This design comes from an exercise in tuning for small area, a short achievable clock period and few clock cycles per item on the open sky130 flow, not from production work.
Where RTL was checked, it was by simulation tests only, not by an equivalence proof against the original.
The series may have gaps, and a smaller design here may also do less where the tests do not look.
The RTL of runs 12 to 16 was laid out without a check of its function.

`flow/config.mk`:
```
export PLATFORM = sky130hd
export DESIGN_NAME = upsample_csc
export DESIGN_NICKNAME = upsample_csc
export VERILOG_FILES = /design/flow/design.v
export SDC_FILE = /design/flow/constraint.sdc
export NUM_CORES = 4
export LEC_CHECK = 0
export ABC_AREA = 0
export CAP_MARGIN = 20
export CORE_MARGIN = 2
export CORE_UTILIZATION = 65
export CTS_CLUSTER_DIAMETER = 100
export CTS_CLUSTER_SIZE = 28
export PLACE_DENSITY = 0.8
export SLEW_MARGIN = 20
export SYNTH_HIERARCHICAL = 1
export SYNTH_MINIMUM_KEEP_SIZE = 0
```
`flow/constraint.sdc`:
```
create_clock -name core_clock -period 11.0 [get_ports {clk}]
set_input_delay 2.2000 -clock core_clock [delete_from_list [all_inputs] [get_ports {clk}]]
set_output_delay 2.2000 -clock core_clock [all_outputs]
set_load 0.01 [all_outputs]
```
`flow/design.v`:
```
`timescale 1ns/100ps
`default_nettype none
module csa_fa(input wire a, input wire b, input wire c, output wire s, output wire co);
  assign s = a ^ b ^ c;
  assign co = (a & b) | (a & c) | (b & c);
endmodule
`default_nettype wire
`timescale 1ns/100ps
`default_nettype none
module upsample_csc (
    input  logic        clk,
    input  logic        resetn,
    input  logic        start,
    output logic        done,
    input  logic [15:0] sram_read_data,
    output logic [15:0] sram_write_data,
    output logic [17:0] sram_address,
    output logic        sram_we_n
);
logic        run;
logic        start_d;
logic        we;          
logic [2:0]  k;           
logic        fpar;        
logic [2:0]  lead;        
logic [7:0]  jc;          
logic [16:0] yc;          
logic [17:0] ra;          
wire go   = ~run & ~done & start & ~start_d;
wire k4   = (k == 3'd4);
wire last = we & (&sram_address);             
assign sram_we_n = ~we;
always_ff @(posedge clk or negedge resetn) begin
    if (~resetn) begin
        run     <= 1'b0;
        start_d <= 1'b0;
        done    <= 1'b0;
        we      <= 1'b0;
        k       <= 3'd0;
        fpar    <= 1'b0;
        lead    <= 3'd7;
    end else begin
        start_d <= start;
        if (go) begin
            run  <= 1'b1;
            k    <= 3'd0;
            fpar <= 1'b0;
            lead <= 3'd7;
        end else if (run) begin
            k <= k4 ? 3'd0 : k + 3'd1;
            if (k4) begin
                fpar <= ~fpar;
                if (lead != 3'd0) lead <= lead - 3'd1;
            end
        end
        if (last) begin
            done <= 1'b1;
            run  <= 1'b0;
        end
        we <= run & ~last & (lead == 3'd0) & (k >= 3'd1) & (k <= 3'd3);
    end
end
wire [18:0] uv_addr = {{2{yc[16]}}, yc} + (yc[0] ? 19'd76804 : 19'd115204);
always_ff @(posedge clk) begin
    if (~run) begin                          
        sram_address <= 18'd0;               
        yc  <= -17'sd6;                      
        ra  <= 18'd146923;                   
        jc  <= 8'd154;                       
    end else begin
        case (k)
            3'd4: sram_address <= uv_addr[18:1];    
            3'd0: begin                             
                sram_address <= {2'b00, yc[15:0]};
                yc <= yc + 17'd1;
            end
            default: begin                          
                sram_address <= ra;
                ra <= ra + 18'd1;
            end
        endcase
        if (k4) jc <= (jc == 8'd159) ? 8'd0 : jc + 8'd1;
    end
end
logic [95:0] ch;      
logic [15:0] vw;      
logic [7:0]  ulo;     
wire shift  = (k == 3'd3) || k4;
wire c11_ld = shift || (k == 3'd2 && fpar);
wire [7:0] c11_in = (k == 3'd2) ? sram_read_data[15:8] :
                    (k == 3'd3) ? (fpar ? vw[7:0] : vw[15:8]) : ulo;
always_ff @(posedge clk) begin
    if (shift)  ch[87:0] <= ch[95:8];
    if (c11_ld) ch[95:88] <= c11_in;
    if (k == 3'd2 && ~fpar) vw <= sram_read_data;
    if (k == 3'd2 &&  fpar) ulo <= sram_read_data[7:0];
end
logic j0, j1, j157, j158, j159;
always_ff @(posedge clk) begin
    j0   <= (jc == 8'd0);
    j1   <= (jc == 8'd1);
    j157 <= (jc == 8'd157);
    j158 <= (jc == 8'd158);
    j159 <= (jc == 8'd159);
end
wire [7:0] t0 = ch[7:0], t1 = ch[23:16], t2 = ch[39:32], t3 = ch[55:48], t4 = ch[71:64], t5 = ch[87:80];
wire [7:0] la  = j0 ? t2 : j1 ? t1 : t0;
wire [7:0] lb  = j0 ? t2 : t1;
wire [7:0] rta = j159 ? t2 : j158 ? t3 : j157 ? t4 : t5;
wire [7:0] rtb = j159 ? t2 : j158 ? t3 : t4;
wire [7:0] rtc = j159 ? t2 : t3;
logic [8:0] fa, fb, fc;
always_ff @(posedge clk) begin
    fa <= {1'b0, la} + {1'b0, rta};
    fb <= {1'b0, lb} + {1'b0, rtb};
    fc <= {1'b0, t2} + {1'b0, rtc};
end
wire [20:0] fm_d;
logic [20:0] fm;
  wire f1_0 = fa[7] ^ fa[5];
  wire f1_1 = fa[7] & fa[5];
  wire f1_2 = fa[8] ^ fa[6];
  wire f1_3 = fa[8] & fa[6];
  wire f1_4 = fa[5] ^ fa[3];
  wire f1_5 = fa[5] & fa[3];
  wire f1_6, f1_7;
  csa_fa f1_i6 (.a(fa[6]), .b(fa[4]), .c(fa[2]), .s(f1_6), .co(f1_7));
  wire f1_8, f1_9;
  csa_fa f1_i8 (.a(~fb[4]), .b(fb[2]), .c(~fb[0]), .s(f1_8), .co(f1_9));
  wire f1_10, f1_11;
  csa_fa f1_i10 (.a(f1_0), .b(fa[3]), .c(~fb[5]), .s(f1_10), .co(f1_11));
  wire f1_12, f1_13;
  csa_fa f1_i12 (.a(fb[3]), .b(~fb[1]), .c(~fc[7]), .s(f1_12), .co(f1_13));
  wire f1_14 = fc[2] ^ fc[0];
  wire f1_15 = fc[2] & fc[0];
  wire f1_16, f1_17;
  csa_fa f1_i16 (.a(f1_2), .b(fa[4]), .c(~fb[6]), .s(f1_16), .co(f1_17));
  wire f1_18, f1_19;
  csa_fa f1_i18 (.a(fb[4]), .b(~fb[2]), .c(~fc[8]), .s(f1_18), .co(f1_19));
  wire f1_20, f1_21;
  csa_fa f1_i20 (.a(fc[3]), .b(fc[1]), .c(f1_1), .s(f1_20), .co(f1_21));
  wire f1_22, f1_23;
  csa_fa f1_i22 (.a(fa[7]), .b(fa[5]), .c(~fb[7]), .s(f1_22), .co(f1_23));
  wire f1_24, f1_25;
  csa_fa f1_i24 (.a(fb[5]), .b(~fb[3]), .c(fc[4]), .s(f1_24), .co(f1_25));
  wire f1_26 = ~(fc[2] ^ f1_3);
  wire f1_27 = fc[2] | f1_3;
  wire f1_28, f1_29;
  csa_fa f1_i28 (.a(fa[8]), .b(fa[6]), .c(~fb[8]), .s(f1_28), .co(f1_29));
  wire f1_30, f1_31;
  csa_fa f1_i30 (.a(fb[6]), .b(~fb[4]), .c(fc[5]), .s(f1_30), .co(f1_31));
  wire f1_32 = ~fc[3];
  wire f1_33, f1_34;
  csa_fa f1_i33 (.a(fa[7]), .b(fb[7]), .c(~fb[5]), .s(f1_33), .co(f1_34));
  wire f1_35 = fa[8] ^ fb[8];
  wire f1_36 = fa[8] & fb[8];
  wire f1_37 = fa[2] ^ fa[0];
  wire f1_38 = fa[2] & fa[0];
  wire f1_39 = fa[3] ^ fa[1];
  wire f1_40 = fa[3] & fa[1];
  wire f1_41, f1_42;
  csa_fa f1_i41 (.a(fa[4]), .b(fa[2]), .c(fa[0]), .s(f1_41), .co(f1_42));
  wire f1_43 = ~fb[2] ^ fb[0];
  wire f1_44 = ~fb[2] & fb[0];
  wire f1_45, f1_46;
  csa_fa f1_i45 (.a(f1_4), .b(fa[1]), .c(~fb[3]), .s(f1_45), .co(f1_46));
  wire f1_47, f1_48;
  csa_fa f1_i47 (.a(fb[1]), .b(~fc[5]), .c(fc[0]), .s(f1_47), .co(f1_48));
  wire f1_49, f1_50;
  csa_fa f1_i49 (.a(f1_6), .b(f1_8), .c(~fc[6]), .s(f1_49), .co(f1_50));
  wire f1_51 = ~(fc[1] ^ f1_5);
  wire f1_52 = fc[1] | f1_5;
  wire f1_53, f1_54;
  csa_fa f1_i53 (.a(f1_10), .b(f1_12), .c(f1_14), .s(f1_53), .co(f1_54));
  wire f1_55 = ~(f1_7 ^ f1_9);
  wire f1_56 = f1_7 | f1_9;
  wire f1_57, f1_58;
  csa_fa f1_i57 (.a(f1_16), .b(f1_18), .c(f1_20), .s(f1_57), .co(f1_58));
  wire f1_59, f1_60;
  csa_fa f1_i59 (.a(f1_11), .b(f1_13), .c(f1_15), .s(f1_59), .co(f1_60));
  wire f1_61, f1_62;
  csa_fa f1_i61 (.a(f1_22), .b(f1_24), .c(f1_26), .s(f1_61), .co(f1_62));
  wire f1_63, f1_64;
  csa_fa f1_i63 (.a(f1_17), .b(f1_19), .c(f1_21), .s(f1_63), .co(f1_64));
  wire f1_65, f1_66;
  csa_fa f1_i65 (.a(f1_28), .b(f1_30), .c(f1_32), .s(f1_65), .co(f1_66));
  wire f1_67, f1_68;
  csa_fa f1_i67 (.a(f1_23), .b(f1_25), .c(f1_27), .s(f1_67), .co(f1_68));
  wire f1_69, f1_70;
  csa_fa f1_i69 (.a(f1_33), .b(fc[6]), .c(fc[4]), .s(f1_69), .co(f1_70));
  wire f1_71, f1_72;
  csa_fa f1_i71 (.a(f1_29), .b(f1_31), .c(fc[3]), .s(f1_71), .co(f1_72));
  wire f1_73, f1_74;
  csa_fa f1_i73 (.a(f1_35), .b(~fb[6]), .c(fc[7]), .s(f1_73), .co(f1_74));
  wire f1_75 = ~(fc[5] ^ f1_34);
  wire f1_76 = fc[5] | f1_34;
  wire f1_77, f1_78;
  csa_fa f1_i77 (.a(~fb[7]), .b(fc[8]), .c(fc[6]), .s(f1_77), .co(f1_78));
  wire f1_79 = ~f1_36;
  wire f1_80 = ~fb[8] ^ fc[7];
  wire f1_81 = ~fb[8] & fc[7];
  wire f1_82 = f1_37 ^ ~fb[0];
  wire f1_83 = f1_37 & ~fb[0];
  wire f1_84, f1_85;
  csa_fa f1_i84 (.a(f1_39), .b(~fb[1]), .c(~fc[3]), .s(f1_84), .co(f1_85));
  wire f1_86, f1_87;
  csa_fa f1_i86 (.a(f1_41), .b(f1_43), .c(~fc[4]), .s(f1_86), .co(f1_87));
  wire f1_88, f1_89;
  csa_fa f1_i88 (.a(f1_45), .b(f1_47), .c(f1_42), .s(f1_88), .co(f1_89));
  wire f1_90, f1_91;
  csa_fa f1_i90 (.a(f1_49), .b(f1_51), .c(f1_46), .s(f1_90), .co(f1_91));
  wire f1_92, f1_93;
  csa_fa f1_i92 (.a(f1_53), .b(f1_55), .c(f1_50), .s(f1_92), .co(f1_93));
  wire f1_94, f1_95;
  csa_fa f1_i94 (.a(f1_57), .b(f1_59), .c(f1_54), .s(f1_94), .co(f1_95));
  wire f1_96, f1_97;
  csa_fa f1_i96 (.a(f1_61), .b(f1_63), .c(f1_58), .s(f1_96), .co(f1_97));
  wire f1_98, f1_99;
  csa_fa f1_i98 (.a(f1_65), .b(f1_67), .c(f1_62), .s(f1_98), .co(f1_99));
  wire f1_100, f1_101;
  csa_fa f1_i100 (.a(f1_69), .b(f1_71), .c(f1_66), .s(f1_100), .co(f1_101));
  wire f1_102, f1_103;
  csa_fa f1_i102 (.a(f1_73), .b(f1_75), .c(f1_70), .s(f1_102), .co(f1_103));
  wire f1_104, f1_105;
  csa_fa f1_i104 (.a(f1_77), .b(f1_79), .c(f1_74), .s(f1_104), .co(f1_105));
  wire f1_106 = ~(f1_80 ^ f1_78);
  wire f1_107 = f1_80 | f1_78;
  wire f1_108 = fa[0] ^ ~fc[0];
  wire f1_109 = fa[0] & ~fc[0];
  wire f1_110 = fa[1] ^ ~fc[1];
  wire f1_111 = fa[1] & ~fc[1];
  wire f1_112 = ~(f1_82 ^ ~fc[2]);
  wire f1_113 = f1_82 | ~fc[2];
  wire f1_114, f1_115;
  csa_fa f1_i114 (.a(f1_84), .b(f1_38), .c(f1_83), .s(f1_114), .co(f1_115));
  wire f1_116, f1_117;
  csa_fa f1_i116 (.a(f1_86), .b(f1_40), .c(f1_85), .s(f1_116), .co(f1_117));
  wire f1_118, f1_119;
  csa_fa f1_i118 (.a(f1_88), .b(f1_44), .c(f1_87), .s(f1_118), .co(f1_119));
  wire f1_120, f1_121;
  csa_fa f1_i120 (.a(f1_90), .b(f1_48), .c(f1_89), .s(f1_120), .co(f1_121));
  wire f1_122, f1_123;
  csa_fa f1_i122 (.a(f1_92), .b(f1_52), .c(f1_91), .s(f1_122), .co(f1_123));
  wire f1_124, f1_125;
  csa_fa f1_i124 (.a(f1_94), .b(f1_56), .c(f1_93), .s(f1_124), .co(f1_125));
  wire f1_126, f1_127;
  csa_fa f1_i126 (.a(f1_96), .b(f1_60), .c(f1_95), .s(f1_126), .co(f1_127));
  wire f1_128, f1_129;
  csa_fa f1_i128 (.a(f1_98), .b(f1_64), .c(f1_97), .s(f1_128), .co(f1_129));
  wire f1_130, f1_131;
  csa_fa f1_i130 (.a(f1_100), .b(f1_68), .c(f1_99), .s(f1_130), .co(f1_131));
  wire f1_132, f1_133;
  csa_fa f1_i132 (.a(f1_102), .b(f1_72), .c(f1_101), .s(f1_132), .co(f1_133));
  wire f1_134, f1_135;
  csa_fa f1_i134 (.a(f1_104), .b(f1_76), .c(f1_103), .s(f1_134), .co(f1_135));
  wire f1_136, f1_137;
  csa_fa f1_i136 (.a(f1_106), .b(f1_36), .c(f1_105), .s(f1_136), .co(f1_137));
  wire f1_138, f1_139;
  csa_fa f1_i138 (.a(fc[8]), .b(f1_81), .c(f1_107), .s(f1_138), .co(f1_139));
  wire f1_140 = ~f1_108;
  wire f1_141 = f1_110 ^ f1_109;
  wire f1_142 = f1_110 & f1_109;
  wire f1_143 = f1_112 ^ f1_111;
  wire f1_144 = f1_112 & f1_111;
  wire f1_145 = f1_114 ^ f1_113;
  wire f1_146 = f1_114 & f1_113;
  wire f1_147 = f1_116 ^ f1_115;
  wire f1_148 = f1_116 & f1_115;
  wire f1_149 = f1_118 ^ f1_117;
  wire f1_150 = f1_118 & f1_117;
  wire f1_151 = f1_120 ^ f1_119;
  wire f1_152 = f1_120 & f1_119;
  wire f1_153 = f1_122 ^ f1_121;
  wire f1_154 = f1_122 & f1_121;
  wire f1_155 = f1_142 | (f1_141 & f1_108);
  wire f1_156 = f1_146 | (f1_145 & f1_144);
  wire f1_157 = f1_145 & f1_143;
  wire f1_158 = f1_150 | (f1_149 & f1_148);
  wire f1_159 = f1_149 & f1_147;
  wire f1_160 = f1_154 | (f1_153 & f1_152);
  wire f1_161 = f1_153 & f1_151;
  wire f1_162 = f1_144 | (f1_143 & f1_155);
  wire f1_163 = f1_143 & f1_141;
  wire f1_164 = f1_156 | (f1_157 & f1_155);
  wire f1_165 = f1_157 & f1_141;
  wire f1_166 = f1_152 | (f1_151 & f1_158);
  wire f1_167 = f1_151 & f1_159;
  wire f1_168 = f1_160 | (f1_161 & f1_158);
  wire f1_169 = f1_161 & f1_159;
  wire f1_170 = f1_148 | (f1_147 & f1_164);
  wire f1_171 = f1_147 & f1_165;
  wire f1_172 = f1_158 | (f1_159 & f1_164);
  wire f1_173 = f1_159 & f1_165;
  wire f1_174 = f1_166 | (f1_167 & f1_164);
  wire f1_175 = f1_167 & f1_165;
  wire f1_176 = f1_168 | (f1_169 & f1_164);
  wire f1_177 = f1_169 & f1_165;
  assign fm_d = {f1_176, 1'b0, f1_139, f1_137, f1_135, f1_133, f1_131, f1_129, f1_127, f1_125, f1_123, 1'b1, 1'b1, f1_138, f1_136, f1_134, f1_132, f1_130, f1_128, f1_126, f1_124};
always_ff @(posedge clk) fm <= fm_d;
wire [9:0] fq;
  wire f2_0 = fm[0] ^ fm[10];
  wire f2_1 = fm[0] & fm[10];
  wire f2_2 = fm[1] ^ fm[11];
  wire f2_3 = fm[1] & fm[11];
  wire f2_4 = fm[2] ^ fm[12];
  wire f2_5 = fm[2] & fm[12];
  wire f2_6 = fm[3] ^ fm[13];
  wire f2_7 = fm[3] & fm[13];
  wire f2_8 = fm[4] ^ fm[14];
  wire f2_9 = fm[4] & fm[14];
  wire f2_10 = fm[5] ^ fm[15];
  wire f2_11 = fm[5] & fm[15];
  wire f2_12 = fm[6] ^ fm[16];
  wire f2_13 = fm[6] & fm[16];
  wire f2_14 = fm[7] ^ fm[17];
  wire f2_15 = fm[7] & fm[17];
  wire f2_16 = fm[8] ^ fm[18];
  wire f2_17 = fm[8] & fm[18];
  wire f2_18 = fm[9] ^ fm[19];
  wire f2_19 = fm[9] & fm[19];
  wire f2_20 = f2_1 | (f2_0 & fm[20]);
  wire f2_21 = f2_3 | (f2_2 & f2_20);
  wire f2_22 = f2_2 & f2_0;
  wire f2_23 = f2_7 | (f2_6 & f2_5);
  wire f2_24 = f2_6 & f2_4;
  wire f2_25 = f2_11 | (f2_10 & f2_9);
  wire f2_26 = f2_10 & f2_8;
  wire f2_27 = f2_15 | (f2_14 & f2_13);
  wire f2_28 = f2_14 & f2_12;
  wire f2_29 = f2_19 | (f2_18 & f2_17);
  wire f2_30 = f2_18 & f2_16;
  wire f2_31 = f2_5 | (f2_4 & f2_21);
  wire f2_32 = f2_4 & f2_22;
  wire f2_33 = f2_23 | (f2_24 & f2_21);
  wire f2_34 = f2_24 & f2_22;
  wire f2_35 = f2_13 | (f2_12 & f2_25);
  wire f2_36 = f2_12 & f2_26;
  wire f2_37 = f2_27 | (f2_28 & f2_25);
  wire f2_38 = f2_28 & f2_26;
  wire f2_39 = f2_9 | (f2_8 & f2_33);
  wire f2_40 = f2_8 & f2_34;
  wire f2_41 = f2_25 | (f2_26 & f2_33);
  wire f2_42 = f2_26 & f2_34;
  wire f2_43 = f2_35 | (f2_36 & f2_33);
  wire f2_44 = f2_36 & f2_34;
  wire f2_45 = f2_37 | (f2_38 & f2_33);
  wire f2_46 = f2_38 & f2_34;
  wire f2_47 = f2_17 | (f2_16 & f2_45);
  wire f2_48 = f2_16 & f2_46;
  wire f2_49 = f2_29 | (f2_30 & f2_45);
  wire f2_50 = f2_30 & f2_46;
  wire f2_51 = f2_0 ^ fm[20];
  wire f2_52 = f2_2 ^ f2_20;
  wire f2_53 = f2_4 ^ f2_21;
  wire f2_54 = f2_6 ^ f2_31;
  wire f2_55 = f2_8 ^ f2_33;
  wire f2_56 = f2_10 ^ f2_39;
  wire f2_57 = f2_12 ^ f2_41;
  wire f2_58 = f2_14 ^ f2_43;
  wire f2_59 = f2_16 ^ f2_45;
  wire f2_60 = f2_18 ^ f2_47;
  assign fq = {f2_60, f2_59, f2_58, f2_57, f2_56, f2_55, f2_54, f2_53, f2_52, f2_51};
logic [9:0] fvr;    
always_ff @(posedge clk) fvr <= fq;
logic [7:0] ylo1, ylo2, py, pu;
logic [9:0] pw, pv;
logic       sr;         
always_ff @(posedge clk) begin
    ylo1 <= sram_read_data[7:0];
    ylo2 <= ylo1;
    if (k == 3'd3) py <= sram_read_data[15:8];
    if (k == 3'd0) py <= ylo2;
    sr <= (k == 3'd4) || (k == 3'd0);
    pw <= (k == 3'd3) ? {2'b00, ch[47:40]} :                   
          (k == 3'd4) ? {2'b00, ch[31:24]} :                   
                        {fq[9:8] & {2{k == 3'd0}}, fq[7:0]};   
    pu <= (k == 3'd4) ? ch[39:32] : fq[7:0];                   
    pv <= (k == 3'd4) ? {2'b00, ch[31:24]} : fvr;              
end
wire [34:0] mrb_d, mg_d;
logic [34:0] mrb, mg;
  wire wn9 = ~pw[9];
  wire srn = ~sr;
  wire wr0 = pw[0] & sr;
  wire wr1 = pw[1] & sr;
  wire wr2 = pw[2] & sr;
  wire wr3 = pw[3] & sr;
  wire wr4 = pw[4] & sr;
  wire wr5 = pw[5] & sr;
  wire wr6 = pw[6] & sr;
  wire wr7 = pw[7] & sr;
  wire wr8 = pw[8] & sr;
  wire wr9 = wn9 & sr;
  wire rb1_0 = ~py[5] ^ ~pw[7];
  wire rb1_1 = ~py[5] & ~pw[7];
  wire rb1_2 = ~py[6] ^ ~pw[8];
  wire rb1_3 = ~py[6] & ~pw[8];
  wire rb1_4, rb1_5;
  csa_fa rb1_i4 (.a(~py[7]), .b(py[0]), .c(~wn9), .s(rb1_4), .co(rb1_5));
  wire rb1_6, rb1_7;
  csa_fa rb1_i6 (.a(py[1]), .b(~pw[8]), .c(pw[5]), .s(rb1_6), .co(rb1_7));
  wire rb1_8 = pw[3] ^ pw[0];
  wire rb1_9 = pw[3] & pw[0];
  wire rb1_10, rb1_11;
  csa_fa rb1_i10 (.a(py[2]), .b(py[0]), .c(~wn9), .s(rb1_10), .co(rb1_11));
  wire rb1_12, rb1_13;
  csa_fa rb1_i12 (.a(pw[6]), .b(pw[4]), .c(pw[1]), .s(rb1_12), .co(rb1_13));
  wire rb1_14 = ~wr8 ^ wr1;
  wire rb1_15 = ~wr8 & wr1;
  wire rb1_16, rb1_17;
  csa_fa rb1_i16 (.a(py[3]), .b(py[1]), .c(pw[7]), .s(rb1_16), .co(rb1_17));
  wire rb1_18, rb1_19;
  csa_fa rb1_i18 (.a(pw[5]), .b(pw[2]), .c(~wr9), .s(rb1_18), .co(rb1_19));
  wire rb1_20, rb1_21;
  csa_fa rb1_i20 (.a(wr2), .b(wr0), .c(sr), .s(rb1_20), .co(rb1_21));
  wire rb1_22, rb1_23;
  csa_fa rb1_i22 (.a(py[4]), .b(py[2]), .c(py[0]), .s(rb1_22), .co(rb1_23));
  wire rb1_24, rb1_25;
  csa_fa rb1_i24 (.a(pw[8]), .b(pw[6]), .c(pw[3]), .s(rb1_24), .co(rb1_25));
  wire rb1_26 = ~(wr3 ^ wr1);
  wire rb1_27 = wr3 | wr1;
  wire rb1_28, rb1_29;
  csa_fa rb1_i28 (.a(py[5]), .b(py[3]), .c(py[1]), .s(rb1_28), .co(rb1_29));
  wire rb1_30, rb1_31;
  csa_fa rb1_i30 (.a(wn9), .b(pw[7]), .c(pw[4]), .s(rb1_30), .co(rb1_31));
  wire rb1_32 = wr4 ^ wr2;
  wire rb1_33 = wr4 & wr2;
  wire rb1_34, rb1_35;
  csa_fa rb1_i34 (.a(py[6]), .b(py[4]), .c(py[2]), .s(rb1_34), .co(rb1_35));
  wire rb1_36, rb1_37;
  csa_fa rb1_i36 (.a(pw[8]), .b(pw[5]), .c(wr5), .s(rb1_36), .co(rb1_37));
  wire rb1_38 = wr3 ^ ~wr0;
  wire rb1_39 = wr3 & ~wr0;
  wire rb1_40, rb1_41;
  csa_fa rb1_i40 (.a(py[7]), .b(py[5]), .c(py[3]), .s(rb1_40), .co(rb1_41));
  wire rb1_42, rb1_43;
  csa_fa rb1_i42 (.a(py[0]), .b(wn9), .c(pw[6]), .s(rb1_42), .co(rb1_43));
  wire rb1_44, rb1_45;
  csa_fa rb1_i44 (.a(wr6), .b(wr4), .c(~wr1), .s(rb1_44), .co(rb1_45));
  wire rb1_46, rb1_47;
  csa_fa rb1_i46 (.a(py[6]), .b(py[4]), .c(py[1]), .s(rb1_46), .co(rb1_47));
  wire rb1_48, rb1_49;
  csa_fa rb1_i48 (.a(pw[7]), .b(pw[0]), .c(wr7), .s(rb1_48), .co(rb1_49));
  wire rb1_50, rb1_51;
  csa_fa rb1_i50 (.a(wr5), .b(~wr2), .c(srn), .s(rb1_50), .co(rb1_51));
  wire rb1_52, rb1_53;
  csa_fa rb1_i52 (.a(py[7]), .b(py[5]), .c(py[2]), .s(rb1_52), .co(rb1_53));
  wire rb1_54, rb1_55;
  csa_fa rb1_i54 (.a(pw[8]), .b(pw[1]), .c(wr8), .s(rb1_54), .co(rb1_55));
  wire rb1_56 = wr6 ^ ~wr3;
  wire rb1_57 = wr6 & ~wr3;
  wire rb1_58, rb1_59;
  csa_fa rb1_i58 (.a(py[6]), .b(py[3]), .c(wn9), .s(rb1_58), .co(rb1_59));
  wire rb1_60, rb1_61;
  csa_fa rb1_i60 (.a(pw[2]), .b(wr9), .c(wr7), .s(rb1_60), .co(rb1_61));
  wire rb1_62, rb1_63;
  csa_fa rb1_i62 (.a(py[7]), .b(py[4]), .c(pw[3]), .s(rb1_62), .co(rb1_63));
  wire rb1_64 = ~py[2] ^ ~pw[4];
  wire rb1_65 = ~py[2] & ~pw[4];
  wire rb1_66, rb1_67;
  csa_fa rb1_i66 (.a(~py[3]), .b(~pw[5]), .c(~pw[3]), .s(rb1_66), .co(rb1_67));
  wire rb1_68, rb1_69;
  csa_fa rb1_i68 (.a(~py[4]), .b(~pw[6]), .c(~pw[4]), .s(rb1_68), .co(rb1_69));
  wire rb1_70 = pw[1] ^ ~wr3;
  wire rb1_71 = pw[1] & ~wr3;
  wire rb1_72, rb1_73;
  csa_fa rb1_i72 (.a(rb1_0), .b(~pw[5]), .c(pw[2]), .s(rb1_72), .co(rb1_73));
  wire rb1_74 = ~(pw[0] ^ ~wr4);
  wire rb1_75 = pw[0] | ~wr4;
  wire rb1_76, rb1_77;
  csa_fa rb1_i76 (.a(rb1_2), .b(~pw[6]), .c(pw[3]), .s(rb1_76), .co(rb1_77));
  wire rb1_78, rb1_79;
  csa_fa rb1_i78 (.a(pw[1]), .b(~wr5), .c(rb1_1), .s(rb1_78), .co(rb1_79));
  wire rb1_80, rb1_81;
  csa_fa rb1_i80 (.a(rb1_4), .b(~pw[7]), .c(pw[4]), .s(rb1_80), .co(rb1_81));
  wire rb1_82, rb1_83;
  csa_fa rb1_i82 (.a(pw[2]), .b(~wr6), .c(rb1_3), .s(rb1_82), .co(rb1_83));
  wire rb1_84, rb1_85;
  csa_fa rb1_i84 (.a(rb1_6), .b(rb1_8), .c(~wr7), .s(rb1_84), .co(rb1_85));
  wire rb1_86, rb1_87;
  csa_fa rb1_i86 (.a(wr0), .b(srn), .c(rb1_5), .s(rb1_86), .co(rb1_87));
  wire rb1_88, rb1_89;
  csa_fa rb1_i88 (.a(rb1_10), .b(rb1_12), .c(rb1_14), .s(rb1_88), .co(rb1_89));
  wire rb1_90, rb1_91;
  csa_fa rb1_i90 (.a(sr), .b(rb1_7), .c(rb1_9), .s(rb1_90), .co(rb1_91));
  wire rb1_92, rb1_93;
  csa_fa rb1_i92 (.a(rb1_16), .b(rb1_18), .c(rb1_20), .s(rb1_92), .co(rb1_93));
  wire rb1_94, rb1_95;
  csa_fa rb1_i94 (.a(rb1_11), .b(rb1_13), .c(rb1_15), .s(rb1_94), .co(rb1_95));
  wire rb1_96, rb1_97;
  csa_fa rb1_i96 (.a(rb1_22), .b(rb1_24), .c(rb1_26), .s(rb1_96), .co(rb1_97));
  wire rb1_98, rb1_99;
  csa_fa rb1_i98 (.a(rb1_17), .b(rb1_19), .c(rb1_21), .s(rb1_98), .co(rb1_99));
  wire rb1_100, rb1_101;
  csa_fa rb1_i100 (.a(rb1_28), .b(rb1_30), .c(rb1_32), .s(rb1_100), .co(rb1_101));
  wire rb1_102, rb1_103;
  csa_fa rb1_i102 (.a(rb1_23), .b(rb1_25), .c(rb1_27), .s(rb1_102), .co(rb1_103));
  wire rb1_104, rb1_105;
  csa_fa rb1_i104 (.a(rb1_34), .b(rb1_36), .c(rb1_38), .s(rb1_104), .co(rb1_105));
  wire rb1_106, rb1_107;
  csa_fa rb1_i106 (.a(rb1_29), .b(rb1_31), .c(rb1_33), .s(rb1_106), .co(rb1_107));
  wire rb1_108, rb1_109;
  csa_fa rb1_i108 (.a(rb1_40), .b(rb1_42), .c(rb1_44), .s(rb1_108), .co(rb1_109));
  wire rb1_110, rb1_111;
  csa_fa rb1_i110 (.a(rb1_35), .b(rb1_37), .c(rb1_39), .s(rb1_110), .co(rb1_111));
  wire rb1_112, rb1_113;
  csa_fa rb1_i112 (.a(rb1_46), .b(rb1_48), .c(rb1_50), .s(rb1_112), .co(rb1_113));
  wire rb1_114, rb1_115;
  csa_fa rb1_i114 (.a(rb1_41), .b(rb1_43), .c(rb1_45), .s(rb1_114), .co(rb1_115));
  wire rb1_116, rb1_117;
  csa_fa rb1_i116 (.a(rb1_52), .b(rb1_54), .c(rb1_56), .s(rb1_116), .co(rb1_117));
  wire rb1_118, rb1_119;
  csa_fa rb1_i118 (.a(rb1_47), .b(rb1_49), .c(rb1_51), .s(rb1_118), .co(rb1_119));
  wire rb1_120, rb1_121;
  csa_fa rb1_i120 (.a(rb1_58), .b(rb1_60), .c(~wr4), .s(rb1_120), .co(rb1_121));
  wire rb1_122, rb1_123;
  csa_fa rb1_i122 (.a(rb1_53), .b(rb1_55), .c(rb1_57), .s(rb1_122), .co(rb1_123));
  wire rb1_124, rb1_125;
  csa_fa rb1_i124 (.a(rb1_62), .b(wr8), .c(~wr5), .s(rb1_124), .co(rb1_125));
  wire rb1_126, rb1_127;
  csa_fa rb1_i126 (.a(sr), .b(rb1_59), .c(rb1_61), .s(rb1_126), .co(rb1_127));
  wire rb1_128, rb1_129;
  csa_fa rb1_i128 (.a(py[5]), .b(pw[4]), .c(wr9), .s(rb1_128), .co(rb1_129));
  wire rb1_130 = ~(~wr6 ^ rb1_63);
  wire rb1_131 = ~wr6 | rb1_63;
  wire rb1_132, rb1_133;
  csa_fa rb1_i132 (.a(py[6]), .b(pw[5]), .c(~wr7), .s(rb1_132), .co(rb1_133));
  wire rb1_134 = py[7] ^ pw[6];
  wire rb1_135 = py[7] & pw[6];
  wire rb1_136 = ~py[1] ^ ~pw[3];
  wire rb1_137 = ~py[1] & ~pw[3];
  wire rb1_138, rb1_139;
  csa_fa rb1_i138 (.a(rb1_64), .b(~pw[2]), .c(~wr1), .s(rb1_138), .co(rb1_139));
  wire rb1_140, rb1_141;
  csa_fa rb1_i140 (.a(rb1_66), .b(pw[0]), .c(~wr2), .s(rb1_140), .co(rb1_141));
  wire rb1_142 = ~(rb1_68 ^ rb1_70);
  wire rb1_143 = rb1_68 | rb1_70;
  wire rb1_144, rb1_145;
  csa_fa rb1_i144 (.a(rb1_72), .b(rb1_74), .c(rb1_69), .s(rb1_144), .co(rb1_145));
  wire rb1_146, rb1_147;
  csa_fa rb1_i146 (.a(rb1_76), .b(rb1_78), .c(rb1_73), .s(rb1_146), .co(rb1_147));
  wire rb1_148, rb1_149;
  csa_fa rb1_i148 (.a(rb1_80), .b(rb1_82), .c(rb1_77), .s(rb1_148), .co(rb1_149));
  wire rb1_150, rb1_151;
  csa_fa rb1_i150 (.a(rb1_84), .b(rb1_86), .c(rb1_81), .s(rb1_150), .co(rb1_151));
  wire rb1_152, rb1_153;
  csa_fa rb1_i152 (.a(rb1_88), .b(rb1_90), .c(rb1_85), .s(rb1_152), .co(rb1_153));
  wire rb1_154, rb1_155;
  csa_fa rb1_i154 (.a(rb1_92), .b(rb1_94), .c(rb1_89), .s(rb1_154), .co(rb1_155));
  wire rb1_156, rb1_157;
  csa_fa rb1_i156 (.a(rb1_96), .b(rb1_98), .c(rb1_93), .s(rb1_156), .co(rb1_157));
  wire rb1_158, rb1_159;
  csa_fa rb1_i158 (.a(rb1_100), .b(rb1_102), .c(rb1_97), .s(rb1_158), .co(rb1_159));
  wire rb1_160, rb1_161;
  csa_fa rb1_i160 (.a(rb1_104), .b(rb1_106), .c(rb1_101), .s(rb1_160), .co(rb1_161));
  wire rb1_162, rb1_163;
  csa_fa rb1_i162 (.a(rb1_108), .b(rb1_110), .c(rb1_105), .s(rb1_162), .co(rb1_163));
  wire rb1_164, rb1_165;
  csa_fa rb1_i164 (.a(rb1_112), .b(rb1_114), .c(rb1_109), .s(rb1_164), .co(rb1_165));
  wire rb1_166, rb1_167;
  csa_fa rb1_i166 (.a(rb1_116), .b(rb1_118), .c(rb1_113), .s(rb1_166), .co(rb1_167));
  wire rb1_168, rb1_169;
  csa_fa rb1_i168 (.a(rb1_120), .b(rb1_122), .c(rb1_117), .s(rb1_168), .co(rb1_169));
  wire rb1_170, rb1_171;
  csa_fa rb1_i170 (.a(rb1_124), .b(rb1_126), .c(rb1_121), .s(rb1_170), .co(rb1_171));
  wire rb1_172, rb1_173;
  csa_fa rb1_i172 (.a(rb1_128), .b(rb1_130), .c(rb1_125), .s(rb1_172), .co(rb1_173));
  wire rb1_174 = ~(rb1_132 ^ rb1_129);
  wire rb1_175 = rb1_132 | rb1_129;
  wire rb1_176 = ~(rb1_134 ^ ~wr8);
  wire rb1_177 = rb1_134 | ~wr8;
  wire rb1_178, rb1_179;
  csa_fa rb1_i178 (.a(pw[7]), .b(~wr9), .c(sr), .s(rb1_178), .co(rb1_179));
  wire rb1_180 = ~py[0] ^ ~pw[2];
  wire rb1_181 = ~py[0] & ~pw[2];
  wire rb1_182, rb1_183;
  csa_fa rb1_i182 (.a(rb1_136), .b(~pw[1]), .c(~wr0), .s(rb1_182), .co(rb1_183));
  wire rb1_184 = ~(rb1_138 ^ rb1_137);
  wire rb1_185 = rb1_138 | rb1_137;
  wire rb1_186, rb1_187;
  csa_fa rb1_i186 (.a(rb1_140), .b(rb1_65), .c(rb1_139), .s(rb1_186), .co(rb1_187));
  wire rb1_188, rb1_189;
  csa_fa rb1_i188 (.a(rb1_142), .b(rb1_67), .c(rb1_141), .s(rb1_188), .co(rb1_189));
  wire rb1_190, rb1_191;
  csa_fa rb1_i190 (.a(rb1_144), .b(rb1_71), .c(rb1_143), .s(rb1_190), .co(rb1_191));
  wire rb1_192, rb1_193;
  csa_fa rb1_i192 (.a(rb1_146), .b(rb1_75), .c(rb1_145), .s(rb1_192), .co(rb1_193));
  wire rb1_194, rb1_195;
  csa_fa rb1_i194 (.a(rb1_148), .b(rb1_79), .c(rb1_147), .s(rb1_194), .co(rb1_195));
  wire rb1_196, rb1_197;
  csa_fa rb1_i196 (.a(rb1_150), .b(rb1_83), .c(rb1_149), .s(rb1_196), .co(rb1_197));
  wire rb1_198, rb1_199;
  csa_fa rb1_i198 (.a(rb1_152), .b(rb1_87), .c(rb1_151), .s(rb1_198), .co(rb1_199));
  wire rb1_200, rb1_201;
  csa_fa rb1_i200 (.a(rb1_154), .b(rb1_91), .c(rb1_153), .s(rb1_200), .co(rb1_201));
  wire rb1_202, rb1_203;
  csa_fa rb1_i202 (.a(rb1_156), .b(rb1_95), .c(rb1_155), .s(rb1_202), .co(rb1_203));
  wire rb1_204, rb1_205;
  csa_fa rb1_i204 (.a(rb1_158), .b(rb1_99), .c(rb1_157), .s(rb1_204), .co(rb1_205));
  wire rb1_206, rb1_207;
  csa_fa rb1_i206 (.a(rb1_160), .b(rb1_103), .c(rb1_159), .s(rb1_206), .co(rb1_207));
  wire rb1_208, rb1_209;
  csa_fa rb1_i208 (.a(rb1_162), .b(rb1_107), .c(rb1_161), .s(rb1_208), .co(rb1_209));
  wire rb1_210, rb1_211;
  csa_fa rb1_i210 (.a(rb1_164), .b(rb1_111), .c(rb1_163), .s(rb1_210), .co(rb1_211));
  wire rb1_212, rb1_213;
  csa_fa rb1_i212 (.a(rb1_166), .b(rb1_115), .c(rb1_165), .s(rb1_212), .co(rb1_213));
  wire rb1_214, rb1_215;
  csa_fa rb1_i214 (.a(rb1_168), .b(rb1_119), .c(rb1_167), .s(rb1_214), .co(rb1_215));
  wire rb1_216, rb1_217;
  csa_fa rb1_i216 (.a(rb1_170), .b(rb1_123), .c(rb1_169), .s(rb1_216), .co(rb1_217));
  wire rb1_218, rb1_219;
  csa_fa rb1_i218 (.a(rb1_172), .b(rb1_127), .c(rb1_171), .s(rb1_218), .co(rb1_219));
  wire rb1_220, rb1_221;
  csa_fa rb1_i220 (.a(rb1_174), .b(rb1_131), .c(rb1_173), .s(rb1_220), .co(rb1_221));
  wire rb1_222, rb1_223;
  csa_fa rb1_i222 (.a(rb1_176), .b(rb1_133), .c(rb1_175), .s(rb1_222), .co(rb1_223));
  wire rb1_224, rb1_225;
  csa_fa rb1_i224 (.a(rb1_178), .b(rb1_135), .c(rb1_177), .s(rb1_224), .co(rb1_225));
  wire rb1_226 = pw[8] ^ rb1_179;
  wire rb1_227 = pw[8] & rb1_179;
  wire rb1_228 = rb1_180 ^ ~pw[0];
  wire rb1_229 = rb1_180 & ~pw[0];
  wire rb1_230 = rb1_182 ^ rb1_181;
  wire rb1_231 = rb1_182 & rb1_181;
  wire rb1_232 = rb1_184 ^ rb1_183;
  wire rb1_233 = rb1_184 & rb1_183;
  wire rb1_234 = rb1_186 ^ rb1_185;
  wire rb1_235 = rb1_186 & rb1_185;
  wire rb1_236 = rb1_188 ^ rb1_187;
  wire rb1_237 = rb1_188 & rb1_187;
  wire rb1_238 = rb1_190 ^ rb1_189;
  wire rb1_239 = rb1_190 & rb1_189;
  wire rb1_240 = rb1_192 ^ rb1_191;
  wire rb1_241 = rb1_192 & rb1_191;
  wire rb1_242 = rb1_194 ^ rb1_193;
  wire rb1_243 = rb1_194 & rb1_193;
  wire rb1_244 = ~pw[1] & ~pw[0];
  wire rb1_245 = rb1_231 | (rb1_230 & rb1_229);
  wire rb1_246 = rb1_230 & rb1_228;
  wire rb1_247 = rb1_235 | (rb1_234 & rb1_233);
  wire rb1_248 = rb1_234 & rb1_232;
  wire rb1_249 = rb1_239 | (rb1_238 & rb1_237);
  wire rb1_250 = rb1_238 & rb1_236;
  wire rb1_251 = rb1_243 | (rb1_242 & rb1_241);
  wire rb1_252 = rb1_242 & rb1_240;
  wire rb1_253 = rb1_229 | (rb1_228 & rb1_244);
  wire rb1_254 = rb1_228 & ~pw[1];
  wire rb1_255 = rb1_245 | (rb1_246 & rb1_244);
  wire rb1_256 = rb1_246 & ~pw[1];
  wire rb1_257 = rb1_237 | (rb1_236 & rb1_247);
  wire rb1_258 = rb1_236 & rb1_248;
  wire rb1_259 = rb1_249 | (rb1_250 & rb1_247);
  wire rb1_260 = rb1_250 & rb1_248;
  wire rb1_261 = rb1_233 | (rb1_232 & rb1_255);
  wire rb1_262 = rb1_232 & rb1_256;
  wire rb1_263 = rb1_247 | (rb1_248 & rb1_255);
  wire rb1_264 = rb1_248 & rb1_256;
  wire rb1_265 = rb1_257 | (rb1_258 & rb1_255);
  wire rb1_266 = rb1_258 & rb1_256;
  wire rb1_267 = rb1_259 | (rb1_260 & rb1_255);
  wire rb1_268 = rb1_260 & rb1_256;
  wire rb1_269 = rb1_241 | (rb1_240 & rb1_267);
  wire rb1_270 = rb1_240 & rb1_268;
  wire rb1_271 = rb1_251 | (rb1_252 & rb1_267);
  wire rb1_272 = rb1_252 & rb1_268;
  assign mrb_d = {rb1_271, rb1_227, rb1_225, rb1_223, rb1_221, rb1_219, rb1_217, rb1_215, rb1_213, rb1_211, rb1_209, rb1_207, rb1_205, rb1_203, rb1_201, rb1_199, rb1_197, rb1_195, wn9, rb1_226, rb1_224, rb1_222, rb1_220, rb1_218, rb1_216, rb1_214, rb1_212, rb1_210, rb1_208, rb1_206, rb1_204, rb1_202, rb1_200, rb1_198, rb1_196};
  wire vn9 = ~pv[9];
  wire g1_0 = py[7] ^ py[5];
  wire g1_1 = py[7] & py[5];
  wire g1_2 = py[6] ^ py[4];
  wire g1_3 = py[6] & py[4];
  wire g1_4 = py[7] ^ py[5];
  wire g1_5 = py[7] & py[5];
  wire g1_6 = ~py[7] ^ py[0];
  wire g1_7 = ~py[7] & py[0];
  wire g1_8, g1_9;
  csa_fa g1_i8 (.a(py[4]), .b(py[2]), .c(py[0]), .s(g1_8), .co(g1_9));
  wire g1_10, g1_11;
  csa_fa g1_i10 (.a(py[5]), .b(py[3]), .c(py[1]), .s(g1_10), .co(g1_11));
  wire g1_12 = ~pu[4] ^ pu[1];
  wire g1_13 = ~pu[4] & pu[1];
  wire g1_14, g1_15;
  csa_fa g1_i14 (.a(py[6]), .b(py[4]), .c(py[2]), .s(g1_14), .co(g1_15));
  wire g1_16, g1_17;
  csa_fa g1_i16 (.a(~pu[5]), .b(pu[2]), .c(~pu[0]), .s(g1_16), .co(g1_17));
  wire g1_18 = ~pv[3] ^ pv[1];
  wire g1_19 = ~pv[3] & pv[1];
  wire g1_20, g1_21;
  csa_fa g1_i20 (.a(g1_0), .b(py[3]), .c(py[0]), .s(g1_20), .co(g1_21));
  wire g1_22, g1_23;
  csa_fa g1_i22 (.a(~pu[6]), .b(pu[3]), .c(~pu[1]), .s(g1_22), .co(g1_23));
  wire g1_24, g1_25;
  csa_fa g1_i24 (.a(~pv[4]), .b(pv[2]), .c(~pv[0]), .s(g1_24), .co(g1_25));
  wire g1_26, g1_27;
  csa_fa g1_i26 (.a(g1_2), .b(py[1]), .c(~pu[7]), .s(g1_26), .co(g1_27));
  wire g1_28, g1_29;
  csa_fa g1_i28 (.a(pu[4]), .b(~pu[2]), .c(~pv[5]), .s(g1_28), .co(g1_29));
  wire g1_30, g1_31;
  csa_fa g1_i30 (.a(pv[3]), .b(~pv[1]), .c(g1_1), .s(g1_30), .co(g1_31));
  wire g1_32, g1_33;
  csa_fa g1_i32 (.a(g1_4), .b(py[2]), .c(pu[5]), .s(g1_32), .co(g1_33));
  wire g1_34, g1_35;
  csa_fa g1_i34 (.a(~pu[3]), .b(~pv[6]), .c(pv[4]), .s(g1_34), .co(g1_35));
  wire g1_36 = ~(~pv[2] ^ g1_3);
  wire g1_37 = ~pv[2] | g1_3;
  wire g1_38, g1_39;
  csa_fa g1_i38 (.a(py[6]), .b(py[3]), .c(pu[6]), .s(g1_38), .co(g1_39));
  wire g1_40, g1_41;
  csa_fa g1_i40 (.a(~pu[4]), .b(~pv[7]), .c(pv[5]), .s(g1_40), .co(g1_41));
  wire g1_42 = ~pv[3] ^ g1_5;
  wire g1_43 = ~pv[3] & g1_5;
  wire g1_44, g1_45;
  csa_fa g1_i44 (.a(py[7]), .b(py[4]), .c(pu[7]), .s(g1_44), .co(g1_45));
  wire g1_46, g1_47;
  csa_fa g1_i46 (.a(~pu[5]), .b(~pv[8]), .c(pv[6]), .s(g1_46), .co(g1_47));
  wire g1_48, g1_49;
  csa_fa g1_i48 (.a(py[5]), .b(~pu[6]), .c(~vn9), .s(g1_48), .co(g1_49));
  wire g1_50 = ~py[3] ^ pu[2];
  wire g1_51 = ~py[3] & pu[2];
  wire g1_52, g1_53;
  csa_fa g1_i52 (.a(~py[4]), .b(pu[3]), .c(~pu[1]), .s(g1_52), .co(g1_53));
  wire g1_54, g1_55;
  csa_fa g1_i54 (.a(~py[5]), .b(pu[4]), .c(~pu[2]), .s(g1_54), .co(g1_55));
  wire g1_56, g1_57;
  csa_fa g1_i56 (.a(~py[6]), .b(pu[5]), .c(~pu[3]), .s(g1_56), .co(g1_57));
  wire g1_58 = ~pv[8] ^ ~pv[3];
  wire g1_59 = ~pv[8] & ~pv[3];
  wire g1_60, g1_61;
  csa_fa g1_i60 (.a(g1_6), .b(pu[6]), .c(~pu[4]), .s(g1_60), .co(g1_61));
  wire g1_62 = ~(~vn9 ^ ~pv[4]);
  wire g1_63 = ~vn9 | ~pv[4];
  wire g1_64, g1_65;
  csa_fa g1_i64 (.a(py[1]), .b(pu[7]), .c(~pu[5]), .s(g1_64), .co(g1_65));
  wire g1_66, g1_67;
  csa_fa g1_i66 (.a(~pu[0]), .b(~pv[5]), .c(g1_7), .s(g1_66), .co(g1_67));
  wire g1_68, g1_69;
  csa_fa g1_i68 (.a(py[2]), .b(py[0]), .c(~pu[6]), .s(g1_68), .co(g1_69));
  wire g1_70 = ~(~pu[1] ^ ~pv[6]);
  wire g1_71 = ~pu[1] | ~pv[6];
  wire g1_72, g1_73;
  csa_fa g1_i72 (.a(py[3]), .b(py[1]), .c(~pu[7]), .s(g1_72), .co(g1_73));
  wire g1_74, g1_75;
  csa_fa g1_i74 (.a(~pu[2]), .b(~pv[7]), .c(~pv[0]), .s(g1_74), .co(g1_75));
  wire g1_76, g1_77;
  csa_fa g1_i76 (.a(g1_8), .b(~pu[3]), .c(pu[0]), .s(g1_76), .co(g1_77));
  wire g1_78 = ~(~pv[8] ^ ~pv[1]);
  wire g1_79 = ~pv[8] | ~pv[1];
  wire g1_80, g1_81;
  csa_fa g1_i80 (.a(g1_10), .b(g1_12), .c(~vn9), .s(g1_80), .co(g1_81));
  wire g1_82, g1_83;
  csa_fa g1_i82 (.a(~pv[2]), .b(pv[0]), .c(g1_9), .s(g1_82), .co(g1_83));
  wire g1_84, g1_85;
  csa_fa g1_i84 (.a(g1_14), .b(g1_16), .c(g1_18), .s(g1_84), .co(g1_85));
  wire g1_86 = ~(g1_11 ^ g1_13);
  wire g1_87 = g1_11 | g1_13;
  wire g1_88, g1_89;
  csa_fa g1_i88 (.a(g1_20), .b(g1_22), .c(g1_24), .s(g1_88), .co(g1_89));
  wire g1_90, g1_91;
  csa_fa g1_i90 (.a(g1_15), .b(g1_17), .c(g1_19), .s(g1_90), .co(g1_91));
  wire g1_92, g1_93;
  csa_fa g1_i92 (.a(g1_26), .b(g1_28), .c(g1_30), .s(g1_92), .co(g1_93));
  wire g1_94, g1_95;
  csa_fa g1_i94 (.a(g1_21), .b(g1_23), .c(g1_25), .s(g1_94), .co(g1_95));
  wire g1_96, g1_97;
  csa_fa g1_i96 (.a(g1_32), .b(g1_34), .c(g1_36), .s(g1_96), .co(g1_97));
  wire g1_98, g1_99;
  csa_fa g1_i98 (.a(g1_27), .b(g1_29), .c(g1_31), .s(g1_98), .co(g1_99));
  wire g1_100, g1_101;
  csa_fa g1_i100 (.a(g1_38), .b(g1_40), .c(g1_42), .s(g1_100), .co(g1_101));
  wire g1_102, g1_103;
  csa_fa g1_i102 (.a(g1_33), .b(g1_35), .c(g1_37), .s(g1_102), .co(g1_103));
  wire g1_104, g1_105;
  csa_fa g1_i104 (.a(g1_44), .b(g1_46), .c(~pv[4]), .s(g1_104), .co(g1_105));
  wire g1_106, g1_107;
  csa_fa g1_i106 (.a(g1_39), .b(g1_41), .c(g1_43), .s(g1_106), .co(g1_107));
  wire g1_108, g1_109;
  csa_fa g1_i108 (.a(g1_48), .b(pv[7]), .c(~pv[5]), .s(g1_108), .co(g1_109));
  wire g1_110 = ~(g1_45 ^ g1_47);
  wire g1_111 = g1_45 | g1_47;
  wire g1_112, g1_113;
  csa_fa g1_i112 (.a(py[6]), .b(~pu[7]), .c(pv[8]), .s(g1_112), .co(g1_113));
  wire g1_114 = ~(~pv[6] ^ g1_49);
  wire g1_115 = ~pv[6] | g1_49;
  wire g1_116 = py[7] ^ vn9;
  wire g1_117 = py[7] & vn9;
  wire g1_118 = g1_50 ^ ~pu[0];
  wire g1_119 = g1_50 & ~pu[0];
  wire g1_120, g1_121;
  csa_fa g1_i120 (.a(g1_52), .b(~pv[6]), .c(~pv[1]), .s(g1_120), .co(g1_121));
  wire g1_122, g1_123;
  csa_fa g1_i122 (.a(g1_54), .b(~pv[7]), .c(~pv[2]), .s(g1_122), .co(g1_123));
  wire g1_124 = ~(g1_56 ^ g1_58);
  wire g1_125 = g1_56 | g1_58;
  wire g1_126, g1_127;
  csa_fa g1_i126 (.a(g1_60), .b(g1_62), .c(g1_57), .s(g1_126), .co(g1_127));
  wire g1_128, g1_129;
  csa_fa g1_i128 (.a(g1_64), .b(g1_66), .c(g1_61), .s(g1_128), .co(g1_129));
  wire g1_130, g1_131;
  csa_fa g1_i130 (.a(g1_68), .b(g1_70), .c(g1_65), .s(g1_130), .co(g1_131));
  wire g1_132, g1_133;
  csa_fa g1_i132 (.a(g1_72), .b(g1_74), .c(g1_69), .s(g1_132), .co(g1_133));
  wire g1_134, g1_135;
  csa_fa g1_i134 (.a(g1_76), .b(g1_78), .c(g1_73), .s(g1_134), .co(g1_135));
  wire g1_136, g1_137;
  csa_fa g1_i136 (.a(g1_80), .b(g1_82), .c(g1_77), .s(g1_136), .co(g1_137));
  wire g1_138, g1_139;
  csa_fa g1_i138 (.a(g1_84), .b(g1_86), .c(g1_81), .s(g1_138), .co(g1_139));
  wire g1_140, g1_141;
  csa_fa g1_i140 (.a(g1_88), .b(g1_90), .c(g1_85), .s(g1_140), .co(g1_141));
  wire g1_142, g1_143;
  csa_fa g1_i142 (.a(g1_92), .b(g1_94), .c(g1_89), .s(g1_142), .co(g1_143));
  wire g1_144, g1_145;
  csa_fa g1_i144 (.a(g1_96), .b(g1_98), .c(g1_93), .s(g1_144), .co(g1_145));
  wire g1_146, g1_147;
  csa_fa g1_i146 (.a(g1_100), .b(g1_102), .c(g1_97), .s(g1_146), .co(g1_147));
  wire g1_148, g1_149;
  csa_fa g1_i148 (.a(g1_104), .b(g1_106), .c(g1_101), .s(g1_148), .co(g1_149));
  wire g1_150, g1_151;
  csa_fa g1_i150 (.a(g1_108), .b(g1_110), .c(g1_105), .s(g1_150), .co(g1_151));
  wire g1_152, g1_153;
  csa_fa g1_i152 (.a(g1_112), .b(g1_114), .c(g1_109), .s(g1_152), .co(g1_153));
  wire g1_154, g1_155;
  csa_fa g1_i154 (.a(g1_116), .b(~pv[7]), .c(g1_113), .s(g1_154), .co(g1_155));
  wire g1_156 = ~py[0] ^ ~pv[2];
  wire g1_157 = ~py[0] & ~pv[2];
  wire g1_158, g1_159;
  csa_fa g1_i158 (.a(~py[1]), .b(pu[0]), .c(~pv[3]), .s(g1_158), .co(g1_159));
  wire g1_160, g1_161;
  csa_fa g1_i160 (.a(~py[2]), .b(pu[1]), .c(~pv[4]), .s(g1_160), .co(g1_161));
  wire g1_162, g1_163;
  csa_fa g1_i162 (.a(g1_118), .b(~pv[5]), .c(~pv[0]), .s(g1_162), .co(g1_163));
  wire g1_164, g1_165;
  csa_fa g1_i164 (.a(g1_120), .b(g1_51), .c(g1_119), .s(g1_164), .co(g1_165));
  wire g1_166, g1_167;
  csa_fa g1_i166 (.a(g1_122), .b(g1_53), .c(g1_121), .s(g1_166), .co(g1_167));
  wire g1_168, g1_169;
  csa_fa g1_i168 (.a(g1_124), .b(g1_55), .c(g1_123), .s(g1_168), .co(g1_169));
  wire g1_170, g1_171;
  csa_fa g1_i170 (.a(g1_126), .b(g1_59), .c(g1_125), .s(g1_170), .co(g1_171));
  wire g1_172, g1_173;
  csa_fa g1_i172 (.a(g1_128), .b(g1_63), .c(g1_127), .s(g1_172), .co(g1_173));
  wire g1_174, g1_175;
  csa_fa g1_i174 (.a(g1_130), .b(g1_67), .c(g1_129), .s(g1_174), .co(g1_175));
  wire g1_176, g1_177;
  csa_fa g1_i176 (.a(g1_132), .b(g1_71), .c(g1_131), .s(g1_176), .co(g1_177));
  wire g1_178, g1_179;
  csa_fa g1_i178 (.a(g1_134), .b(g1_75), .c(g1_133), .s(g1_178), .co(g1_179));
  wire g1_180, g1_181;
  csa_fa g1_i180 (.a(g1_136), .b(g1_79), .c(g1_135), .s(g1_180), .co(g1_181));
  wire g1_182, g1_183;
  csa_fa g1_i182 (.a(g1_138), .b(g1_83), .c(g1_137), .s(g1_182), .co(g1_183));
  wire g1_184, g1_185;
  csa_fa g1_i184 (.a(g1_140), .b(g1_87), .c(g1_139), .s(g1_184), .co(g1_185));
  wire g1_186, g1_187;
  csa_fa g1_i186 (.a(g1_142), .b(g1_91), .c(g1_141), .s(g1_186), .co(g1_187));
  wire g1_188, g1_189;
  csa_fa g1_i188 (.a(g1_144), .b(g1_95), .c(g1_143), .s(g1_188), .co(g1_189));
  wire g1_190, g1_191;
  csa_fa g1_i190 (.a(g1_146), .b(g1_99), .c(g1_145), .s(g1_190), .co(g1_191));
  wire g1_192, g1_193;
  csa_fa g1_i192 (.a(g1_148), .b(g1_103), .c(g1_147), .s(g1_192), .co(g1_193));
  wire g1_194, g1_195;
  csa_fa g1_i194 (.a(g1_150), .b(g1_107), .c(g1_149), .s(g1_194), .co(g1_195));
  wire g1_196, g1_197;
  csa_fa g1_i196 (.a(g1_152), .b(g1_111), .c(g1_151), .s(g1_196), .co(g1_197));
  wire g1_198, g1_199;
  csa_fa g1_i198 (.a(g1_154), .b(g1_115), .c(g1_153), .s(g1_198), .co(g1_199));
  wire g1_200, g1_201;
  csa_fa g1_i200 (.a(pv[8]), .b(g1_117), .c(g1_155), .s(g1_200), .co(g1_201));
  wire g1_202 = ~vn9 ^ ~pv[8];
  wire g1_203 = ~vn9 & ~pv[8];
  wire g1_204 = ~g1_156;
  wire g1_205 = g1_158 ^ g1_157;
  wire g1_206 = g1_158 & g1_157;
  wire g1_207 = g1_160 ^ g1_159;
  wire g1_208 = g1_160 & g1_159;
  wire g1_209 = g1_162 ^ g1_161;
  wire g1_210 = g1_162 & g1_161;
  wire g1_211 = g1_164 ^ g1_163;
  wire g1_212 = g1_164 & g1_163;
  wire g1_213 = g1_166 ^ g1_165;
  wire g1_214 = g1_166 & g1_165;
  wire g1_215 = g1_168 ^ g1_167;
  wire g1_216 = g1_168 & g1_167;
  wire g1_217 = g1_170 ^ g1_169;
  wire g1_218 = g1_170 & g1_169;
  wire g1_219 = ~pv[1] & ~pv[0];
  wire g1_220 = g1_206 | (g1_205 & g1_156);
  wire g1_221 = g1_210 | (g1_209 & g1_208);
  wire g1_222 = g1_209 & g1_207;
  wire g1_223 = g1_214 | (g1_213 & g1_212);
  wire g1_224 = g1_213 & g1_211;
  wire g1_225 = g1_218 | (g1_217 & g1_216);
  wire g1_226 = g1_217 & g1_215;
  wire g1_227 = g1_156 | (1'b1 & g1_219);
  wire g1_228 = g1_220 | (g1_205 & g1_219);
  wire g1_229 = g1_205 & ~pv[1];
  wire g1_230 = g1_212 | (g1_211 & g1_221);
  wire g1_231 = g1_211 & g1_222;
  wire g1_232 = g1_223 | (g1_224 & g1_221);
  wire g1_233 = g1_224 & g1_222;
  wire g1_234 = g1_208 | (g1_207 & g1_228);
  wire g1_235 = g1_207 & g1_229;
  wire g1_236 = g1_221 | (g1_222 & g1_228);
  wire g1_237 = g1_222 & g1_229;
  wire g1_238 = g1_230 | (g1_231 & g1_228);
  wire g1_239 = g1_231 & g1_229;
  wire g1_240 = g1_232 | (g1_233 & g1_228);
  wire g1_241 = g1_233 & g1_229;
  wire g1_242 = g1_216 | (g1_215 & g1_240);
  wire g1_243 = g1_215 & g1_241;
  wire g1_244 = g1_225 | (g1_226 & g1_240);
  wire g1_245 = g1_226 & g1_241;
  assign mg_d = {g1_244, g1_203, g1_201, g1_199, g1_197, g1_195, g1_193, g1_191, g1_189, g1_187, g1_185, g1_183, g1_181, g1_179, g1_177, g1_175, g1_173, g1_171, 1'b1, g1_202, g1_200, g1_198, g1_196, g1_194, g1_192, g1_190, g1_188, g1_186, g1_184, g1_182, g1_180, g1_178, g1_176, g1_174, g1_172};
always_ff @(posedge clk) begin
    mrb <= mrb_d;
    mg  <= mg_d;
end
wire [7:0] qrb, qg;
  wire rb2_0 = mrb[0] ^ mrb[17];
  wire rb2_1 = mrb[0] & mrb[17];
  wire rb2_2 = mrb[1] ^ mrb[18];
  wire rb2_3 = mrb[1] & mrb[18];
  wire rb2_4 = mrb[2] ^ mrb[19];
  wire rb2_5 = mrb[2] & mrb[19];
  wire rb2_6 = mrb[3] ^ mrb[20];
  wire rb2_7 = mrb[3] & mrb[20];
  wire rb2_8 = mrb[4] ^ mrb[21];
  wire rb2_9 = mrb[4] & mrb[21];
  wire rb2_10 = mrb[5] ^ mrb[22];
  wire rb2_11 = mrb[5] & mrb[22];
  wire rb2_12 = mrb[6] ^ mrb[23];
  wire rb2_13 = mrb[6] & mrb[23];
  wire rb2_14 = mrb[7] ^ mrb[24];
  wire rb2_15 = mrb[7] & mrb[24];
  wire rb2_16 = mrb[8] ^ mrb[25];
  wire rb2_17 = mrb[8] & mrb[25];
  wire rb2_18 = mrb[9] ^ mrb[26];
  wire rb2_19 = mrb[9] & mrb[26];
  wire rb2_20 = mrb[10] ^ mrb[27];
  wire rb2_21 = mrb[10] & mrb[27];
  wire rb2_22 = mrb[11] ^ mrb[28];
  wire rb2_23 = mrb[11] & mrb[28];
  wire rb2_24 = mrb[12] ^ mrb[29];
  wire rb2_25 = mrb[12] & mrb[29];
  wire rb2_26 = mrb[13] ^ mrb[30];
  wire rb2_27 = mrb[13] & mrb[30];
  wire rb2_28 = mrb[14] ^ mrb[31];
  wire rb2_29 = mrb[14] & mrb[31];
  wire rb2_30 = mrb[15] ^ mrb[32];
  wire rb2_31 = mrb[15] & mrb[32];
  wire rb2_32 = mrb[16] ^ mrb[33];
  wire rb2_33 = mrb[16] & mrb[33];
  wire rb2_34 = rb2_1 | (rb2_0 & mrb[34]);
  wire rb2_35 = rb2_3 | (rb2_2 & rb2_34);
  wire rb2_36 = rb2_2 & rb2_0;
  wire rb2_37 = rb2_7 | (rb2_6 & rb2_5);
  wire rb2_38 = rb2_6 & rb2_4;
  wire rb2_39 = rb2_11 | (rb2_10 & rb2_9);
  wire rb2_40 = rb2_10 & rb2_8;
  wire rb2_41 = rb2_15 | (rb2_14 & rb2_13);
  wire rb2_42 = rb2_14 & rb2_12;
  wire rb2_43 = rb2_19 | (rb2_18 & rb2_17);
  wire rb2_44 = rb2_18 & rb2_16;
  wire rb2_45 = rb2_23 | (rb2_22 & rb2_21);
  wire rb2_46 = rb2_22 & rb2_20;
  wire rb2_47 = rb2_27 | (rb2_26 & rb2_25);
  wire rb2_48 = rb2_26 & rb2_24;
  wire rb2_49 = rb2_31 | (rb2_30 & rb2_29);
  wire rb2_50 = rb2_30 & rb2_28;
  wire rb2_51 = rb2_5 | (rb2_4 & rb2_35);
  wire rb2_52 = rb2_4 & rb2_36;
  wire rb2_53 = rb2_37 | (rb2_38 & rb2_35);
  wire rb2_54 = rb2_38 & rb2_36;
  wire rb2_55 = rb2_13 | (rb2_12 & rb2_39);
  wire rb2_56 = rb2_12 & rb2_40;
  wire rb2_57 = rb2_41 | (rb2_42 & rb2_39);
  wire rb2_58 = rb2_42 & rb2_40;
  wire rb2_59 = rb2_21 | (rb2_20 & rb2_43);
  wire rb2_60 = rb2_20 & rb2_44;
  wire rb2_61 = rb2_45 | (rb2_46 & rb2_43);
  wire rb2_62 = rb2_46 & rb2_44;
  wire rb2_63 = rb2_29 | (rb2_28 & rb2_47);
  wire rb2_64 = rb2_28 & rb2_48;
  wire rb2_65 = rb2_49 | (rb2_50 & rb2_47);
  wire rb2_66 = rb2_50 & rb2_48;
  wire rb2_67 = rb2_9 | (rb2_8 & rb2_53);
  wire rb2_68 = rb2_8 & rb2_54;
  wire rb2_69 = rb2_39 | (rb2_40 & rb2_53);
  wire rb2_70 = rb2_40 & rb2_54;
  wire rb2_71 = rb2_55 | (rb2_56 & rb2_53);
  wire rb2_72 = rb2_56 & rb2_54;
  wire rb2_73 = rb2_57 | (rb2_58 & rb2_53);
  wire rb2_74 = rb2_58 & rb2_54;
  wire rb2_75 = rb2_25 | (rb2_24 & rb2_61);
  wire rb2_76 = rb2_24 & rb2_62;
  wire rb2_77 = rb2_47 | (rb2_48 & rb2_61);
  wire rb2_78 = rb2_48 & rb2_62;
  wire rb2_79 = rb2_63 | (rb2_64 & rb2_61);
  wire rb2_80 = rb2_64 & rb2_62;
  wire rb2_81 = rb2_65 | (rb2_66 & rb2_61);
  wire rb2_82 = rb2_66 & rb2_62;
  wire rb2_83 = rb2_17 | (rb2_16 & rb2_73);
  wire rb2_84 = rb2_16 & rb2_74;
  wire rb2_85 = rb2_43 | (rb2_44 & rb2_73);
  wire rb2_86 = rb2_44 & rb2_74;
  wire rb2_87 = rb2_59 | (rb2_60 & rb2_73);
  wire rb2_88 = rb2_60 & rb2_74;
  wire rb2_89 = rb2_61 | (rb2_62 & rb2_73);
  wire rb2_90 = rb2_62 & rb2_74;
  wire rb2_91 = rb2_75 | (rb2_76 & rb2_73);
  wire rb2_92 = rb2_76 & rb2_74;
  wire rb2_93 = rb2_77 | (rb2_78 & rb2_73);
  wire rb2_94 = rb2_78 & rb2_74;
  wire rb2_95 = rb2_79 | (rb2_80 & rb2_73);
  wire rb2_96 = rb2_80 & rb2_74;
  wire rb2_97 = rb2_81 | (rb2_82 & rb2_73);
  wire rb2_98 = rb2_82 & rb2_74;
  wire rb2_99 = rb2_33 | (rb2_32 & rb2_97);
  wire rb2_100 = rb2_32 & rb2_98;
  wire rb2_101 = rb2_12 ^ rb2_69;
  wire rb2_102 = rb2_14 ^ rb2_71;
  wire rb2_103 = rb2_16 ^ rb2_73;
  wire rb2_104 = rb2_18 ^ rb2_83;
  wire rb2_105 = rb2_20 ^ rb2_85;
  wire rb2_106 = rb2_22 ^ rb2_87;
  wire rb2_107 = rb2_24 ^ rb2_89;
  wire rb2_108 = rb2_26 ^ rb2_91;
  wire rb2_109 = rb2_28 ^ rb2_93;
  wire rb2_110 = rb2_30 ^ rb2_95;
  wire rb2_111 = rb2_32 ^ rb2_97;
  wire rb2_112 = rb2_109 | rb2_110;
  wire rb2_113 = ~rb2_111 & (rb2_112 | rb2_101);
  wire rb2_114 = ~rb2_111 & (rb2_112 | rb2_102);
  wire rb2_115 = ~rb2_111 & (rb2_112 | rb2_103);
  wire rb2_116 = ~rb2_111 & (rb2_112 | rb2_104);
  wire rb2_117 = ~rb2_111 & (rb2_112 | rb2_105);
  wire rb2_118 = ~rb2_111 & (rb2_112 | rb2_106);
  wire rb2_119 = ~rb2_111 & (rb2_112 | rb2_107);
  wire rb2_120 = ~rb2_111 & (rb2_112 | rb2_108);
  assign qrb = {rb2_120, rb2_119, rb2_118, rb2_117, rb2_116, rb2_115, rb2_114, rb2_113};
  wire g2_0 = mg[0] ^ mg[17];
  wire g2_1 = mg[0] & mg[17];
  wire g2_2 = mg[1] ^ mg[18];
  wire g2_3 = mg[1] & mg[18];
  wire g2_4 = mg[2] ^ mg[19];
  wire g2_5 = mg[2] & mg[19];
  wire g2_6 = mg[3] ^ mg[20];
  wire g2_7 = mg[3] & mg[20];
  wire g2_8 = mg[4] ^ mg[21];
  wire g2_9 = mg[4] & mg[21];
  wire g2_10 = mg[5] ^ mg[22];
  wire g2_11 = mg[5] & mg[22];
  wire g2_12 = mg[6] ^ mg[23];
  wire g2_13 = mg[6] & mg[23];
  wire g2_14 = mg[7] ^ mg[24];
  wire g2_15 = mg[7] & mg[24];
  wire g2_16 = mg[8] ^ mg[25];
  wire g2_17 = mg[8] & mg[25];
  wire g2_18 = mg[9] ^ mg[26];
  wire g2_19 = mg[9] & mg[26];
  wire g2_20 = mg[10] ^ mg[27];
  wire g2_21 = mg[10] & mg[27];
  wire g2_22 = mg[11] ^ mg[28];
  wire g2_23 = mg[11] & mg[28];
  wire g2_24 = mg[12] ^ mg[29];
  wire g2_25 = mg[12] & mg[29];
  wire g2_26 = mg[13] ^ mg[30];
  wire g2_27 = mg[13] & mg[30];
  wire g2_28 = mg[14] ^ mg[31];
  wire g2_29 = mg[14] & mg[31];
  wire g2_30 = mg[15] ^ mg[32];
  wire g2_31 = mg[15] & mg[32];
  wire g2_32 = mg[16] ^ mg[33];
  wire g2_33 = mg[16] & mg[33];
  wire g2_34 = g2_1 | (g2_0 & mg[34]);
  wire g2_35 = g2_3 | (g2_2 & g2_34);
  wire g2_36 = g2_2 & g2_0;
  wire g2_37 = g2_7 | (g2_6 & g2_5);
  wire g2_38 = g2_6 & g2_4;
  wire g2_39 = g2_11 | (g2_10 & g2_9);
  wire g2_40 = g2_10 & g2_8;
  wire g2_41 = g2_15 | (g2_14 & g2_13);
  wire g2_42 = g2_14 & g2_12;
  wire g2_43 = g2_19 | (g2_18 & g2_17);
  wire g2_44 = g2_18 & g2_16;
  wire g2_45 = g2_23 | (g2_22 & g2_21);
  wire g2_46 = g2_22 & g2_20;
  wire g2_47 = g2_27 | (g2_26 & g2_25);
  wire g2_48 = g2_26 & g2_24;
  wire g2_49 = g2_31 | (g2_30 & g2_29);
  wire g2_50 = g2_30 & g2_28;
  wire g2_51 = g2_5 | (g2_4 & g2_35);
  wire g2_52 = g2_4 & g2_36;
  wire g2_53 = g2_37 | (g2_38 & g2_35);
  wire g2_54 = g2_38 & g2_36;
  wire g2_55 = g2_13 | (g2_12 & g2_39);
  wire g2_56 = g2_12 & g2_40;
  wire g2_57 = g2_41 | (g2_42 & g2_39);
  wire g2_58 = g2_42 & g2_40;
  wire g2_59 = g2_21 | (g2_20 & g2_43);
  wire g2_60 = g2_20 & g2_44;
  wire g2_61 = g2_45 | (g2_46 & g2_43);
  wire g2_62 = g2_46 & g2_44;
  wire g2_63 = g2_29 | (g2_28 & g2_47);
  wire g2_64 = g2_28 & g2_48;
  wire g2_65 = g2_49 | (g2_50 & g2_47);
  wire g2_66 = g2_50 & g2_48;
  wire g2_67 = g2_9 | (g2_8 & g2_53);
  wire g2_68 = g2_8 & g2_54;
  wire g2_69 = g2_39 | (g2_40 & g2_53);
  wire g2_70 = g2_40 & g2_54;
  wire g2_71 = g2_55 | (g2_56 & g2_53);
  wire g2_72 = g2_56 & g2_54;
  wire g2_73 = g2_57 | (g2_58 & g2_53);
  wire g2_74 = g2_58 & g2_54;
  wire g2_75 = g2_25 | (g2_24 & g2_61);
  wire g2_76 = g2_24 & g2_62;
  wire g2_77 = g2_47 | (g2_48 & g2_61);
  wire g2_78 = g2_48 & g2_62;
  wire g2_79 = g2_63 | (g2_64 & g2_61);
  wire g2_80 = g2_64 & g2_62;
  wire g2_81 = g2_65 | (g2_66 & g2_61);
  wire g2_82 = g2_66 & g2_62;
  wire g2_83 = g2_17 | (g2_16 & g2_73);
  wire g2_84 = g2_16 & g2_74;
  wire g2_85 = g2_43 | (g2_44 & g2_73);
  wire g2_86 = g2_44 & g2_74;
  wire g2_87 = g2_59 | (g2_60 & g2_73);
  wire g2_88 = g2_60 & g2_74;
  wire g2_89 = g2_61 | (g2_62 & g2_73);
  wire g2_90 = g2_62 & g2_74;
  wire g2_91 = g2_75 | (g2_76 & g2_73);
  wire g2_92 = g2_76 & g2_74;
  wire g2_93 = g2_77 | (g2_78 & g2_73);
  wire g2_94 = g2_78 & g2_74;
  wire g2_95 = g2_79 | (g2_80 & g2_73);
  wire g2_96 = g2_80 & g2_74;
  wire g2_97 = g2_81 | (g2_82 & g2_73);
  wire g2_98 = g2_82 & g2_74;
  wire g2_99 = g2_33 | (g2_32 & g2_97);
  wire g2_100 = g2_32 & g2_98;
  wire g2_101 = g2_12 ^ g2_69;
  wire g2_102 = g2_14 ^ g2_71;
  wire g2_103 = g2_16 ^ g2_73;
  wire g2_104 = g2_18 ^ g2_83;
  wire g2_105 = g2_20 ^ g2_85;
  wire g2_106 = g2_22 ^ g2_87;
  wire g2_107 = g2_24 ^ g2_89;
  wire g2_108 = g2_26 ^ g2_91;
  wire g2_109 = g2_28 ^ g2_93;
  wire g2_110 = g2_30 ^ g2_95;
  wire g2_111 = g2_32 ^ g2_97;
  wire g2_112 = g2_109 | g2_110;
  wire g2_113 = ~g2_111 & (g2_112 | g2_101);
  wire g2_114 = ~g2_111 & (g2_112 | g2_102);
  wire g2_115 = ~g2_111 & (g2_112 | g2_103);
  wire g2_116 = ~g2_111 & (g2_112 | g2_104);
  wire g2_117 = ~g2_111 & (g2_112 | g2_105);
  wire g2_118 = ~g2_111 & (g2_112 | g2_106);
  wire g2_119 = ~g2_111 & (g2_112 | g2_107);
  wire g2_120 = ~g2_111 & (g2_112 | g2_108);
  assign qg = {g2_120, g2_119, g2_118, g2_117, g2_116, g2_115, g2_114, g2_113};
logic [7:0] bh;         
always_ff @(posedge clk) begin
    if (k == 3'd0) bh <= qrb;
    case (k)
        3'd1:    sram_write_data <= {qrb, qg};     
        3'd2:    sram_write_data <= {bh, qrb};     
        default: sram_write_data <= {qg, qrb};     
    endcase
end
endmodule
`default_nettype wire
```
`flow/flow/run.sh`:
```
#!/bin/bash
# Own layout flow: the standard synthesis unchanged, then the standard ORFS steps with
# stronger timing repair (a larger setup margin, all endpoints) and faster port buffers.
# Each step's full output goes to a log file in the work folder.
set -euo pipefail
bash standard.sh synth > synth.log 2>&1
bash standard.sh SETUP_SLACK_MARGIN=7.5 TNS_END_PERCENT=100 \
     BUFFER_PORTS_ARGS="-buffer_cell sky130_fd_sc_hd__buf_4" finish > layout.log 2>&1
```
`flow/standard.sh`:
```
#!/bin/bash
# synth_recipe.tcl (not shown) runs the flow's synth.tcl, then flattens the netlist and writes it again
# the make line also repeats each setting of config.mk as NAME=value (left out here)
make -C /OpenROAD-flow-scripts/flow DESIGN_CONFIG=/design/flow/config.mk WORK_HOME=/design/flow/orfs CLKGATE_MAP_FILE= SYNTH_SCRIPT=/design/flow/synth_recipe.tcl "${@:-finish}"
```
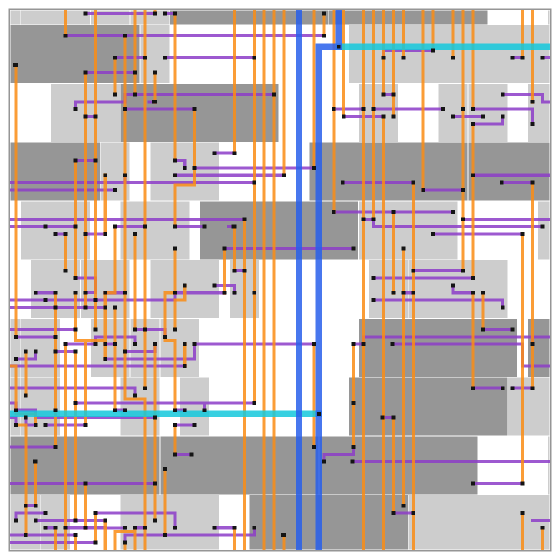
Figure 1: run 1, layout detail.
Region (34, 128) to (59, 153) µm. Cells in gray, sequential cells in the stronger gray; small squares are vias.
legend:
  blue:
    layer: M4
  orange:
    layer: M2
  cyan:
    layer: M3
  purple:
    layer: M1
sequential cells in the window: 12
cells with their middle in the window: 41
most frequent: dfxtp_1 (12), nand2_1 (5), o21ai_0 (4)
netlist names of flops here include: mrb (6), yc (6)

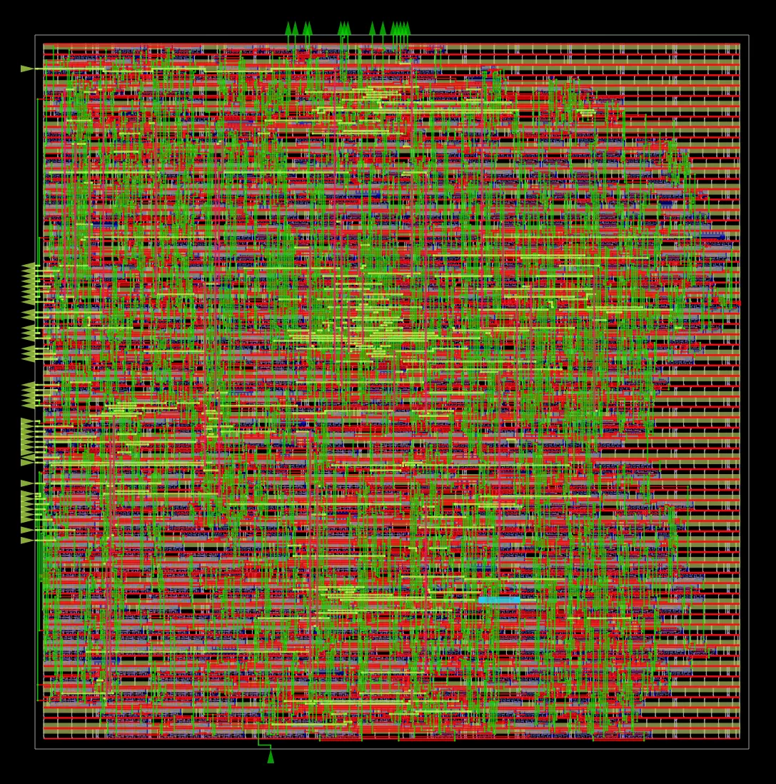
Figure 2: run 1, the routed nets.
length of routed met3 wiring: 2.758 mm
Routed wire per std cell: 19.23 µm
via count: 13600
Routed met2 length: 22.14 mm

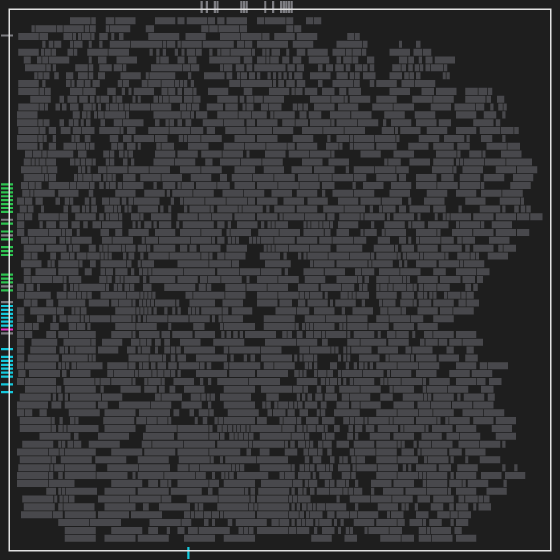
Figure 3: run 1, I/O pins on the die edge.
Pins as bars across the die edge, other pins in gray.
legend:
  cyan:
    port: sram_read_data
    pins: 16
    direction: input
    edge: 15 west, 1 south
  magenta:
    port: done
    pins: 1
    direction: output
    edge: west
  green:
    port: sram_address
    pins: 18
    direction: output
    edge: west
all pins by edge: 40 west, 14 north, 1 south
number of input and output port buffers inserted: 54
Die H: 187.4 µm
Die Wd: 187.4 µm

==> impl_summary.log, run 1 <==
[metrics] synthesized netlist cell count: about 1900
[metrics] CTS tree: done
[metrics] clock edge transition at the registers on the reported setup and hold paths: ~110 ps
[metrics] Antenna Violating Nets Remaining: 0
[metrics] worst hold path class: flip-flop to flip-flop
[metrics] Distinct cells, synth: 65
[metrics] Initial Util: 0.6566
[metrics] I/O Pins: 55
[metrics] Synth top area share: 0.2300
[metrics] maximum fanout encountered on the critical timing path: 3
[metrics] vias in the first global route: ~14000
[metrics] final wirelength: 45.56 mm
[metrics] drt drc: 0
[metrics] most frequent standard cell in the layout excluding fill and tap cells: sky130_fd_sc_hd__dfxtp_1
[metrics] critical path capture point type: flip-flop
[metrics] dominant cell type by area after synthesis: sky130_fd_sc_hd__dfxtp_1
[metrics] async set-or-reset flop fraction in the synthesized netlist: 0.02764
[metrics] total negative setup slack: 0 ps
[metrics] initial antenna violation count: 1
[metrics] number of iterations in the first detailed-routing pass: 7
[metrics] Total Die Area: between 30000 and 40000 µm²
[metrics] number of warnings printed during yosys synthesis: 7
[metrics] element type at the critical path start: flip-flop
[metrics] portion of the post-synthesis area used by sequential elements: 0.4296
[metrics] Crit path required time: 11420 ps
[metrics] later-pin clock latency in the skew report: between 500 and 600 ps
[metrics] Final setup violation count: 0
[metrics] Area growth, synth to finish: 7.009%
[metrics] site row count: between 60 and 70
[metrics] status: timing/DRC/antenna clean
[metrics] most used flip-flop cell after synthesis: sky130_fd_sc_hd__dfxtp_1
[metrics] number of DRC markers after the initial detailed-route iteration: roughly 950
[metrics] proportion of layout cells with a drive suffix above 1: 0.06715
[metrics] number of buffers created by CTS: 18
[metrics] number of clock sinks: roughly 400
[metrics] number of max-cap violations: 0
[metrics] type of the worst setup path: flip-flop to flip-flop
[metrics] final worst path period share: 0.3091
[metrics] routed vias/inst: roughly 5.7
[metrics] first-pass GRT wire length: 74.75 mm
[metrics] top cells by area in the synthesized netlist: sky130_fd_sc_hd__dfxtp_1 (23%), sky130_fd_sc_hd__fa_1 (22%), sky130_fd_sc_hd__edfxtp_1 (19%), sky130_fd_sc_hd__ha_1 (9.3%), sky130_fd_sc_hd__inv_1 (3.5%)
[metrics] count of flip-flops with a built-in enable after synthesis: 136
[metrics] headroom to the max-slew limit: 0.3185
[metrics] clk root buf: sky130_fd_sc_hd__clkbuf_16
[metrics] core area: between 30000 and 40000 µm²
[metrics] Avg Inst Size Synth: between 10 and 15 µm²
[metrics] HPWL after DPL: 35.68 mm
[metrics] Antenna diodes: 0
[metrics] placer congestion estimate: ~0.94
[metrics] top library cells by usage in the layout, fill and taps aside: sky130_fd_sc_hd__dfxtp_1 (248), sky130_fd_sc_hd__fa_1 (235), sky130_fd_sc_hd__inv_1 (198), sky130_fd_sc_hd__nand2_1 (174), sky130_fd_sc_hd__ha_1 (162)
[metrics] max-slew violation count: 0
[metrics] Worst Tran Pin Value: between 1000 and 1500 ps
[metrics] GR Overflow Total: 0
[metrics] Post-Route Skew: between 40 and 50 ps
[metrics] register bit total from synthesis: around 400
[metrics] H-Tree Depth: 1
[metrics] data arrival at the endpoint of the critical path: roughly 3800 ps
[metrics] GRT Overall Usage: 0.2716
[metrics] Syn Nets: around 2300
[metrics] post-synthesis instance area: between 20000 and 25000 µm²
[metrics] post-route minimum period: 3400 ps
[metrics] maximum clock rate: about 0.3 GHz
[metrics] largest net degree at the start of global routing: a little over 50
[metrics] RSZ-0062 raised after global routing: no
[metrics] number of endpoints with negative hold slack in the final report: 0
[metrics] Nets: 2326
[metrics] worst-case clock buffer depth: 3
Testbench counts for the RTL of run 1, summed over its fixed seeds: cycles 960,180, pixels 384,000.
==> run 1: kinds of logic (layout without fill, tap and decap cells) <==
| kind of cell | Yosys count | after routing | share of synthesized area |
|---|---|---|---|
| and+or+nand+nor | 409 | 409 | 0.08738 |
| DFF | 398 | 398 | 0.4296 |
| buffers and inverters | 254 | 312 | 0.04432 |
| xor gates and xnor gates | 71 | 71 | 0.02880 |
| AOI/OAI and AO/OA | 289 | 289 | 0.08108 |
| muxes | 44 | 44 | 0.02016 |
| adders and majority gates | 398 | 398 | 0.3086 |
==> run 1: critical path: stages (launching register included) <==
cell                       delay (ps)
sky130_fd_sc_hd__edfxtp_1         440
sky130_fd_sc_hd__inv_2             80
sky130_fd_sc_hd__fa_1             560
sky130_fd_sc_hd__fa_1             450
sky130_fd_sc_hd__fa_1             500
sky130_fd_sc_hd__fa_1             510
sky130_fd_sc_hd__ha_1             230
sky130_fd_sc_hd__or3_1            360
sky130_fd_sc_hd__o21ai_0           80
sky130_fd_sc_hd__a21oi_1           60
==> run 1: synth_stat cells (38+ instances only) <==
master	count
sky130_fd_sc_hd__dfxtp_1	251
sky130_fd_sc_hd__xnor2_1	38
sky130_fd_sc_hd__mux2i_1	44
sky130_fd_sc_hd__nand2_1	175
sky130_fd_sc_hd__ha_1	163
sky130_fd_sc_hd__nor2_1	88
sky130_fd_sc_hd__fa_1	235
sky130_fd_sc_hd__a21oi_1	81
sky130_fd_sc_hd__inv_1	201
sky130_fd_sc_hd__edfxtp_1	136
sky130_fd_sc_hd__o21ai_0	105
sky130_fd_sc_hd__clkbuf_1	40
==> run 1: timing repair <==
action | in CTS | in global routing
gates cloned | 0 | 0
gates resized for setup | 2 | 5
pin swaps | 0 | 2
hold buffers | 0 | 0
setup endpoints to repair | 15 | 15
setup buffers | 5 | 12
==> run 1: registers in the layout, indices dropped and copies added (netlist names), 3 cells and up <==
name / flops
ch: 96
mrb: 35
mg: 34
fm: 18
ra: 18
sram_address: 18
yc: 17
sram_write_data: 16
vw: 16
fvr: 10
pv: 10
pw: 10
fa: 9
fb: 9
fc: 9
bh: 8
jc: 8
pu: 8
py: 8
ulo: 8
ylo1: 8
ylo2: 8
k: 3
lead: 3
==> run 1: stage by stage <==
stage / utilization / hold WS [ps] / instances / setup slack (ps) / area (µm²)
global placement: 0.6813 / 311.1 / 2320 / 7274 / 22680
floorplan: - / 309.6 / 1863 / 7521 / 21850
CTS: 0.6992 / 336.2 / 2357 / 7535 / 23270
finish: 0.7026 / 335.5 / 2369 / 7600 / 23380
detailed placement: 0.6813 / 312.1 / 2320 / 7102 / 22680
global route: 0.7026 / 345.4 / 2369 / 7513 / 23380
==> run 1: Yosys stat by module, one instance, submodules excluded <==
| module | cells inside | flip-flops and latches | cell area [µm²] |
|---|---|---|---|
| upsample_csc | 1637 | 398 | 17330 |
| csa_fa | 1 | 0 | 20.02 |
==> run 1: per-layer routing <==
| layer | up-vias | GRT usage | wire (µm) |
|---|---|---|---|
| met2 | 452 | 0.4620 | 22140 |
| li1 | 6307 | - | - |
| met1 | 6757 | 0.3692 | 19420 |
| met4 | 2 | 0.07112 | 1240 |
| met3 | 81 | 0.04015 | 2758 |
| met5 | - | 0 | 9 |
==> run 1: path summary, 6_finish.rpt <==
| kind | startpoint | end | cells after the start |
|---|---|---|---|
| max reg2reg | py[7] | mrb[34] | 9 |
| min | ylo1[2] | ylo2[2] | 0 |
| max in group asynchronous | resetn | lead[0] | 1 |
| min in group asynchronous | resetn | k[1] | 1 |
| max | py[7] | mrb[34] | 9 |
| min reg2reg | ylo1[2] | ylo2[2] | 0 |
==> run 1: area by class of cell <==
type | instances | area, µm²
clock buffers | 27 | 494.2
inverters | 201 | 758.2
fillers | 2319 | 9898
repair buffers | 79 | 609.3
well taps | 448 | 560.5
flip-flops and latches | 398 | 9392
clock inverters | 5 | 58.81
multi-input cells | 1211 | 11510
==> run 1 -> run 2 <==
--- a/flow/config.mk
+++ b/flow/config.mk
@@ -7,9 +7,9 @@
 export LEC_CHECK = 0
-export ABC_AREA = 0
+export ABC_AREA = 1
 export CAP_MARGIN = 20
 export CORE_MARGIN = 2
-export CORE_UTILIZATION = 65
+export CORE_UTILIZATION = 55
 export CTS_CLUSTER_DIAMETER = 100
 export CTS_CLUSTER_SIZE = 28
-export PLACE_DENSITY = 0.8
+export PLACE_DENSITY = 0.7
 export SLEW_MARGIN = 20
==> run 2 against run 1 <==
- hold slack is essentially flat
- clock skew shrank 19 ps
- fmax shrank 2.4%
- first-iteration DRC count grew 31%
- flip-flop and latch count is the same
- final area grew 1.4%
- critical path type unchanged
- largest cell class unchanged
- highest routed layer is now met4
==> impl_summary.log, run 2 <==
[metrics] later-pin clock latency in the skew report: roughly 550 ps
[metrics] Post-Route Skew: around 24 ps
[metrics] data arrival at the endpoint of the critical path: 3930 ps
[metrics] post-synthesis instance area: 22120 µm²
[metrics] final-layout fill cell count: 3333
[metrics] core area: between 30000 and 40000 µm²
[metrics] GRT Overall Usage: 0.2338
[metrics] Finished Cell Area: roughly 24000 µm²
[metrics] RSZ-0062 raised after global routing: yes
[metrics] register bit total from synthesis: roughly 400
[metrics] portion of the post-synthesis area used by sequential elements: 0.4245
[metrics] FF+latch area: 9392 µm²
[metrics] Die Wd: ~200 µm
[metrics] clk root buf: sky130_fd_sc_hd__clkbuf_16
[metrics] Total Die Area: between 40000 and 50000 µm²
[metrics] via count: roughly 15000
[metrics] post-route minimum period: 3484 ps
[metrics] proportion of layout cells with a drive suffix above 1: 0.05571
[metrics] Antenna diodes: 0
[metrics] initial antenna violation count: 0
[metrics] max-slew violation count: 0
[metrics] Initial Util: 0.5566
[metrics] total negative setup slack: 0 ps
[metrics] headroom to the max-slew limit: 0.3009
[metrics] cell area reported after detailed placement: 23070 µm²
[metrics] combined area of the multi-input logic cells: about 11000 µm²
[metrics] Final setup violation count: 0
[metrics] Distinct cells, synth: 49
[metrics] type of the worst setup path: flip-flop to flip-flop
[metrics] HPWL after DPL: around 38 mm
[metrics] top cells by area in the synthesized netlist: sky130_fd_sc_hd__dfxtp_1 (23%), sky130_fd_sc_hd__fa_1 (21%), sky130_fd_sc_hd__edfxtp_1 (18%), sky130_fd_sc_hd__ha_1 (9.2%), sky130_fd_sc_hd__nand2_1 (6.7%)
[metrics] element type at the critical path start: flip-flop
[metrics] async set-or-reset flop fraction in the synthesized netlist: 0.02764
[metrics] non-filler instance count after layout: about 2700
[metrics] dominant cell type by area after synthesis: sky130_fd_sc_hd__dfxtp_1
[metrics] number of endpoints with negative hold slack in the final report: 0
[metrics] Area growth, synth to finish: 7.179%
[metrics] first-pass GRT wire length: roughly 76 mm
[metrics] Nets: ~2600
[metrics] critical path capture point type: flip-flop
[metrics] number of input and output port buffers inserted: 54
[metrics] Synth top area share: 0.2272
[metrics] worst-case clock buffer depth: 3
[metrics] Die H: a little over 200 µm
[metrics] maximum fanout encountered on the critical timing path: 6
[metrics] cell types with the highest counts after synthesis: sky130_fd_sc_hd__nand2_1 (395), sky130_fd_sc_hd__inv_1 (306), sky130_fd_sc_hd__dfxtp_1 (251)
[metrics] worst hold path class: flip-flop to flip-flop
[metrics] number of iterations in the first detailed-routing pass: 7
[metrics] routed vias/inst: about 5.3
[metrics] Crit path required time: between 10000 and 15000 ps
[metrics] largest registers ranked by flip-flop count: ch: 96 flops, mrb: 35 flops, mg: 34 flops
[metrics] maximum clock rate: 0.2870 GHz
[metrics] register with the most flip-flops: ch
[metrics] status: timing/DRC/antenna clean
[metrics] count of flip-flops with a built-in enable after synthesis: approximately 140
[metrics] number of placed cells counting well taps: 2672
[metrics] GR Overflow Total: 0
[metrics] most instantiated library cell after synthesis: sky130_fd_sc_hd__nand2_1
[metrics] most used flip-flop cell after synthesis: sky130_fd_sc_hd__dfxtp_1
[metrics] final wirelength: 47.03 mm
[metrics] synthesized netlist cell count: between 2000 and 2500
[metrics] CTS tree: done
[metrics] top library cells by usage in the layout, fill and taps aside: sky130_fd_sc_hd__nand2_1 (395), sky130_fd_sc_hd__inv_1 (305), sky130_fd_sc_hd__dfxtp_1 (248), sky130_fd_sc_hd__fa_1 (235), sky130_fd_sc_hd__ha_1 (162)
[metrics] clock edge transition at the registers on the reported setup and hold paths: 120 ps
[metrics] Syn Nets: 2542
[metrics] site row count: 73
[metrics] Antenna Violating Nets Remaining: 0
[metrics] number of DRC markers after the initial detailed-route iteration: between 1000 and 1500
[metrics] number of flip-flops under the largest register name: 96
[metrics] placer congestion estimate: approximately 0.93
[metrics] number of max-cap violations: 0
[metrics] number of warnings printed during yosys synthesis: 7
[metrics] Worst Tran Pin Value: about 1000 ps
[metrics] vias in the first global route: between 10000 and 15000
[metrics] largest net degree at the start of global routing: slightly below 90
[metrics] Avg Inst Size Synth: approximately 10 µm²
[metrics] Routed wire per std cell: about 17 µm
[metrics] most frequent standard cell in the layout excluding fill and tap cells: sky130_fd_sc_hd__nand2_1
[metrics] final worst path period share: 0.3168
[metrics] drt drc: 0
==> run 2: changes by cell type in the layout (fill, tap and decap cells not counted), moves of 29 or more <==
| cell | before | now |
|---|---|---|
| sky130_fd_sc_hd__a31oi_1 | 2 | 31 |
| sky130_fd_sc_hd__inv_1 | 198 | 305 |
| sky130_fd_sc_hd__mux2i_1 | 44 | 0 |
| sky130_fd_sc_hd__nand2_1 | 174 | 395 |
| sky130_fd_sc_hd__nand3_1 | 25 | 111 |
| sky130_fd_sc_hd__nor2_1 | 87 | 121 |
| sky130_fd_sc_hd__xnor2_1 | 38 | 7 |
==> run 2: cell families (layout without fill, tap and decap cells) <==
group	count (synthesis)	count (layout)	share of synthesized area
DFF	398	398	0.4245
and+or+nand+nor	692	692	0.1330
AOI/OAI and AO/OA	256	256	0.06529
xor gates and xnor gates	30	30	0.01188
buffers and inverters	351	416	0.06042
adders and majority gates	398	398	0.3049
==> run 2: critical path: stages, from the launching register on <==
cell and delay, ps:
sky130_fd_sc_hd__dfxtp_1 580, sky130_fd_sc_hd__inv_1 150, sky130_fd_sc_hd__ha_1 320, sky130_fd_sc_hd__fa_1 510, sky130_fd_sc_hd__fa_1 520, sky130_fd_sc_hd__fa_1 490
sky130_fd_sc_hd__ha_1 300, sky130_fd_sc_hd__a21oi_1 140, sky130_fd_sc_hd__o21ai_0 100, sky130_fd_sc_hd__o211ai_1 200, sky130_fd_sc_hd__nand2_1 70
==> run 2: per-module statistics from Yosys (local to each module, per instance) <==
| module | flops+latches | times used |
|---|---|---|
| csa_fa | 0 | 226 |
| upsample_csc | 398 | 1 |
==> run 2: layout make-up <==
| type | instances | area share |
|---|---|---|
| Clock buffer | 29 | 0.02074 |
| Clock inverter | 3 | 0.001742 |
| Inverter | 313 | 0.05025 |
| Multi-Input combinational cell | 1376 | 0.4807 |
| Sequential cell | 398 | 0.3962 |
| Tap cell | 525 | 0.02771 |
| Timing Repair Buffer | 71 | 0.02264 |
==> run 2: final timing paths <==
kind	startpoint	endpoint	slack [ps]	cells past startpoint
worst max-delay path	pw[7]	mrb[34]	7520	10
worst min-delay path	ylo1[7]	ylo2[7]	340	0
worst max register to register	pw[7]	mrb[34]	7520	10
worst min register to register	ylo1[7]	ylo2[7]	340	0
max in group asynchronous	resetn	lead[2]	9290	1
min in group asynchronous	resetn	done	1480	1
==> run 2: routing by layer <==
metal / routed length [µm] / vias up / share of wire / track usage
li1: - / 6956 / - / -
met1: 21020 / 7037 / 0.45 / 0.3226
met2: 22130 / 425 / 0.47 / 0.3916
met3: 2442 / 91 / 0.052 / 0.02800
met4: 1435 / 0 / 0.031 / 0.06781
met5: 0 / - / 0 / 0
==> run 2: repair_timing <==
item,CTS,global route
hold buffers,0,0
buffers inserted,1,10
resized for setup,3,5
setup endpoints to repair,98,102
pin swaps,0,2
==> run 2: per-stage QoR <==
stage | hold WS, ps | setup slack, ps | utilization
floorplan | 309.6 | 7617 | -
global placement | 311.8 | 7259 | 0.5807
detailed placement | 312.1 | 7261 | 0.5807
CTS | 335.6 | 7433 | 0.5944
global route | 341.3 | 7350 | 0.5966
finish | 335.2 | 7516 | 0.5966
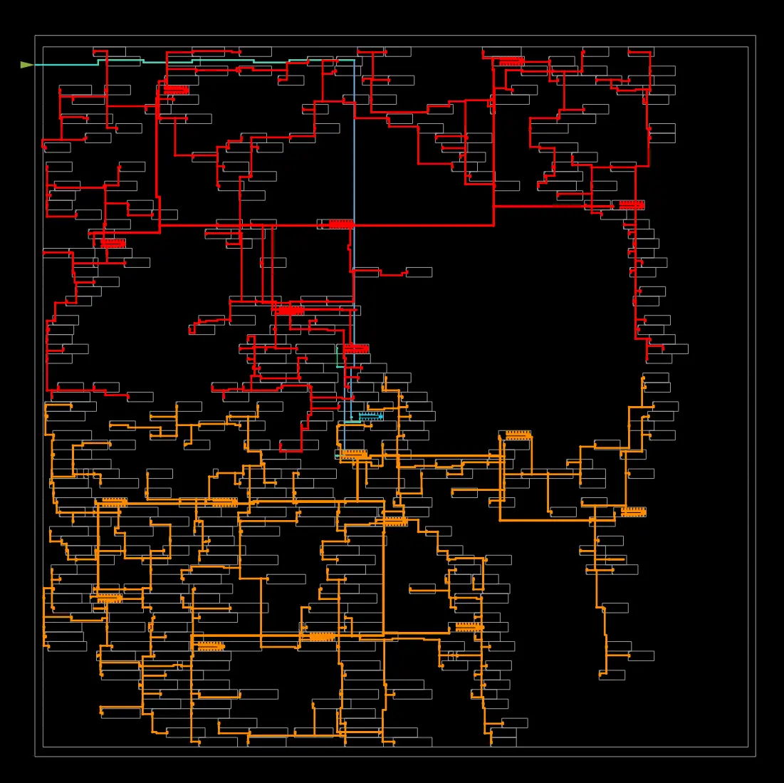
Figure 4: run 2, clock tree branches.
number of buffers created by CTS: 18
sequential cells: 398
H-Tree Depth: 1
number of clock sinks: 398

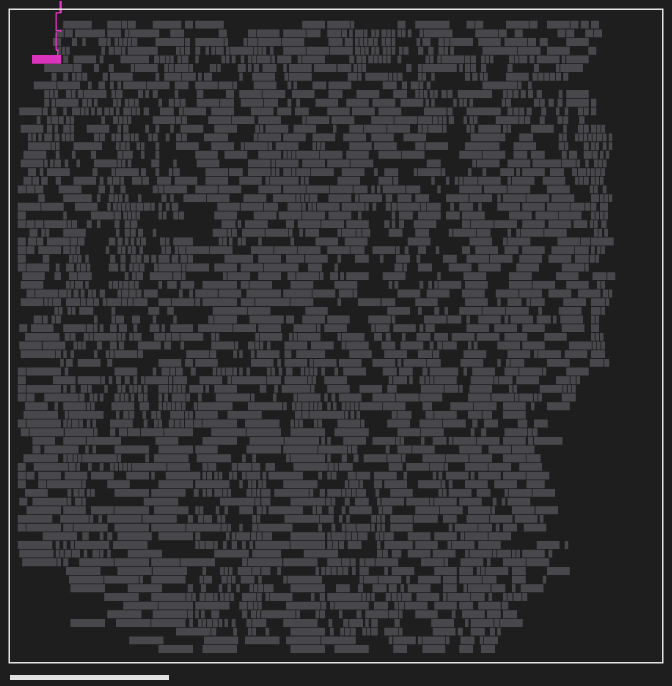
Figure 5: run 2, wires at chosen ports, followed through buffers.
The bar under the picture is 50 µm long.
legend:
  magenta:
    port: done
    bits: 1
    direction: output
    end_cells: 1
    buffers: 1
    wire: 18.9 µm
I/O Pins: 55

==> run 2 -> run 3 <==
--- a/flow/config.mk
+++ b/flow/config.mk
@@ -7,3 +7,3 @@
 export LEC_CHECK = 0
-export ABC_AREA = 1
+export ABC_AREA = 0
 export CAP_MARGIN = 20
==> run 3 against run 2 <==
- still clean on timing, DRC and antenna
- hold slack got worse by 2.7 ps
- routed wire length is 1.7% lower
- critical path type unchanged
- critical endpoint unchanged
- largest cell class unchanged
==> impl_summary.log, run 3 <==
[metrics] first-pass GRT wire length: between 70 and 80 mm
[metrics] initial antenna violation count: 0
[metrics] final wirelength: around 46 mm
[metrics] number of cells on the worst reg-to-reg path: 9
[metrics] dominant cell type by area after synthesis: sky130_fd_sc_hd__dfxtp_1
[metrics] Post-Route Skew: ~21 ps
[metrics] crit-path cells: inv_1 -> fa_1 -> fa_1 -> fa_1 -> fa_1 -> ha_1 -> or3_1 -> o21ai_0 -> a21oi_1
[metrics] drt drc: 0
[metrics] data arrival at the endpoint of the critical path: approximately 3800 ps
[metrics] GRT Overall Usage: 0.2328
[metrics] post-route minimum period: 3372 ps
[metrics] number of iterations in the first detailed-routing pass: 5
[metrics] register with the most flip-flops: ch
[metrics] worst-case clock buffer depth: 3
[metrics] async set-or-reset flop fraction in the synthesized netlist: 0.02764
[metrics] H-Tree Depth: 1
[metrics] number of DRC markers after the initial detailed-route iteration: 881
[metrics] proportion of layout cells with a drive suffix above 1: 0.06760
[metrics] Worst Tran Pin Value: around 990 ps
[metrics] number of endpoints with negative hold slack in the final report: 0
[metrics] maximum fanout encountered on the critical timing path: 3
[metrics] Nets: 2328
[metrics] headroom to the max-slew limit: 0.3385
[metrics] core area: just under 40000 µm²
[metrics] count of flip-flops with a built-in enable after synthesis: around 140
[metrics] number of buffers and inverters on the critical path: 1
[metrics] routed vias/inst: roughly 5.4
[metrics] total negative setup slack: 0 ps
[metrics] GR Overflow Total: 0
[metrics] via count: around 13000
[metrics] critical path capture point type: flip-flop
[metrics] clock edge transition at the registers on the reported setup and hold paths: 110 ps
[metrics] Die H: ~200 µm
[metrics] Total Die Area: approximately 41000 µm²
[metrics] most frequent standard cell in the layout excluding fill and tap cells: sky130_fd_sc_hd__dfxtp_1
[metrics] clk root buf: sky130_fd_sc_hd__clkbuf_16
[metrics] top cells by area in the synthesized netlist: sky130_fd_sc_hd__dfxtp_1 (23%), sky130_fd_sc_hd__fa_1 (22%), sky130_fd_sc_hd__edfxtp_1 (19%), sky130_fd_sc_hd__ha_1 (9.3%), sky130_fd_sc_hd__inv_1 (3.5%)
[metrics] type of the worst setup path: flip-flop to flip-flop
[metrics] Distinct cells, synth: 65
[metrics] Avg Inst Size Synth: roughly 12 µm²
[metrics] most instantiated library cell after synthesis: sky130_fd_sc_hd__dfxtp_1
[metrics] Final setup violation count: 0
[metrics] total of hold buffers inserted after clock tree synthesis: 0
[metrics] largest registers ranked by flip-flop count: ch: 96 flops, mrb: 35 flops, mg: 34 flops
[metrics] cell types with the highest counts after synthesis: sky130_fd_sc_hd__dfxtp_1 (251), sky130_fd_sc_hd__fa_1 (235), sky130_fd_sc_hd__inv_1 (201)
[metrics] site row count: 73
[metrics] number of clock sinks: roughly 400
[metrics] worst slack after detailed placement: about 7000 ps
[metrics] top library cells by usage in the layout, fill and taps aside: sky130_fd_sc_hd__dfxtp_1 (248), sky130_fd_sc_hd__fa_1 (235), sky130_fd_sc_hd__inv_1 (199), sky130_fd_sc_hd__nand2_1 (174), sky130_fd_sc_hd__ha_1 (162)
[metrics] Crit path required time: about 11000 ps
[metrics] number of input and output port buffers inserted: 54
[metrics] Max stage delay cell, worst path: sky130_fd_sc_hd__fa_1
[metrics] register bit total from synthesis: between 300 and 400
[metrics] CTS tree: done
[metrics] RSZ-0062 raised after global routing: no
[metrics] Routed wire per std cell: ~19 µm
[metrics] Worst path most repeated cell: sky130_fd_sc_hd__fa_1
[metrics] status: timing/DRC/antenna clean
[metrics] Antenna Violating Nets Remaining: 0
[metrics] most used flip-flop cell after synthesis: sky130_fd_sc_hd__dfxtp_1
==> run 3: final timing paths <==
kind                               from  endpoint  slack (ps)
worst min-delay path            ylo1[5]   ylo2[5]         330
worst min register to register  ylo1[5]   ylo2[5]         330
worst max-delay path              py[7]   mrb[34]        7630
max in group asynchronous        resetn   lead[0]        9310
worst max register to register    py[7]   mrb[34]        7630
min in group asynchronous        resetn        we        1460
==> run 3: cell families (layout without fill, tap and decap cells) <==
family	count (synthesis)	after routing	synth area share
AO/OA/AOI/OAI	289	289	0.08108
XOR/XNOR	71	71	0.02880
adder cells (fa/ha/maj)	398	398	0.3086
buffers and inverters	254	314	0.04432
flip-flops	398	398	0.4296
multiplexers	44	44	0.02016
AND/OR/NAND/NOR	409	409	0.08738
==> run 3: modules after synthesis, one instance, submodules excluded <==
module,cells inside,cell area [µm²],copies in the design,flip-flops and latches
csa_fa,1,20.02,226,0
upsample_csc,1637,17330,1,398
==> run 3: worst register-to-register path, stage by stage (launching register included) <==
cell and delay, ps:
sky130_fd_sc_hd__edfxtp_1 400, sky130_fd_sc_hd__inv_1 100, sky130_fd_sc_hd__fa_1 520, sky130_fd_sc_hd__fa_1 520
sky130_fd_sc_hd__fa_1 520, sky130_fd_sc_hd__fa_1 490, sky130_fd_sc_hd__ha_1 210, sky130_fd_sc_hd__or3_1 360
sky130_fd_sc_hd__o21ai_0 90, sky130_fd_sc_hd__a21oi_1 60
==> run 3: final cells by class <==
type                       count  area (µm²)
inverter                     201       758.2
fill                        3240       15950
timing repair inverter         1       5.005
sequential                   398        9392
tap                          525       656.9
multi-input combinational   1211       11520
clock buffer                  29       501.7
clock inverter                 3       40.04
timing repair buffer          80       629.4
==> run 3: what timing repair did <==
item / CTS / global route
gates resized for setup: 2 / 5
setup buffers: 4 / 15
pin swaps: 0 / 0
endpoints found under the setup margin: 58 / 59
gates cloned: 0 / 1
==> run 3: stage by stage <==
step                instances  area (µm²)  hold WS [ps]  utilization
floorplan                1863       21850         309.6            -
global placement         2396       22760         312.0       0.5769
detailed placement       2396       22770         312.1       0.5770
CTS                      2432       23340         336.0       0.5916
global route             2448       23510         338.8       0.5957
finish                   2448       23510         332.4       0.5957
==> run 3: metal layers <==
metal / up-vias / part of all wire / GRT usage
li1: 6313 / - / -
met5: - / 0 / 0
met4: 0 / 0.025 / 0.06283
met1: 6567 / 0.45 / 0.3233
met2: 302 / 0.48 / 0.3922
met3: 72 / 0.043 / 0.02573
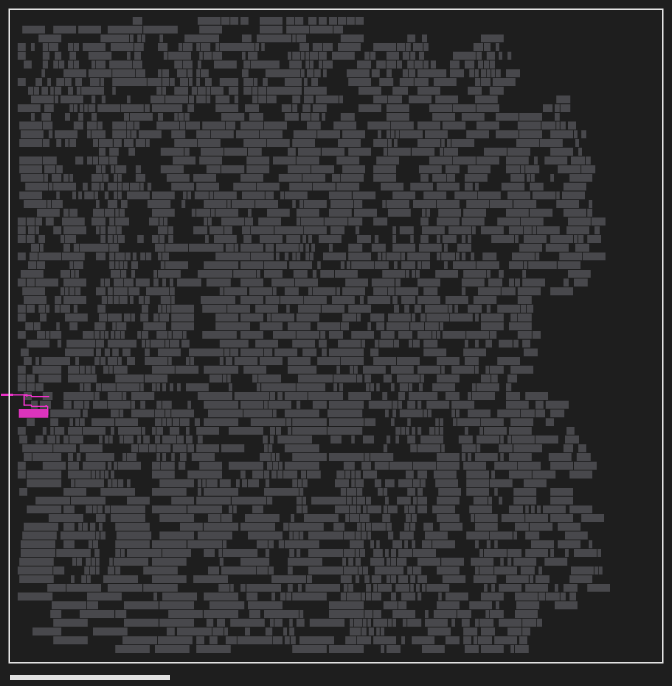
Figure 6: run 3, wires at chosen ports, followed through buffers.
The bar under the picture is 50 µm long.
legend:
  magenta:
    port: done
    bits: 1
    direction: output
    end_cells: 1
    buffers: 1
    wire: 27.3 µm

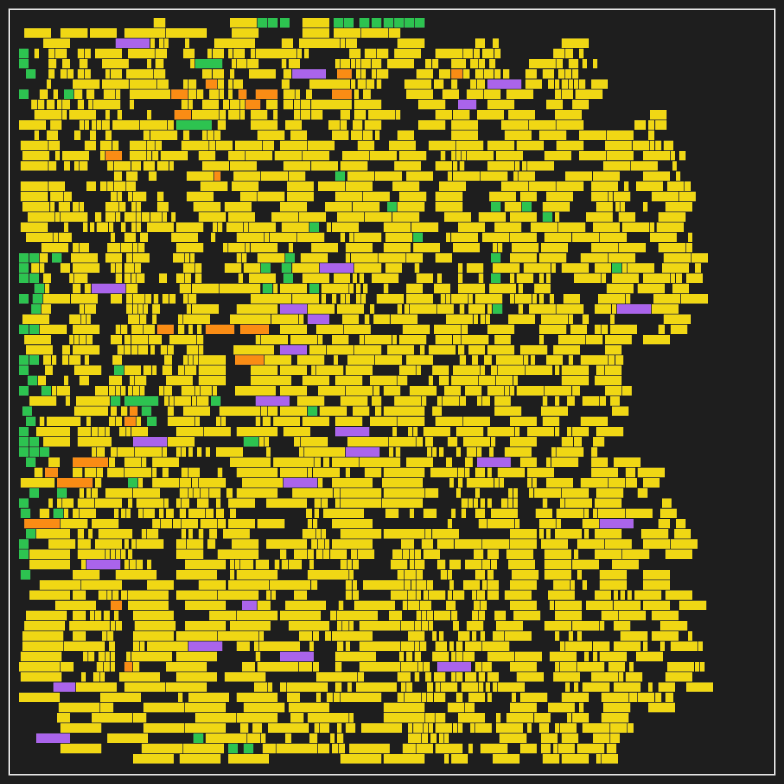
Figure 7: run 3, drive-strength map.
legend:
  yellow:
    size: x1 and smaller
    cells: 1793
    share: 93%
  purple:
    size: x6 and larger
    cells: 24
    share: 1.2%
  orange:
    size: x2
    cells: 23
    share: 1.2%
  green:
    size: x3 and x4
    cells: 83
    share: 4.3%
smallest setup slack after layout: 7628 ps
Area growth, synth to finish: 7.570%
count of non-CTS buffers in the layout: 80
Finished Cell Area: 23510 µm²

==> run 3 -> run 4 <==
--- a/flow/flow/run.sh
+++ b/flow/flow/run.sh
@@ -7,2 +7,3 @@
 bash standard.sh SETUP_SLACK_MARGIN=7.5 TNS_END_PERCENT=100 \
-     BUFFER_PORTS_ARGS="-buffer_cell sky130_fd_sc_hd__buf_4" finish > layout.log 2>&1
+     BUFFER_PORTS_ARGS="-buffer_cell sky130_fd_sc_hd__buf_4" \
+     CTS_ARGS="-sink_clustering_enable -repair_clock_nets -sink_clustering_size 28 -sink_clustering_max_diameter 100 -dont_use_dummy_load -distance_between_buffers 150" finish > layout.log 2>&1
==> run 4 against run 3 <==
- highest routed layer unchanged
- critical path type unchanged
- non-clock buffer count fell by 1
- critical endpoint unchanged
- global-route usage fell by 0.089 points
- critical path depth did not move
- synthesized cell count did not move
- clock skew rose by 22 ps
- clock-buffer cell count fell by 11
==> impl_summary.log, run 4 <==
[metrics] status: timing/DRC/antenna clean
[metrics] GR Overflow Total: 0
[metrics] GRT Overall Usage: 0.2320
[metrics] Antenna Violating Nets Remaining: 0
[metrics] worst slack after detailed placement: a little over 7000 ps
[metrics] Syn Nets: ~2300
[metrics] count of flip-flops with a built-in enable after synthesis: between 100 and 150
[metrics] headroom to the max-slew limit: 0.3383
[metrics] Max stage delay cell, worst path: sky130_fd_sc_hd__fa_1
[metrics] synthesized netlist cell count: ~1900
[metrics] max-slew violation count: 0
[metrics] I/O Pins: 55
[metrics] dominant cell type by area after synthesis: sky130_fd_sc_hd__dfxtp_1
[metrics] proportion of layout cells with a drive suffix above 1: 0.06604
[metrics] H-Tree Depth: 1
[metrics] Total Die Area: approximately 41000 µm²
[metrics] number of placed cells counting well taps: about 2400
[metrics] post-route minimum period: roughly 3400 ps
[metrics] site row count: 73
[metrics] type of the worst setup path: flip-flop to flip-flop
[metrics] later-pin clock latency in the skew report: between 500 and 600 ps
[metrics] register with the most flip-flops: ch
[metrics] Hold Worst Slack: 332.0 ps
[metrics] number of iterations in the first detailed-routing pass: 8
[metrics] largest net degree at the start of global routing: 49
[metrics] top library cells by usage in the layout, fill and taps aside: sky130_fd_sc_hd__dfxtp_1 (248), sky130_fd_sc_hd__fa_1 (235), sky130_fd_sc_hd__inv_1 (198), sky130_fd_sc_hd__nand2_1 (174), sky130_fd_sc_hd__ha_1 (162)
[metrics] largest stage delay on the critical path: ~520 ps
[metrics] number of warnings printed during yosys synthesis: 7
[metrics] maximum clock rate: 0.2973 GHz
[metrics] final wirelength: around 46 mm
[metrics] Area growth, synth to finish: 7.118%
[metrics] first-pass GRT wire length: around 74 mm
[metrics] number of DRC markers after the initial detailed-route iteration: about 900
[metrics] largest registers ranked by flip-flop count: ch: 96 flops, mrb: 35 flops, mg: 34 flops
[metrics] number of buffers and inverters on the critical path: 1
[metrics] number of input and output port buffers inserted: 54
[metrics] Crit path required time: approximately 11000 ps
[metrics] Avg Inst Size Synth: 11.73 µm²
[metrics] top cells by area in the synthesized netlist: sky130_fd_sc_hd__dfxtp_1 (23%), sky130_fd_sc_hd__fa_1 (22%), sky130_fd_sc_hd__edfxtp_1 (19%), sky130_fd_sc_hd__ha_1 (9.3%), sky130_fd_sc_hd__inv_1 (3.5%)
[metrics] maximum fanout encountered on the critical timing path: 3
[metrics] Die H: ~200 µm
[metrics] gate family responsible for the most delay along the worst path: adder cells
[metrics] total negative setup slack: 0 ps
[metrics] crit-path cells: inv_2 -> fa_1 -> fa_1 -> fa_1 -> fa_1 -> ha_1 -> or3_1 -> o21ai_0 -> a21oi_1
[metrics] Finished Cell Area: ~23000 µm²
[metrics] stages on the worst setup path: 9
[metrics] Antenna diodes: 0
[metrics] cell types with the highest counts after synthesis: sky130_fd_sc_hd__dfxtp_1 (251), sky130_fd_sc_hd__fa_1 (235), sky130_fd_sc_hd__inv_1 (201)
[metrics] placer congestion estimate: between 0.9 and 1
[metrics] vias in the first global route: roughly 14000
[metrics] drt drc: 0
[metrics] via count: approximately 13000
[metrics] most instantiated library cell after synthesis: sky130_fd_sc_hd__dfxtp_1
[metrics] critical path capture point type: flip-flop
[metrics] Hold Path Stages: 0
[metrics] data arrival at the endpoint of the critical path: about 3800 ps
[metrics] number of clock sinks: about 400
[metrics] cell area reported after detailed placement: around 23000 µm²
[metrics] async set-or-reset flop fraction in the synthesized netlist: 0.02764
[metrics] final worst path period share: 0.3058
[metrics] non-filler instance count after layout: between 2000 and 2500
[metrics] register bit total from synthesis: just under 400
[metrics] Nets: approximately 2300
[metrics] portion of the post-synthesis area used by sequential elements: 0.4296
[metrics] RSZ-0062 raised after global routing: no
[metrics] Final setup violation count: 0
[metrics] initial antenna violation count: 0
[metrics] Worst path most repeated cell: sky130_fd_sc_hd__fa_1
[metrics] number of endpoints with negative hold slack in the final report: 0
[metrics] HPWL after DPL: between 30 and 40 mm
[metrics] most frequent standard cell in the layout excluding fill and tap cells: sky130_fd_sc_hd__dfxtp_1
[metrics] routed vias/inst: roughly 5.4
[metrics] Distinct cells, synth: 65
[metrics] smallest setup slack after layout: roughly 7600 ps
[metrics] number of buffers created by CTS: 18
[metrics] clock edge transition at the registers on the reported setup and hold paths: roughly 100 ps
[metrics] core area: between 30000 and 40000 µm²
[metrics] Initial Util: 0.5538
[metrics] element type at the critical path start: flip-flop
[metrics] number of max-cap violations: 0
[metrics] worst hold path class: flip-flop to flip-flop
[metrics] Die Wd: about 200 µm
[metrics] Synth top area share: 0.2300
[metrics] number of cells on the worst reg-to-reg path: 9
[metrics] post-synthesis instance area: 21850 µm²
[metrics] Worst Tran Pin Value: roughly 990 ps
[metrics] Routed wire per std cell: ~19 µm
[metrics] Post-Route Skew: 43.05 ps
[metrics] fin util: 0.5932
[metrics] most used flip-flop cell after synthesis: sky130_fd_sc_hd__dfxtp_1
[metrics] number of flip-flops under the largest register name: 96
[metrics] CTS tree: done
[metrics] worst-case clock buffer depth: 3
run 4: worst paths after layout:
check                      slack [ps]  startpoint  endpoint
max reg2reg                      7640       py[7]   mrb[34]
max                              7640       py[7]   mrb[34]
min in group asynchronous        1460      resetn        we
min reg2reg                       330     ylo1[5]   ylo2[5]
max in group asynchronous        9310      resetn   lead[0]
min                               330     ylo1[5]   ylo2[5]
run 4: logic make-up after synthesis:
logic type	Yosys count	synth area share
mux	44	0.02016
buf+inv	254	0.04432
xor+xnor	71	0.02880
flops	398	0.4296
fa+ha+maj	398	0.3086
compound gates	289	0.08108
simple gates	409	0.08738
run 4: repair_timing:
action | in CTS | in global routing
gates cloned | 0 | 1
setup buffers | 4 | 14
resized for setup | 2 | 6
hold buffers | 0 | 0
setup endpoints to repair | 58 | 60
run 4: area by class of cell:
type	count	area [µm²]
fillers	3249	16050
multi-input cells	1211	11520
flip-flops and latches	398	9392
inverters	201	758.2
well taps	525	656.9
repair buffers	79	621.8
clock buffers	18	450.4
repair inverters	1	5.005
run 4: worst reg2reg max path, cell delays in order (launching register included):
cell	delay, ps
sky130_fd_sc_hd__edfxtp_1	410
sky130_fd_sc_hd__inv_2	80
sky130_fd_sc_hd__fa_1	510
sky130_fd_sc_hd__fa_1	520
sky130_fd_sc_hd__fa_1	520
sky130_fd_sc_hd__fa_1	490
sky130_fd_sc_hd__ha_1	210
sky130_fd_sc_hd__or3_1	360
sky130_fd_sc_hd__o21ai_0	90
sky130_fd_sc_hd__a21oi_1	50
run 4: modules after synthesis (local to each module, per instance):
module	flip-flops and latches	cells inside
csa_fa	0	1
upsample_csc	398	1637
run 4: metal layers:
layer	vias to the layer above	wire, µm	GRT usage
li1	6304	-	-
met1	6543	20920	0.3209
met2	294	22210	0.3918
met3	66	1910	0.02605
met4	0	1059	0.06257
met5	-	0	0
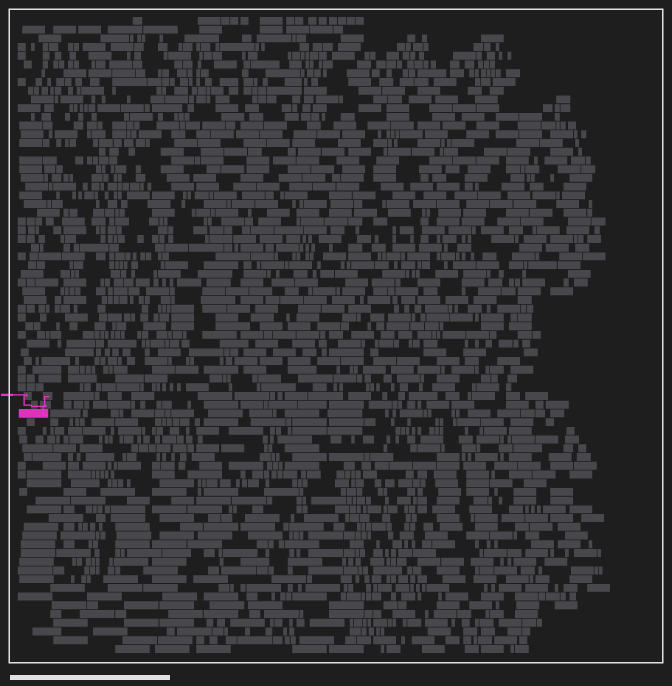
Figure 8: run 4, wires at chosen ports, followed through buffers.
The bar under the picture is 50 µm long.
legend:
  magenta:
    port: done
    bits: 1
    direction: output
    end_cells: 1
    buffers: 1
    wire: 25.0 µm

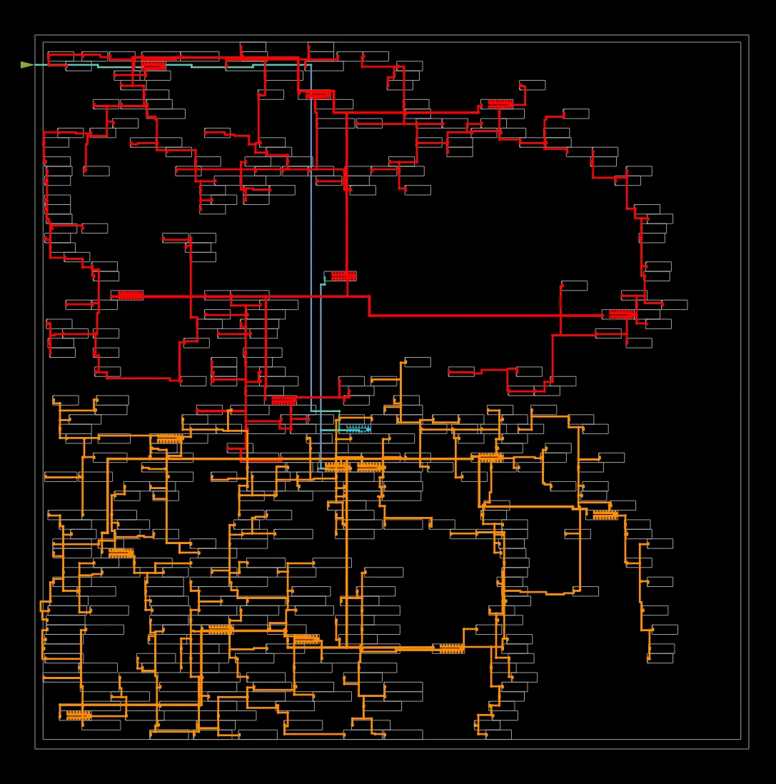
Figure 9: run 4, clock tree branches.
clk root buf: sky130_fd_sc_hd__clkbuf_16

==> run 4 -> run 5 <==
--- a/flow/flow/run.sh
+++ b/flow/flow/run.sh
@@ -8,2 +8,2 @@
      BUFFER_PORTS_ARGS="-buffer_cell sky130_fd_sc_hd__buf_4" \
-     CTS_ARGS="-sink_clustering_enable -repair_clock_nets -sink_clustering_size 28 -sink_clustering_max_diameter 100 -dont_use_dummy_load -distance_between_buffers 150" finish > layout.log 2>&1
+     CTS_ARGS="-sink_clustering_enable -repair_clock_nets -sink_clustering_size 28 -sink_clustering_max_diameter 100 -dont_use_dummy_load" finish > layout.log 2>&1
==> run 5 against run 4 <==
- still clean
- worst setup slack unchanged
- non-clock buffer count unchanged
- critical path depth unchanged
- clock-buffer cell count unchanged
- clock skew unchanged
- flip-flop and latch count unchanged
- die area unchanged
- hold slack unchanged
- critical path type unchanged
- largest cell class unchanged
==> impl_summary.log, run 5 <==
[metrics] Final setup violation count: 0
[metrics] Avg Inst Size Synth: 11.73 µm²
[metrics] vias in the first global route: around 14000
[metrics] largest stage delay on the critical path: around 520 ps
[metrics] number of placed cells counting well taps: about 2400
[metrics] H-Tree Depth: 1
[metrics] gate family responsible for the most delay along the worst path: adder cells
[metrics] top cells by area in the synthesized netlist: sky130_fd_sc_hd__dfxtp_1 (23%), sky130_fd_sc_hd__fa_1 (22%), sky130_fd_sc_hd__edfxtp_1 (19%), sky130_fd_sc_hd__ha_1 (9.3%), sky130_fd_sc_hd__inv_1 (3.5%)
[metrics] Max stage delay cell, worst path: sky130_fd_sc_hd__fa_1
[metrics] register with the most flip-flops: ch
[metrics] post-synthesis instance area: 21850 µm²
[metrics] clk root buf: sky130_fd_sc_hd__clkbuf_16
[metrics] placer congestion estimate: 0.9068
[metrics] Post-Route Skew: about 43 ps
[metrics] status: timing/DRC/antenna clean
[metrics] non-filler instance count after layout: approximately 2400
[metrics] number of buffers created by CTS: 18
[metrics] later-pin clock latency in the skew report: 550 ps
[metrics] total negative setup slack: 0 ps
[metrics] GR Overflow Total: 0
[metrics] register bit total from synthesis: between 300 and 400
[metrics] count of flip-flops with a built-in enable after synthesis: ~140
[metrics] Worst Tran Pin Value: 986.5 ps
[metrics] first-pass GRT wire length: roughly 74 mm
[metrics] RSZ-0062 raised after global routing: no
[metrics] max-slew violation count: 0
[metrics] number of input and output port buffers inserted: between 50 and 60
[metrics] headroom to the max-slew limit: 0.3383
[metrics] number of max-cap violations: 0
[metrics] largest registers ranked by flip-flop count: ch: 96 flops, mrb: 35 flops, mg: 34 flops
[metrics] FF+latch area: roughly 9400 µm²
[metrics] Antenna Violating Nets Remaining: 0
[metrics] Synth top area share: 0.2300
[metrics] Total Die Area: approximately 41000 µm²
[metrics] via count: approximately 13000
[metrics] initial antenna violation count: 0
[metrics] core area: ~40000 µm²
[metrics] worst hold path class: flip-flop to flip-flop
[metrics] GRT Overall Usage: 0.2320
[metrics] drt drc: 0
[metrics] number of iterations in the first detailed-routing pass: 8
[metrics] Crit path required time: 11400 ps
[metrics] most frequent standard cell in the layout excluding fill and tap cells: sky130_fd_sc_hd__dfxtp_1
[metrics] final wirelength: 46.10 mm
[metrics] proportion of layout cells with a drive suffix above 1: 0.06604
[metrics] maximum clock rate: ~0.30 GHz
[metrics] CTS tree: done
[metrics] number of endpoints with negative hold slack in the final report: 0
[metrics] number of warnings printed during yosys synthesis: 7
[metrics] Distinct cells, synth: 65
[metrics] most instantiated library cell after synthesis: sky130_fd_sc_hd__dfxtp_1
[metrics] fin util: 0.5932
[metrics] cell area reported after detailed placement: ~23000 µm²
[metrics] maximum fanout encountered on the critical timing path: 3
[metrics] post-route minimum period: between 3000 and 4000 ps
[metrics] element type at the critical path start: flip-flop
[metrics] synthesized netlist cell count: roughly 1900
[metrics] top library cells by usage in the layout, fill and taps aside: sky130_fd_sc_hd__dfxtp_1 (248), sky130_fd_sc_hd__fa_1 (235), sky130_fd_sc_hd__inv_1 (198), sky130_fd_sc_hd__nand2_1 (174), sky130_fd_sc_hd__ha_1 (162)
[metrics] cell types with the highest counts after synthesis: sky130_fd_sc_hd__dfxtp_1 (251), sky130_fd_sc_hd__fa_1 (235), sky130_fd_sc_hd__inv_1 (201)
[metrics] Nets: approximately 2300
[metrics] portion of the post-synthesis area used by sequential elements: 0.4296
[metrics] async set-or-reset flop fraction in the synthesized netlist: 0.02764
[metrics] crit-path cells: inv_2 -> fa_1 -> fa_1 -> fa_1 -> fa_1 -> ha_1 -> or3_1 -> o21ai_0 -> a21oi_1
[metrics] worst-case clock buffer depth: 3
[metrics] data arrival at the endpoint of the critical path: between 3000 and 4000 ps
[metrics] Routed wire per std cell: approximately 19 µm
[metrics] Hold Worst Slack: ~330 ps
[metrics] Initial Util: 0.5538
[metrics] site row count: 73
[metrics] Worst path most repeated cell: sky130_fd_sc_hd__fa_1
[metrics] most used flip-flop cell after synthesis: sky130_fd_sc_hd__dfxtp_1
[metrics] final-layout fill cell count: 3249
[metrics] dominant cell type by area after synthesis: sky130_fd_sc_hd__dfxtp_1
[metrics] number of DRC markers after the initial detailed-route iteration: 899
[metrics] routed vias/inst: roughly 5.4
[metrics] HPWL after DPL: between 30 and 40 mm
[metrics] Antenna diodes: 0
[metrics] critical path capture point type: flip-flop
[metrics] number of clock sinks: slightly below 400
[metrics] worst slack after detailed placement: slightly above 7000 ps
[metrics] I/O Pins: 55
[metrics] Syn Nets: 2280
[metrics] number of flip-flops under the largest register name: between 90 and 100
[metrics] type of the worst setup path: flip-flop to flip-flop
[metrics] largest net degree at the start of global routing: a little under 50
[metrics] stages on the worst setup path: 9
[metrics] combined area of the multi-input logic cells: between 10000 and 15000 µm²
[run 5: final timing paths]
check / startpoint / endpoint
worst max-delay path: py[7] / mrb[34]
worst min-delay path: ylo1[5] / ylo2[5]
worst max register to register: py[7] / mrb[34]
worst min register to register: ylo1[5] / ylo2[5]
max in group asynchronous: resetn / lead[0]
min in group asynchronous: resetn / we
[run 5: Yosys stat by module, one instance, submodules excluded]
module / cells inside / copies in the design
upsample_csc: 1637 / 1
csa_fa: 1 / 226
[run 5: cell families (layout without fill, tap and decap cells)]
family          Yosys count  in the layout  synth area share
fa+ha+maj               398            398            0.3086
compound gates          289            289           0.08108
xor+xnor                 71             71           0.02880
simple gates            409            409           0.08738
buf+inv                 254            299           0.04432
flops                   398            398            0.4296
mux                      44             44           0.02016
[run 5: repair_timing]
action	4_1_cts	5_1_grt
buffers inserted	4	14
gates cloned	0	1
resized for setup	2	6
hold buffers	0	0
setup endpoints to repair	58	60
[run 5: per-layer routing]
layer,track usage,up-vias,part of all wire
li1,-,6304,-
met1,0.3209,6543,0.45
met2,0.3918,294,0.48
met3,0.02605,66,0.041
met4,0.06257,0,0.023
met5,0,-,0
[run 5: final cells by class]
| type | count | share of cell area |
|---|---|---|
| Multi-Input combinational cell | 1211 | 0.4923 |
| Sequential cell | 398 | 0.4012 |
| Inverter | 201 | 0.03239 |
| Tap cell | 525 | 0.02806 |
| Timing Repair Buffer | 79 | 0.02657 |
| Clock buffer | 18 | 0.01924 |
| Timing Repair inverter | 1 | 0.0002138 |
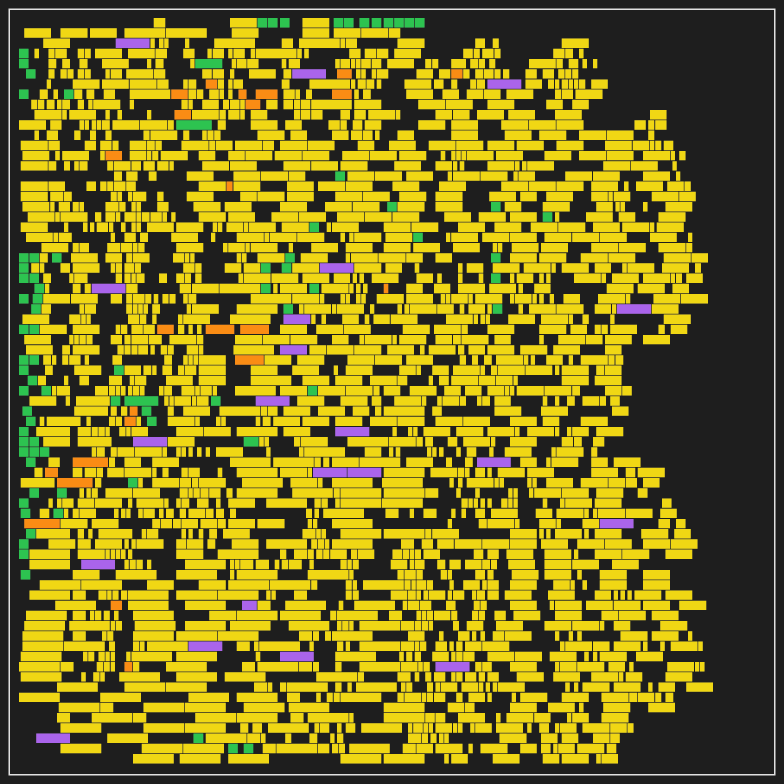
Figure 10: run 5, drive-strength map.
legend:
  purple:
    size: x6 and larger
    cells: 21
    share: 1.1%
  yellow:
    size: x1 and smaller
    cells: 1782
    share: 93%
  green:
    size: x3 and x4
    cells: 81
    share: 4.2%
  orange:
    size: x2
    cells: 24
    share: 1.3%
Finished Cell Area: 23410 µm²
Area growth, synth to finish: 7.118%
smallest setup slack after layout: 7636 ps
count of non-CTS buffers in the layout: 79

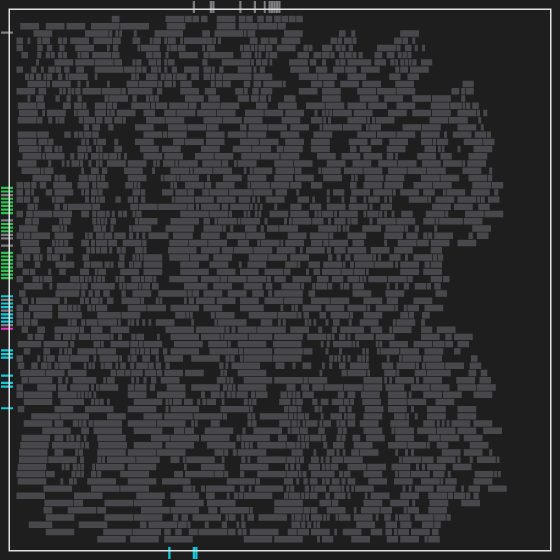
Figure 11: run 5, I/O pins on the die edge.
Pins as bars across the die edge, other pins in gray.
legend:
  magenta:
    port: done
    pins: 1
    direction: output
    edge: west
  cyan:
    port: sram_read_data
    pins: 16
    direction: input
    edge: 13 west, 3 south
  green:
    port: sram_address
    pins: 18
    direction: output
    edge: west
all pins by edge: 41 west, 11 north, 3 south
Die Wd: 203.3 µm
Die H: 203.3 µm

==> run 5 -> run 6 <==
--- a/flow/flow/run.sh
+++ b/flow/flow/run.sh
@@ -2,3 +2,4 @@
 # Own layout flow: the standard synthesis unchanged, then the standard ORFS steps with
-# stronger timing repair (a larger setup margin, all endpoints) and faster port buffers.
+# stronger timing repair (a larger setup margin, all endpoints), faster port buffers and
+# clock tree synthesis without dummy balancing loads.
 # Each step's full output goes to a log file in the work folder.
==> run 6 against run 5 <==
- critical endpoint unchanged
- critical path depth is the same
- critical path type unchanged
- fmax is the same
- final area is the same
- synthesized area is the same
- global-route usage is the same
- sequential share of layout area is the same
- clock-buffer cell count is the same
- synthesized cell count is the same
- core utilization is the same
==> impl_summary.log, run 6 <==
[metrics] total negative setup slack: 0 ps
[metrics] number of buffers created by CTS: 18
[metrics] number of DRC markers after the initial detailed-route iteration: between 800 and 900
[metrics] Crit path required time: between 10000 and 15000 ps
[metrics] fin util: 0.5932
[metrics] I/O Pins: 55
[metrics] Worst Tran Pin Value: roughly 990 ps
[metrics] post-route minimum period: ~3400 ps
[metrics] Synth top area share: 0.2300
[metrics] H-Tree Depth: 1
[metrics] number of placed cells counting well taps: around 2400
[metrics] worst slack after detailed placement: 7125 ps
[metrics] maximum fanout encountered on the critical timing path: 3
[metrics] vias in the first global route: roughly 14000
[metrics] Initial Util: 0.5538
[metrics] number of max-cap violations: 0
[metrics] number of warnings printed during yosys synthesis: 7
[metrics] Total Die Area: 41340 µm²
[metrics] number of iterations in the first detailed-routing pass: 8
[metrics] clk root buf: sky130_fd_sc_hd__clkbuf_16
[metrics] Nets: roughly 2300
[metrics] core area: between 30000 and 40000 µm²
[metrics] proportion of layout cells with a drive suffix above 1: 0.06604
[metrics] Antenna Violating Nets Remaining: 0
[metrics] Finished Cell Area: 23410 µm²
[metrics] Routed wire per std cell: about 19 µm
[metrics] Syn Nets: 2280
[metrics] Die H: approximately 200 µm
[metrics] top cells by area in the synthesized netlist: sky130_fd_sc_hd__dfxtp_1 (23%), sky130_fd_sc_hd__fa_1 (22%), sky130_fd_sc_hd__edfxtp_1 (19%), sky130_fd_sc_hd__ha_1 (9.3%), sky130_fd_sc_hd__inv_1 (3.5%)
[metrics] headroom to the max-slew limit: 0.3383
[metrics] max-slew violation count: 0
[metrics] worst hold path class: flip-flop to flip-flop
[metrics] RSZ-0062 raised after global routing: no
[metrics] Hold Worst Slack: ~330 ps
[metrics] placer congestion estimate: around 0.91
[metrics] async set-or-reset flop fraction in the synthesized netlist: 0.02764
[metrics] largest net degree at the start of global routing: ~50
[metrics] number of clock sinks: 398
[metrics] portion of the post-synthesis area used by sequential elements: 0.4296
[metrics] register with the most flip-flops: ch
[metrics] type of the worst setup path: flip-flop to flip-flop
[metrics] Avg Inst Size Synth: around 12 µm²
[metrics] first-pass GRT wire length: ~74 mm
[metrics] most instantiated library cell after synthesis: sky130_fd_sc_hd__dfxtp_1
[metrics] data arrival at the endpoint of the critical path: 3770 ps
[metrics] status: timing/DRC/antenna clean
[metrics] smallest setup slack after layout: 7636 ps
[metrics] top library cells by usage in the layout, fill and taps aside: sky130_fd_sc_hd__dfxtp_1 (248), sky130_fd_sc_hd__fa_1 (235), sky130_fd_sc_hd__inv_1 (198), sky130_fd_sc_hd__nand2_1 (174), sky130_fd_sc_hd__ha_1 (162)
[metrics] initial antenna violation count: 0
[metrics] largest registers ranked by flip-flop count: ch: 96 flops, mrb: 35 flops, mg: 34 flops
[metrics] total of hold buffers inserted after clock tree synthesis: 0
[metrics] Distinct cells, synth: 65
[metrics] most frequent standard cell in the layout excluding fill and tap cells: sky130_fd_sc_hd__dfxtp_1
[metrics] dominant cell type by area after synthesis: sky130_fd_sc_hd__dfxtp_1
[metrics] routed vias/inst: about 5.4
[metrics] final worst path period share: 0.3058
[metrics] HPWL after DPL: 36.17 mm
[metrics] CTS tree: done
[metrics] non-filler instance count after layout: 2433
[metrics] later-pin clock latency in the skew report: between 500 and 600 ps
[metrics] cell types with the highest counts after synthesis: sky130_fd_sc_hd__dfxtp_1 (251), sky130_fd_sc_hd__fa_1 (235), sky130_fd_sc_hd__inv_1 (201)
[metrics] element type at the critical path start: flip-flop
[metrics] most used flip-flop cell after synthesis: sky130_fd_sc_hd__dfxtp_1
[metrics] Die Wd: ~200 µm
[metrics] site row count: 73
[metrics] Antenna diodes: 0
[metrics] final wirelength: 46.10 mm
## run 6: kinds of logic after synthesis
family | after synthesis | share of synthesized area
buffers and inverters | 254 | 0.04432
muxes | 44 | 0.02016
AOI/OAI and AO/OA | 289 | 0.08108
and+or+nand+nor | 409 | 0.08738
adders and majority gates | 398 | 0.3086
xor gates and xnor gates | 71 | 0.02880
DFF | 398 | 0.4296
## run 6: routing by layer
layer  vias up  GRT usage
met2       294     0.3918
met5         -          0
met1      6543     0.3209
li1       6304          -
met4         0    0.06257
met3        66    0.02605
## run 6: modules after synthesis, one instance, submodules excluded
module | area [µm²] | flip-flops and latches | copies in the design | cells inside
upsample_csc | 17330 | 398 | 1 | 1637
csa_fa | 20.02 | 0 | 226 | 1
## run 6: timing repair
action | CTS | global route
endpoints found under the setup margin | 58 | 60
gates cloned | 0 | 1
gates resized for setup | 2 | 6
setup buffers | 4 | 14
## run 6: worst max-delay path, cell delays in order (launching register included)
cell	delay, ps
sky130_fd_sc_hd__edfxtp_1	410
sky130_fd_sc_hd__inv_2	80
sky130_fd_sc_hd__fa_1	510
sky130_fd_sc_hd__fa_1	520
sky130_fd_sc_hd__fa_1	520
sky130_fd_sc_hd__fa_1	490
sky130_fd_sc_hd__ha_1	210
sky130_fd_sc_hd__or3_1	360
sky130_fd_sc_hd__o21ai_0	90
sky130_fd_sc_hd__a21oi_1	50
## run 6: final timing paths
check / cells past startpoint / endpoint / slack (ps) / startpoint
min in group asynchronous: 1 / we / 1460 / resetn
hold / removal: 0 / ylo2[5] / 330 / ylo1[5]
setup / recovery: 9 / mrb[34] / 7640 / py[7]
setup reg to reg: 9 / mrb[34] / 7640 / py[7]
max in group asynchronous: 1 / lead[0] / 9310 / resetn
hold reg to reg: 0 / ylo2[5] / 330 / ylo1[5]
## run 6: cell type report
class	count	area, µm²
well taps	525	656.9
repair inverters	1	5.005
clock buffers	18	450.4
flip-flops and latches	398	9392
multi-input cells	1211	11520
repair buffers	79	621.8
fillers	3249	16050
inverters	201	758.2
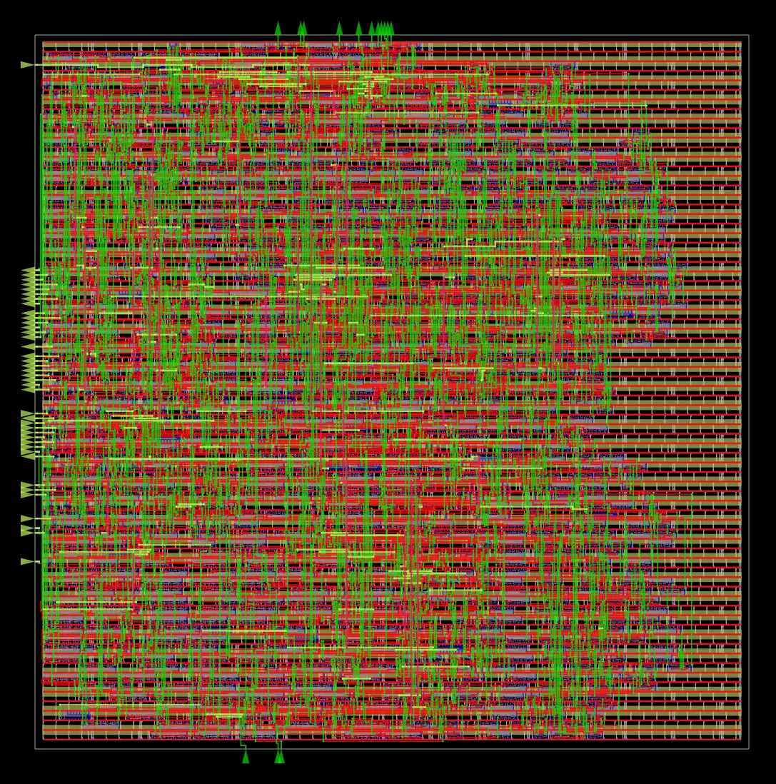
Figure 12: run 6, the routed nets.
top routing layer in use: met4
routed length on met1: 20.92 mm
GRT Overall Usage: 0.2320
length of routed met3 wiring: 1.910 mm
via count: 13210

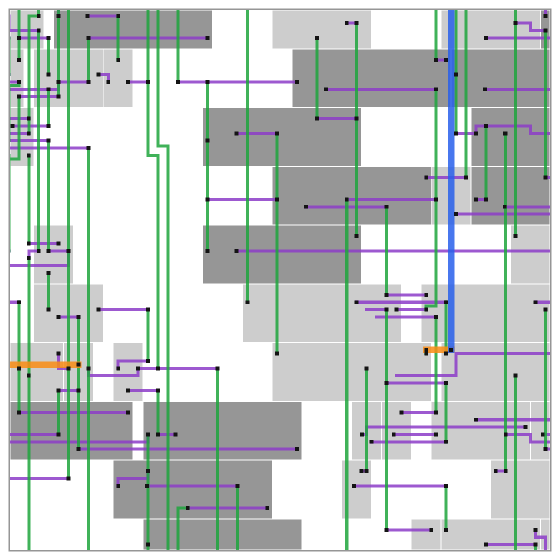
Figure 13: run 6, layout detail.
Region (38, 140) to (63, 165) µm. Cells in gray, sequential cells in the stronger gray; small squares are vias.
legend:
  orange:
    layer: M3
  green:
    layer: M2
  purple:
    layer: M1
  blue:
    layer: M4
sequential cells in the window: 10
netlist names of flops here include: mrb (5), yc (5)
cells with their middle in the window: 32
most frequent: dfxtp_1 (10), inv_1 (5)

==> run 6 -> run 7 <==
--- a/flow/design.v
+++ b/flow/design.v
@@ -85,3 +85,4 @@
 logic [95:0] ch;      
-logic [15:0] vw;      
+logic [7:0]  vhi;     
+logic [7:0]  vlo;     
 logic [7:0]  ulo;     
@@ -90,3 +91,3 @@
 wire [7:0] c11_in = (k == 3'd2) ? sram_read_data[15:8] :
-                    (k == 3'd3) ? (fpar ? vw[7:0] : vw[15:8]) : ulo;
+                    (k == 3'd3) ? (fpar ? vlo : vhi) : ulo;
 always_ff @(posedge clk) begin
@@ -94,3 +95,4 @@
     if (c11_ld) ch[95:88] <= c11_in;
-    if (k == 3'd2 && ~fpar) vw <= sram_read_data;
+    vhi <= sram_read_data[15:8];
+    if (k == 3'd2 && ~fpar) vlo <= sram_read_data[7:0];
     if (k == 3'd2 &&  fpar) ulo <= sram_read_data[7:0];
@@ -362,5 +364,3 @@
   assign fq = {f2_60, f2_59, f2_58, f2_57, f2_56, f2_55, f2_54, f2_53, f2_52, f2_51};
-logic [9:0] fvr;    
-always_ff @(posedge clk) fvr <= fq;
-logic [7:0] ylo1, ylo2, py, pu;
+logic [7:0] ylo, py, pu;
 logic [9:0] pw, pv;
@@ -368,12 +368,13 @@
 always_ff @(posedge clk) begin
-    ylo1 <= sram_read_data[7:0];
-    ylo2 <= ylo1;
-    if (k == 3'd3) py <= sram_read_data[15:8];
-    if (k == 3'd0) py <= ylo2;
-    sr <= (k == 3'd4) || (k == 3'd0);
-    pw <= (k == 3'd3) ? {2'b00, ch[47:40]} :                   
-          (k == 3'd4) ? {2'b00, ch[31:24]} :                   
+    if (k == 3'd3) begin
+        py  <= sram_read_data[15:8];
+        ylo <= sram_read_data[7:0];
+    end
+    if (k == 3'd0) py <= ylo;
+    if (k == 3'd4) pv <= {2'b00, ch[31:24]};               
+    if (k == 3'd0) pv <= fq;                               
+    sr <= (k == 3'd3) || (k == 3'd0);
+    pw <= (k == 3'd3 || k == 3'd4) ? {2'b00, ch[39:32]} :   
                         {fq[9:8] & {2{k == 3'd0}}, fq[7:0]};   
-    pu <= (k == 3'd4) ? ch[39:32] : fq[7:0];                   
-    pv <= (k == 3'd4) ? {2'b00, ch[31:24]} : fvr;              
+    pu <= (k == 3'd4) ? ch[39:32] : fq[7:0];               
 end
@@ -1164,8 +1165,8 @@
   assign qg = {g2_120, g2_119, g2_118, g2_117, g2_116, g2_115, g2_114, g2_113};
-logic [7:0] bh;         
+logic [7:0] rbd;        
 always_ff @(posedge clk) begin
-    if (k == 3'd0) bh <= qrb;
+    rbd <= qrb;
     case (k)
-        3'd1:    sram_write_data <= {qrb, qg};     
-        3'd2:    sram_write_data <= {bh, qrb};     
+        3'd1:    sram_write_data <= {rbd, qg};     
+        3'd2:    sram_write_data <= {rbd, qrb};    
         default: sram_write_data <= {qg, qrb};     
==> run 7 against run 6 <==
- clock-buffer cell count down 1
- core utilization is 0.31 points higher
- final cell count fell by 1.3%
- synthesized cell count fell by 1.4%
- final area fell by 1.5%
- highest routed layer is now met5
- still clean on timing, DRC and antenna
- die area shrank 1.3%
- global-route usage fell by 0.93 points
==> impl_summary.log, run 7 <==
[metrics] status: timing/DRC/antenna clean
[metrics] GR Overflow Total: 0
[metrics] RSZ-0062 raised after global routing: no
[metrics] smallest setup slack after layout: ~7600 ps
[metrics] cell types with the highest counts after synthesis: sky130_fd_sc_hd__fa_1 (235), sky130_fd_sc_hd__dfxtp_1 (231), sky130_fd_sc_hd__inv_1 (206)
[metrics] async set-or-reset flop fraction in the synthesized netlist: 0.02895
[metrics] Post-Route Skew: 39.62 ps
[metrics] Area growth, synth to finish: 6.870%
[metrics] max-slew violation count: 0
[metrics] top cells by area in the synthesized netlist: sky130_fd_sc_hd__fa_1 (22%), sky130_fd_sc_hd__dfxtp_1 (21%), sky130_fd_sc_hd__edfxtp_1 (19%), sky130_fd_sc_hd__ha_1 (9.5%), sky130_fd_sc_hd__inv_1 (3.6%)
[metrics] synthesized netlist cell count: 1837
[metrics] most frequent standard cell in the layout excluding fill and tap cells: sky130_fd_sc_hd__fa_1
[metrics] portion of the post-synthesis area used by sequential elements: 0.4196
[metrics] core area: a little under 40000 µm²
[metrics] worst slack after detailed placement: about 7000 ps
[metrics] H-Tree Depth: 1
[metrics] Die Wd: ~200 µm
[metrics] Initial Util: 0.5580
[metrics] count of flip-flops with a built-in enable after synthesis: ~140
[metrics] Antenna diodes: 0
[metrics] placer congestion estimate: 0.9156
[metrics] most instantiated library cell after synthesis: sky130_fd_sc_hd__fa_1
[metrics] total of hold buffers inserted after clock tree synthesis: 0
[metrics] post-route minimum period: 3354 ps
[metrics] drt drc: 0
[metrics] Distinct cells, synth: just under 80
[metrics] critical path capture point type: flip-flop
[metrics] clock edge transition at the registers on the reported setup and hold paths: roughly 110 ps
[metrics] number of placed cells counting well taps: 2371
[metrics] register with the most flip-flops: ch
[metrics] clk root buf: sky130_fd_sc_hd__clkbuf_16
[metrics] Die H: 202.0 µm
[metrics] number of endpoints with negative hold slack in the final report: 0
[metrics] element type at the critical path start: flip-flop
[metrics] Crit path required time: roughly 11000 ps
[metrics] site row count: between 70 and 80
[metrics] largest net degree at the start of global routing: just under 90
[metrics] top library cells by usage in the layout, fill and taps aside: sky130_fd_sc_hd__fa_1 (235), sky130_fd_sc_hd__dfxtp_1 (228), sky130_fd_sc_hd__inv_1 (205), sky130_fd_sc_hd__nand2_1 (175), sky130_fd_sc_hd__ha_1 (162)
[metrics] HPWL after DPL: around 35 mm
[metrics] vias in the first global route: 13270
[metrics] proportion of layout cells with a drive suffix above 1: 0.07219
[metrics] number of flip-flops under the largest register name: 96
[metrics] maximum fanout encountered on the critical timing path: 3
[metrics] I/O Pins: between 50 and 60
[metrics] routed vias/inst: 5.398
[metrics] number of max-cap violations: 0
[metrics] Avg Inst Size Synth: about 12 µm²
[metrics] number of warnings printed during yosys synthesis: 7
[metrics] largest registers ranked by flip-flop count: ch: 96 flops, mrb: 35 flops, mg: 34 flops
[metrics] Synth top area share: 0.2182
[metrics] CTS tree: done
[metrics] GRT Overall Usage: 0.2226
[metrics] later-pin clock latency in the skew report: about 540 ps
[metrics] number of buffers created by CTS: 17
[metrics] register bit total from synthesis: 380
[metrics] number of clock sinks: between 300 and 400
[metrics] dominant cell type by area after synthesis: sky130_fd_sc_hd__fa_1
[metrics] non-filler instance count after layout: approximately 2400
[metrics] Total Die Area: a little over 40000 µm²
[metrics] Worst Tran Pin Value: between 1000 and 1500 ps
[metrics] combined area of the multi-input logic cells: roughly 12000 µm²
[metrics] worst hold path class: flip-flop to flip-flop
[metrics] FF+latch area: around 9100 µm²
[metrics] number of DRC markers after the initial detailed-route iteration: approximately 760
[metrics] Final setup violation count: 0
[metrics] final wirelength: ~44 mm
[metrics] type of the worst setup path: flip-flop to flip-flop
[metrics] Nets: 2303
[metrics] total negative setup slack: 0 ps
[metrics] Routed wire per std cell: between 15 and 20 µm
[metrics] data arrival at the endpoint of the critical path: 3760 ps
[metrics] headroom to the max-slew limit: 0.3049
[metrics] number of input and output port buffers inserted: 54
[metrics] initial antenna violation count: 1
[metrics] maximum clock rate: around 0.30 GHz
[metrics] number of iterations in the first detailed-routing pass: 5
[metrics] Antenna Violating Nets Remaining: 0
[metrics] first-pass GRT wire length: roughly 70 mm
[metrics] final-layout fill cell count: between 3000 and 4000
[metrics] Syn Nets: roughly 2300
[metrics] final worst path period share: 0.3049
[metrics] worst-case clock buffer depth: 3
[metrics] most used flip-flop cell after synthesis: sky130_fd_sc_hd__dfxtp_1
[metrics] post-synthesis instance area: about 22000 µm²
Testbench counts for the RTL of run 7, summed over its fixed seeds: cycles 960,180, pixels 384,000.
run 7: changes by cell type after synthesis, sizes merged, moves of 8 or more:
cell    previous run  this run
dfxtp            251       231
nor3              19         8
clkbuf            40        31
nand3             25        34
o22ai              0         8
o32ai              9         1
run 7: path summary, 6_finish.rpt:
kind                             start      end  slack [ps]  cells past startpoint
worst max-delay path             fa[7]   fm[20]        7650                      7
worst min-delay path            ch[45]   ch[37]         420                      0
worst max register to register   fa[7]   fm[20]        7650                      7
worst min register to register  ch[45]   ch[37]         420                      0
max in group asynchronous       resetn  lead[2]        9290                      1
min in group asynchronous       resetn       we        1470                      1
run 7: metal layers:
| layer | GRT usage | vias up | routed length (µm) |
|---|---|---|---|
| met1 | 0.3233 | 6422 | 20450 |
| li1 | - | 6220 | - |
| met3 | 0.03402 | 57 | 2150 |
| met2 | 0.3573 | 266 | 20690 |
| met5 | 0 | - | 13 |
| met4 | 0.04753 | 2 | 945 |
run 7: area by class of cell:
type                            instances  area share
Sequential cell                       380      0.3928
Clock buffer                           17     0.01846
Timing Repair Buffer                   74     0.02465
Tap cell                              518     0.02812
Inverter                              207     0.03377
Multi-Input combinational cell       1206      0.5022
run 7: what timing repair did:
action                                 4_1_cts  5_1_grt
endpoints found under the hold margin        0        0
setup endpoints to repair                   88       90
cloned                                       0        0
resized for setup                            2        6
setup buffers                                3       11
run 7: worst max-delay path, cell delays in order, from the launching register on:
cell and delay [ps]:
sky130_fd_sc_hd__dfxtp_1 440, sky130_fd_sc_hd__ha_1 290, sky130_fd_sc_hd__fa_1 510, sky130_fd_sc_hd__fa_1 520
sky130_fd_sc_hd__fa_1 520, sky130_fd_sc_hd__fa_1 570, sky130_fd_sc_hd__ha_1 230, sky130_fd_sc_hd__a21o_1 160
run 7: kinds of logic (layout without fill, tap and decap cells):
logic type                 Yosys count  count (layout)  share of synthesized area
xor gates and xnor gates            66              66                    0.02681
muxes                               48              48                    0.02240
adders and majority gates          398             398                     0.3128
buffers and inverters              251             298                    0.04404
and+or+nand+nor                    394             394                    0.08477
DFF                                380             380                     0.4196
AOI/OAI and AO/OA                  300             300                    0.08965
run 7: through the flow:
stage                     hold WS [ps]    util  cell area [µm²]
after detailed placement         404.5  0.5821            22500
after global placement           400.4  0.5821            22500
final                            419.8  0.5963            23040
after global routing             421.3  0.5963            23040
after CTS                        420.0  0.5938            22950
after floorplan                  400.3       -            21560
run 7: modules after synthesis, one instance, submodules excluded:
module        copies in the design  flip-flops and latches  cells inside
upsample_csc                     1                     380          1611
csa_fa                         226                       0             1
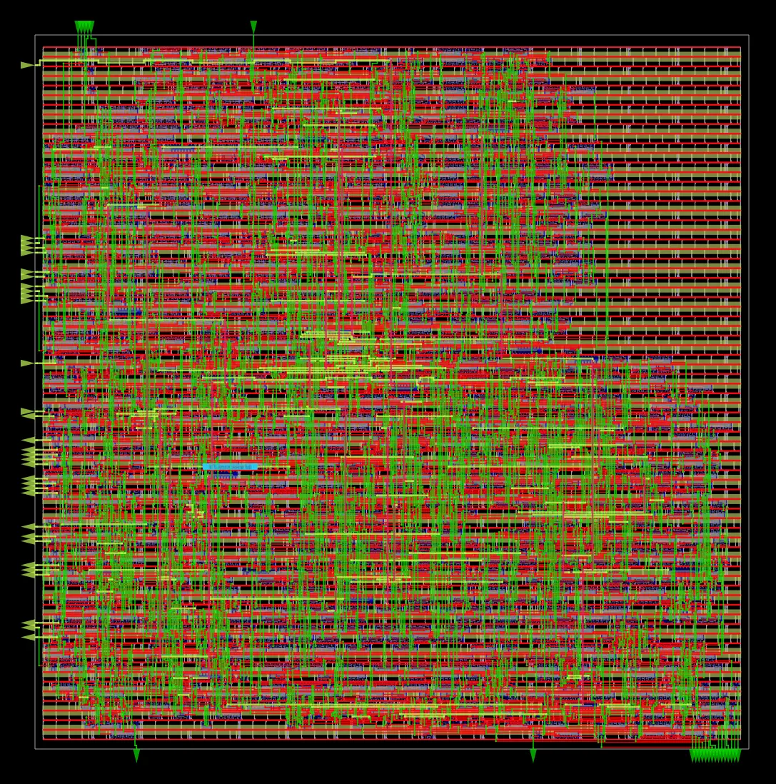
Figure 14: run 7, the routed nets.
via count: 12970
length of routed met3 wiring: 2.150 mm
top routing layer in use: met5
Routed met2 length: 20.69 mm
routed length on met1: 20.45 mm

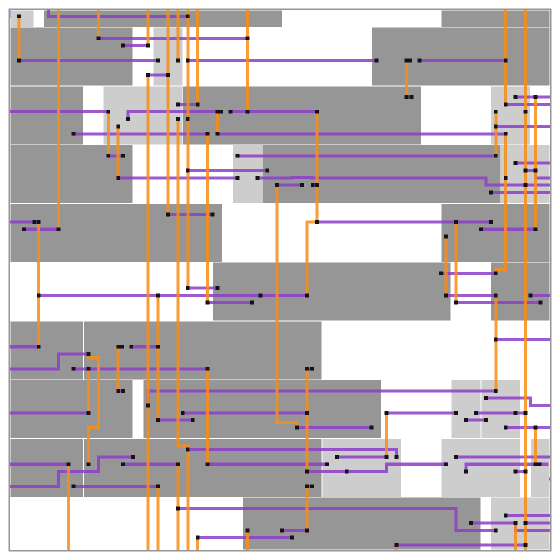
Figure 15: run 7, layout detail.
Region (38, 139) to (63, 164) µm. Cells in gray, sequential cells in the stronger gray; small squares are vias.
legend:
  purple:
    layer: M1
  orange:
    layer: M2
netlist names of flops here include: ch (11), ylo (1)
most frequent: edfxtp_1 (12), mux2i_1 (5)
sequential cells in the window: 12
cells with their middle in the window: 23

==> run 7 -> run 8 <==
--- a/flow/design.v
+++ b/flow/design.v
@@ -364,3 +364,3 @@
   assign fq = {f2_60, f2_59, f2_58, f2_57, f2_56, f2_55, f2_54, f2_53, f2_52, f2_51};
-logic [7:0] ylo, py, pu;
+logic [7:0] ylo, py;
 logic [9:0] pw, pv;
@@ -378,3 +378,2 @@
                         {fq[9:8] & {2{k == 3'd0}}, fq[7:0]};   
-    pu <= (k == 3'd4) ? ch[39:32] : fq[7:0];               
 end
@@ -681,4 +680,4 @@
   csa_fa g1_i10 (.a(py[5]), .b(py[3]), .c(py[1]), .s(g1_10), .co(g1_11));
-  wire g1_12 = ~pu[4] ^ pu[1];
-  wire g1_13 = ~pu[4] & pu[1];
+  wire g1_12 = ~pw[4] ^ pw[1];
+  wire g1_13 = ~pw[4] & pw[1];
   wire g1_14, g1_15;
@@ -686,3 +685,3 @@
   wire g1_16, g1_17;
-  csa_fa g1_i16 (.a(~pu[5]), .b(pu[2]), .c(~pu[0]), .s(g1_16), .co(g1_17));
+  csa_fa g1_i16 (.a(~pw[5]), .b(pw[2]), .c(~pw[0]), .s(g1_16), .co(g1_17));
   wire g1_18 = ~pv[3] ^ pv[1];
@@ -692,3 +691,3 @@
   wire g1_22, g1_23;
-  csa_fa g1_i22 (.a(~pu[6]), .b(pu[3]), .c(~pu[1]), .s(g1_22), .co(g1_23));
+  csa_fa g1_i22 (.a(~pw[6]), .b(pw[3]), .c(~pw[1]), .s(g1_22), .co(g1_23));
   wire g1_24, g1_25;
@@ -696,5 +695,5 @@
   wire g1_26, g1_27;
-  csa_fa g1_i26 (.a(g1_2), .b(py[1]), .c(~pu[7]), .s(g1_26), .co(g1_27));
+  csa_fa g1_i26 (.a(g1_2), .b(py[1]), .c(~pw[7]), .s(g1_26), .co(g1_27));
   wire g1_28, g1_29;
-  csa_fa g1_i28 (.a(pu[4]), .b(~pu[2]), .c(~pv[5]), .s(g1_28), .co(g1_29));
+  csa_fa g1_i28 (.a(pw[4]), .b(~pw[2]), .c(~pv[5]), .s(g1_28), .co(g1_29));
   wire g1_30, g1_31;
@@ -702,5 +701,5 @@
   wire g1_32, g1_33;
-  csa_fa g1_i32 (.a(g1_4), .b(py[2]), .c(pu[5]), .s(g1_32), .co(g1_33));
+  csa_fa g1_i32 (.a(g1_4), .b(py[2]), .c(pw[5]), .s(g1_32), .co(g1_33));
   wire g1_34, g1_35;
-  csa_fa g1_i34 (.a(~pu[3]), .b(~pv[6]), .c(pv[4]), .s(g1_34), .co(g1_35));
+  csa_fa g1_i34 (.a(~pw[3]), .b(~pv[6]), .c(pv[4]), .s(g1_34), .co(g1_35));
   wire g1_36 = ~(~pv[2] ^ g1_3);
@@ -708,5 +707,5 @@
   wire g1_38, g1_39;
-  csa_fa g1_i38 (.a(py[6]), .b(py[3]), .c(pu[6]), .s(g1_38), .co(g1_39));
+  csa_fa g1_i38 (.a(py[6]), .b(py[3]), .c(pw[6]), .s(g1_38), .co(g1_39));
   wire g1_40, g1_41;
-  csa_fa g1_i40 (.a(~pu[4]), .b(~pv[7]), .c(pv[5]), .s(g1_40), .co(g1_41));
+  csa_fa g1_i40 (.a(~pw[4]), .b(~pv[7]), .c(pv[5]), .s(g1_40), .co(g1_41));
   wire g1_42 = ~pv[3] ^ g1_5;
@@ -714,15 +713,15 @@
   wire g1_44, g1_45;
-  csa_fa g1_i44 (.a(py[7]), .b(py[4]), .c(pu[7]), .s(g1_44), .co(g1_45));
+  csa_fa g1_i44 (.a(py[7]), .b(py[4]), .c(pw[7]), .s(g1_44), .co(g1_45));
   wire g1_46, g1_47;
-  csa_fa g1_i46 (.a(~pu[5]), .b(~pv[8]), .c(pv[6]), .s(g1_46), .co(g1_47));
+  csa_fa g1_i46 (.a(~pw[5]), .b(~pv[8]), .c(pv[6]), .s(g1_46), .co(g1_47));
   wire g1_48, g1_49;
-  csa_fa g1_i48 (.a(py[5]), .b(~pu[6]), .c(~vn9), .s(g1_48), .co(g1_49));
-  wire g1_50 = ~py[3] ^ pu[2];
-  wire g1_51 = ~py[3] & pu[2];
+  csa_fa g1_i48 (.a(py[5]), .b(~pw[6]), .c(~vn9), .s(g1_48), .co(g1_49));
+  wire g1_50 = ~py[3] ^ pw[2];
+  wire g1_51 = ~py[3] & pw[2];
   wire g1_52, g1_53;
-  csa_fa g1_i52 (.a(~py[4]), .b(pu[3]), .c(~pu[1]), .s(g1_52), .co(g1_53));
+  csa_fa g1_i52 (.a(~py[4]), .b(pw[3]), .c(~pw[1]), .s(g1_52), .co(g1_53));
   wire g1_54, g1_55;
-  csa_fa g1_i54 (.a(~py[5]), .b(pu[4]), .c(~pu[2]), .s(g1_54), .co(g1_55));
+  csa_fa g1_i54 (.a(~py[5]), .b(pw[4]), .c(~pw[2]), .s(g1_54), .co(g1_55));
   wire g1_56, g1_57;
-  csa_fa g1_i56 (.a(~py[6]), .b(pu[5]), .c(~pu[3]), .s(g1_56), .co(g1_57));
+  csa_fa g1_i56 (.a(~py[6]), .b(pw[5]), .c(~pw[3]), .s(g1_56), .co(g1_57));
   wire g1_58 = ~pv[8] ^ ~pv[3];
@@ -730,3 +729,3 @@
   wire g1_60, g1_61;
-  csa_fa g1_i60 (.a(g1_6), .b(pu[6]), .c(~pu[4]), .s(g1_60), .co(g1_61));
+  csa_fa g1_i60 (.a(g1_6), .b(pw[6]), .c(~pw[4]), .s(g1_60), .co(g1_61));
   wire g1_62 = ~(~vn9 ^ ~pv[4]);
@@ -734,15 +733,15 @@
   wire g1_64, g1_65;
-  csa_fa g1_i64 (.a(py[1]), .b(pu[7]), .c(~pu[5]), .s(g1_64), .co(g1_65));
+  csa_fa g1_i64 (.a(py[1]), .b(pw[7]), .c(~pw[5]), .s(g1_64), .co(g1_65));
   wire g1_66, g1_67;
-  csa_fa g1_i66 (.a(~pu[0]), .b(~pv[5]), .c(g1_7), .s(g1_66), .co(g1_67));
+  csa_fa g1_i66 (.a(~pw[0]), .b(~pv[5]), .c(g1_7), .s(g1_66), .co(g1_67));
   wire g1_68, g1_69;
-  csa_fa g1_i68 (.a(py[2]), .b(py[0]), .c(~pu[6]), .s(g1_68), .co(g1_69));
-  wire g1_70 = ~(~pu[1] ^ ~pv[6]);
-  wire g1_71 = ~pu[1] | ~pv[6];
+  csa_fa g1_i68 (.a(py[2]), .b(py[0]), .c(~pw[6]), .s(g1_68), .co(g1_69));
+  wire g1_70 = ~(~pw[1] ^ ~pv[6]);
+  wire g1_71 = ~pw[1] | ~pv[6];
   wire g1_72, g1_73;
-  csa_fa g1_i72 (.a(py[3]), .b(py[1]), .c(~pu[7]), .s(g1_72), .co(g1_73));
+  csa_fa g1_i72 (.a(py[3]), .b(py[1]), .c(~pw[7]), .s(g1_72), .co(g1_73));
   wire g1_74, g1_75;
-  csa_fa g1_i74 (.a(~pu[2]), .b(~pv[7]), .c(~pv[0]), .s(g1_74), .co(g1_75));
+  csa_fa g1_i74 (.a(~pw[2]), .b(~pv[7]), .c(~pv[0]), .s(g1_74), .co(g1_75));
   wire g1_76, g1_77;
-  csa_fa g1_i76 (.a(g1_8), .b(~pu[3]), .c(pu[0]), .s(g1_76), .co(g1_77));
+  csa_fa g1_i76 (.a(g1_8), .b(~pw[3]), .c(pw[0]), .s(g1_76), .co(g1_77));
   wire g1_78 = ~(~pv[8] ^ ~pv[1]);
@@ -782,3 +781,3 @@
   wire g1_112, g1_113;
-  csa_fa g1_i112 (.a(py[6]), .b(~pu[7]), .c(pv[8]), .s(g1_112), .co(g1_113));
+  csa_fa g1_i112 (.a(py[6]), .b(~pw[7]), .c(pv[8]), .s(g1_112), .co(g1_113));
   wire g1_114 = ~(~pv[6] ^ g1_49);
@@ -787,4 +786,4 @@
   wire g1_117 = py[7] & vn9;
-  wire g1_118 = g1_50 ^ ~pu[0];
-  wire g1_119 = g1_50 & ~pu[0];
+  wire g1_118 = g1_50 ^ ~pw[0];
+  wire g1_119 = g1_50 & ~pw[0];
   wire g1_120, g1_121;
@@ -828,5 +827,5 @@
   wire g1_158, g1_159;
-  csa_fa g1_i158 (.a(~py[1]), .b(pu[0]), .c(~pv[3]), .s(g1_158), .co(g1_159));
+  csa_fa g1_i158 (.a(~py[1]), .b(pw[0]), .c(~pv[3]), .s(g1_158), .co(g1_159));
   wire g1_160, g1_161;
-  csa_fa g1_i160 (.a(~py[2]), .b(pu[1]), .c(~pv[4]), .s(g1_160), .co(g1_161));
+  csa_fa g1_i160 (.a(~py[2]), .b(pw[1]), .c(~pv[4]), .s(g1_160), .co(g1_161));
   wire g1_162, g1_163;
==> run 8 against run 7 <==
- synthesized area down 2.8%
- first-iteration DRC count is 7.8% higher
- core utilization is essentially flat
- global-route usage up 0.52 points
- critical endpoint is now mrb[34]
- hold slack improved by 0.75 ps
- synthesized cell count shrank 4.1%
- highest routed layer is now met4
- critical path type unchanged
- flip-flop and latch count is 8 lower
- largest cell class unchanged
- sequential share of layout area grew 0.44 points
- routed wire length is 2.3% lower
==> impl_summary.log, run 8 <==
[metrics] first-pass GRT wire length: approximately 70 mm
[metrics] number of max-cap violations: 0
[metrics] data arrival at the endpoint of the critical path: about 3900 ps
[metrics] Compound-Gate Fraction of Synth Area: 0.08110
[metrics] most instantiated library cell after synthesis: sky130_fd_sc_hd__fa_1
[metrics] vias in the first global route: 13040
[metrics] crit path to: mrb[34]
[metrics] via count: ~13000
[metrics] GRT Overall Usage: 0.2278
[metrics] number of iterations in the first detailed-routing pass: 5
[metrics] headroom to the max-slew limit: 0.3432
[metrics] Nets: about 2200
[metrics] largest registers ranked by flip-flop count: ch: 96 flops, mrb: 35 flops, mg: 34 flops
[metrics] maximum fanout encountered on the critical timing path: 9
[metrics] total negative setup slack: 0 ps
[metrics] worst-case clock buffer depth: 3
[metrics] post-synthesis instance area: 20950 µm²
[metrics] final wirelength: 43.22 mm
[metrics] number of warnings printed during yosys synthesis: 7
[metrics] number of endpoints with negative hold slack in the final report: 0
[metrics] Die Wd: ~200 µm
[metrics] top cells by area in the synthesized netlist: sky130_fd_sc_hd__fa_1 (22%), sky130_fd_sc_hd__dfxtp_1 (21%), sky130_fd_sc_hd__edfxtp_1 (20%), sky130_fd_sc_hd__ha_1 (9.7%), sky130_fd_sc_hd__inv_1 (3.4%)
[metrics] placer congestion estimate: roughly 0.93
[metrics] initial antenna violation count: 0
[metrics] number of buffers created by CTS: 17
[metrics] number of flip-flops under the largest register name: between 90 and 100
[metrics] top library cells by usage in the layout, fill and taps aside: sky130_fd_sc_hd__fa_1 (235), sky130_fd_sc_hd__dfxtp_1 (217), sky130_fd_sc_hd__inv_1 (191), sky130_fd_sc_hd__ha_1 (162), sky130_fd_sc_hd__nand2_1 (155)
[metrics] number of clock sinks: 372
[metrics] FF+latch area: roughly 8900 µm²
[metrics] Crit path required time: approximately 11000 ps
[metrics] multiplexer area fraction after synthesis: 0.02347
[metrics] crit path launch: py[0]
[metrics] worst reg2reg endpoint: mrb[34]
[metrics] most used flip-flop cell after synthesis: sky130_fd_sc_hd__dfxtp_1
[metrics] Syn Nets: 2179
[metrics] GR Overflow Total: 0
[metrics] portion of the post-synthesis area used by sequential elements: 0.4242
[metrics] dominant cell type by area after synthesis: sky130_fd_sc_hd__fa_1
[metrics] clk root buf: sky130_fd_sc_hd__clkbuf_16
[metrics] max-slew violation count: 0
[metrics] Finished Cell Area: 22390 µm²
[metrics] Die H: ~200 µm
[metrics] post-route minimum period: 3425 ps
[metrics] core area: about 38000 µm²
[metrics] post-synthesis xor/xnor area fraction: 0.02920
[metrics] synthesized netlist cell count: between 1500 and 2000
[metrics] Post-Route Skew: about 40 ps
[metrics] Initial Util: 0.5575
[metrics] Antenna diodes: 0
[metrics] synthesized-area fraction occupied by and/or/nand/nor cells: 0.07716
[metrics] register bit total from synthesis: roughly 370
[metrics] number of DRC markers after the initial detailed-route iteration: 815
[metrics] site row count: between 70 and 80
[metrics] status: timing/DRC/antenna clean
[metrics] Final setup violation count: 0
[metrics] Worst Tran Pin Value: 974.8 ps
Testbench counts for the RTL of run 8, summed over its fixed seeds: cycles 960,180, pixels 384,000.
## run 8: changes by cell type in the layout (fill, tap and decap cells not counted), sizes merged, moves of 5 or more
cell,previous run,this run
a21o,24,16
nand2,175,155
nand4,13,8
o21a,14,7
inv,206,191
xor2,26,31
dfxtp,231,223
nand3,34,23
a21boi,7,1
a21oi,77,88
## run 8: area by class of cell
class	count	area share
Clock buffer	17	0.01900
Multi-Input combinational cell	1153	0.4990
Sequential cell	372	0.3972
Inverter	192	0.03224
Tap cell	511	0.02855
Timing Repair Buffer	71	0.02397
## run 8: stage by stage
stage                     hold WS (ps)  std cells
after global routing             430.3       2316
after global placement           400.8       2289
after detailed placement         404.5       2289
after floorplan                  400.3       1762
after CTS                        424.4       2307
final                            420.6       2316
## run 8: worst max-delay path, cell delays in order (launching register included)
cell and delay [ps]:
sky130_fd_sc_hd__edfxtp_1 730, sky130_fd_sc_hd__fa_1 550, sky130_fd_sc_hd__fa_1 520, sky130_fd_sc_hd__fa_1 510, sky130_fd_sc_hd__fa_1 490, sky130_fd_sc_hd__ha_1 310, sky130_fd_sc_hd__a21oi_1 150, sky130_fd_sc_hd__o21ai_1 80
## run 8: worst min path at each step
stage	startpoint	end	cells past startpoint
after floorplan	ch[8]	ch[0]	0
after global placement	ch[59]	ch[51]	0
after detailed placement	ch[42]	ch[34]	0
after CTS	ch[59]	ch[51]	0
after global routing	ch[90]	ch[82]	0
final	ch[61]	ch[53]	0
## run 8: cell families (layout without fill, tap and decap cells)
| logic type | Yosys count | count (layout) |
|---|---|---|
| fa+ha+maj | 398 | 398 |
| flops | 372 | 372 |
| simple gates | 353 | 353 |
| compound gates | 284 | 284 |
| buf+inv | 237 | 280 |
| xor+xnor | 69 | 69 |
| mux | 49 | 49 |
## run 8: per-module statistics from Yosys (local to each module, per instance)
module | flip-flops and latches | copies in the design
csa_fa | 0 | 226
upsample_csc | 372 | 1
## run 8: per-layer routing
metal | global-route usage | wire length (µm) | up-vias
met5 | 0 | 0 | -
met4 | 0.06440 | 1103 | 0
met3 | 0.02768 | 2108 | 64
met2 | 0.3696 | 20300 | 316
met1 | 0.3252 | 19710 | 6367
li1 | - | - | 5964
## run 8: repair_timing
action | in CTS | in global routing
resized for setup | 1 | 7
endpoints found under the setup margin | 77 | 80
buffers inserted | 1 | 9
hold buffers | 0 | 0
pin swaps | 0 | 0
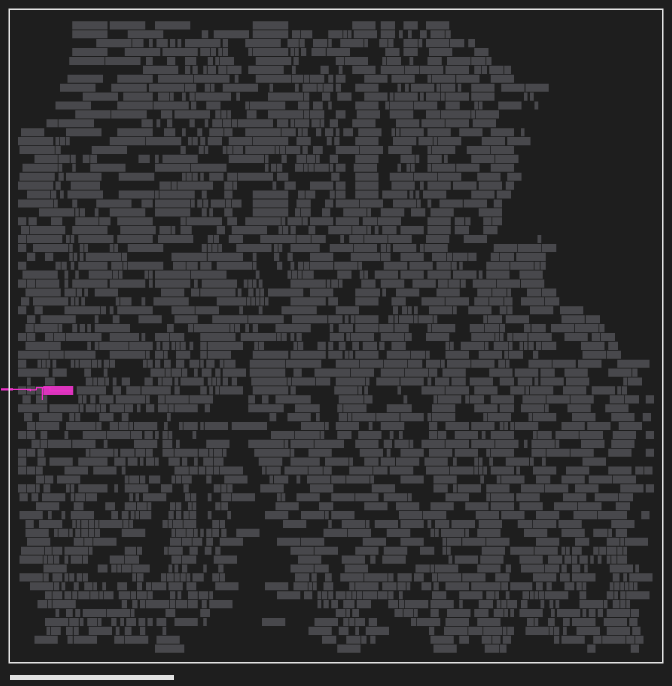
Figure 16: run 8, wires at chosen ports, followed through buffers.
The bar under the picture is 50 µm long.
legend:
  magenta:
    port: done
    bits: 1
    direction: output
    end_cells: 1
    buffers: 1
    wire: 25.5 µm

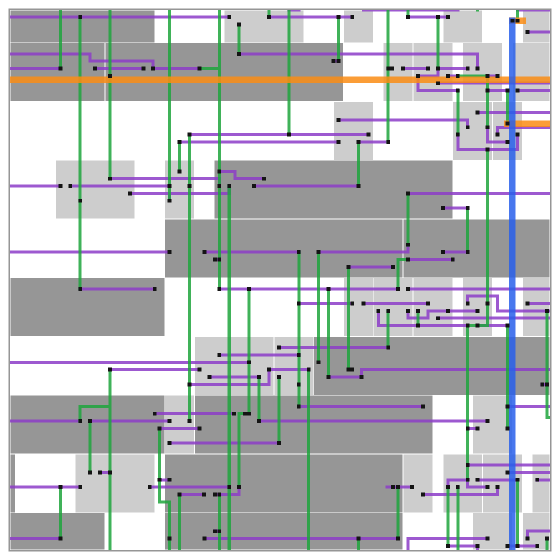
Figure 17: run 8, layout detail.
Region (37, 137) to (62, 162) µm. Cells in gray, sequential cells in the stronger gray; small squares are vias.
legend:
  purple:
    layer: M1
  orange:
    layer: M3
  blue:
    layer: M4
  green:
    layer: M2
sequential cells in the window: 11
netlist names of flops here include: ch (11)
cells with their middle in the window: 36
most frequent: edfxtp_1 (11), o21ai_0 (10)

==> run 8 -> run 9 <==
--- a/flow/flow/run.sh
+++ b/flow/flow/run.sh
@@ -7,3 +7,3 @@
 bash standard.sh synth > synth.log 2>&1
-bash standard.sh SETUP_SLACK_MARGIN=7.5 TNS_END_PERCENT=100 \
+bash standard.sh SETUP_SLACK_MARGIN=7.6 TNS_END_PERCENT=100 \
      BUFFER_PORTS_ARGS="-buffer_cell sky130_fd_sc_hd__buf_4" \
==> run 9 against run 8 <==
- still clean on timing, DRC and antenna
- clock-buffer cell count unchanged
- critical path type unchanged
- critical endpoint unchanged
- flip-flop and latch count unchanged
- highest routed layer unchanged
==> impl_summary.log, run 9 <==
[metrics] top library cells by usage in the layout, fill and taps aside: sky130_fd_sc_hd__fa_1 (235), sky130_fd_sc_hd__dfxtp_1 (213), sky130_fd_sc_hd__inv_1 (191), sky130_fd_sc_hd__ha_1 (162), sky130_fd_sc_hd__nand2_1 (155)
[metrics] initial antenna violation count: 0
[metrics] vias in the first global route: 13040
[metrics] startpoint of the lowest-slack hold path: ch[61]
[metrics] total negative setup slack: 0 ps
[metrics] crit path launch: py[0]
[metrics] most used flip-flop cell after synthesis: sky130_fd_sc_hd__dfxtp_1
[metrics] Nets: ~2200
[metrics] Avg Inst Size Synth: between 10 and 15 µm²
[metrics] most instantiated library cell after synthesis: sky130_fd_sc_hd__fa_1
[metrics] later-pin clock latency in the skew report: about 530 ps
[metrics] portion of the post-synthesis area used by sequential elements: 0.4242
[metrics] headroom to the max-slew limit: 0.3459
[metrics] GR Overflow Total: 0
[metrics] worst hold path class: flip-flop to flip-flop
[metrics] number of placed cells counting well taps: 2289
[metrics] number of max-cap violations: 0
[metrics] dominant cell type by area after synthesis: sky130_fd_sc_hd__fa_1
[metrics] cell types with the highest counts after synthesis: sky130_fd_sc_hd__fa_1 (235), sky130_fd_sc_hd__dfxtp_1 (223), sky130_fd_sc_hd__inv_1 (192)
[metrics] number of flip-flops under the largest register name: between 90 and 100
[metrics] Worst path most repeated cell: sky130_fd_sc_hd__fa_1
[metrics] number of warnings printed during yosys synthesis: 7
[metrics] Routed met2 length: 20.29 mm
[metrics] max-slew violation count: 0
[metrics] async set-or-reset flop fraction in the synthesized netlist: 0.02957
[metrics] core area: between 30000 and 40000 µm²
[metrics] clk root buf: sky130_fd_sc_hd__clkbuf_16
[metrics] Initial Util: 0.5575
[metrics] CTS tree: done
[metrics] element type at the critical path start: flip-flop
[metrics] proportion of layout cells with a drive suffix above 1: 0.06902
[metrics] Crit path required time: 11420 ps
[metrics] data arrival at the endpoint of the critical path: 3870 ps
[metrics] number of DRC markers after the initial detailed-route iteration: roughly 780
[metrics] launch point of the worst reg-to-reg path: py[0]
[metrics] Antenna diodes: 0
[metrics] largest registers ranked by flip-flop count: ch: 96 flops, mrb: 35 flops, mg: 34 flops
[metrics] crit-path cells: fa_1 -> fa_1 -> fa_1 -> fa_1 -> ha_1 -> a21oi_1 -> o21ai_1
[metrics] Die H: roughly 200 µm
[metrics] synthesized netlist cell count: ~1800
[metrics] I/O Pins: between 50 and 60
[metrics] routed vias/inst: around 5.5
[metrics] first-pass GRT wire length: between 60 and 70 mm
[metrics] register with the most flip-flops: ch
[metrics] Distinct cells, synth: 68
[metrics] top cells by area in the synthesized netlist: sky130_fd_sc_hd__fa_1 (22%), sky130_fd_sc_hd__dfxtp_1 (21%), sky130_fd_sc_hd__edfxtp_1 (20%), sky130_fd_sc_hd__ha_1 (9.7%), sky130_fd_sc_hd__inv_1 (3.4%)
[metrics] register bit total from synthesis: 372
[metrics] number of input and output port buffers inserted: 54
[metrics] Total Die Area: 39670 µm²
[metrics] status: timing/DRC/antenna clean
[metrics] Synth top area share: 0.2246
[metrics] Post-Route Skew: 43.98 ps
[metrics] Area growth, synth to finish: 7.131%
[metrics] Die Wd: approximately 200 µm
[metrics] clock edge transition at the registers on the reported setup and hold paths: between 100 and 150 ps
[metrics] final worst path period share: 0.3134
[metrics] drt drc: 0
[metrics] largest stage delay on the critical path: 740 ps
[metrics] placer congestion estimate: 0.9328
[metrics] RSZ-0062 raised after global routing: yes
[metrics] H-Tree Depth: 1
[metrics] Syn Nets: roughly 2200
[metrics] critical path capture point type: flip-flop
[metrics] maximum fanout encountered on the critical timing path: 9
[metrics] non-filler instance count after layout: roughly 2300
[metrics] final-layout fill cell count: about 3000
[metrics] post-route minimum period: 3448 ps
[run 9: cell types whose count changed in the layout (fill, tap and decap cells not counted), sizes merged]
cell / change
buf: +6
[run 9: repair_timing]
item | 4_1_cts | 5_1_grt
setup endpoints to repair | 77 | 94
setup buffers | 1 | 15
resized for setup | 1 | 11
pin swaps | 0 | 3
[run 9: worst paths after layout]
check / endpoint / slack (ps) / cells past startpoint
max in group asynchronous: lead[2] / 9280 / 1
min in group asynchronous: fpar / 1480 / 1
min: ch[53] / 420 / 0
max reg2reg: mrb[34] / 7550 / 7
max: mrb[34] / 7550 / 7
min reg2reg: ch[53] / 420 / 0
[run 9: Yosys stat by module, one instance, submodules excluded]
module | flip-flops and latches | cells | area [µm²] | copies in the design
csa_fa | 0 | 1 | 20.02 | 226
upsample_csc | 372 | 1536 | 16430 | 1
[run 9: cells by family (layout without fill, tap and decap cells)]
group	after synthesis	after routing	share of synthesized area
and+or+nand+nor	353	353	0.07716
muxes	49	49	0.02347
adders and majority gates	398	398	0.3219
DFF	372	372	0.4242
xor gates and xnor gates	69	69	0.02920
buffers and inverters	237	286	0.04294
AOI/OAI and AO/OA	284	284	0.08111
[run 9: stage by stage]
step	hold slack [ps]	area (µm²)	util	setup slack (ps)
3_5_place_dp	404.5	21870	0.5821	7428
4_1_cts	424.4	22310	0.5937	7447
5_1_grt	430.3	22440	0.5973	7433
2_1_floorplan	400.3	20950	-	7656
3_3_place_gp	400.8	21870	0.5821	7499
6_report	420.9	22440	0.5973	7552
[run 9: per-layer routing]
metal,global-route usage,vias to the layer above
met3,0.02768,65
met1,0.3252,6359
li1,-,5977
met5,0,-
met4,0.06440,0
met2,0.3696,344
[run 9: cell type report]
class                           instances  area (µm²)  share of cell area
Multi-Input combinational cell       1153       11180              0.4979
Clock buffer                           17       425.4             0.01895
Inverter                              192       721.9             0.03217
Sequential cell                       372        8900              0.3965
Tap cell                              511       639.4             0.02849
Timing Repair Buffer                   77       581.8             0.02592
[run 9: critical path: cells and delay by family (launching register included)]
family,cells,cell delay (ps)
adders and majority gates,5,2390
AOI/OAI and AO/OA,2,230
DFF,1,740
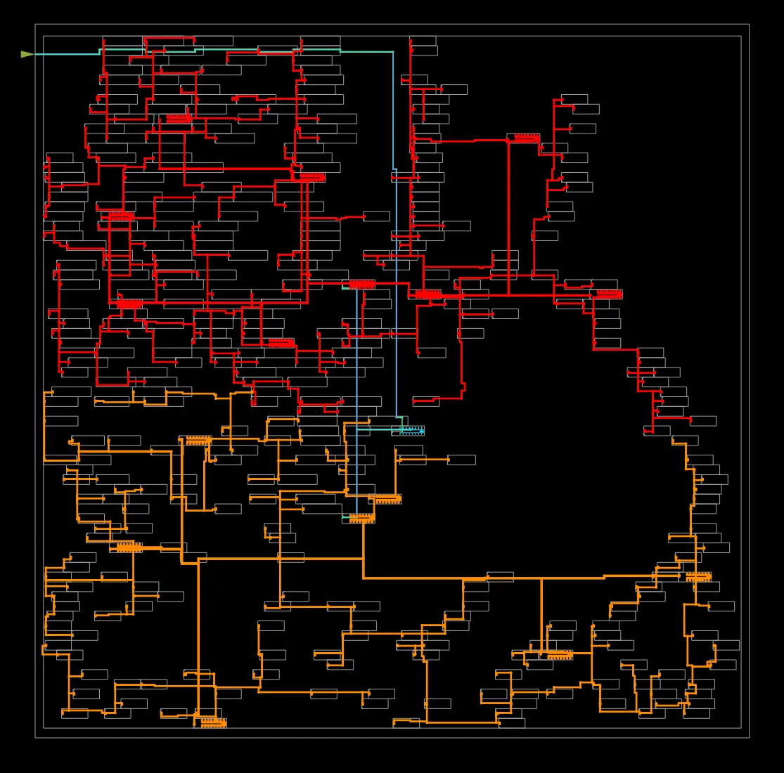
Figure 18: run 9, clock tree branches.
sequential cells: 372
number of buffers created by CTS: 17

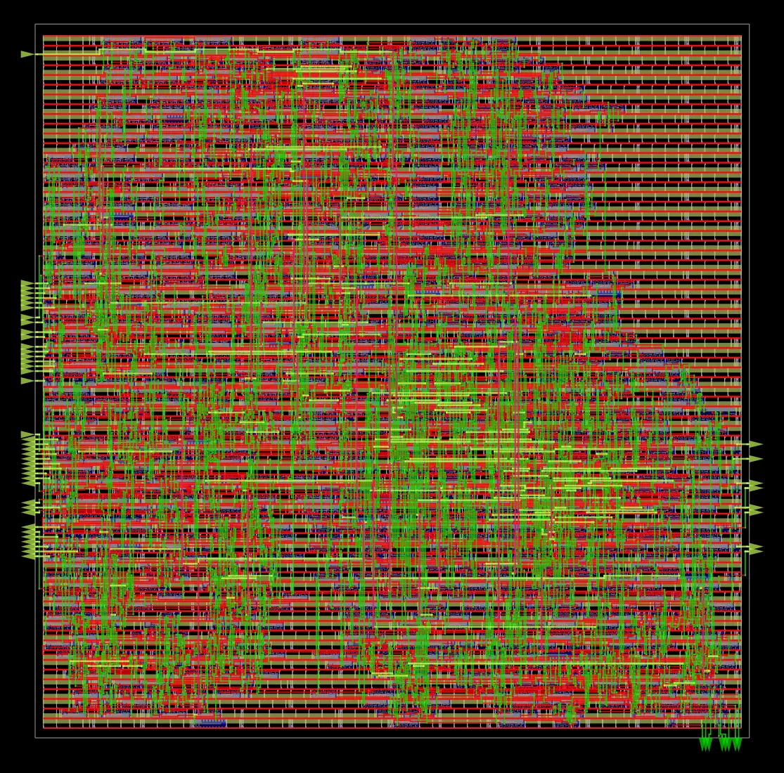
Figure 19: run 9, the routed nets.
routed length on met1: 19.54 mm
Routed wire per std cell: 18.64 µm
via count: 12750
top routing layer in use: met4
GRT Overall Usage: 0.2278

==> run 9 -> run 10 <==
--- a/flow/flow/run.sh
+++ b/flow/flow/run.sh
@@ -7,3 +7,3 @@
 bash standard.sh synth > synth.log 2>&1
-bash standard.sh SETUP_SLACK_MARGIN=7.6 TNS_END_PERCENT=100 \
+bash standard.sh SETUP_SLACK_MARGIN=7.9 TNS_END_PERCENT=100 \
      BUFFER_PORTS_ARGS="-buffer_cell sky130_fd_sc_hd__buf_4" \
==> run 10 against run 9 <==
- still clean
- critical endpoint is now sram_we_n
- clock-buffer cell count unchanged
- synthesized area unchanged
- die area is the same
- register-to-register slack improved by 380 ps
- flip-flop and latch count stayed put
- non-clock buffer count rose by 22
- critical path depth down 5
- clock skew up 5.3 ps
- first-iteration DRC count grew 10%
- synthesized cell count unchanged
==> impl_summary.log, run 10 <==
[metrics] status: timing/DRC/antenna clean
[metrics] H-Tree Depth: 1
[metrics] clock edge transition at the registers on the reported setup and hold paths: about 110 ps
[metrics] final wirelength: 43.65 mm
[metrics] via count: around 13000
[metrics] HPWL after DPL: roughly 34 mm
[metrics] portion of the post-synthesis area used by sequential elements: 0.4242
[metrics] RSZ-0062 raised after global routing: yes
[metrics] Area growth, synth to finish: 9.824%
[metrics] most used flip-flop cell after synthesis: sky130_fd_sc_hd__dfxtp_1
[metrics] site row count: 71
[metrics] headroom to the max-slew limit: 0.3568
[metrics] Finished Cell Area: 23010 µm²
[metrics] Antenna Violating Nets Remaining: 0
[metrics] CTS tree: done
[metrics] async set-or-reset flop fraction in the synthesized netlist: 0.02957
[metrics] Avg Inst Size Synth: 11.89 µm²
[metrics] gate family responsible for the most delay along the worst path: flip-flops
[metrics] Antenna diodes: 0
[metrics] register with the most flip-flops: ch
[metrics] data arrival at the endpoint of the critical path: between 1000 and 1500 ps
[metrics] top cells by area in the synthesized netlist: sky130_fd_sc_hd__fa_1 (22%), sky130_fd_sc_hd__dfxtp_1 (21%), sky130_fd_sc_hd__edfxtp_1 (20%), sky130_fd_sc_hd__ha_1 (9.7%), sky130_fd_sc_hd__inv_1 (3.4%)
[metrics] Post-Route Skew: a little under 50 ps
[metrics] number of endpoints with negative hold slack in the final report: 0
[metrics] combined area of the multi-input logic cells: between 10000 and 15000 µm²
[metrics] element type at the critical path start: flip-flop
[metrics] GR Overflow Total: 0
[metrics] largest net degree at the start of global routing: 92
[metrics] number of DRC markers after the initial detailed-route iteration: approximately 860
[metrics] I/O Pins: 55
[metrics] count of flip-flops with a built-in enable after synthesis: 138
[metrics] most frequent standard cell in the layout excluding fill and tap cells: sky130_fd_sc_hd__fa_1
[metrics] Hold Worst Slack: about 430 ps
[metrics] non-filler instance count after layout: roughly 2300
[metrics] maximum fanout encountered on the critical timing path: 2
[metrics] fin util: 0.6123
[metrics] largest registers ranked by flip-flop count: ch: 96 flops, mrb: 35 flops, mg: 34 flops
[metrics] final worst path period share: 0.2970
[metrics] largest stage delay on the critical path: roughly 400 ps
[metrics] worst hold path class: flip-flop to flip-flop
[metrics] first-pass GRT wire length: just under 70 mm
[metrics] maximum clock rate: 0.3061 GHz
[metrics] final-layout fill cell count: ~3000
[metrics] cell area reported after detailed placement: roughly 22000 µm²
[metrics] vias in the first global route: roughly 13000
[metrics] FF+latch area: about 9000 µm²
[metrics] number of max-cap violations: 0
[metrics] crit-path cells: inv_2 -> buf_6
[metrics] post-route minimum period: about 3300 ps
[metrics] Distinct cells, synth: between 60 and 70
[metrics] Crit path required time: 8800 ps
[metrics] number of placed cells counting well taps: between 2000 and 2500
[metrics] total negative setup slack: 0 ps
[metrics] max-slew violation count: 0
[metrics] Total Die Area: approximately 40000 µm²
[metrics] Synth top area share: 0.2246
[metrics] number of input and output port buffers inserted: 54
[metrics] clk root buf: sky130_fd_sc_hd__clkbuf_16
[metrics] Die H: between 150 and 200 µm
[metrics] Max stage delay cell, worst path: sky130_fd_sc_hd__dfrtp_1
[metrics] Final setup violation count: 0
[metrics] GRT Overall Usage: 0.2284
[metrics] most instantiated library cell after synthesis: sky130_fd_sc_hd__fa_1
[metrics] top library cells by usage in the layout, fill and taps aside: sky130_fd_sc_hd__fa_1 (235), sky130_fd_sc_hd__inv_1 (181), sky130_fd_sc_hd__dfxtp_1 (170), sky130_fd_sc_hd__ha_1 (157), sky130_fd_sc_hd__nand2_1 (155)
run 10: cell counts after synthesis:
No cell type changed its count.
run 10: area by class of cell:
cell class / count / share of cell area
well taps: 511 / 0.02779
multi-input cells: 1153 / 0.4918
flip-flops and latches: 372 / 0.3903
repair buffers: 99 / 0.03953
clock buffers: 17 / 0.01849
inverters: 192 / 0.03203
run 10: routing by layer:
layer  wire length (µm)  up-vias  GRT usage
met1              19510     6252     0.3217
met5                  0        -          0
met4                866        0    0.04561
li1                   -     6009          -
met3               2559       47    0.03949
met2              20710      338     0.3754
run 10: worst paths after layout:
| kind | depth (start not counted) | endpoint | from |
|---|---|---|---|
| worst min-delay path | 0 | ch[48] | ch[56] |
| max in group asynchronous | 1 | lead[2] | resetn |
| min in group asynchronous | 1 | fpar | resetn |
| worst min register to register | 0 | ch[48] | ch[56] |
| worst max-delay path | 2 | sram_we_n | we |
| worst max register to register | 8 | fm[20] | fa[5] |
run 10: worst register-to-register path, stage by stage (launching register included):
cell and delay [ps]:
sky130_fd_sc_hd__dfxtp_4 370, sky130_fd_sc_hd__ha_4 240, sky130_fd_sc_hd__fa_1 460, sky130_fd_sc_hd__fa_1 490, sky130_fd_sc_hd__fa_1 510, sky130_fd_sc_hd__fa_1 600, sky130_fd_sc_hd__ha_4 210, sky130_fd_sc_hd__o21ai_2 50
sky130_fd_sc_hd__nand2b_1 50
run 10: cell families (layout without fill, tap and decap cells):
logic type / Yosys count / in the layout / share of synthesized area
AOI/OAI and AO/OA: 284 / 284 / 0.08111
buffers and inverters: 237 / 308 / 0.04294
adders and majority gates: 398 / 398 / 0.3219
DFF: 372 / 372 / 0.4242
and+or+nand+nor: 353 / 353 / 0.07716
xor gates and xnor gates: 69 / 69 / 0.02920
muxes: 49 / 49 / 0.02347
run 10: what timing repair did:
action	in CTS	in global routing
gates resized for setup	97	33
buffers inserted	22	16
pin swaps	7	17
hold buffers	0	0
hold endpoints to repair	0	0
setup endpoints to repair	180	170
run 10: modules after synthesis (local to each module, per instance):
module	cells inside	cell area, µm²	flops+latches	copies in the design
upsample_csc	1536	16430	372	1
csa_fa	1	20.02	0	226
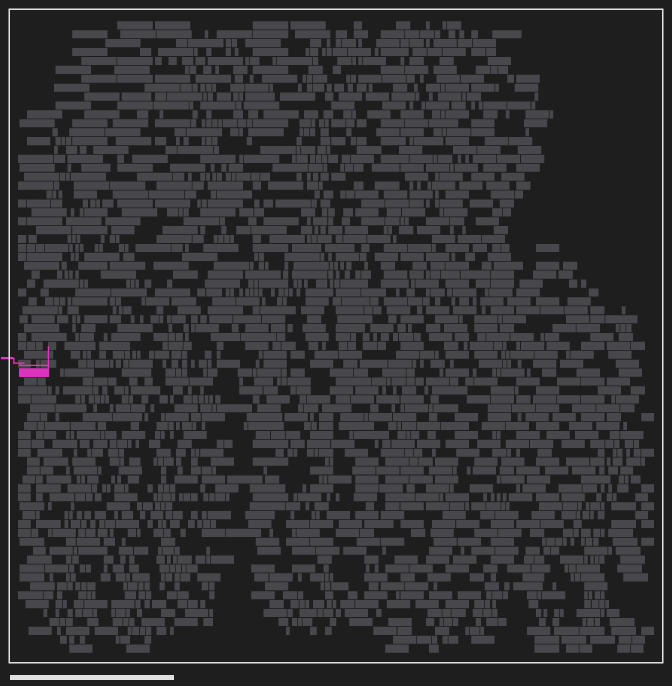
Figure 20: run 10, wires at chosen ports, followed through buffers.
The bar under the picture is 50 µm long.
legend:
  magenta:
    port: done
    bits: 1
    direction: output
    end_cells: 1
    buffers: 1
    wire: 21.7 µm

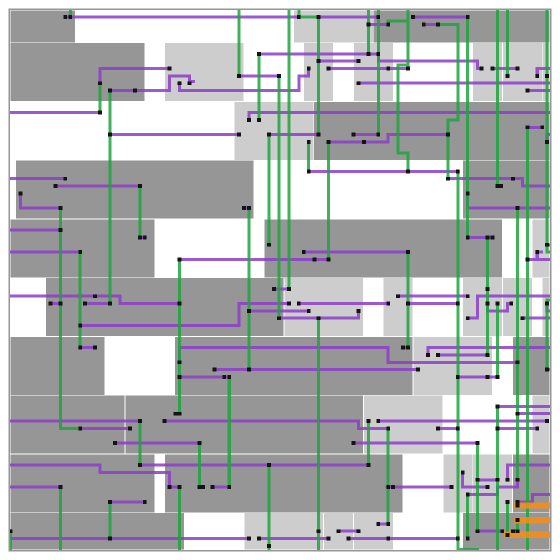
Figure 21: run 10, layout detail.
Region (37, 137) to (62, 162) µm. Cells in gray, sequential cells in the stronger gray; small squares are vias.
legend:
  orange:
    layer: M3
  green:
    layer: M2
  purple:
    layer: M1
most frequent: edfxtp_1 (12), mux2i_1 (7)
cells with their middle in the window: 31
sequential cells in the window: 12
netlist names of flops here include: ch (12)

==> run 10 -> run 11 <==
--- a/flow/flow/run.sh
+++ b/flow/flow/run.sh
@@ -7,3 +7,3 @@
 bash standard.sh synth > synth.log 2>&1
-bash standard.sh SETUP_SLACK_MARGIN=7.9 TNS_END_PERCENT=100 \
+bash standard.sh SETUP_SLACK_MARGIN=7.75 TNS_END_PERCENT=100 \
      BUFFER_PORTS_ARGS="-buffer_cell sky130_fd_sc_hd__buf_4" \
==> run 11 against run 10 <==
- worst setup slack improved by 8.1 ps
- final area decreased by 1.8%
- via count decreased by 0.19%
- largest cell class unchanged
==> impl_summary.log, run 11 <==
[metrics] CTS tree: done
[metrics] largest registers ranked by flip-flop count: ch: 96 flops, mrb: 35 flops, mg: 34 flops
[metrics] maximum fanout encountered on the critical timing path: 2
[metrics] combined area of the multi-input logic cells: approximately 11000 µm²
[metrics] HPWL after DPL: between 30 and 40 mm
[metrics] dominant cell type by area after synthesis: sky130_fd_sc_hd__fa_1
[metrics] number of buffers created by CTS: 17
[metrics] total negative setup slack: 0 ps
[metrics] total of hold buffers inserted after clock tree synthesis: 0
[metrics] Max stage delay cell, worst path: sky130_fd_sc_hd__dfrtp_1
[metrics] max-slew violation count: 0
[metrics] async set-or-reset flop fraction in the synthesized netlist: 0.02957
[metrics] number of flip-flops under the largest register name: 96
[metrics] core area: 37580 µm²
[metrics] post-synthesis instance area: approximately 21000 µm²
[metrics] count of flip-flops with a built-in enable after synthesis: ~140
[metrics] portion of the post-synthesis area used by sequential elements: 0.4242
[metrics] number of input and output port buffers inserted: 54
[metrics] Final setup violation count: 0
[metrics] routed vias/inst: roughly 5.4
[metrics] headroom to the max-slew limit: 0.3756
[metrics] placer congestion estimate: roughly 0.91
[metrics] final worst path period share: 0.2962
[metrics] final wirelength: 42.92 mm
[metrics] I/O Pins: 55
[metrics] Hold Worst Slack: between 400 and 500 ps
[metrics] drt drc: 0
[metrics] number of max-cap violations: 0
[metrics] Initial Util: 0.5575
[metrics] Antenna Violating Nets Remaining: 0
[metrics] proportion of layout cells with a drive suffix above 1: 0.08329
[metrics] later-pin clock latency in the skew report: approximately 530 ps
[metrics] synthesized netlist cell count: between 1500 and 2000
[metrics] Syn Nets: 2179
[metrics] largest stage delay on the critical path: about 400 ps
[metrics] fin util: 0.6011
[metrics] vias in the first global route: ~13000
[metrics] cell area reported after detailed placement: about 22000 µm²
[metrics] non-filler instance count after layout: between 2000 and 2500
[metrics] Nets: around 2200
[metrics] Avg Inst Size Synth: 11.89 µm²
[metrics] top library cells by usage in the layout, fill and taps aside: sky130_fd_sc_hd__fa_1 (235), sky130_fd_sc_hd__dfxtp_1 (205), sky130_fd_sc_hd__inv_1 (187), sky130_fd_sc_hd__ha_1 (162), sky130_fd_sc_hd__nand2_1 (154)
[metrics] Antenna diodes: 0
[metrics] number of placed cells counting well taps: 2290
[metrics] post-route minimum period: approximately 3300 ps
[metrics] met3 Track Usage GR: 0.04304
[metrics] register with the most flip-flops: ch
[metrics] initial antenna violation count: 1
[metrics] maximum clock rate: 0.3069 GHz
[metrics] Total Die Area: 39670 µm²
[metrics] via count: approximately 13000
[metrics] Worst Tran Pin Value: ~940 ps
[metrics] top cells by area in the synthesized netlist: sky130_fd_sc_hd__fa_1 (22%), sky130_fd_sc_hd__dfxtp_1 (21%), sky130_fd_sc_hd__edfxtp_1 (20%), sky130_fd_sc_hd__ha_1 (9.7%), sky130_fd_sc_hd__inv_1 (3.4%)
[metrics] Distinct cells, synth: just under 70
[metrics] element type at the critical path start: flip-flop
[metrics] Die H: 199.2 µm
[metrics] most instantiated library cell after synthesis: sky130_fd_sc_hd__fa_1
[metrics] site row count: 71
[metrics] met2 Resource Use GR: 0.3726
[metrics] clock edge transition at the registers on the reported setup and hold paths: around 100 ps
[metrics] number of warnings printed during yosys synthesis: 7
[metrics] worst hold path class: flip-flop to flip-flop
[metrics] GRT Overall Usage: 0.2266
[metrics] RSZ-0062 raised after global routing: yes
[metrics] GR Overflow Total: 0
[metrics] most used flip-flop cell after synthesis: sky130_fd_sc_hd__dfxtp_1
[metrics] largest net degree at the start of global routing: ~100
[metrics] first-pass GRT wire length: 69.48 mm
[metrics] clk root buf: sky130_fd_sc_hd__clkbuf_16
[metrics] number of endpoints with negative hold slack in the final report: 0
[metrics] data arrival at the endpoint of the critical path: around 1100 ps
[metrics] busiest layer in global routing: met2
[metrics] register bit total from synthesis: 372
[metrics] number of iterations in the first detailed-routing pass: 5
[metrics] status: timing/DRC/antenna clean
[metrics] Die Wd: approximately 200 µm
[metrics] FF+latch area: around 8900 µm²
[metrics] Post-Route Skew: 49.39 ps
[metrics] Synth top area share: 0.2246
[metrics] number of DRC markers after the initial detailed-route iteration: approximately 960
[metrics] critical path capture point type: primary output
[metrics] worst slack after detailed placement: between 7000 and 8000 ps
[metrics] GRT met1 Usage: 0.3113
[metrics] Crit path required time: roughly 8800 ps
[metrics] H-Tree Depth: 1
[metrics] type of the worst setup path: flip-flop to primary output
[metrics] most frequent standard cell in the layout excluding fill and tap cells: sky130_fd_sc_hd__fa_1
[metrics] cell types with the highest counts after synthesis: sky130_fd_sc_hd__fa_1 (235), sky130_fd_sc_hd__dfxtp_1 (223), sky130_fd_sc_hd__inv_1 (192)
[metrics] crit-path cells: inv_1 -> buf_4
[metrics] final-layout fill cell count: 3026
[metrics] Routed wire per std cell: about 18 µm
[metrics] worst-case clock buffer depth: 3
-- run 11: cell count changes in the layout (fill, tap and decap cells not counted), moves of 6 or more --
cell,previous run,this run
sky130_fd_sc_hd__buf_6,36,2
sky130_fd_sc_hd__buf_4,60,89
sky130_fd_sc_hd__inv_1,181,187
sky130_fd_sc_hd__dfxtp_1,170,205
sky130_fd_sc_hd__dfxtp_4,11,4
sky130_fd_sc_hd__dfxtp_2,42,14
-- run 11: kinds of logic after synthesis --
family	synth area share
xor+xnor	0.02920
compound gates	0.08111
mux	0.02347
simple gates	0.07716
flops	0.4242
buf+inv	0.04294
fa+ha+maj	0.3219
-- run 11: worst paths after layout --
check,start,endpoint,slack [ps],cells past startpoint
setup / recovery,we,sram_we_n,7740,2
setup reg to reg,py[5],mrb[34],7800,8
hold reg to reg,ra[17],sram_address[17],430,2
hold / removal,ra[17],sram_address[17],430,2
min in group asynchronous,resetn,k[2],1490,1
max in group asynchronous,resetn,lead[2],9270,1
-- run 11: routing by layer --
metal	wire (µm)	vias to the layer above
li1	-	5996
met1	19320	6241
met2	20050	317
met3	2509	66
met4	1029	2
met5	13	-
-- run 11: layout make-up --
cell class	instances	area share
multi-input combinational	1153	0.4951
sequential	372	0.3949
inverter	192	0.03230
timing repair buffer	91	0.03058
tap	511	0.02831
clock buffer	17	0.01883
-- run 11: Yosys stat by module (local to each module, per instance) --
module	copies in the design	cell area, µm²	cells
upsample_csc	1	16430	1536
csa_fa	226	20.02	1
-- run 11: timing repair --
item | CTS | global route
resized for setup | 12 | 18
buffers inserted | 14 | 15
pin swaps | 2 | 9
setup endpoints to repair | 115 | 26
-- run 11: worst max-delay path: cells and delay by family (launching register included) --
| family | cells | cell delay [ps] |
|---|---|---|
| buffers and inverters | 2 | 160 |
| DFF | 1 | 390 |
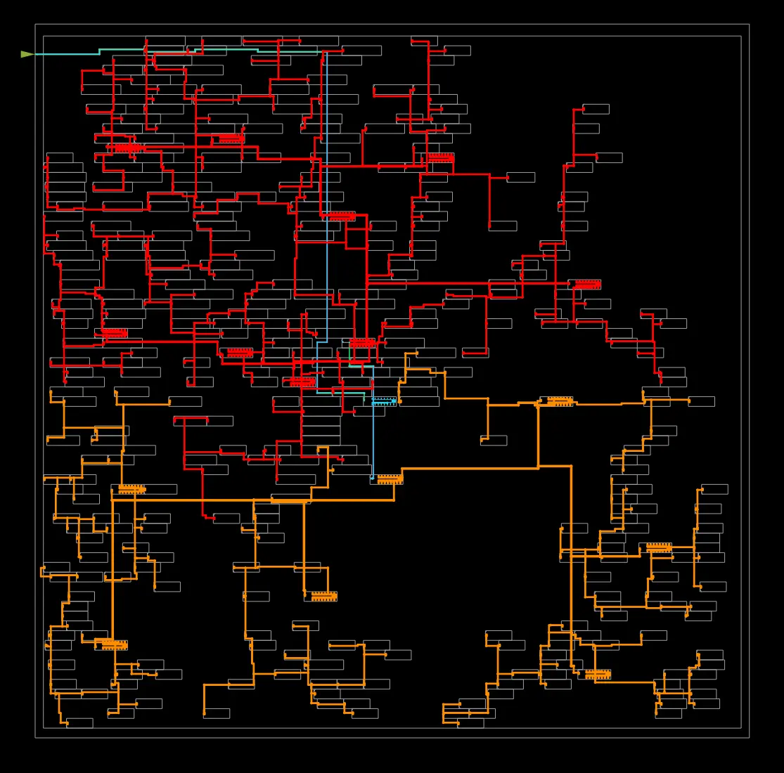
Figure 22: run 11, clock tree branches.
number of clock sinks: 372

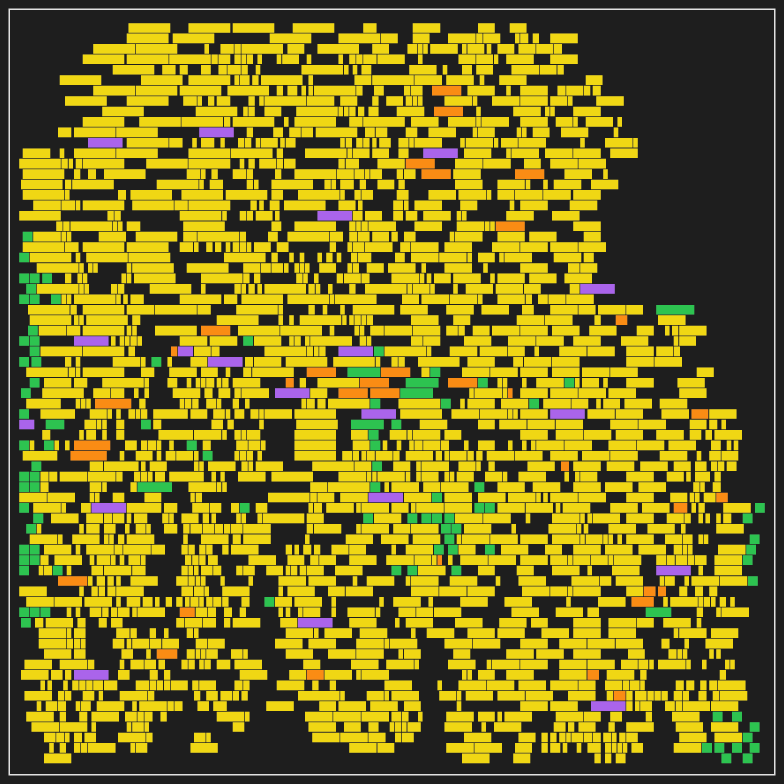
Figure 23: run 11, drive-strength map.
legend:
  yellow:
    size: x1 and smaller
    cells: 1673
    share: 92%
  green:
    size: x3 and x4
    cells: 99
    share: 5.4%
  purple:
    size: x6 and larger
    cells: 19
    share: 1.0%
  orange:
    size: x2
    cells: 34
    share: 1.9%
Area growth, synth to finish: 7.812%
smallest setup slack after layout: 7741 ps
Finished Cell Area: 22590 µm²
count of non-CTS buffers in the layout: 91

## Run 12: large edit since run 11, in outline
flow/design.v: 1175 -> 1179 lines; modules unchanged: 1
  csa_ha: new, 4 lines
  upsample_csc: edited, 1165 -> 1165 lines
==> module csa_ha as of run 12 <==
module csa_ha(input wire a, input wire b, output wire s, output wire co);
  assign s = a ^ b;
  assign co = a & b;
endmodule
==> flow/flow/run.sh (replaced) <==
#!/bin/bash
# Own layout flow: the standard synthesis unchanged, then the standard ORFS steps with
# stronger timing repair (a larger setup margin, all endpoints) and faster port buffers.
# Each step's full output goes to a log file in the work folder.
set -euo pipefail
bash standard.sh synth > synth.log 2>&1
bash standard.sh SETUP_SLACK_MARGIN=7.5 TNS_END_PERCENT=100 \
     BUFFER_PORTS_ARGS="-buffer_cell sky130_fd_sc_hd__buf_4" finish > layout.log 2>&1
==> run 12 against run 11 <==
- final area up 4.6%
- first-iteration DRC count down 12%
- critical endpoint is now mrb[34]
- highest routed layer unchanged
==> impl_summary.log, run 12 <==
[metrics] headroom to the max-slew limit: 0.3758
[metrics] Synth top area share: 0.2295
[metrics] core area: 39550 µm²
[metrics] Die Wd: around 200 µm
[metrics] post-route minimum period: 3440 ps
[metrics] GRT met1 Usage: 0.3256
[metrics] met2 Resource Use GR: 0.3718
[metrics] GR Overflow Total: 0
[metrics] number of iterations in the first detailed-routing pass: 5
[metrics] number of buffers created by CTS: 19
[metrics] final worst path period share: 0.3128
[metrics] vias in the first global route: around 14000
[metrics] first-pass GRT wire length: between 70 and 80 mm
[metrics] Final setup violation count: 0
[metrics] launch point of the worst reg-to-reg path: py[0]
[metrics] Die H: 203.5 µm
[metrics] Nets: approximately 2300
[metrics] count of flip-flops with a built-in enable after synthesis: ~140
[metrics] I/O Pins: 55
[metrics] worst-case clock buffer depth: 3
[metrics] Crit path required time: around 11000 ps
[metrics] crit-path cells: fa_1 -> fa_1 -> fa_1 -> fa_1 -> ha_1 -> a21oi_1 -> a21oi_1
[metrics] type of the worst setup path: flip-flop to flip-flop
[metrics] Syn Nets: 2263
[metrics] worst reg2reg endpoint: mrb[34]
[metrics] data arrival at the endpoint of the critical path: approximately 3900 ps
[metrics] Worst path most repeated cell: sky130_fd_sc_hd__fa_1
[metrics] worst hold path class: flip-flop to flip-flop
[metrics] cell types with the highest counts after synthesis: sky130_fd_sc_hd__dfxtp_1 (251), sky130_fd_sc_hd__fa_1 (235), sky130_fd_sc_hd__inv_1 (195)
[metrics] HPWL after DPL: around 36 mm
[metrics] busiest layer in global routing: met2
[metrics] Distinct cells, synth: ~70
[metrics] largest stage delay on the critical path: 760 ps
[metrics] clk root buf: sky130_fd_sc_hd__clkbuf_16
[metrics] Post-Route Skew: 19.13 ps
[metrics] total negative setup slack: 0 ps
[metrics] GRT Overall Usage: 0.2301
[metrics] clock edge transition at the registers on the reported setup and hold paths: 100 ps
[metrics] Avg Inst Size Synth: ~12 µm²
[metrics] RSZ-0062 raised after global routing: yes
[metrics] top library cells by usage in the layout, fill and taps aside: sky130_fd_sc_hd__dfxtp_1 (248), sky130_fd_sc_hd__fa_1 (235), sky130_fd_sc_hd__inv_1 (195), sky130_fd_sc_hd__nand2_1 (178), sky130_fd_sc_hd__ha_1 (164)
[metrics] maximum clock rate: just under 0.3 GHz
[metrics] synthesized netlist cell count: 1845
[metrics] Total Die Area: 41420 µm²
[metrics] H-Tree Depth: 1
[metrics] number of max-cap violations: 0
[metrics] status: timing/DRC/antenna clean
[metrics] portion of the post-synthesis area used by sequential elements: 0.4287
[metrics] largest registers ranked by flip-flop count: ch: 96 flops, mrb: 35 flops, mg: 34 flops
[metrics] number of input and output port buffers inserted: 54
[metrics] met3 Track Usage GR: 0.03516
[metrics] CTS tree: done
[metrics] number of warnings printed during yosys synthesis: 7
[metrics] Max stage delay cell, worst path: sky130_fd_sc_hd__edfxtp_1
[metrics] WHS Endpoint: ylo2[1]
[metrics] register with the most flip-flops: ch
[metrics] startpoint of the lowest-slack hold path: ylo1[1]
[metrics] final wirelength: approximately 45 mm
[metrics] Routed wire per std cell: ~19 µm
[metrics] top cells by area in the synthesized netlist: sky130_fd_sc_hd__dfxtp_1 (23%), sky130_fd_sc_hd__fa_1 (21%), sky130_fd_sc_hd__edfxtp_1 (19%), sky130_fd_sc_hd__ha_1 (9.4%), sky130_fd_sc_hd__inv_1 (3.3%)
[metrics] Antenna Violating Nets Remaining: 0
[metrics] element type at the critical path start: flip-flop
[metrics] dominant cell type by area after synthesis: sky130_fd_sc_hd__dfxtp_1
[metrics] Initial Util: 0.5536
[metrics] maximum fanout encountered on the critical timing path: 9
[metrics] number of clock sinks: 398
[metrics] proportion of layout cells with a drive suffix above 1: 0.07937
[metrics] max-slew violation count: 0
[metrics] number of cells on the worst reg-to-reg path: 7
[metrics] Antenna diodes: 0
[metrics] critical path capture point type: flip-flop
[metrics] initial antenna violation count: 1
[metrics] later-pin clock latency in the skew report: about 550 ps
[metrics] Worst Tran Pin Value: roughly 930 ps
[metrics] async set-or-reset flop fraction in the synthesized netlist: 0.02764
[metrics] largest net degree at the start of global routing: 72
[metrics] Hold Path Stages: 0
[metrics] post-synthesis instance area: around 22000 µm²
[metrics] most frequent standard cell in the layout excluding fill and tap cells: sky130_fd_sc_hd__dfxtp_1
[metrics] number of DRC markers after the initial detailed-route iteration: ~850
[metrics] register bit total from synthesis: roughly 400
[metrics] number of flip-flops under the largest register name: 96
[metrics] most instantiated library cell after synthesis: sky130_fd_sc_hd__dfxtp_1
[metrics] drt drc: 0
[metrics] site row count: 73
[metrics] total of hold buffers inserted after clock tree synthesis: 0
[metrics] placer congestion estimate: between 0.8 and 0.9
[metrics] via count: 13120
[metrics] routed vias/inst: roughly 5.4
[metrics] most used flip-flop cell after synthesis: sky130_fd_sc_hd__dfxtp_1
[metrics] number of endpoints with negative hold slack in the final report: 0
==> run 12: changes by cell type after synthesis, moves of 8 or more <==
| cell | before | now |
|---|---|---|
| sky130_fd_sc_hd__and2_1 | 10 | 22 |
| sky130_fd_sc_hd__nand2_1 | 155 | 179 |
| sky130_fd_sc_hd__nor2_4 | 0 | 8 |
| sky130_fd_sc_hd__nand4_1 | 8 | 16 |
| sky130_fd_sc_hd__o21ai_0 | 98 | 107 |
| sky130_fd_sc_hd__o21ai_1 | 16 | 2 |
| sky130_fd_sc_hd__dfxtp_1 | 223 | 251 |
| sky130_fd_sc_hd__nor2_1 | 81 | 49 |
| sky130_fd_sc_hd__a21o_1 | 16 | 24 |
==> run 12: Yosys stat by module (local to each module, per instance) <==
module | cells | area [µm²] | times used
upsample_csc | 1581 | 16900 | 1
csa_ha | 1 | 12.51 | 38
csa_fa | 1 | 20.02 | 226
==> run 12: how the worst max path moves through the flow <==
| stage | from | to | slack, ps | cells after the start |
|---|---|---|---|---|
| 3_3_place_gp | py[6] | mrb[34] | 7270 | 9 |
| 6_report | py[0] | mrb[34] | 7560 | 7 |
| 3_5_place_dp | py[6] | mrb[34] | 7210 | 9 |
| 4_1_cts | py[7] | mrb[34] | 7400 | 8 |
| 2_1_floorplan | py[6] | mrb[34] | 7530 | 9 |
| 5_1_grt | py[0] | mrb[34] | 7450 | 7 |
==> run 12: metal layers <==
metal	part of all wire	wire length, µm	up-vias
li1	-	-	6281
met1	0.45	20510	6433
met2	0.46	20890	322
met3	0.059	2690	79
met4	0.029	1331	2
met5	0.00029	13	-
==> run 12: layout make-up <==
class	instances	area (µm²)
fillers	3167	15930
flip-flops and latches	398	9394
multi-input cells	1204	11600
clock buffers	27	505.5
repair buffers	84	646.9
clock inverters	6	73.82
inverters	196	737.0
well taps	525	656.9
==> run 12: what timing repair did <==
item | 4_1_cts | 5_1_grt
buffers inserted | 2 | 20
endpoints found under the setup margin | 16 | 4
cloned | 0 | 0
resized for setup | 3 | 4
==> run 12: kinds of logic after synthesis <==
logic type      Yosys count  share of synthesized area
compound gates          288                    0.08114
xor+xnor                 73                    0.02954
fa+ha+maj               399                     0.3086
buf+inv                 243                    0.04211
flops                   398                     0.4287
mux                      45                    0.02069
simple gates            399                    0.08920
==> run 12: per-stage QoR <==
step	hold slack, ps	instances	worst slack [ps]	area (µm²)	utilization
2_1_floorplan	309.6	1845	7534	21900	-
3_3_place_gp	313.0	2385	7271	22850	0.5777
3_5_place_dp	313.5	2385	7207	22850	0.5777
4_1_cts	339.3	2420	7404	23450	0.5928
5_1_grt	341.4	2440	7446	23620	0.5972
6_report	337.9	2440	7560	23620	0.5972
==> run 12: worst max-delay path: cells and delay by family, from the launching register on <==
kind                     cells  cell delay (ps)
flip-flops                   1              760
adder cells (fa/ha/maj)      5             2390
AO/OA/AOI/OAI                2              170
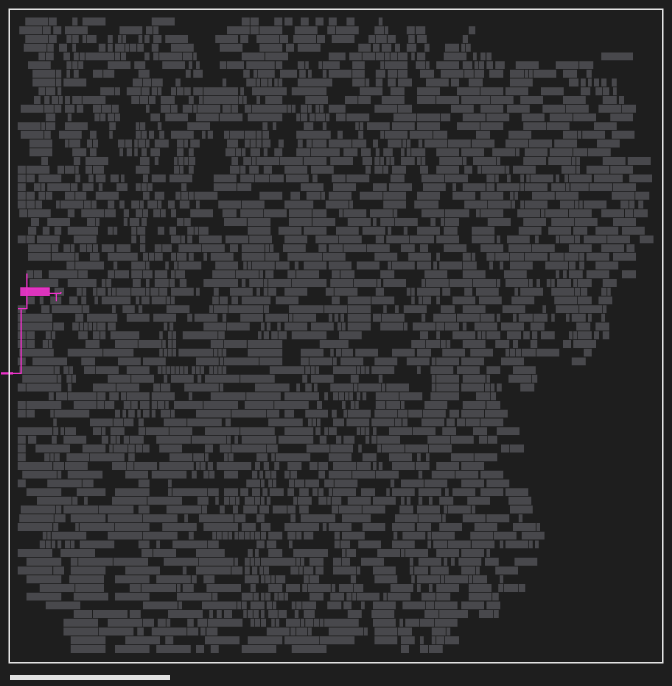
Figure 24: run 12, wires at chosen ports, followed through buffers.
The bar under the picture is 50 µm long.
legend:
  magenta:
    port: done
    bits: 1
    direction: output
    end_cells: 1
    buffers: 1
    wire: 49.8 µm

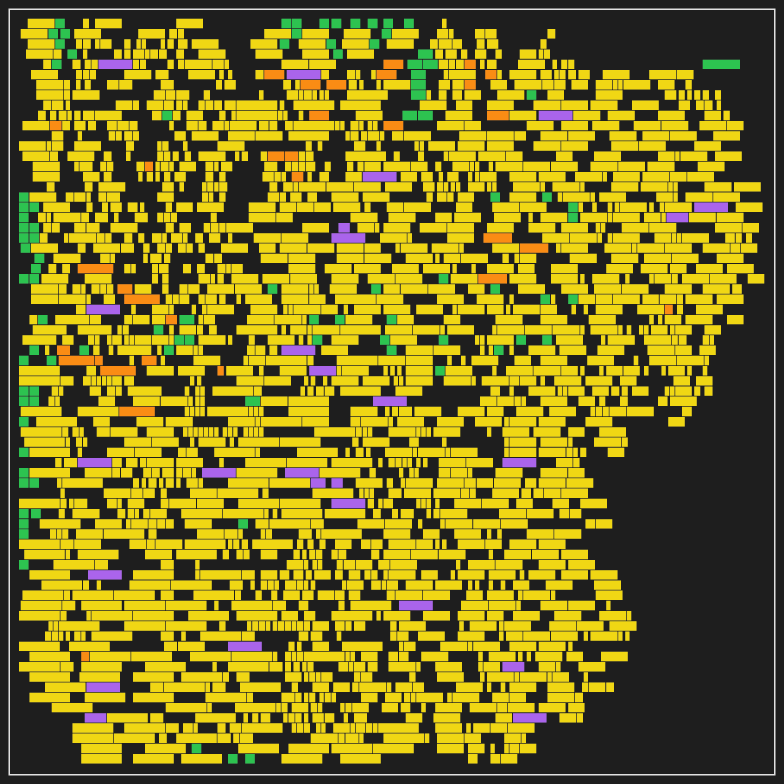
Figure 25: run 12, drive-strength map.
legend:
  green:
    size: x3 and x4
    cells: 94
    share: 4.9%
  yellow:
    size: x1 and smaller
    cells: 1763
    share: 92%
  orange:
    size: x2
    cells: 32
    share: 1.7%
  purple:
    size: x6 and larger
    cells: 26
    share: 1.4%
smallest setup slack after layout: 7560 ps
Finished Cell Area: 23620 µm²
count of non-CTS buffers in the layout: 84
Area growth, synth to finish: 7.863%

==> run 13: too many edits to list; what changed since run 12 <==
flow/design.v: 1179 -> 1169 lines; modules unchanged: 1
  upsample_csc: edited, 1165 -> 1159 lines
  removed: csa_ha
==> run 13 against run 12 <==
- core utilization about the same
- critical path depth decreased by 5
- hold slack got worse by 3.3 ps
- worst setup slack improved by 95 ps
- fmax increased by 2.9%
- non-clock buffer count decreased by 14
- clock-buffer cell count increased by 2
- critical endpoint is now sram_we_n
==> impl_summary.log, run 13 <==
[metrics] status: timing/DRC/antenna clean
[metrics] drt drc: 0
[metrics] proportion of layout cells with a drive suffix above 1: 0.07154
[metrics] final wirelength: between 40 and 50 mm
[metrics] RSZ-0062 raised after global routing: no
[metrics] first-pass GRT wire length: ~76 mm
[metrics] Die H: 205.2 µm
[metrics] Antenna diodes: 0
[metrics] register bit total from synthesis: 409
[metrics] Avg Inst Size Synth: between 10 and 15 µm²
[metrics] worst slack after detailed placement: 7276 ps
[metrics] number of iterations in the first detailed-routing pass: 5
[metrics] Total Die Area: 42100 µm²
[metrics] crit path launch: we
[metrics] launch point of the worst reg-to-reg path: py[7]
[metrics] H-Tree Depth: 1
[metrics] Post-Route Skew: roughly 25 ps
[metrics] number of input and output port buffers inserted: 54
[metrics] via count: 13540
[metrics] count of flip-flops with a built-in enable after synthesis: 136
[metrics] Die Wd: between 200 and 250 µm
[metrics] total negative setup slack: 0 ps
[metrics] async set-or-reset flop fraction in the synthesized netlist: 0.02689
[metrics] placer congestion estimate: 0.9277
[metrics] GRT Overall Usage: 0.2359
[metrics] register with the most flip-flops: ch
[metrics] most used flip-flop cell after synthesis: sky130_fd_sc_hd__dfxtp_1
[metrics] Crit path required time: ~9000 ps
[metrics] headroom to the max-slew limit: 0.2686
[metrics] Hold Worst Slack: 334.6 ps
[metrics] most instantiated library cell after synthesis: sky130_fd_sc_hd__dfxtp_1
[metrics] number of flip-flops under the largest register name: 96
[metrics] clock edge transition at the registers on the reported setup and hold paths: roughly 100 ps
[metrics] Distinct cells, synth: 81
[metrics] post-route minimum period: between 3000 and 4000 ps
[metrics] Initial Util: 0.5590
[metrics] number of clock sinks: ~400
[metrics] worst hold path class: flip-flop to flip-flop
[metrics] maximum fanout encountered on the critical timing path: 2
[metrics] number of max-cap violations: 0
[metrics] number of endpoints with negative hold slack in the final report: 0
[metrics] most frequent standard cell in the layout excluding fill and tap cells: sky130_fd_sc_hd__dfxtp_1
[metrics] number of warnings printed during yosys synthesis: 7
[metrics] startpoint of the lowest-slack hold path: ylo1[7]
[metrics] portion of the post-synthesis area used by sequential elements: 0.4316
[metrics] type of the worst setup path: flip-flop to primary output
[metrics] Antenna Violating Nets Remaining: 0
[metrics] top library cells by usage in the layout, fill and taps aside: sky130_fd_sc_hd__dfxtp_1 (260), sky130_fd_sc_hd__fa_1 (235), sky130_fd_sc_hd__inv_1 (195), sky130_fd_sc_hd__ha_1 (163), sky130_fd_sc_hd__nand2_1 (159)
[metrics] number of DRC markers after the initial detailed-route iteration: just under 1000
[metrics] Nets: between 2000 and 2500
[metrics] GR Overflow Total: 0
[metrics] Syn Nets: 2296
[metrics] maximum clock rate: between 0.2 and 0.3 GHz
[metrics] I/O Pins: 55
[metrics] cell types with the highest counts after synthesis: sky130_fd_sc_hd__dfxtp_1 (262), sky130_fd_sc_hd__fa_1 (235), sky130_fd_sc_hd__inv_1 (196)
[metrics] element type at the critical path start: flip-flop
[metrics] synthesized netlist cell count: between 1500 and 2000
[metrics] data arrival at the endpoint of the critical path: 1140 ps
[metrics] worst-case clock buffer depth: 3
[metrics] Worst Tran Pin Value: between 1000 and 1500 ps
[metrics] top cells by area in the synthesized netlist: sky130_fd_sc_hd__dfxtp_1 (24%), sky130_fd_sc_hd__fa_1 (21%), sky130_fd_sc_hd__edfxtp_1 (18%), sky130_fd_sc_hd__ha_1 (9.2%), sky130_fd_sc_hd__inv_1 (3.3%)
[metrics] dominant cell type by area after synthesis: sky130_fd_sc_hd__dfxtp_1
[metrics] later-pin clock latency in the skew report: around 560 ps
[metrics] HPWL after DPL: approximately 37 mm
[metrics] site row count: 73
[metrics] initial antenna violation count: 0
[metrics] final worst path period share: 0.3041
[metrics] largest net degree at the start of global routing: 90
[metrics] Synth top area share: 0.2356
[metrics] max-slew violation count: 0
[metrics] Final setup violation count: 0
[metrics] post-synthesis instance area: roughly 22000 µm²
[metrics] CTS tree: done
[metrics] routed vias/inst: between 5 and 6
[metrics] largest registers ranked by flip-flop count: ch: 96 flops, mrb: 35 flops, mg: 34 flops
[metrics] vias in the first global route: approximately 14000
[metrics] core area: between 30000 and 40000 µm²
[metrics] Routed wire per std cell: 19.31 µm
[metrics] critical path capture point type: primary output
[metrics] clk root buf: sky130_fd_sc_hd__clkbuf_16
-- run 13: cell count changes after synthesis, sizes merged, moves of 10 or more --
cell | previous run | this run
nor3 | 10 | 20
a21o | 24 | 36
nor2 | 57 | 87
nand2 | 179 | 160
nor2b | 23 | 10
dfxtp | 251 | 262
o21ai | 110 | 95
-- run 13: area by class of cell --
cell class	instances	area, µm²
Timing Repair Buffer	70	525.5
Clock inverter	2	27.53
Sequential cell	409	9610
Inverter	199	747.0
Tap cell	525	656.9
Multi-Input combinational cell	1220	11720
Fill cell	3288	16040
Clock buffer	29	501.7
-- run 13: final timing paths --
path,slack (ps),cells past startpoint,to
worst max-delay path,7660,2,sram_we_n
worst min-delay path,330,0,ylo2[7]
worst max register to register,7670,9,mrb[34]
worst min register to register,330,0,ylo2[7]
max in group asynchronous,9310,1,lead[0]
min in group asynchronous,1460,1,k[2]
-- run 13: worst max-delay path: stages, from the launching register on --
cell	delay, ps
sky130_fd_sc_hd__dfrtp_1	430
sky130_fd_sc_hd__inv_1	60
sky130_fd_sc_hd__buf_4	110
-- run 13: cell families after synthesis --
family / count (synthesis) / synth area share
and+or+nand+nor: 409 / 0.08965
adders and majority gates: 398 / 0.3030
buffers and inverters: 250 / 0.04283
DFF: 409 / 0.4316
muxes: 43 / 0.01939
AOI/OAI and AO/OA: 298 / 0.08521
xor gates and xnor gates: 72 / 0.02833
-- run 13: repair_timing --
action | in CTS | in global routing
gates cloned | 0 | 0
hold buffers | 0 | 0
setup endpoints to repair | 1 | 4
resized for setup | 0 | 3
pin swaps | 0 | 1
buffers inserted | 5 | 3
-- run 13: metal layers --
metal	global-route usage	share of wire	up-vias	wire, µm
met2	0.3743	0.46	336	21640
met5	0	0	-	0
met4	0.06912	0.029	0	1365
met1	0.3426	0.47	6740	22080
met3	0.03025	0.049	77	2299
li1	-	-	6385	-
-- run 13: Yosys stat by module, one instance, submodules excluded --
module	area, µm²	cells
csa_fa	20.02	1
upsample_csc	17740	1653
-- run 13: per-stage QoR --
stage	cells	instance area, µm²	utilization
after floorplan	1879	22260	-
after global placement	2415	23190	0.5823
after detailed placement	2415	23200	0.5825
after CTS	2451	23760	0.5967
after global routing	2454	23790	0.5973
final	2454	23790	0.5973
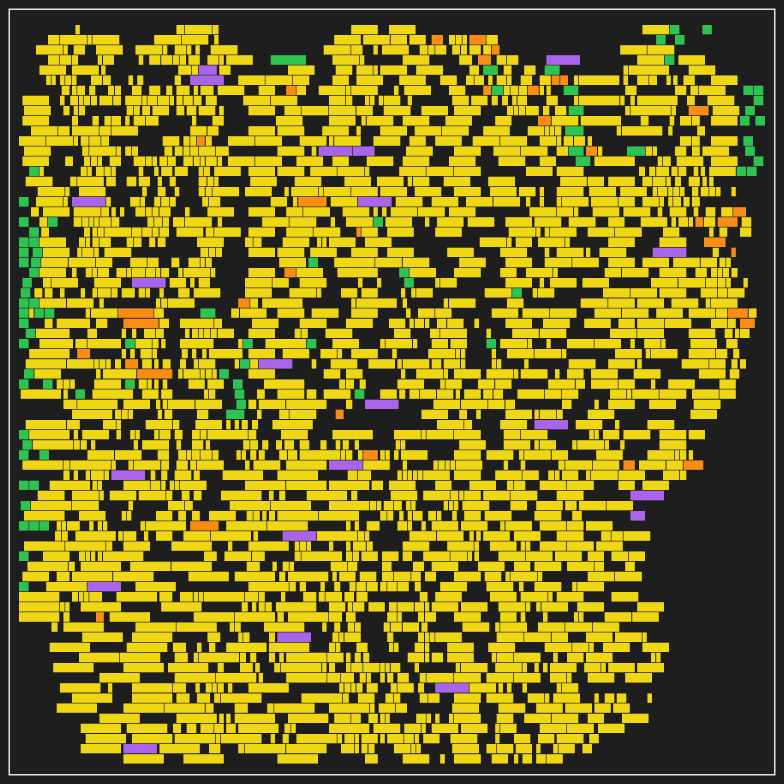
Figure 26: run 13, drive-strength map.
legend:
  yellow:
    size: x1 and smaller
    cells: 1791
    share: 93%
  purple:
    size: x6 and larger
    cells: 21
    share: 1.1%
  green:
    size: x3 and x4
    cells: 82
    share: 4.3%
  orange:
    size: x2
    cells: 35
    share: 1.8%
Area growth, synth to finish: 6.863%
smallest setup slack after layout: 7655 ps
count of non-CTS buffers in the layout: 70
Finished Cell Area: 23790 µm²

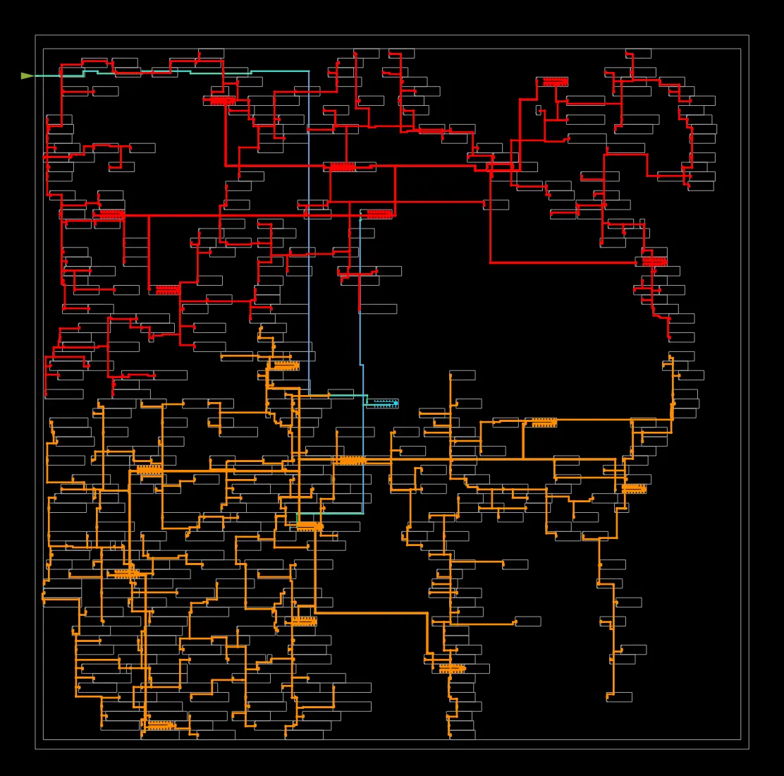
Figure 27: run 13, clock tree branches.
number of buffers created by CTS: 18
sequential cells: 409

==> run 13 -> run 14 <==
--- a/flow/flow/run.sh
+++ b/flow/flow/run.sh
@@ -6,3 +6,3 @@
 bash standard.sh synth > synth.log 2>&1
-bash standard.sh SETUP_SLACK_MARGIN=7.5 TNS_END_PERCENT=100 \
+bash standard.sh SETUP_SLACK_MARGIN=7.8 TNS_END_PERCENT=100 \
      BUFFER_PORTS_ARGS="-buffer_cell sky130_fd_sc_hd__buf_4" finish > layout.log 2>&1
==> run 14 against run 13 <==
- critical path depth unchanged
- clock-buffer cell count unchanged
- routed wire length down 0.36%
- highest routed layer unchanged
- critical path type unchanged
==> impl_summary.log, run 14 <==
[metrics] status: timing/DRC/antenna clean
[metrics] Crit path required time: between 8000 and 9000 ps
[metrics] cell area reported after detailed placement: ~23000 µm²
[metrics] later-pin clock latency in the skew report: between 500 and 600 ps
[metrics] async set-or-reset flop fraction in the synthesized netlist: 0.02689
[metrics] most instantiated library cell after synthesis: sky130_fd_sc_hd__dfxtp_1
[metrics] proportion of layout cells with a drive suffix above 1: 0.1097
[metrics] first-pass GRT wire length: roughly 76 mm
[metrics] element type at the critical path start: flip-flop
[metrics] dominant cell type by area after synthesis: sky130_fd_sc_hd__dfxtp_1
[metrics] number of buffers and inverters on the critical path: 2
[metrics] Nets: roughly 2400
[metrics] final worst path period share: 0.3012
[metrics] largest registers ranked by flip-flop count: ch: 96 flops, mrb: 35 flops, mg: 34 flops
[metrics] FF+latch area: approximately 9700 µm²
[metrics] routed vias/inst: 5.438
[metrics] crit-path cells: inv_2 -> buf_6
[metrics] total negative setup slack: 0 ps
[metrics] register bit total from synthesis: about 410
[metrics] maximum clock rate: just over 0.3 GHz
[metrics] final wirelength: roughly 47 mm
[metrics] Antenna diodes: 0
[metrics] top cells by area in the synthesized netlist: sky130_fd_sc_hd__dfxtp_1 (24%), sky130_fd_sc_hd__fa_1 (21%), sky130_fd_sc_hd__edfxtp_1 (18%), sky130_fd_sc_hd__ha_1 (9.2%), sky130_fd_sc_hd__inv_1 (3.3%)
[metrics] cell types with the highest counts after synthesis: sky130_fd_sc_hd__dfxtp_1 (262), sky130_fd_sc_hd__fa_1 (235), sky130_fd_sc_hd__inv_1 (196)
[metrics] number of flip-flops under the largest register name: 96
[metrics] total of hold buffers inserted after clock tree synthesis: 0
[metrics] largest stage delay on the critical path: around 420 ps
[metrics] worst hold path class: flip-flop to flip-flop
[metrics] site row count: between 70 and 80
[metrics] number of clock sinks: roughly 410
[metrics] number of input and output port buffers inserted: 54
[metrics] number of DRC markers after the initial detailed-route iteration: 975
[metrics] number of endpoints with negative hold slack in the final report: 0
[metrics] Routed wire per std cell: about 19 µm
[metrics] clock edge transition at the registers on the reported setup and hold paths: about 100 ps
[metrics] number of warnings printed during yosys synthesis: 7
[metrics] data arrival at the endpoint of the critical path: approximately 1100 ps
[metrics] RSZ-0062 raised after global routing: yes
[metrics] Post-Route Skew: approximately 43 ps
[metrics] count of flip-flops with a built-in enable after synthesis: around 140
[metrics] critical path capture point type: primary output
[metrics] largest net degree at the start of global routing: 73
[metrics] Final setup violation count: 0
[metrics] register with the most flip-flops: ch
[metrics] I/O Pins: 55
[metrics] worst-case clock buffer depth: 3
[metrics] Total Die Area: around 42000 µm²
[metrics] CTS tree: done
[metrics] top library cells by usage in the layout, fill and taps aside: sky130_fd_sc_hd__fa_1 (235), sky130_fd_sc_hd__dfxtp_1 (219), sky130_fd_sc_hd__inv_1 (191), sky130_fd_sc_hd__nand2_1 (158), sky130_fd_sc_hd__ha_1 (158)
[metrics] Die Wd: between 200 and 250 µm
[metrics] number of buffers created by CTS: 19
[metrics] most used flip-flop cell after synthesis: sky130_fd_sc_hd__dfxtp_1
[metrics] Initial Util: 0.5590
[metrics] HPWL after DPL: ~37 mm
[metrics] clk root buf: sky130_fd_sc_hd__clkbuf_16
[metrics] worst slack after detailed placement: around 7500 ps
[metrics] Max stage delay cell, worst path: sky130_fd_sc_hd__dfrtp_1
[metrics] portion of the post-synthesis area used by sequential elements: 0.4316
[metrics] GR Overflow Total: 0
[metrics] initial antenna violation count: 0
[metrics] post-route minimum period: between 3000 and 4000 ps
[metrics] H-Tree Depth: 1
[metrics] synthesized netlist cell count: around 1900
[metrics] Distinct cells, synth: between 80 and 90
[metrics] Area growth, synth to finish: 8.999%
[metrics] Worst Tran Pin Value: ~1000 ps
[metrics] GRT Overall Usage: 0.2349
[metrics] headroom to the max-slew limit: 0.3263
[metrics] type of the worst setup path: flip-flop to primary output
[metrics] number of iterations in the first detailed-routing pass: 5
[metrics] Syn Nets: roughly 2300
[metrics] gate family responsible for the most delay along the worst path: flip-flops
[metrics] final-layout fill cell count: 3252
[metrics] Synth top area share: 0.2356
[metrics] max-slew violation count: 0
[metrics] Finished Cell Area: between 20000 and 25000 µm²
[metrics] drt drc: 0
[metrics] Avg Inst Size Synth: approximately 12 µm²
[metrics] core area: 39820 µm²
[metrics] smallest setup slack after layout: slightly below 8000 ps
[metrics] combined area of the multi-input logic cells: about 12000 µm²
[metrics] vias in the first global route: 13820
[metrics] number of max-cap violations: 0
run 14: cell counts after synthesis:
No cell type changed its count.
run 14: cell families (layout without fill, tap and decap cells):
family,Yosys count,after routing,share of synthesized area
AOI/OAI and AO/OA,298,298,0.08521
xor gates and xnor gates,72,72,0.02833
adders and majority gates,398,398,0.3030
buffers and inverters,250,321,0.04283
DFF,409,409,0.4316
muxes,43,43,0.01939
and+or+nand+nor,409,409,0.08965
run 14: cell type report:
class,instances,share of cell area
Multi-Input combinational cell,1220,0.4856
Sequential cell,409,0.3983
Timing Repair Buffer,89,0.03393
Inverter,199,0.03110
Tap cell,525,0.02707
Clock buffer,29,0.02156
Clock inverter,4,0.002424
run 14: metal layers:
| metal | vias to the layer above | share of wire | GRT usage |
|---|---|---|---|
| li1 | 6431 | - | - |
| met1 | 6598 | 0.46 | 0.3318 |
| met2 | 364 | 0.45 | 0.3769 |
| met3 | 66 | 0.063 | 0.04783 |
| met4 | 0 | 0.023 | 0.05344 |
| met5 | - | 0 | 0 |
run 14: what timing repair did:
action,4_1_cts,5_1_grt
endpoints found under the setup margin,42,80
pin swaps,4,13
setup buffers,17,9
gates resized for setup,54,37
run 14: per-module statistics from Yosys, one instance, submodules excluded:
module,cell area [µm²],flops+latches
upsample_csc,17740,409
csa_fa,20.02,0
run 14: worst register-to-register path: cells and delay by family (launching register included):
| family | cells | cell delay (ps) |
|---|---|---|
| AOI/OAI and AO/OA | 2 | 130 |
| DFF | 1 | 470 |
| adders and majority gates | 5 | 2180 |
| and+or+nand+nor | 1 | 300 |
run 14: path summary, 6_finish.rpt:
check                           startpoint         to  slack [ps]  cells after the start
worst max-delay path                    we  sram_we_n        7690                      2
worst min-delay path               ylo1[5]    ylo2[5]         340                      0
worst max register to register       py[0]    mrb[34]        7820                      8
worst min register to register     ylo1[5]    ylo2[5]         340                      0
max in group asynchronous           resetn    lead[1]        9310                      1
min in group asynchronous           resetn    start_d        1460                      1
run 14: metrics by stage:
step	cells	hold WS [ps]	util
2_1_floorplan	1879	309.6	-
3_3_place_gp	2416	312.6	0.5832
3_5_place_dp	2416	312.1	0.5832
4_1_cts	2466	337.9	0.6048
5_1_grt	2475	341.3	0.6093
6_report	2475	336.4	0.6093
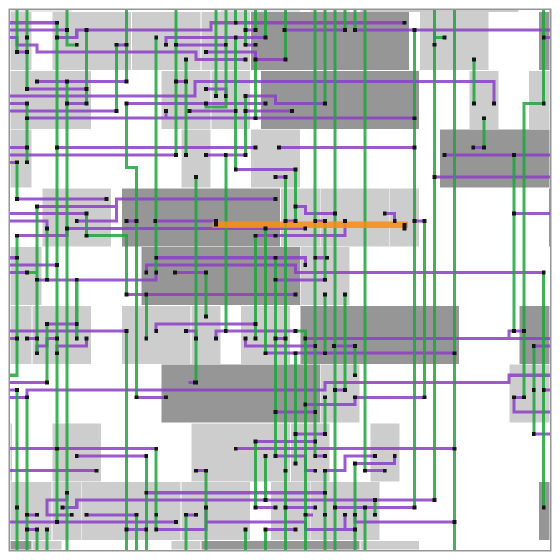
Figure 28: run 14, layout detail.
Region (39, 141) to (64, 166) µm. Cells in gray, sequential cells in the stronger gray; small squares are vias.
legend:
  purple:
    layer: M1
  green:
    layer: M2
  orange:
    layer: M3
netlist names of flops here include: yc (7)
most frequent: dfxtp_1 (7), nand2_1 (4)
cells with their middle in the window: 40
sequential cells in the window: 7

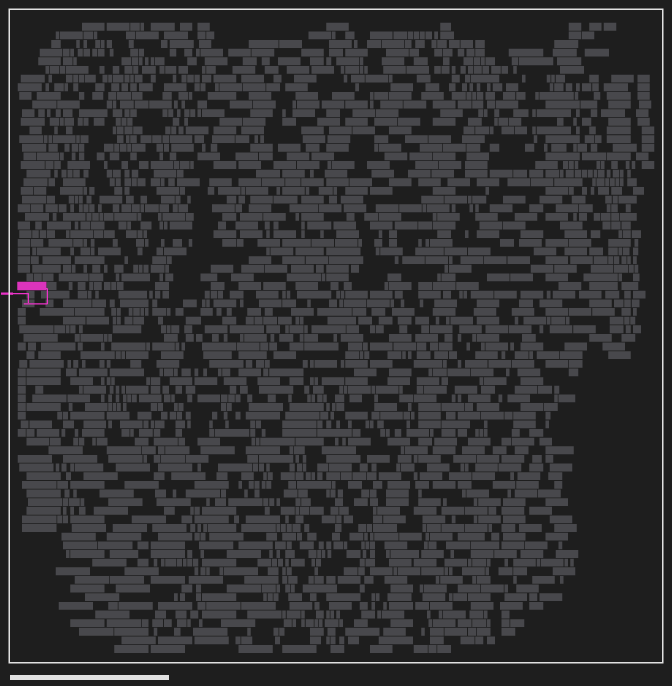
Figure 29: run 14, wires at chosen ports, followed through buffers.
The bar under the picture is 50 µm long.
legend:
  magenta:
    port: done
    bits: 1
    direction: output
    end_cells: 1
    buffers: 1
    wire: 20.8 µm

--- run 15: outline of the changes from run 14 ---
flow/design.v: 1169 -> 1176 lines; modules unchanged: 1
  upsample_csc: edited, 1159 -> 1166 lines
==> flow/flow/run.sh (replaced) <==
#!/bin/bash
# Own layout flow: the standard synthesis unchanged, then the standard ORFS steps with
# stronger timing repair (a larger setup margin, all endpoints), faster port buffers and
# clock tree synthesis without dummy balancing loads.
# Each step's full output goes to a log file in the work folder.
set -euo pipefail
bash standard.sh synth > synth.log 2>&1
bash standard.sh SETUP_SLACK_MARGIN=7.5 TNS_END_PERCENT=100 \
     BUFFER_PORTS_ARGS="-buffer_cell sky130_fd_sc_hd__buf_4" \
     CTS_ARGS="-sink_clustering_enable -repair_clock_nets -sink_clustering_size 28 -sink_clustering_max_diameter 100 -dont_use_dummy_load" finish > layout.log 2>&1
==> run 15 against run 14 <==
- non-clock buffer count shrank 16
- register-to-register slack lost 360 ps
- die area shrank 4.5%
- worst setup slack lost 230 ps
- clock-buffer cell count shrank 12
- still clean on timing, DRC and antenna
- global-route usage shrank 1.1 points
- critical path depth grew 8
==> impl_summary.log, run 15 <==
[metrics] H-Tree Depth: 1
[metrics] Finished Cell Area: approximately 23000 µm²
[metrics] number of input and output port buffers inserted: 54
[metrics] number of clock sinks: 380
[metrics] most frequent standard cell in the layout excluding fill and tap cells: sky130_fd_sc_hd__fa_1
[metrics] dominant cell type by area after synthesis: sky130_fd_sc_hd__fa_1
[metrics] post-route minimum period: ~3500 ps
[metrics] CTS tree: done
[metrics] number of iterations in the first detailed-routing pass: 5
[metrics] launch point of the worst reg-to-reg path: py[3]
[metrics] number of DRC markers after the initial detailed-route iteration: around 730
[metrics] total negative setup slack: 0 ps
[metrics] Crit path required time: 11430 ps
[metrics] core area: ~38000 µm²
[metrics] Max stage delay cell, worst path: sky130_fd_sc_hd__fa_1
[metrics] smallest setup slack after layout: 7461 ps
[metrics] Distinct cells, synth: 74
[metrics] Hold Path Stages: 0
[metrics] worst-case clock buffer depth: 3
[metrics] post-synthesis instance area: 21240 µm²
[metrics] vias in the first global route: 13380
[metrics] status: timing/DRC/antenna clean
[metrics] largest registers ranked by flip-flop count: ch: 96 flops, mrb: 35 flops, mg: 34 flops
[metrics] headroom to the max-slew limit: 0.3902
[metrics] maximum fanout encountered on the critical timing path: 2
[metrics] crit-path cells: inv_2 -> fa_1 -> fa_1 -> fa_1 -> o22ai_2 -> o2bb2ai_2 -> maj3_2 -> maj3_2 -> maj3_2 -> maj3_2
[metrics] final worst path period share: 0.3218
[metrics] register with the most flip-flops: ch
[metrics] later-pin clock latency in the skew report: approximately 530 ps
[metrics] Antenna Violating Nets Remaining: 0
[metrics] number of max-cap violations: 0
[metrics] Synth top area share: 0.2215
[metrics] data arrival at the endpoint of the critical path: just under 4000 ps
[metrics] I/O Pins: between 50 and 60
[metrics] number of flip-flops under the largest register name: 96
[metrics] site row count: slightly above 70
[metrics] RSZ-0062 raised after global routing: yes
[metrics] Nets: roughly 2300
[metrics] crit path launch: py[3]
[metrics] type of the worst setup path: flip-flop to flip-flop
[metrics] portion of the post-synthesis area used by sequential elements: 0.4259
[metrics] worst slack after detailed placement: 6859 ps
[metrics] worst reg2reg endpoint: mrb[34]
[metrics] WHS Endpoint: ch[32]
[metrics] largest stage delay on the critical path: between 500 and 600 ps
[metrics] GRT Overall Usage: 0.2236
[metrics] GR Overflow Total: 0
[metrics] Avg Inst Size Synth: approximately 12 µm²
[metrics] placer congestion estimate: ~0.90
[metrics] register bit total from synthesis: 380
[metrics] cell types with the highest counts after synthesis: sky130_fd_sc_hd__fa_1 (235), sky130_fd_sc_hd__dfxtp_1 (231), sky130_fd_sc_hd__inv_1 (208)
[metrics] max-slew violation count: 0
[metrics] Syn Nets: between 2000 and 2500
[metrics] async set-or-reset flop fraction in the synthesized netlist: 0.02895
[metrics] number of placed cells counting well taps: about 2400
[metrics] first-pass GRT wire length: ~71 mm
[metrics] Routed wire per std cell: approximately 18 µm
[metrics] number of warnings printed during yosys synthesis: 7
[metrics] number of cells on the worst reg-to-reg path: 10
[metrics] cell area reported after detailed placement: about 22000 µm²
[metrics] largest net degree at the start of global routing: 57
[metrics] proportion of layout cells with a drive suffix above 1: 0.07052
[metrics] element type at the critical path start: flip-flop
[metrics] Final setup violation count: 0
[metrics] Post-Route Skew: 42.25 ps
[metrics] synthesized netlist cell count: ~1800
[metrics] Initial Util: 0.5613
[metrics] maximum clock rate: about 0.28 GHz
[metrics] Area growth, synth to finish: 7.127%
## run 15: modules after synthesis, one instance, submodules excluded
module | cells | area (µm²)
upsample_csc | 1613 | 16720
csa_fa | 1 | 20.02
## run 15: logic make-up (layout without fill, tap and decap cells)
family          Yosys count  count (layout)  share of synthesized area
compound gates          320             320                    0.09495
flops                   380             380                     0.4259
simple gates            408             408                    0.08635
mux                      41              41                    0.01932
xor+xnor                 62              62                    0.02556
fa+ha+maj               376             376                     0.3034
buf+inv                 252             299                    0.04453
other cells               0               2                          0
## run 15: worst max-delay path by stage
stage	endpoint	slack (ps)
2_1_floorplan	mrb[34]	7420
3_3_place_gp	ch[0]	7030
3_5_place_dp	ch[8]	6860
4_1_cts	mrb[34]	7500
5_1_grt	mrb[34]	7360
6_report	mrb[34]	7460
## run 15: per-stage QoR
step                      hold slack [ps]
after detailed placement            404.5
after CTS                           426.3
after global placement              400.6
after floorplan                     400.3
final                               421.0
after global routing                435.0
## run 15: layer usage
metal | wire length [µm] | vias to the layer above | GRT usage
li1 | - | 6270 | -
met1 | 19840 | 6617 | 0.3174
met2 | 20920 | 351 | 0.3637
met3 | 2686 | 40 | 0.04091
met4 | 693 | 2 | 0.04497
met5 | 8 | - | 0
## run 15: what timing repair did
item,in CTS,in global routing
gates resized for setup,12,7
buffers inserted,9,2
setup endpoints to repair,66,66
hold buffers,0,0
## run 15: cell type report
type                    instances  area, µm²
well taps                     511      639.4
flip-flops and latches        380       9066
diodes                          2      5.005
inverters                     209      789.5
clock buffers                  17      425.4
repair buffers                 73      555.5
fillers                      3113      15090
multi-input cells            1207      11270
## run 15: critical path: cells and delay by family, from the launching register on
family                     cells  cell delay (ps)
adders and majority gates      7             2560
DFF                            1              460
AOI/OAI and AO/OA              2              290
buffers and inverters          1              110
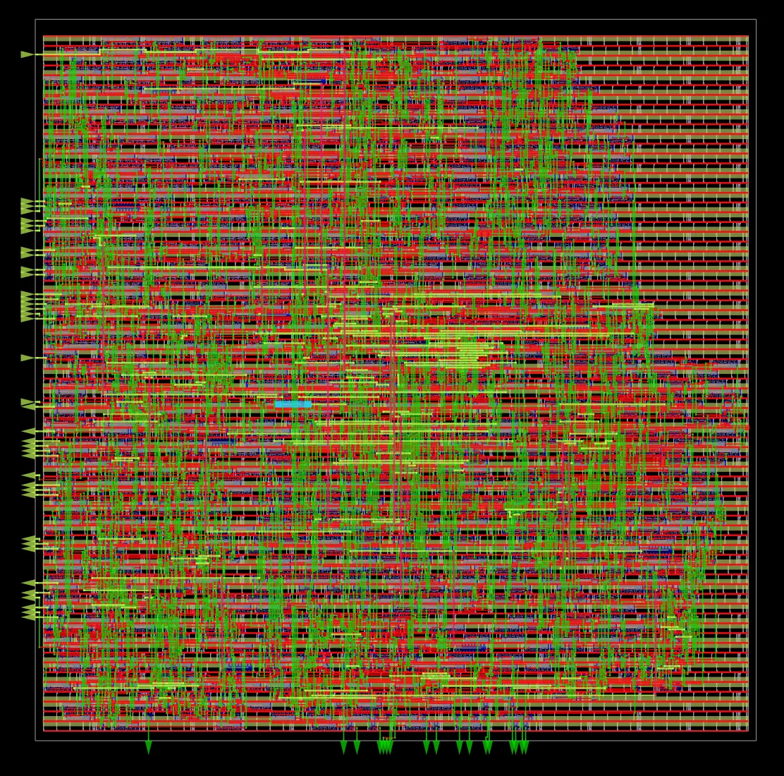
Figure 30: run 15, the routed nets.
Routed met2 length: 20.92 mm
top routing layer in use: met5
routed length on met1: 19.84 mm
length of routed met3 wiring: 2.686 mm

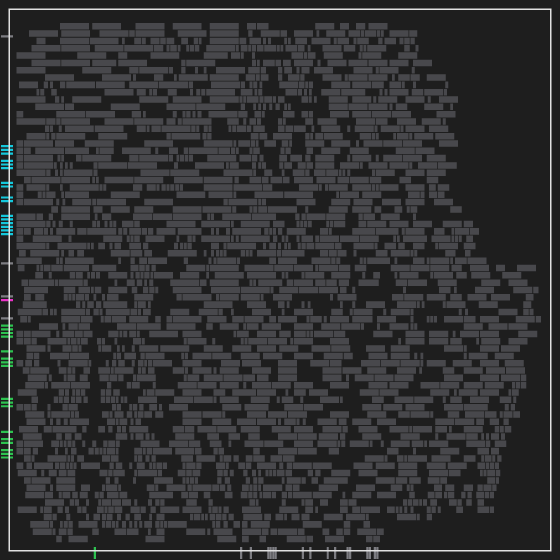
Figure 31: run 15, I/O pins on the die edge.
Pins as bars across the die edge, other pins in gray.
legend:
  cyan:
    port: sram_read_data
    pins: 16
    direction: input
    edge: west
  green:
    port: sram_address
    pins: 18
    direction: output
    edge: 17 west, 1 south
  magenta:
    port: done
    pins: 1
    direction: output
    edge: west
all pins by edge: 38 west, 17 south
Die Wd: 200.5 µm
Die H: 200.5 µm

## Run 16: large edit since run 15, in outline
flow/design.v: 1176 -> 1179 lines; modules unchanged: 1
  upsample_csc: edited, 1166 -> 1169 lines
==> flow/flow/run.sh (replaced) <==
#!/bin/bash
# Own layout flow: the standard synthesis unchanged, then the standard ORFS steps with
# stronger timing repair (a larger setup margin, all endpoints) and faster port buffers.
# Each step's full output goes to a log file in the work folder.
set -euo pipefail
bash standard.sh synth > synth.log 2>&1
bash standard.sh SETUP_SLACK_MARGIN=7.5 TNS_END_PERCENT=100 \
     BUFFER_PORTS_ARGS="-buffer_cell sky130_fd_sc_hd__buf_4" finish > layout.log 2>&1
==> run 16 against run 15 <==
- synthesized cell count increased by 1.2%
- sequential share of layout area increased by 0.20 points
- first-iteration DRC count increased by 16%
- core utilization decreased by 0.093 points
- via count about the same
- final area increased by 4.8%
- flip-flop and latch count increased by 26
- final cell count increased by 2.2%
- critical path type unchanged
==> impl_summary.log, run 16 <==
[metrics] number of endpoints with negative hold slack in the final report: 0
[metrics] Final setup violation count: 0
[metrics] number of max-cap violations: 0
[metrics] final worst path period share: 0.3065
[metrics] critical path capture point type: flip-flop
[metrics] status: timing/DRC/antenna clean
[metrics] vias in the first global route: roughly 14000
[metrics] Crit path required time: roughly 12000 ps
[metrics] Routed wire per std cell: ~19 µm
[metrics] top library cells by usage in the layout, fill and taps aside: sky130_fd_sc_hd__dfxtp_1 (258), sky130_fd_sc_hd__fa_1 (237), sky130_fd_sc_hd__inv_1 (198), sky130_fd_sc_hd__nand2_1 (180), sky130_fd_sc_hd__ha_1 (162)
[metrics] most used flip-flop cell after synthesis: sky130_fd_sc_hd__dfxtp_1
[metrics] number of input and output port buffers inserted: between 50 and 60
[metrics] Die H: slightly above 200 µm
[metrics] number of buffers and inverters on the critical path: 0
[metrics] crit-path cells: ha_1 -> fa_1 -> fa_1 -> fa_1 -> fa_1
[metrics] Avg Inst Size Synth: ~12 µm²
[metrics] most instantiated library cell after synthesis: sky130_fd_sc_hd__dfxtp_1
[metrics] most frequent standard cell in the layout excluding fill and tap cells: sky130_fd_sc_hd__dfxtp_1
[metrics] GRT Overall Usage: 0.2372
[metrics] element type at the critical path start: flip-flop
[metrics] Antenna Violating Nets Remaining: 0
[metrics] register bit total from synthesis: ~410
[metrics] async set-or-reset flop fraction in the synthesized netlist: 0.02709
[metrics] drt drc: 0
[metrics] Antenna diodes: 0
[metrics] I/O Pins: 55
[metrics] initial antenna violation count: 0
[metrics] Distinct cells, synth: 74
[metrics] Area growth, synth to finish: 7.760%
[metrics] RSZ-0062 raised after global routing: no
[metrics] Max stage delay cell, worst path: sky130_fd_sc_hd__edfxtp_1
[metrics] Worst Tran Pin Value: around 1000 ps
[metrics] proportion of layout cells with a drive suffix above 1: 0.07425
[metrics] register with the most flip-flops: ch
[metrics] number of iterations in the first detailed-routing pass: 4
[metrics] first-pass GRT wire length: around 76 mm
[metrics] core area: roughly 40000 µm²
[metrics] post-route minimum period: between 3000 and 4000 ps
[metrics] dominant cell type by area after synthesis: sky130_fd_sc_hd__dfxtp_1
[metrics] placer congestion estimate: around 0.94
[metrics] GR Overflow Total: 0
[metrics] Finished Cell Area: between 20000 and 25000 µm²
[metrics] final wirelength: roughly 48 mm
[metrics] worst hold path class: flip-flop to flip-flop
[metrics] total of hold buffers inserted after clock tree synthesis: 0
[metrics] Nets: 2332
[metrics] fin util: 0.6004
[metrics] headroom to the max-slew limit: 0.3250
[metrics] post-synthesis instance area: between 20000 and 25000 µm²
[metrics] total negative setup slack: 0 ps
[metrics] data arrival at the endpoint of the critical path: between 3000 and 4000 ps
[metrics] Worst path most repeated cell: sky130_fd_sc_hd__fa_1
[metrics] Initial Util: 0.5571
[metrics] worst-case clock buffer depth: 3
[metrics] number of DRC markers after the initial detailed-route iteration: ~850
[metrics] Total Die Area: 41870 µm²
[metrics] portion of the post-synthesis area used by sequential elements: 0.4313
[metrics] clock edge transition at the registers on the reported setup and hold paths: ~100 ps
[metrics] routed vias/inst: between 5 and 6
[metrics] gate family responsible for the most delay along the worst path: adder cells
[metrics] largest registers ranked by flip-flop count: ch: 96 flops, mrb: 39 flops, mg: 38 flops
[metrics] synthesized netlist cell count: 1861
[metrics] CTS tree: done
[metrics] maximum fanout encountered on the critical timing path: 9
[metrics] largest net degree at the start of global routing: 75
[metrics] largest stage delay on the critical path: 830 ps
[metrics] maximum clock rate: around 0.30 GHz
[metrics] clk root buf: sky130_fd_sc_hd__clkbuf_16
==> run 16: cell types whose count changed in the layout (fill, tap and decap cells not counted), sizes merged, moves of 8 or more <==
cell | before | now
nor2 | 98 | 57
clkbuf | 17 | 29
ha | 129 | 163
o22ai | 11 | 1
and3 | 11 | 20
maj3 | 12 | 0
dfxtp | 231 | 259
a211oi | 13 | 5
and2 | 11 | 26
nor2b | 12 | 23
nand2 | 174 | 183
buf | 73 | 81
==> run 16: Yosys stat by module, one instance, submodules excluded <==
module,copies in the design,area [µm²],flops+latches
upsample_csc,1,17610,406
csa_fa,226,20.02,0
==> run 16: path summary, 6_finish.rpt <==
path	from	to	cells past startpoint
hold / removal	ylo1[5]	ylo2[5]	0
setup reg to reg	py[6]	mg[9]	5
max in group asynchronous	resetn	lead[1]	1
setup / recovery	py[6]	mg[9]	5
hold reg to reg	ylo1[5]	ylo2[5]	0
min in group asynchronous	resetn	start_d	1
==> run 16: kinds of logic (layout without fill, tap and decap cells) <==
| kind of cell | after synthesis | count (layout) | share of synthesized area |
|---|---|---|---|
| flip-flops | 406 | 406 | 0.4313 |
| AND/OR/NAND/NOR | 402 | 402 | 0.08541 |
| adder cells (fa/ha/maj) | 400 | 400 | 0.3065 |
| AO/OA/AOI/OAI | 280 | 280 | 0.08202 |
| buffers and inverters | 251 | 316 | 0.04324 |
| XOR/XNOR | 76 | 76 | 0.03075 |
| multiplexers | 46 | 46 | 0.02080 |
==> run 16: what timing repair did <==
| item | in CTS | in global routing |
|---|---|---|
| resized for setup | 1 | 11 |
| setup buffers | 0 | 20 |
| setup endpoints to repair | 2 | 16 |
| cloned | 0 | 1 |
| pin swaps | 0 | 1 |
==> run 16: cell type report <==
| type | instances | area, µm² | area share |
|---|---|---|---|
| Multi-Input combinational cell | 1204 | 11680 | 0.4898 |
| Sequential cell | 406 | 9550 | 0.4004 |
| Inverter | 200 | 754.5 | 0.03163 |
| Tap cell | 525 | 656.9 | 0.02754 |
| Timing Repair Buffer | 81 | 633.1 | 0.02654 |
| Clock buffer | 29 | 513.0 | 0.02151 |
| Clock inverter | 5 | 57.56 | 0.002413 |
| Timing Repair inverter | 1 | 5.005 | 0.0002098 |
==> run 16: layer usage <==
layer / track usage / part of all wire / up-vias
li1: - / - / 6309
met1: 0.3284 / 0.45 / 6606
met2: 0.3976 / 0.48 / 296
met3: 0.03643 / 0.048 / 57
met4: 0.05047 / 0.020 / 0
met5: 0 / 0 / -
==> run 16: per-stage QoR <==
step / worst slack [ps] / hold slack (ps) / instances
after floorplan: 7829 / 309.6 / 1861
after global placement: 7538 / 310.5 / 2396
after detailed placement: 7471 / 313.6 / 2396
after CTS: 7529 / 339.3 / 2430
after global routing: 7514 / 345.7 / 2451
final: 7629 / 339.9 / 2451
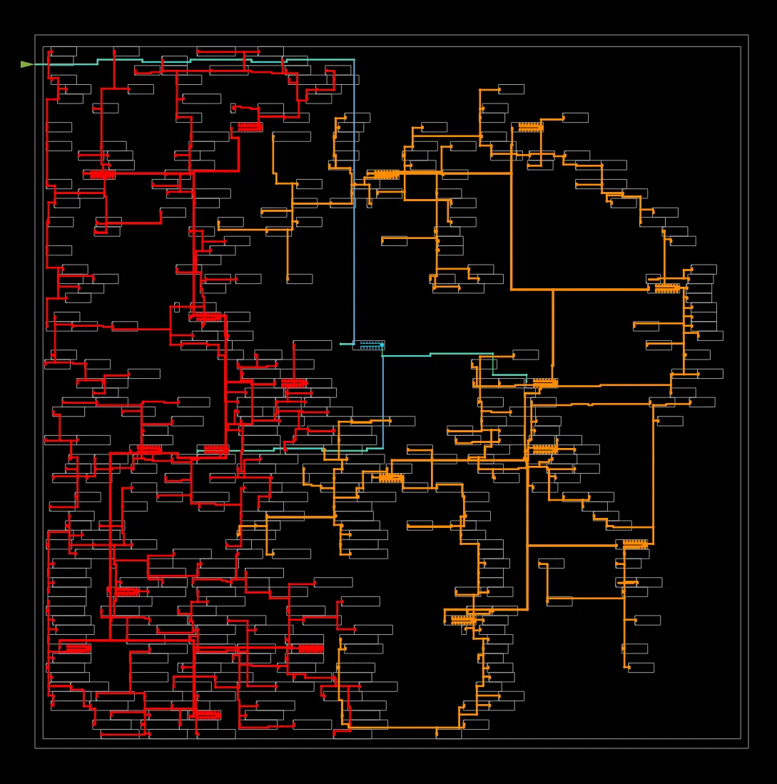
Figure 32: run 16, clock tree branches.
number of clock sinks: 406
number of buffers created by CTS: 19
sequential cells: 406

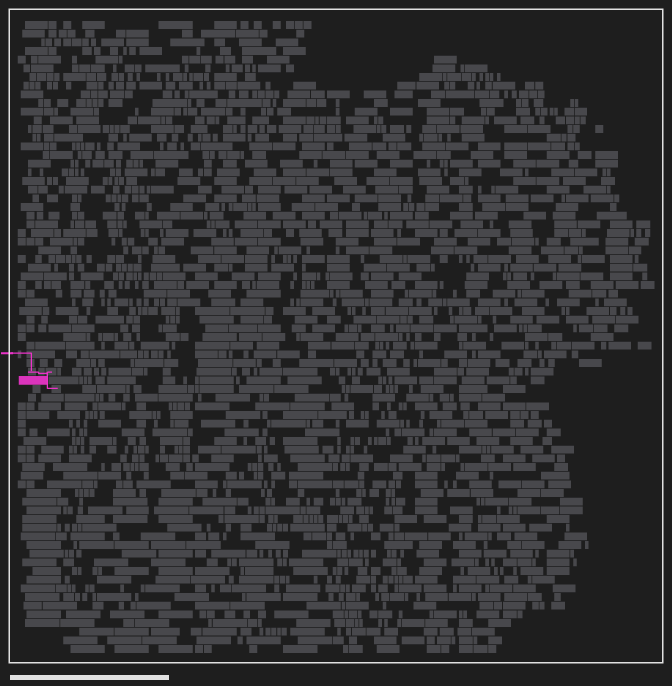
Figure 33: run 16, wires at chosen ports, followed through buffers.
The bar under the picture is 50 µm long.
legend:
  magenta:
    port: done
    bits: 1
    direction: output
    end_cells: 1
    buffers: 1
    wire: 28.2 µm


==> layout pictures side by side <==
Clock tree branches.
(a)
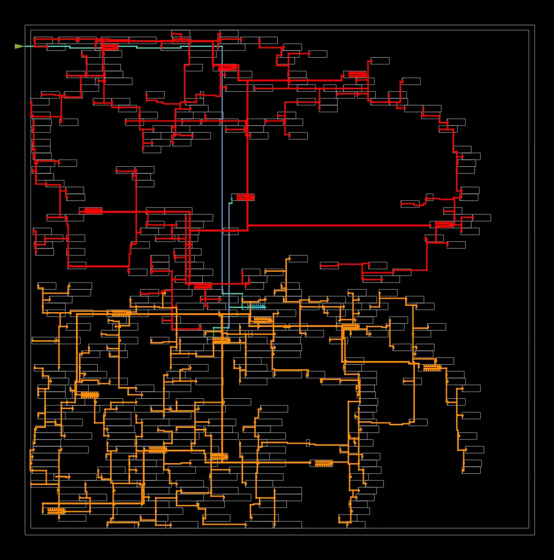
(b)
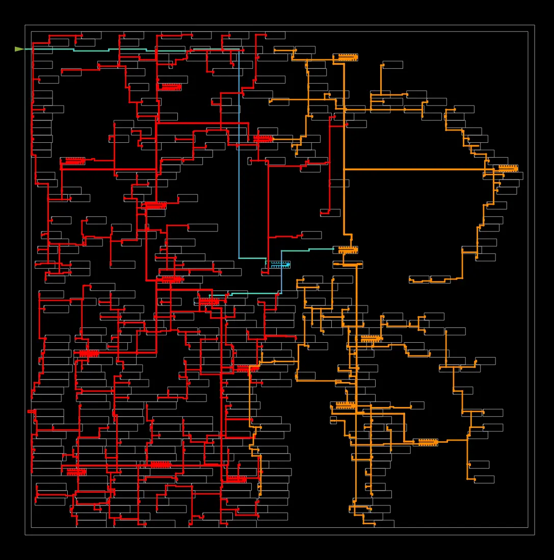
(c)
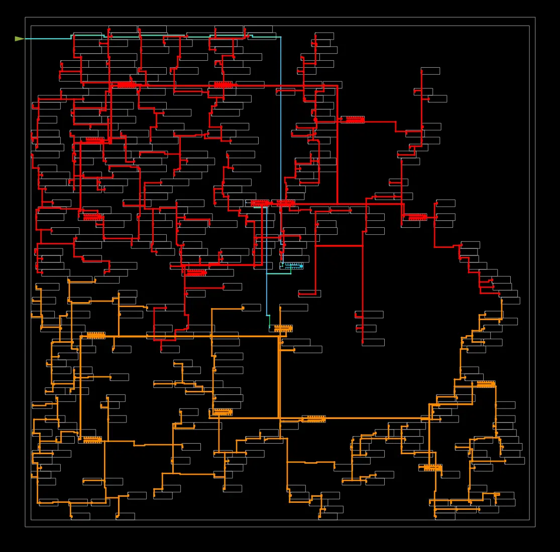
(d)
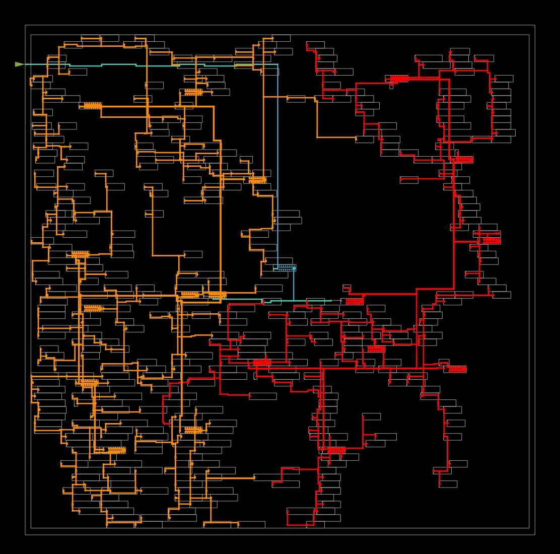
(e)
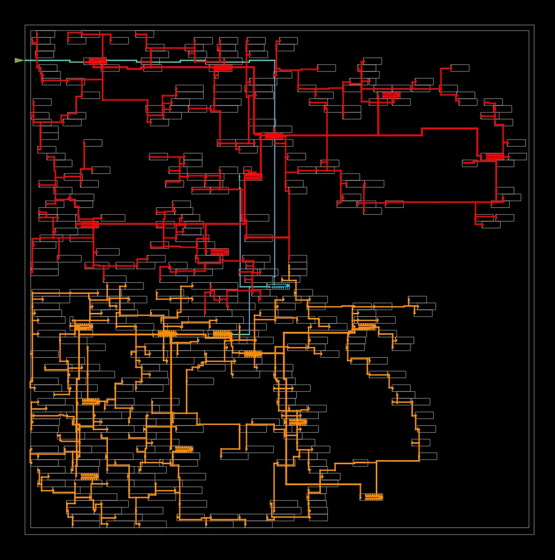
- (d) = run 14
- (a) = run 3
- (b) = run 1
- (c) = run 10
- (e) = run 12

==> separate check: timing with driven ports <==
The results above use ideal ports. As a check the final layouts listed here were re-extracted and re-timed, cells and wires unchanged. Step 1: set_driving_cell puts a clkbuf_16 on clk and a buf_2 on each other input, an assumption about the parent block. Step 2 times the ports against the registers' clock, not the clock port: input delays grow and output delays shrink by t, the midpoint of the rising clock arrivals with the driver on. Slacks: no drivers / after step 1 / after step 2; pairs: no drivers / after step 1.
| run | t, ns | setup WS [ns] | pins driven straight from the clock port |
|---|---|---|---|
| run 1 | 0.595 | 7.600 / 7.600 / 7.600 | 1 |
| run 2 | 0.589 | 7.516 / 7.516 / 7.516 | 1 |
| run 3 | 0.599 | 7.628 / 7.582 / 7.628 | 1 |
| run 4 | 0.585 | 7.636 / 7.593 / 7.636 | 1 |
| run 5 | 0.585 | 7.636 / 7.593 / 7.636 | 1 |
| run 6 | 0.585 | 7.636 / 7.593 / 7.636 | 1 |
| run 7 | 0.581 | 7.646 / 7.608 / 7.621 | 1 |
| run 8 | 0.568 | 7.575 / 7.575 / 7.516 | 1 |
| run 9 | 0.569 | 7.552 / 7.552 / 7.514 | 1 |
| run 10 | 0.557 | 7.733 / 7.679 / 7.737 | 1 |
| run 11 | 0.561 | 7.741 / 7.686 / 7.729 | 1 |
| run 12 | 0.595 | 7.560 / 7.560 / 7.560 | 1 |
| run 13 | 0.607 | 7.655 / 7.600 / 7.672 | 1 |
| run 14 | 0.585 | 7.687 / 7.632 / 7.691 | 1 |
| run 15 | 0.570 | 7.461 / 7.461 / 7.461 | 1 |
| run 16 | 0.599 | 7.629 / 7.577 / 7.629 | 1 |
After both steps setup and hold are still met in every run listed. For run 8, which loses most, drivers alone change the setup slack by 0.000 ns; drivers and shift together by -0.059 ns.
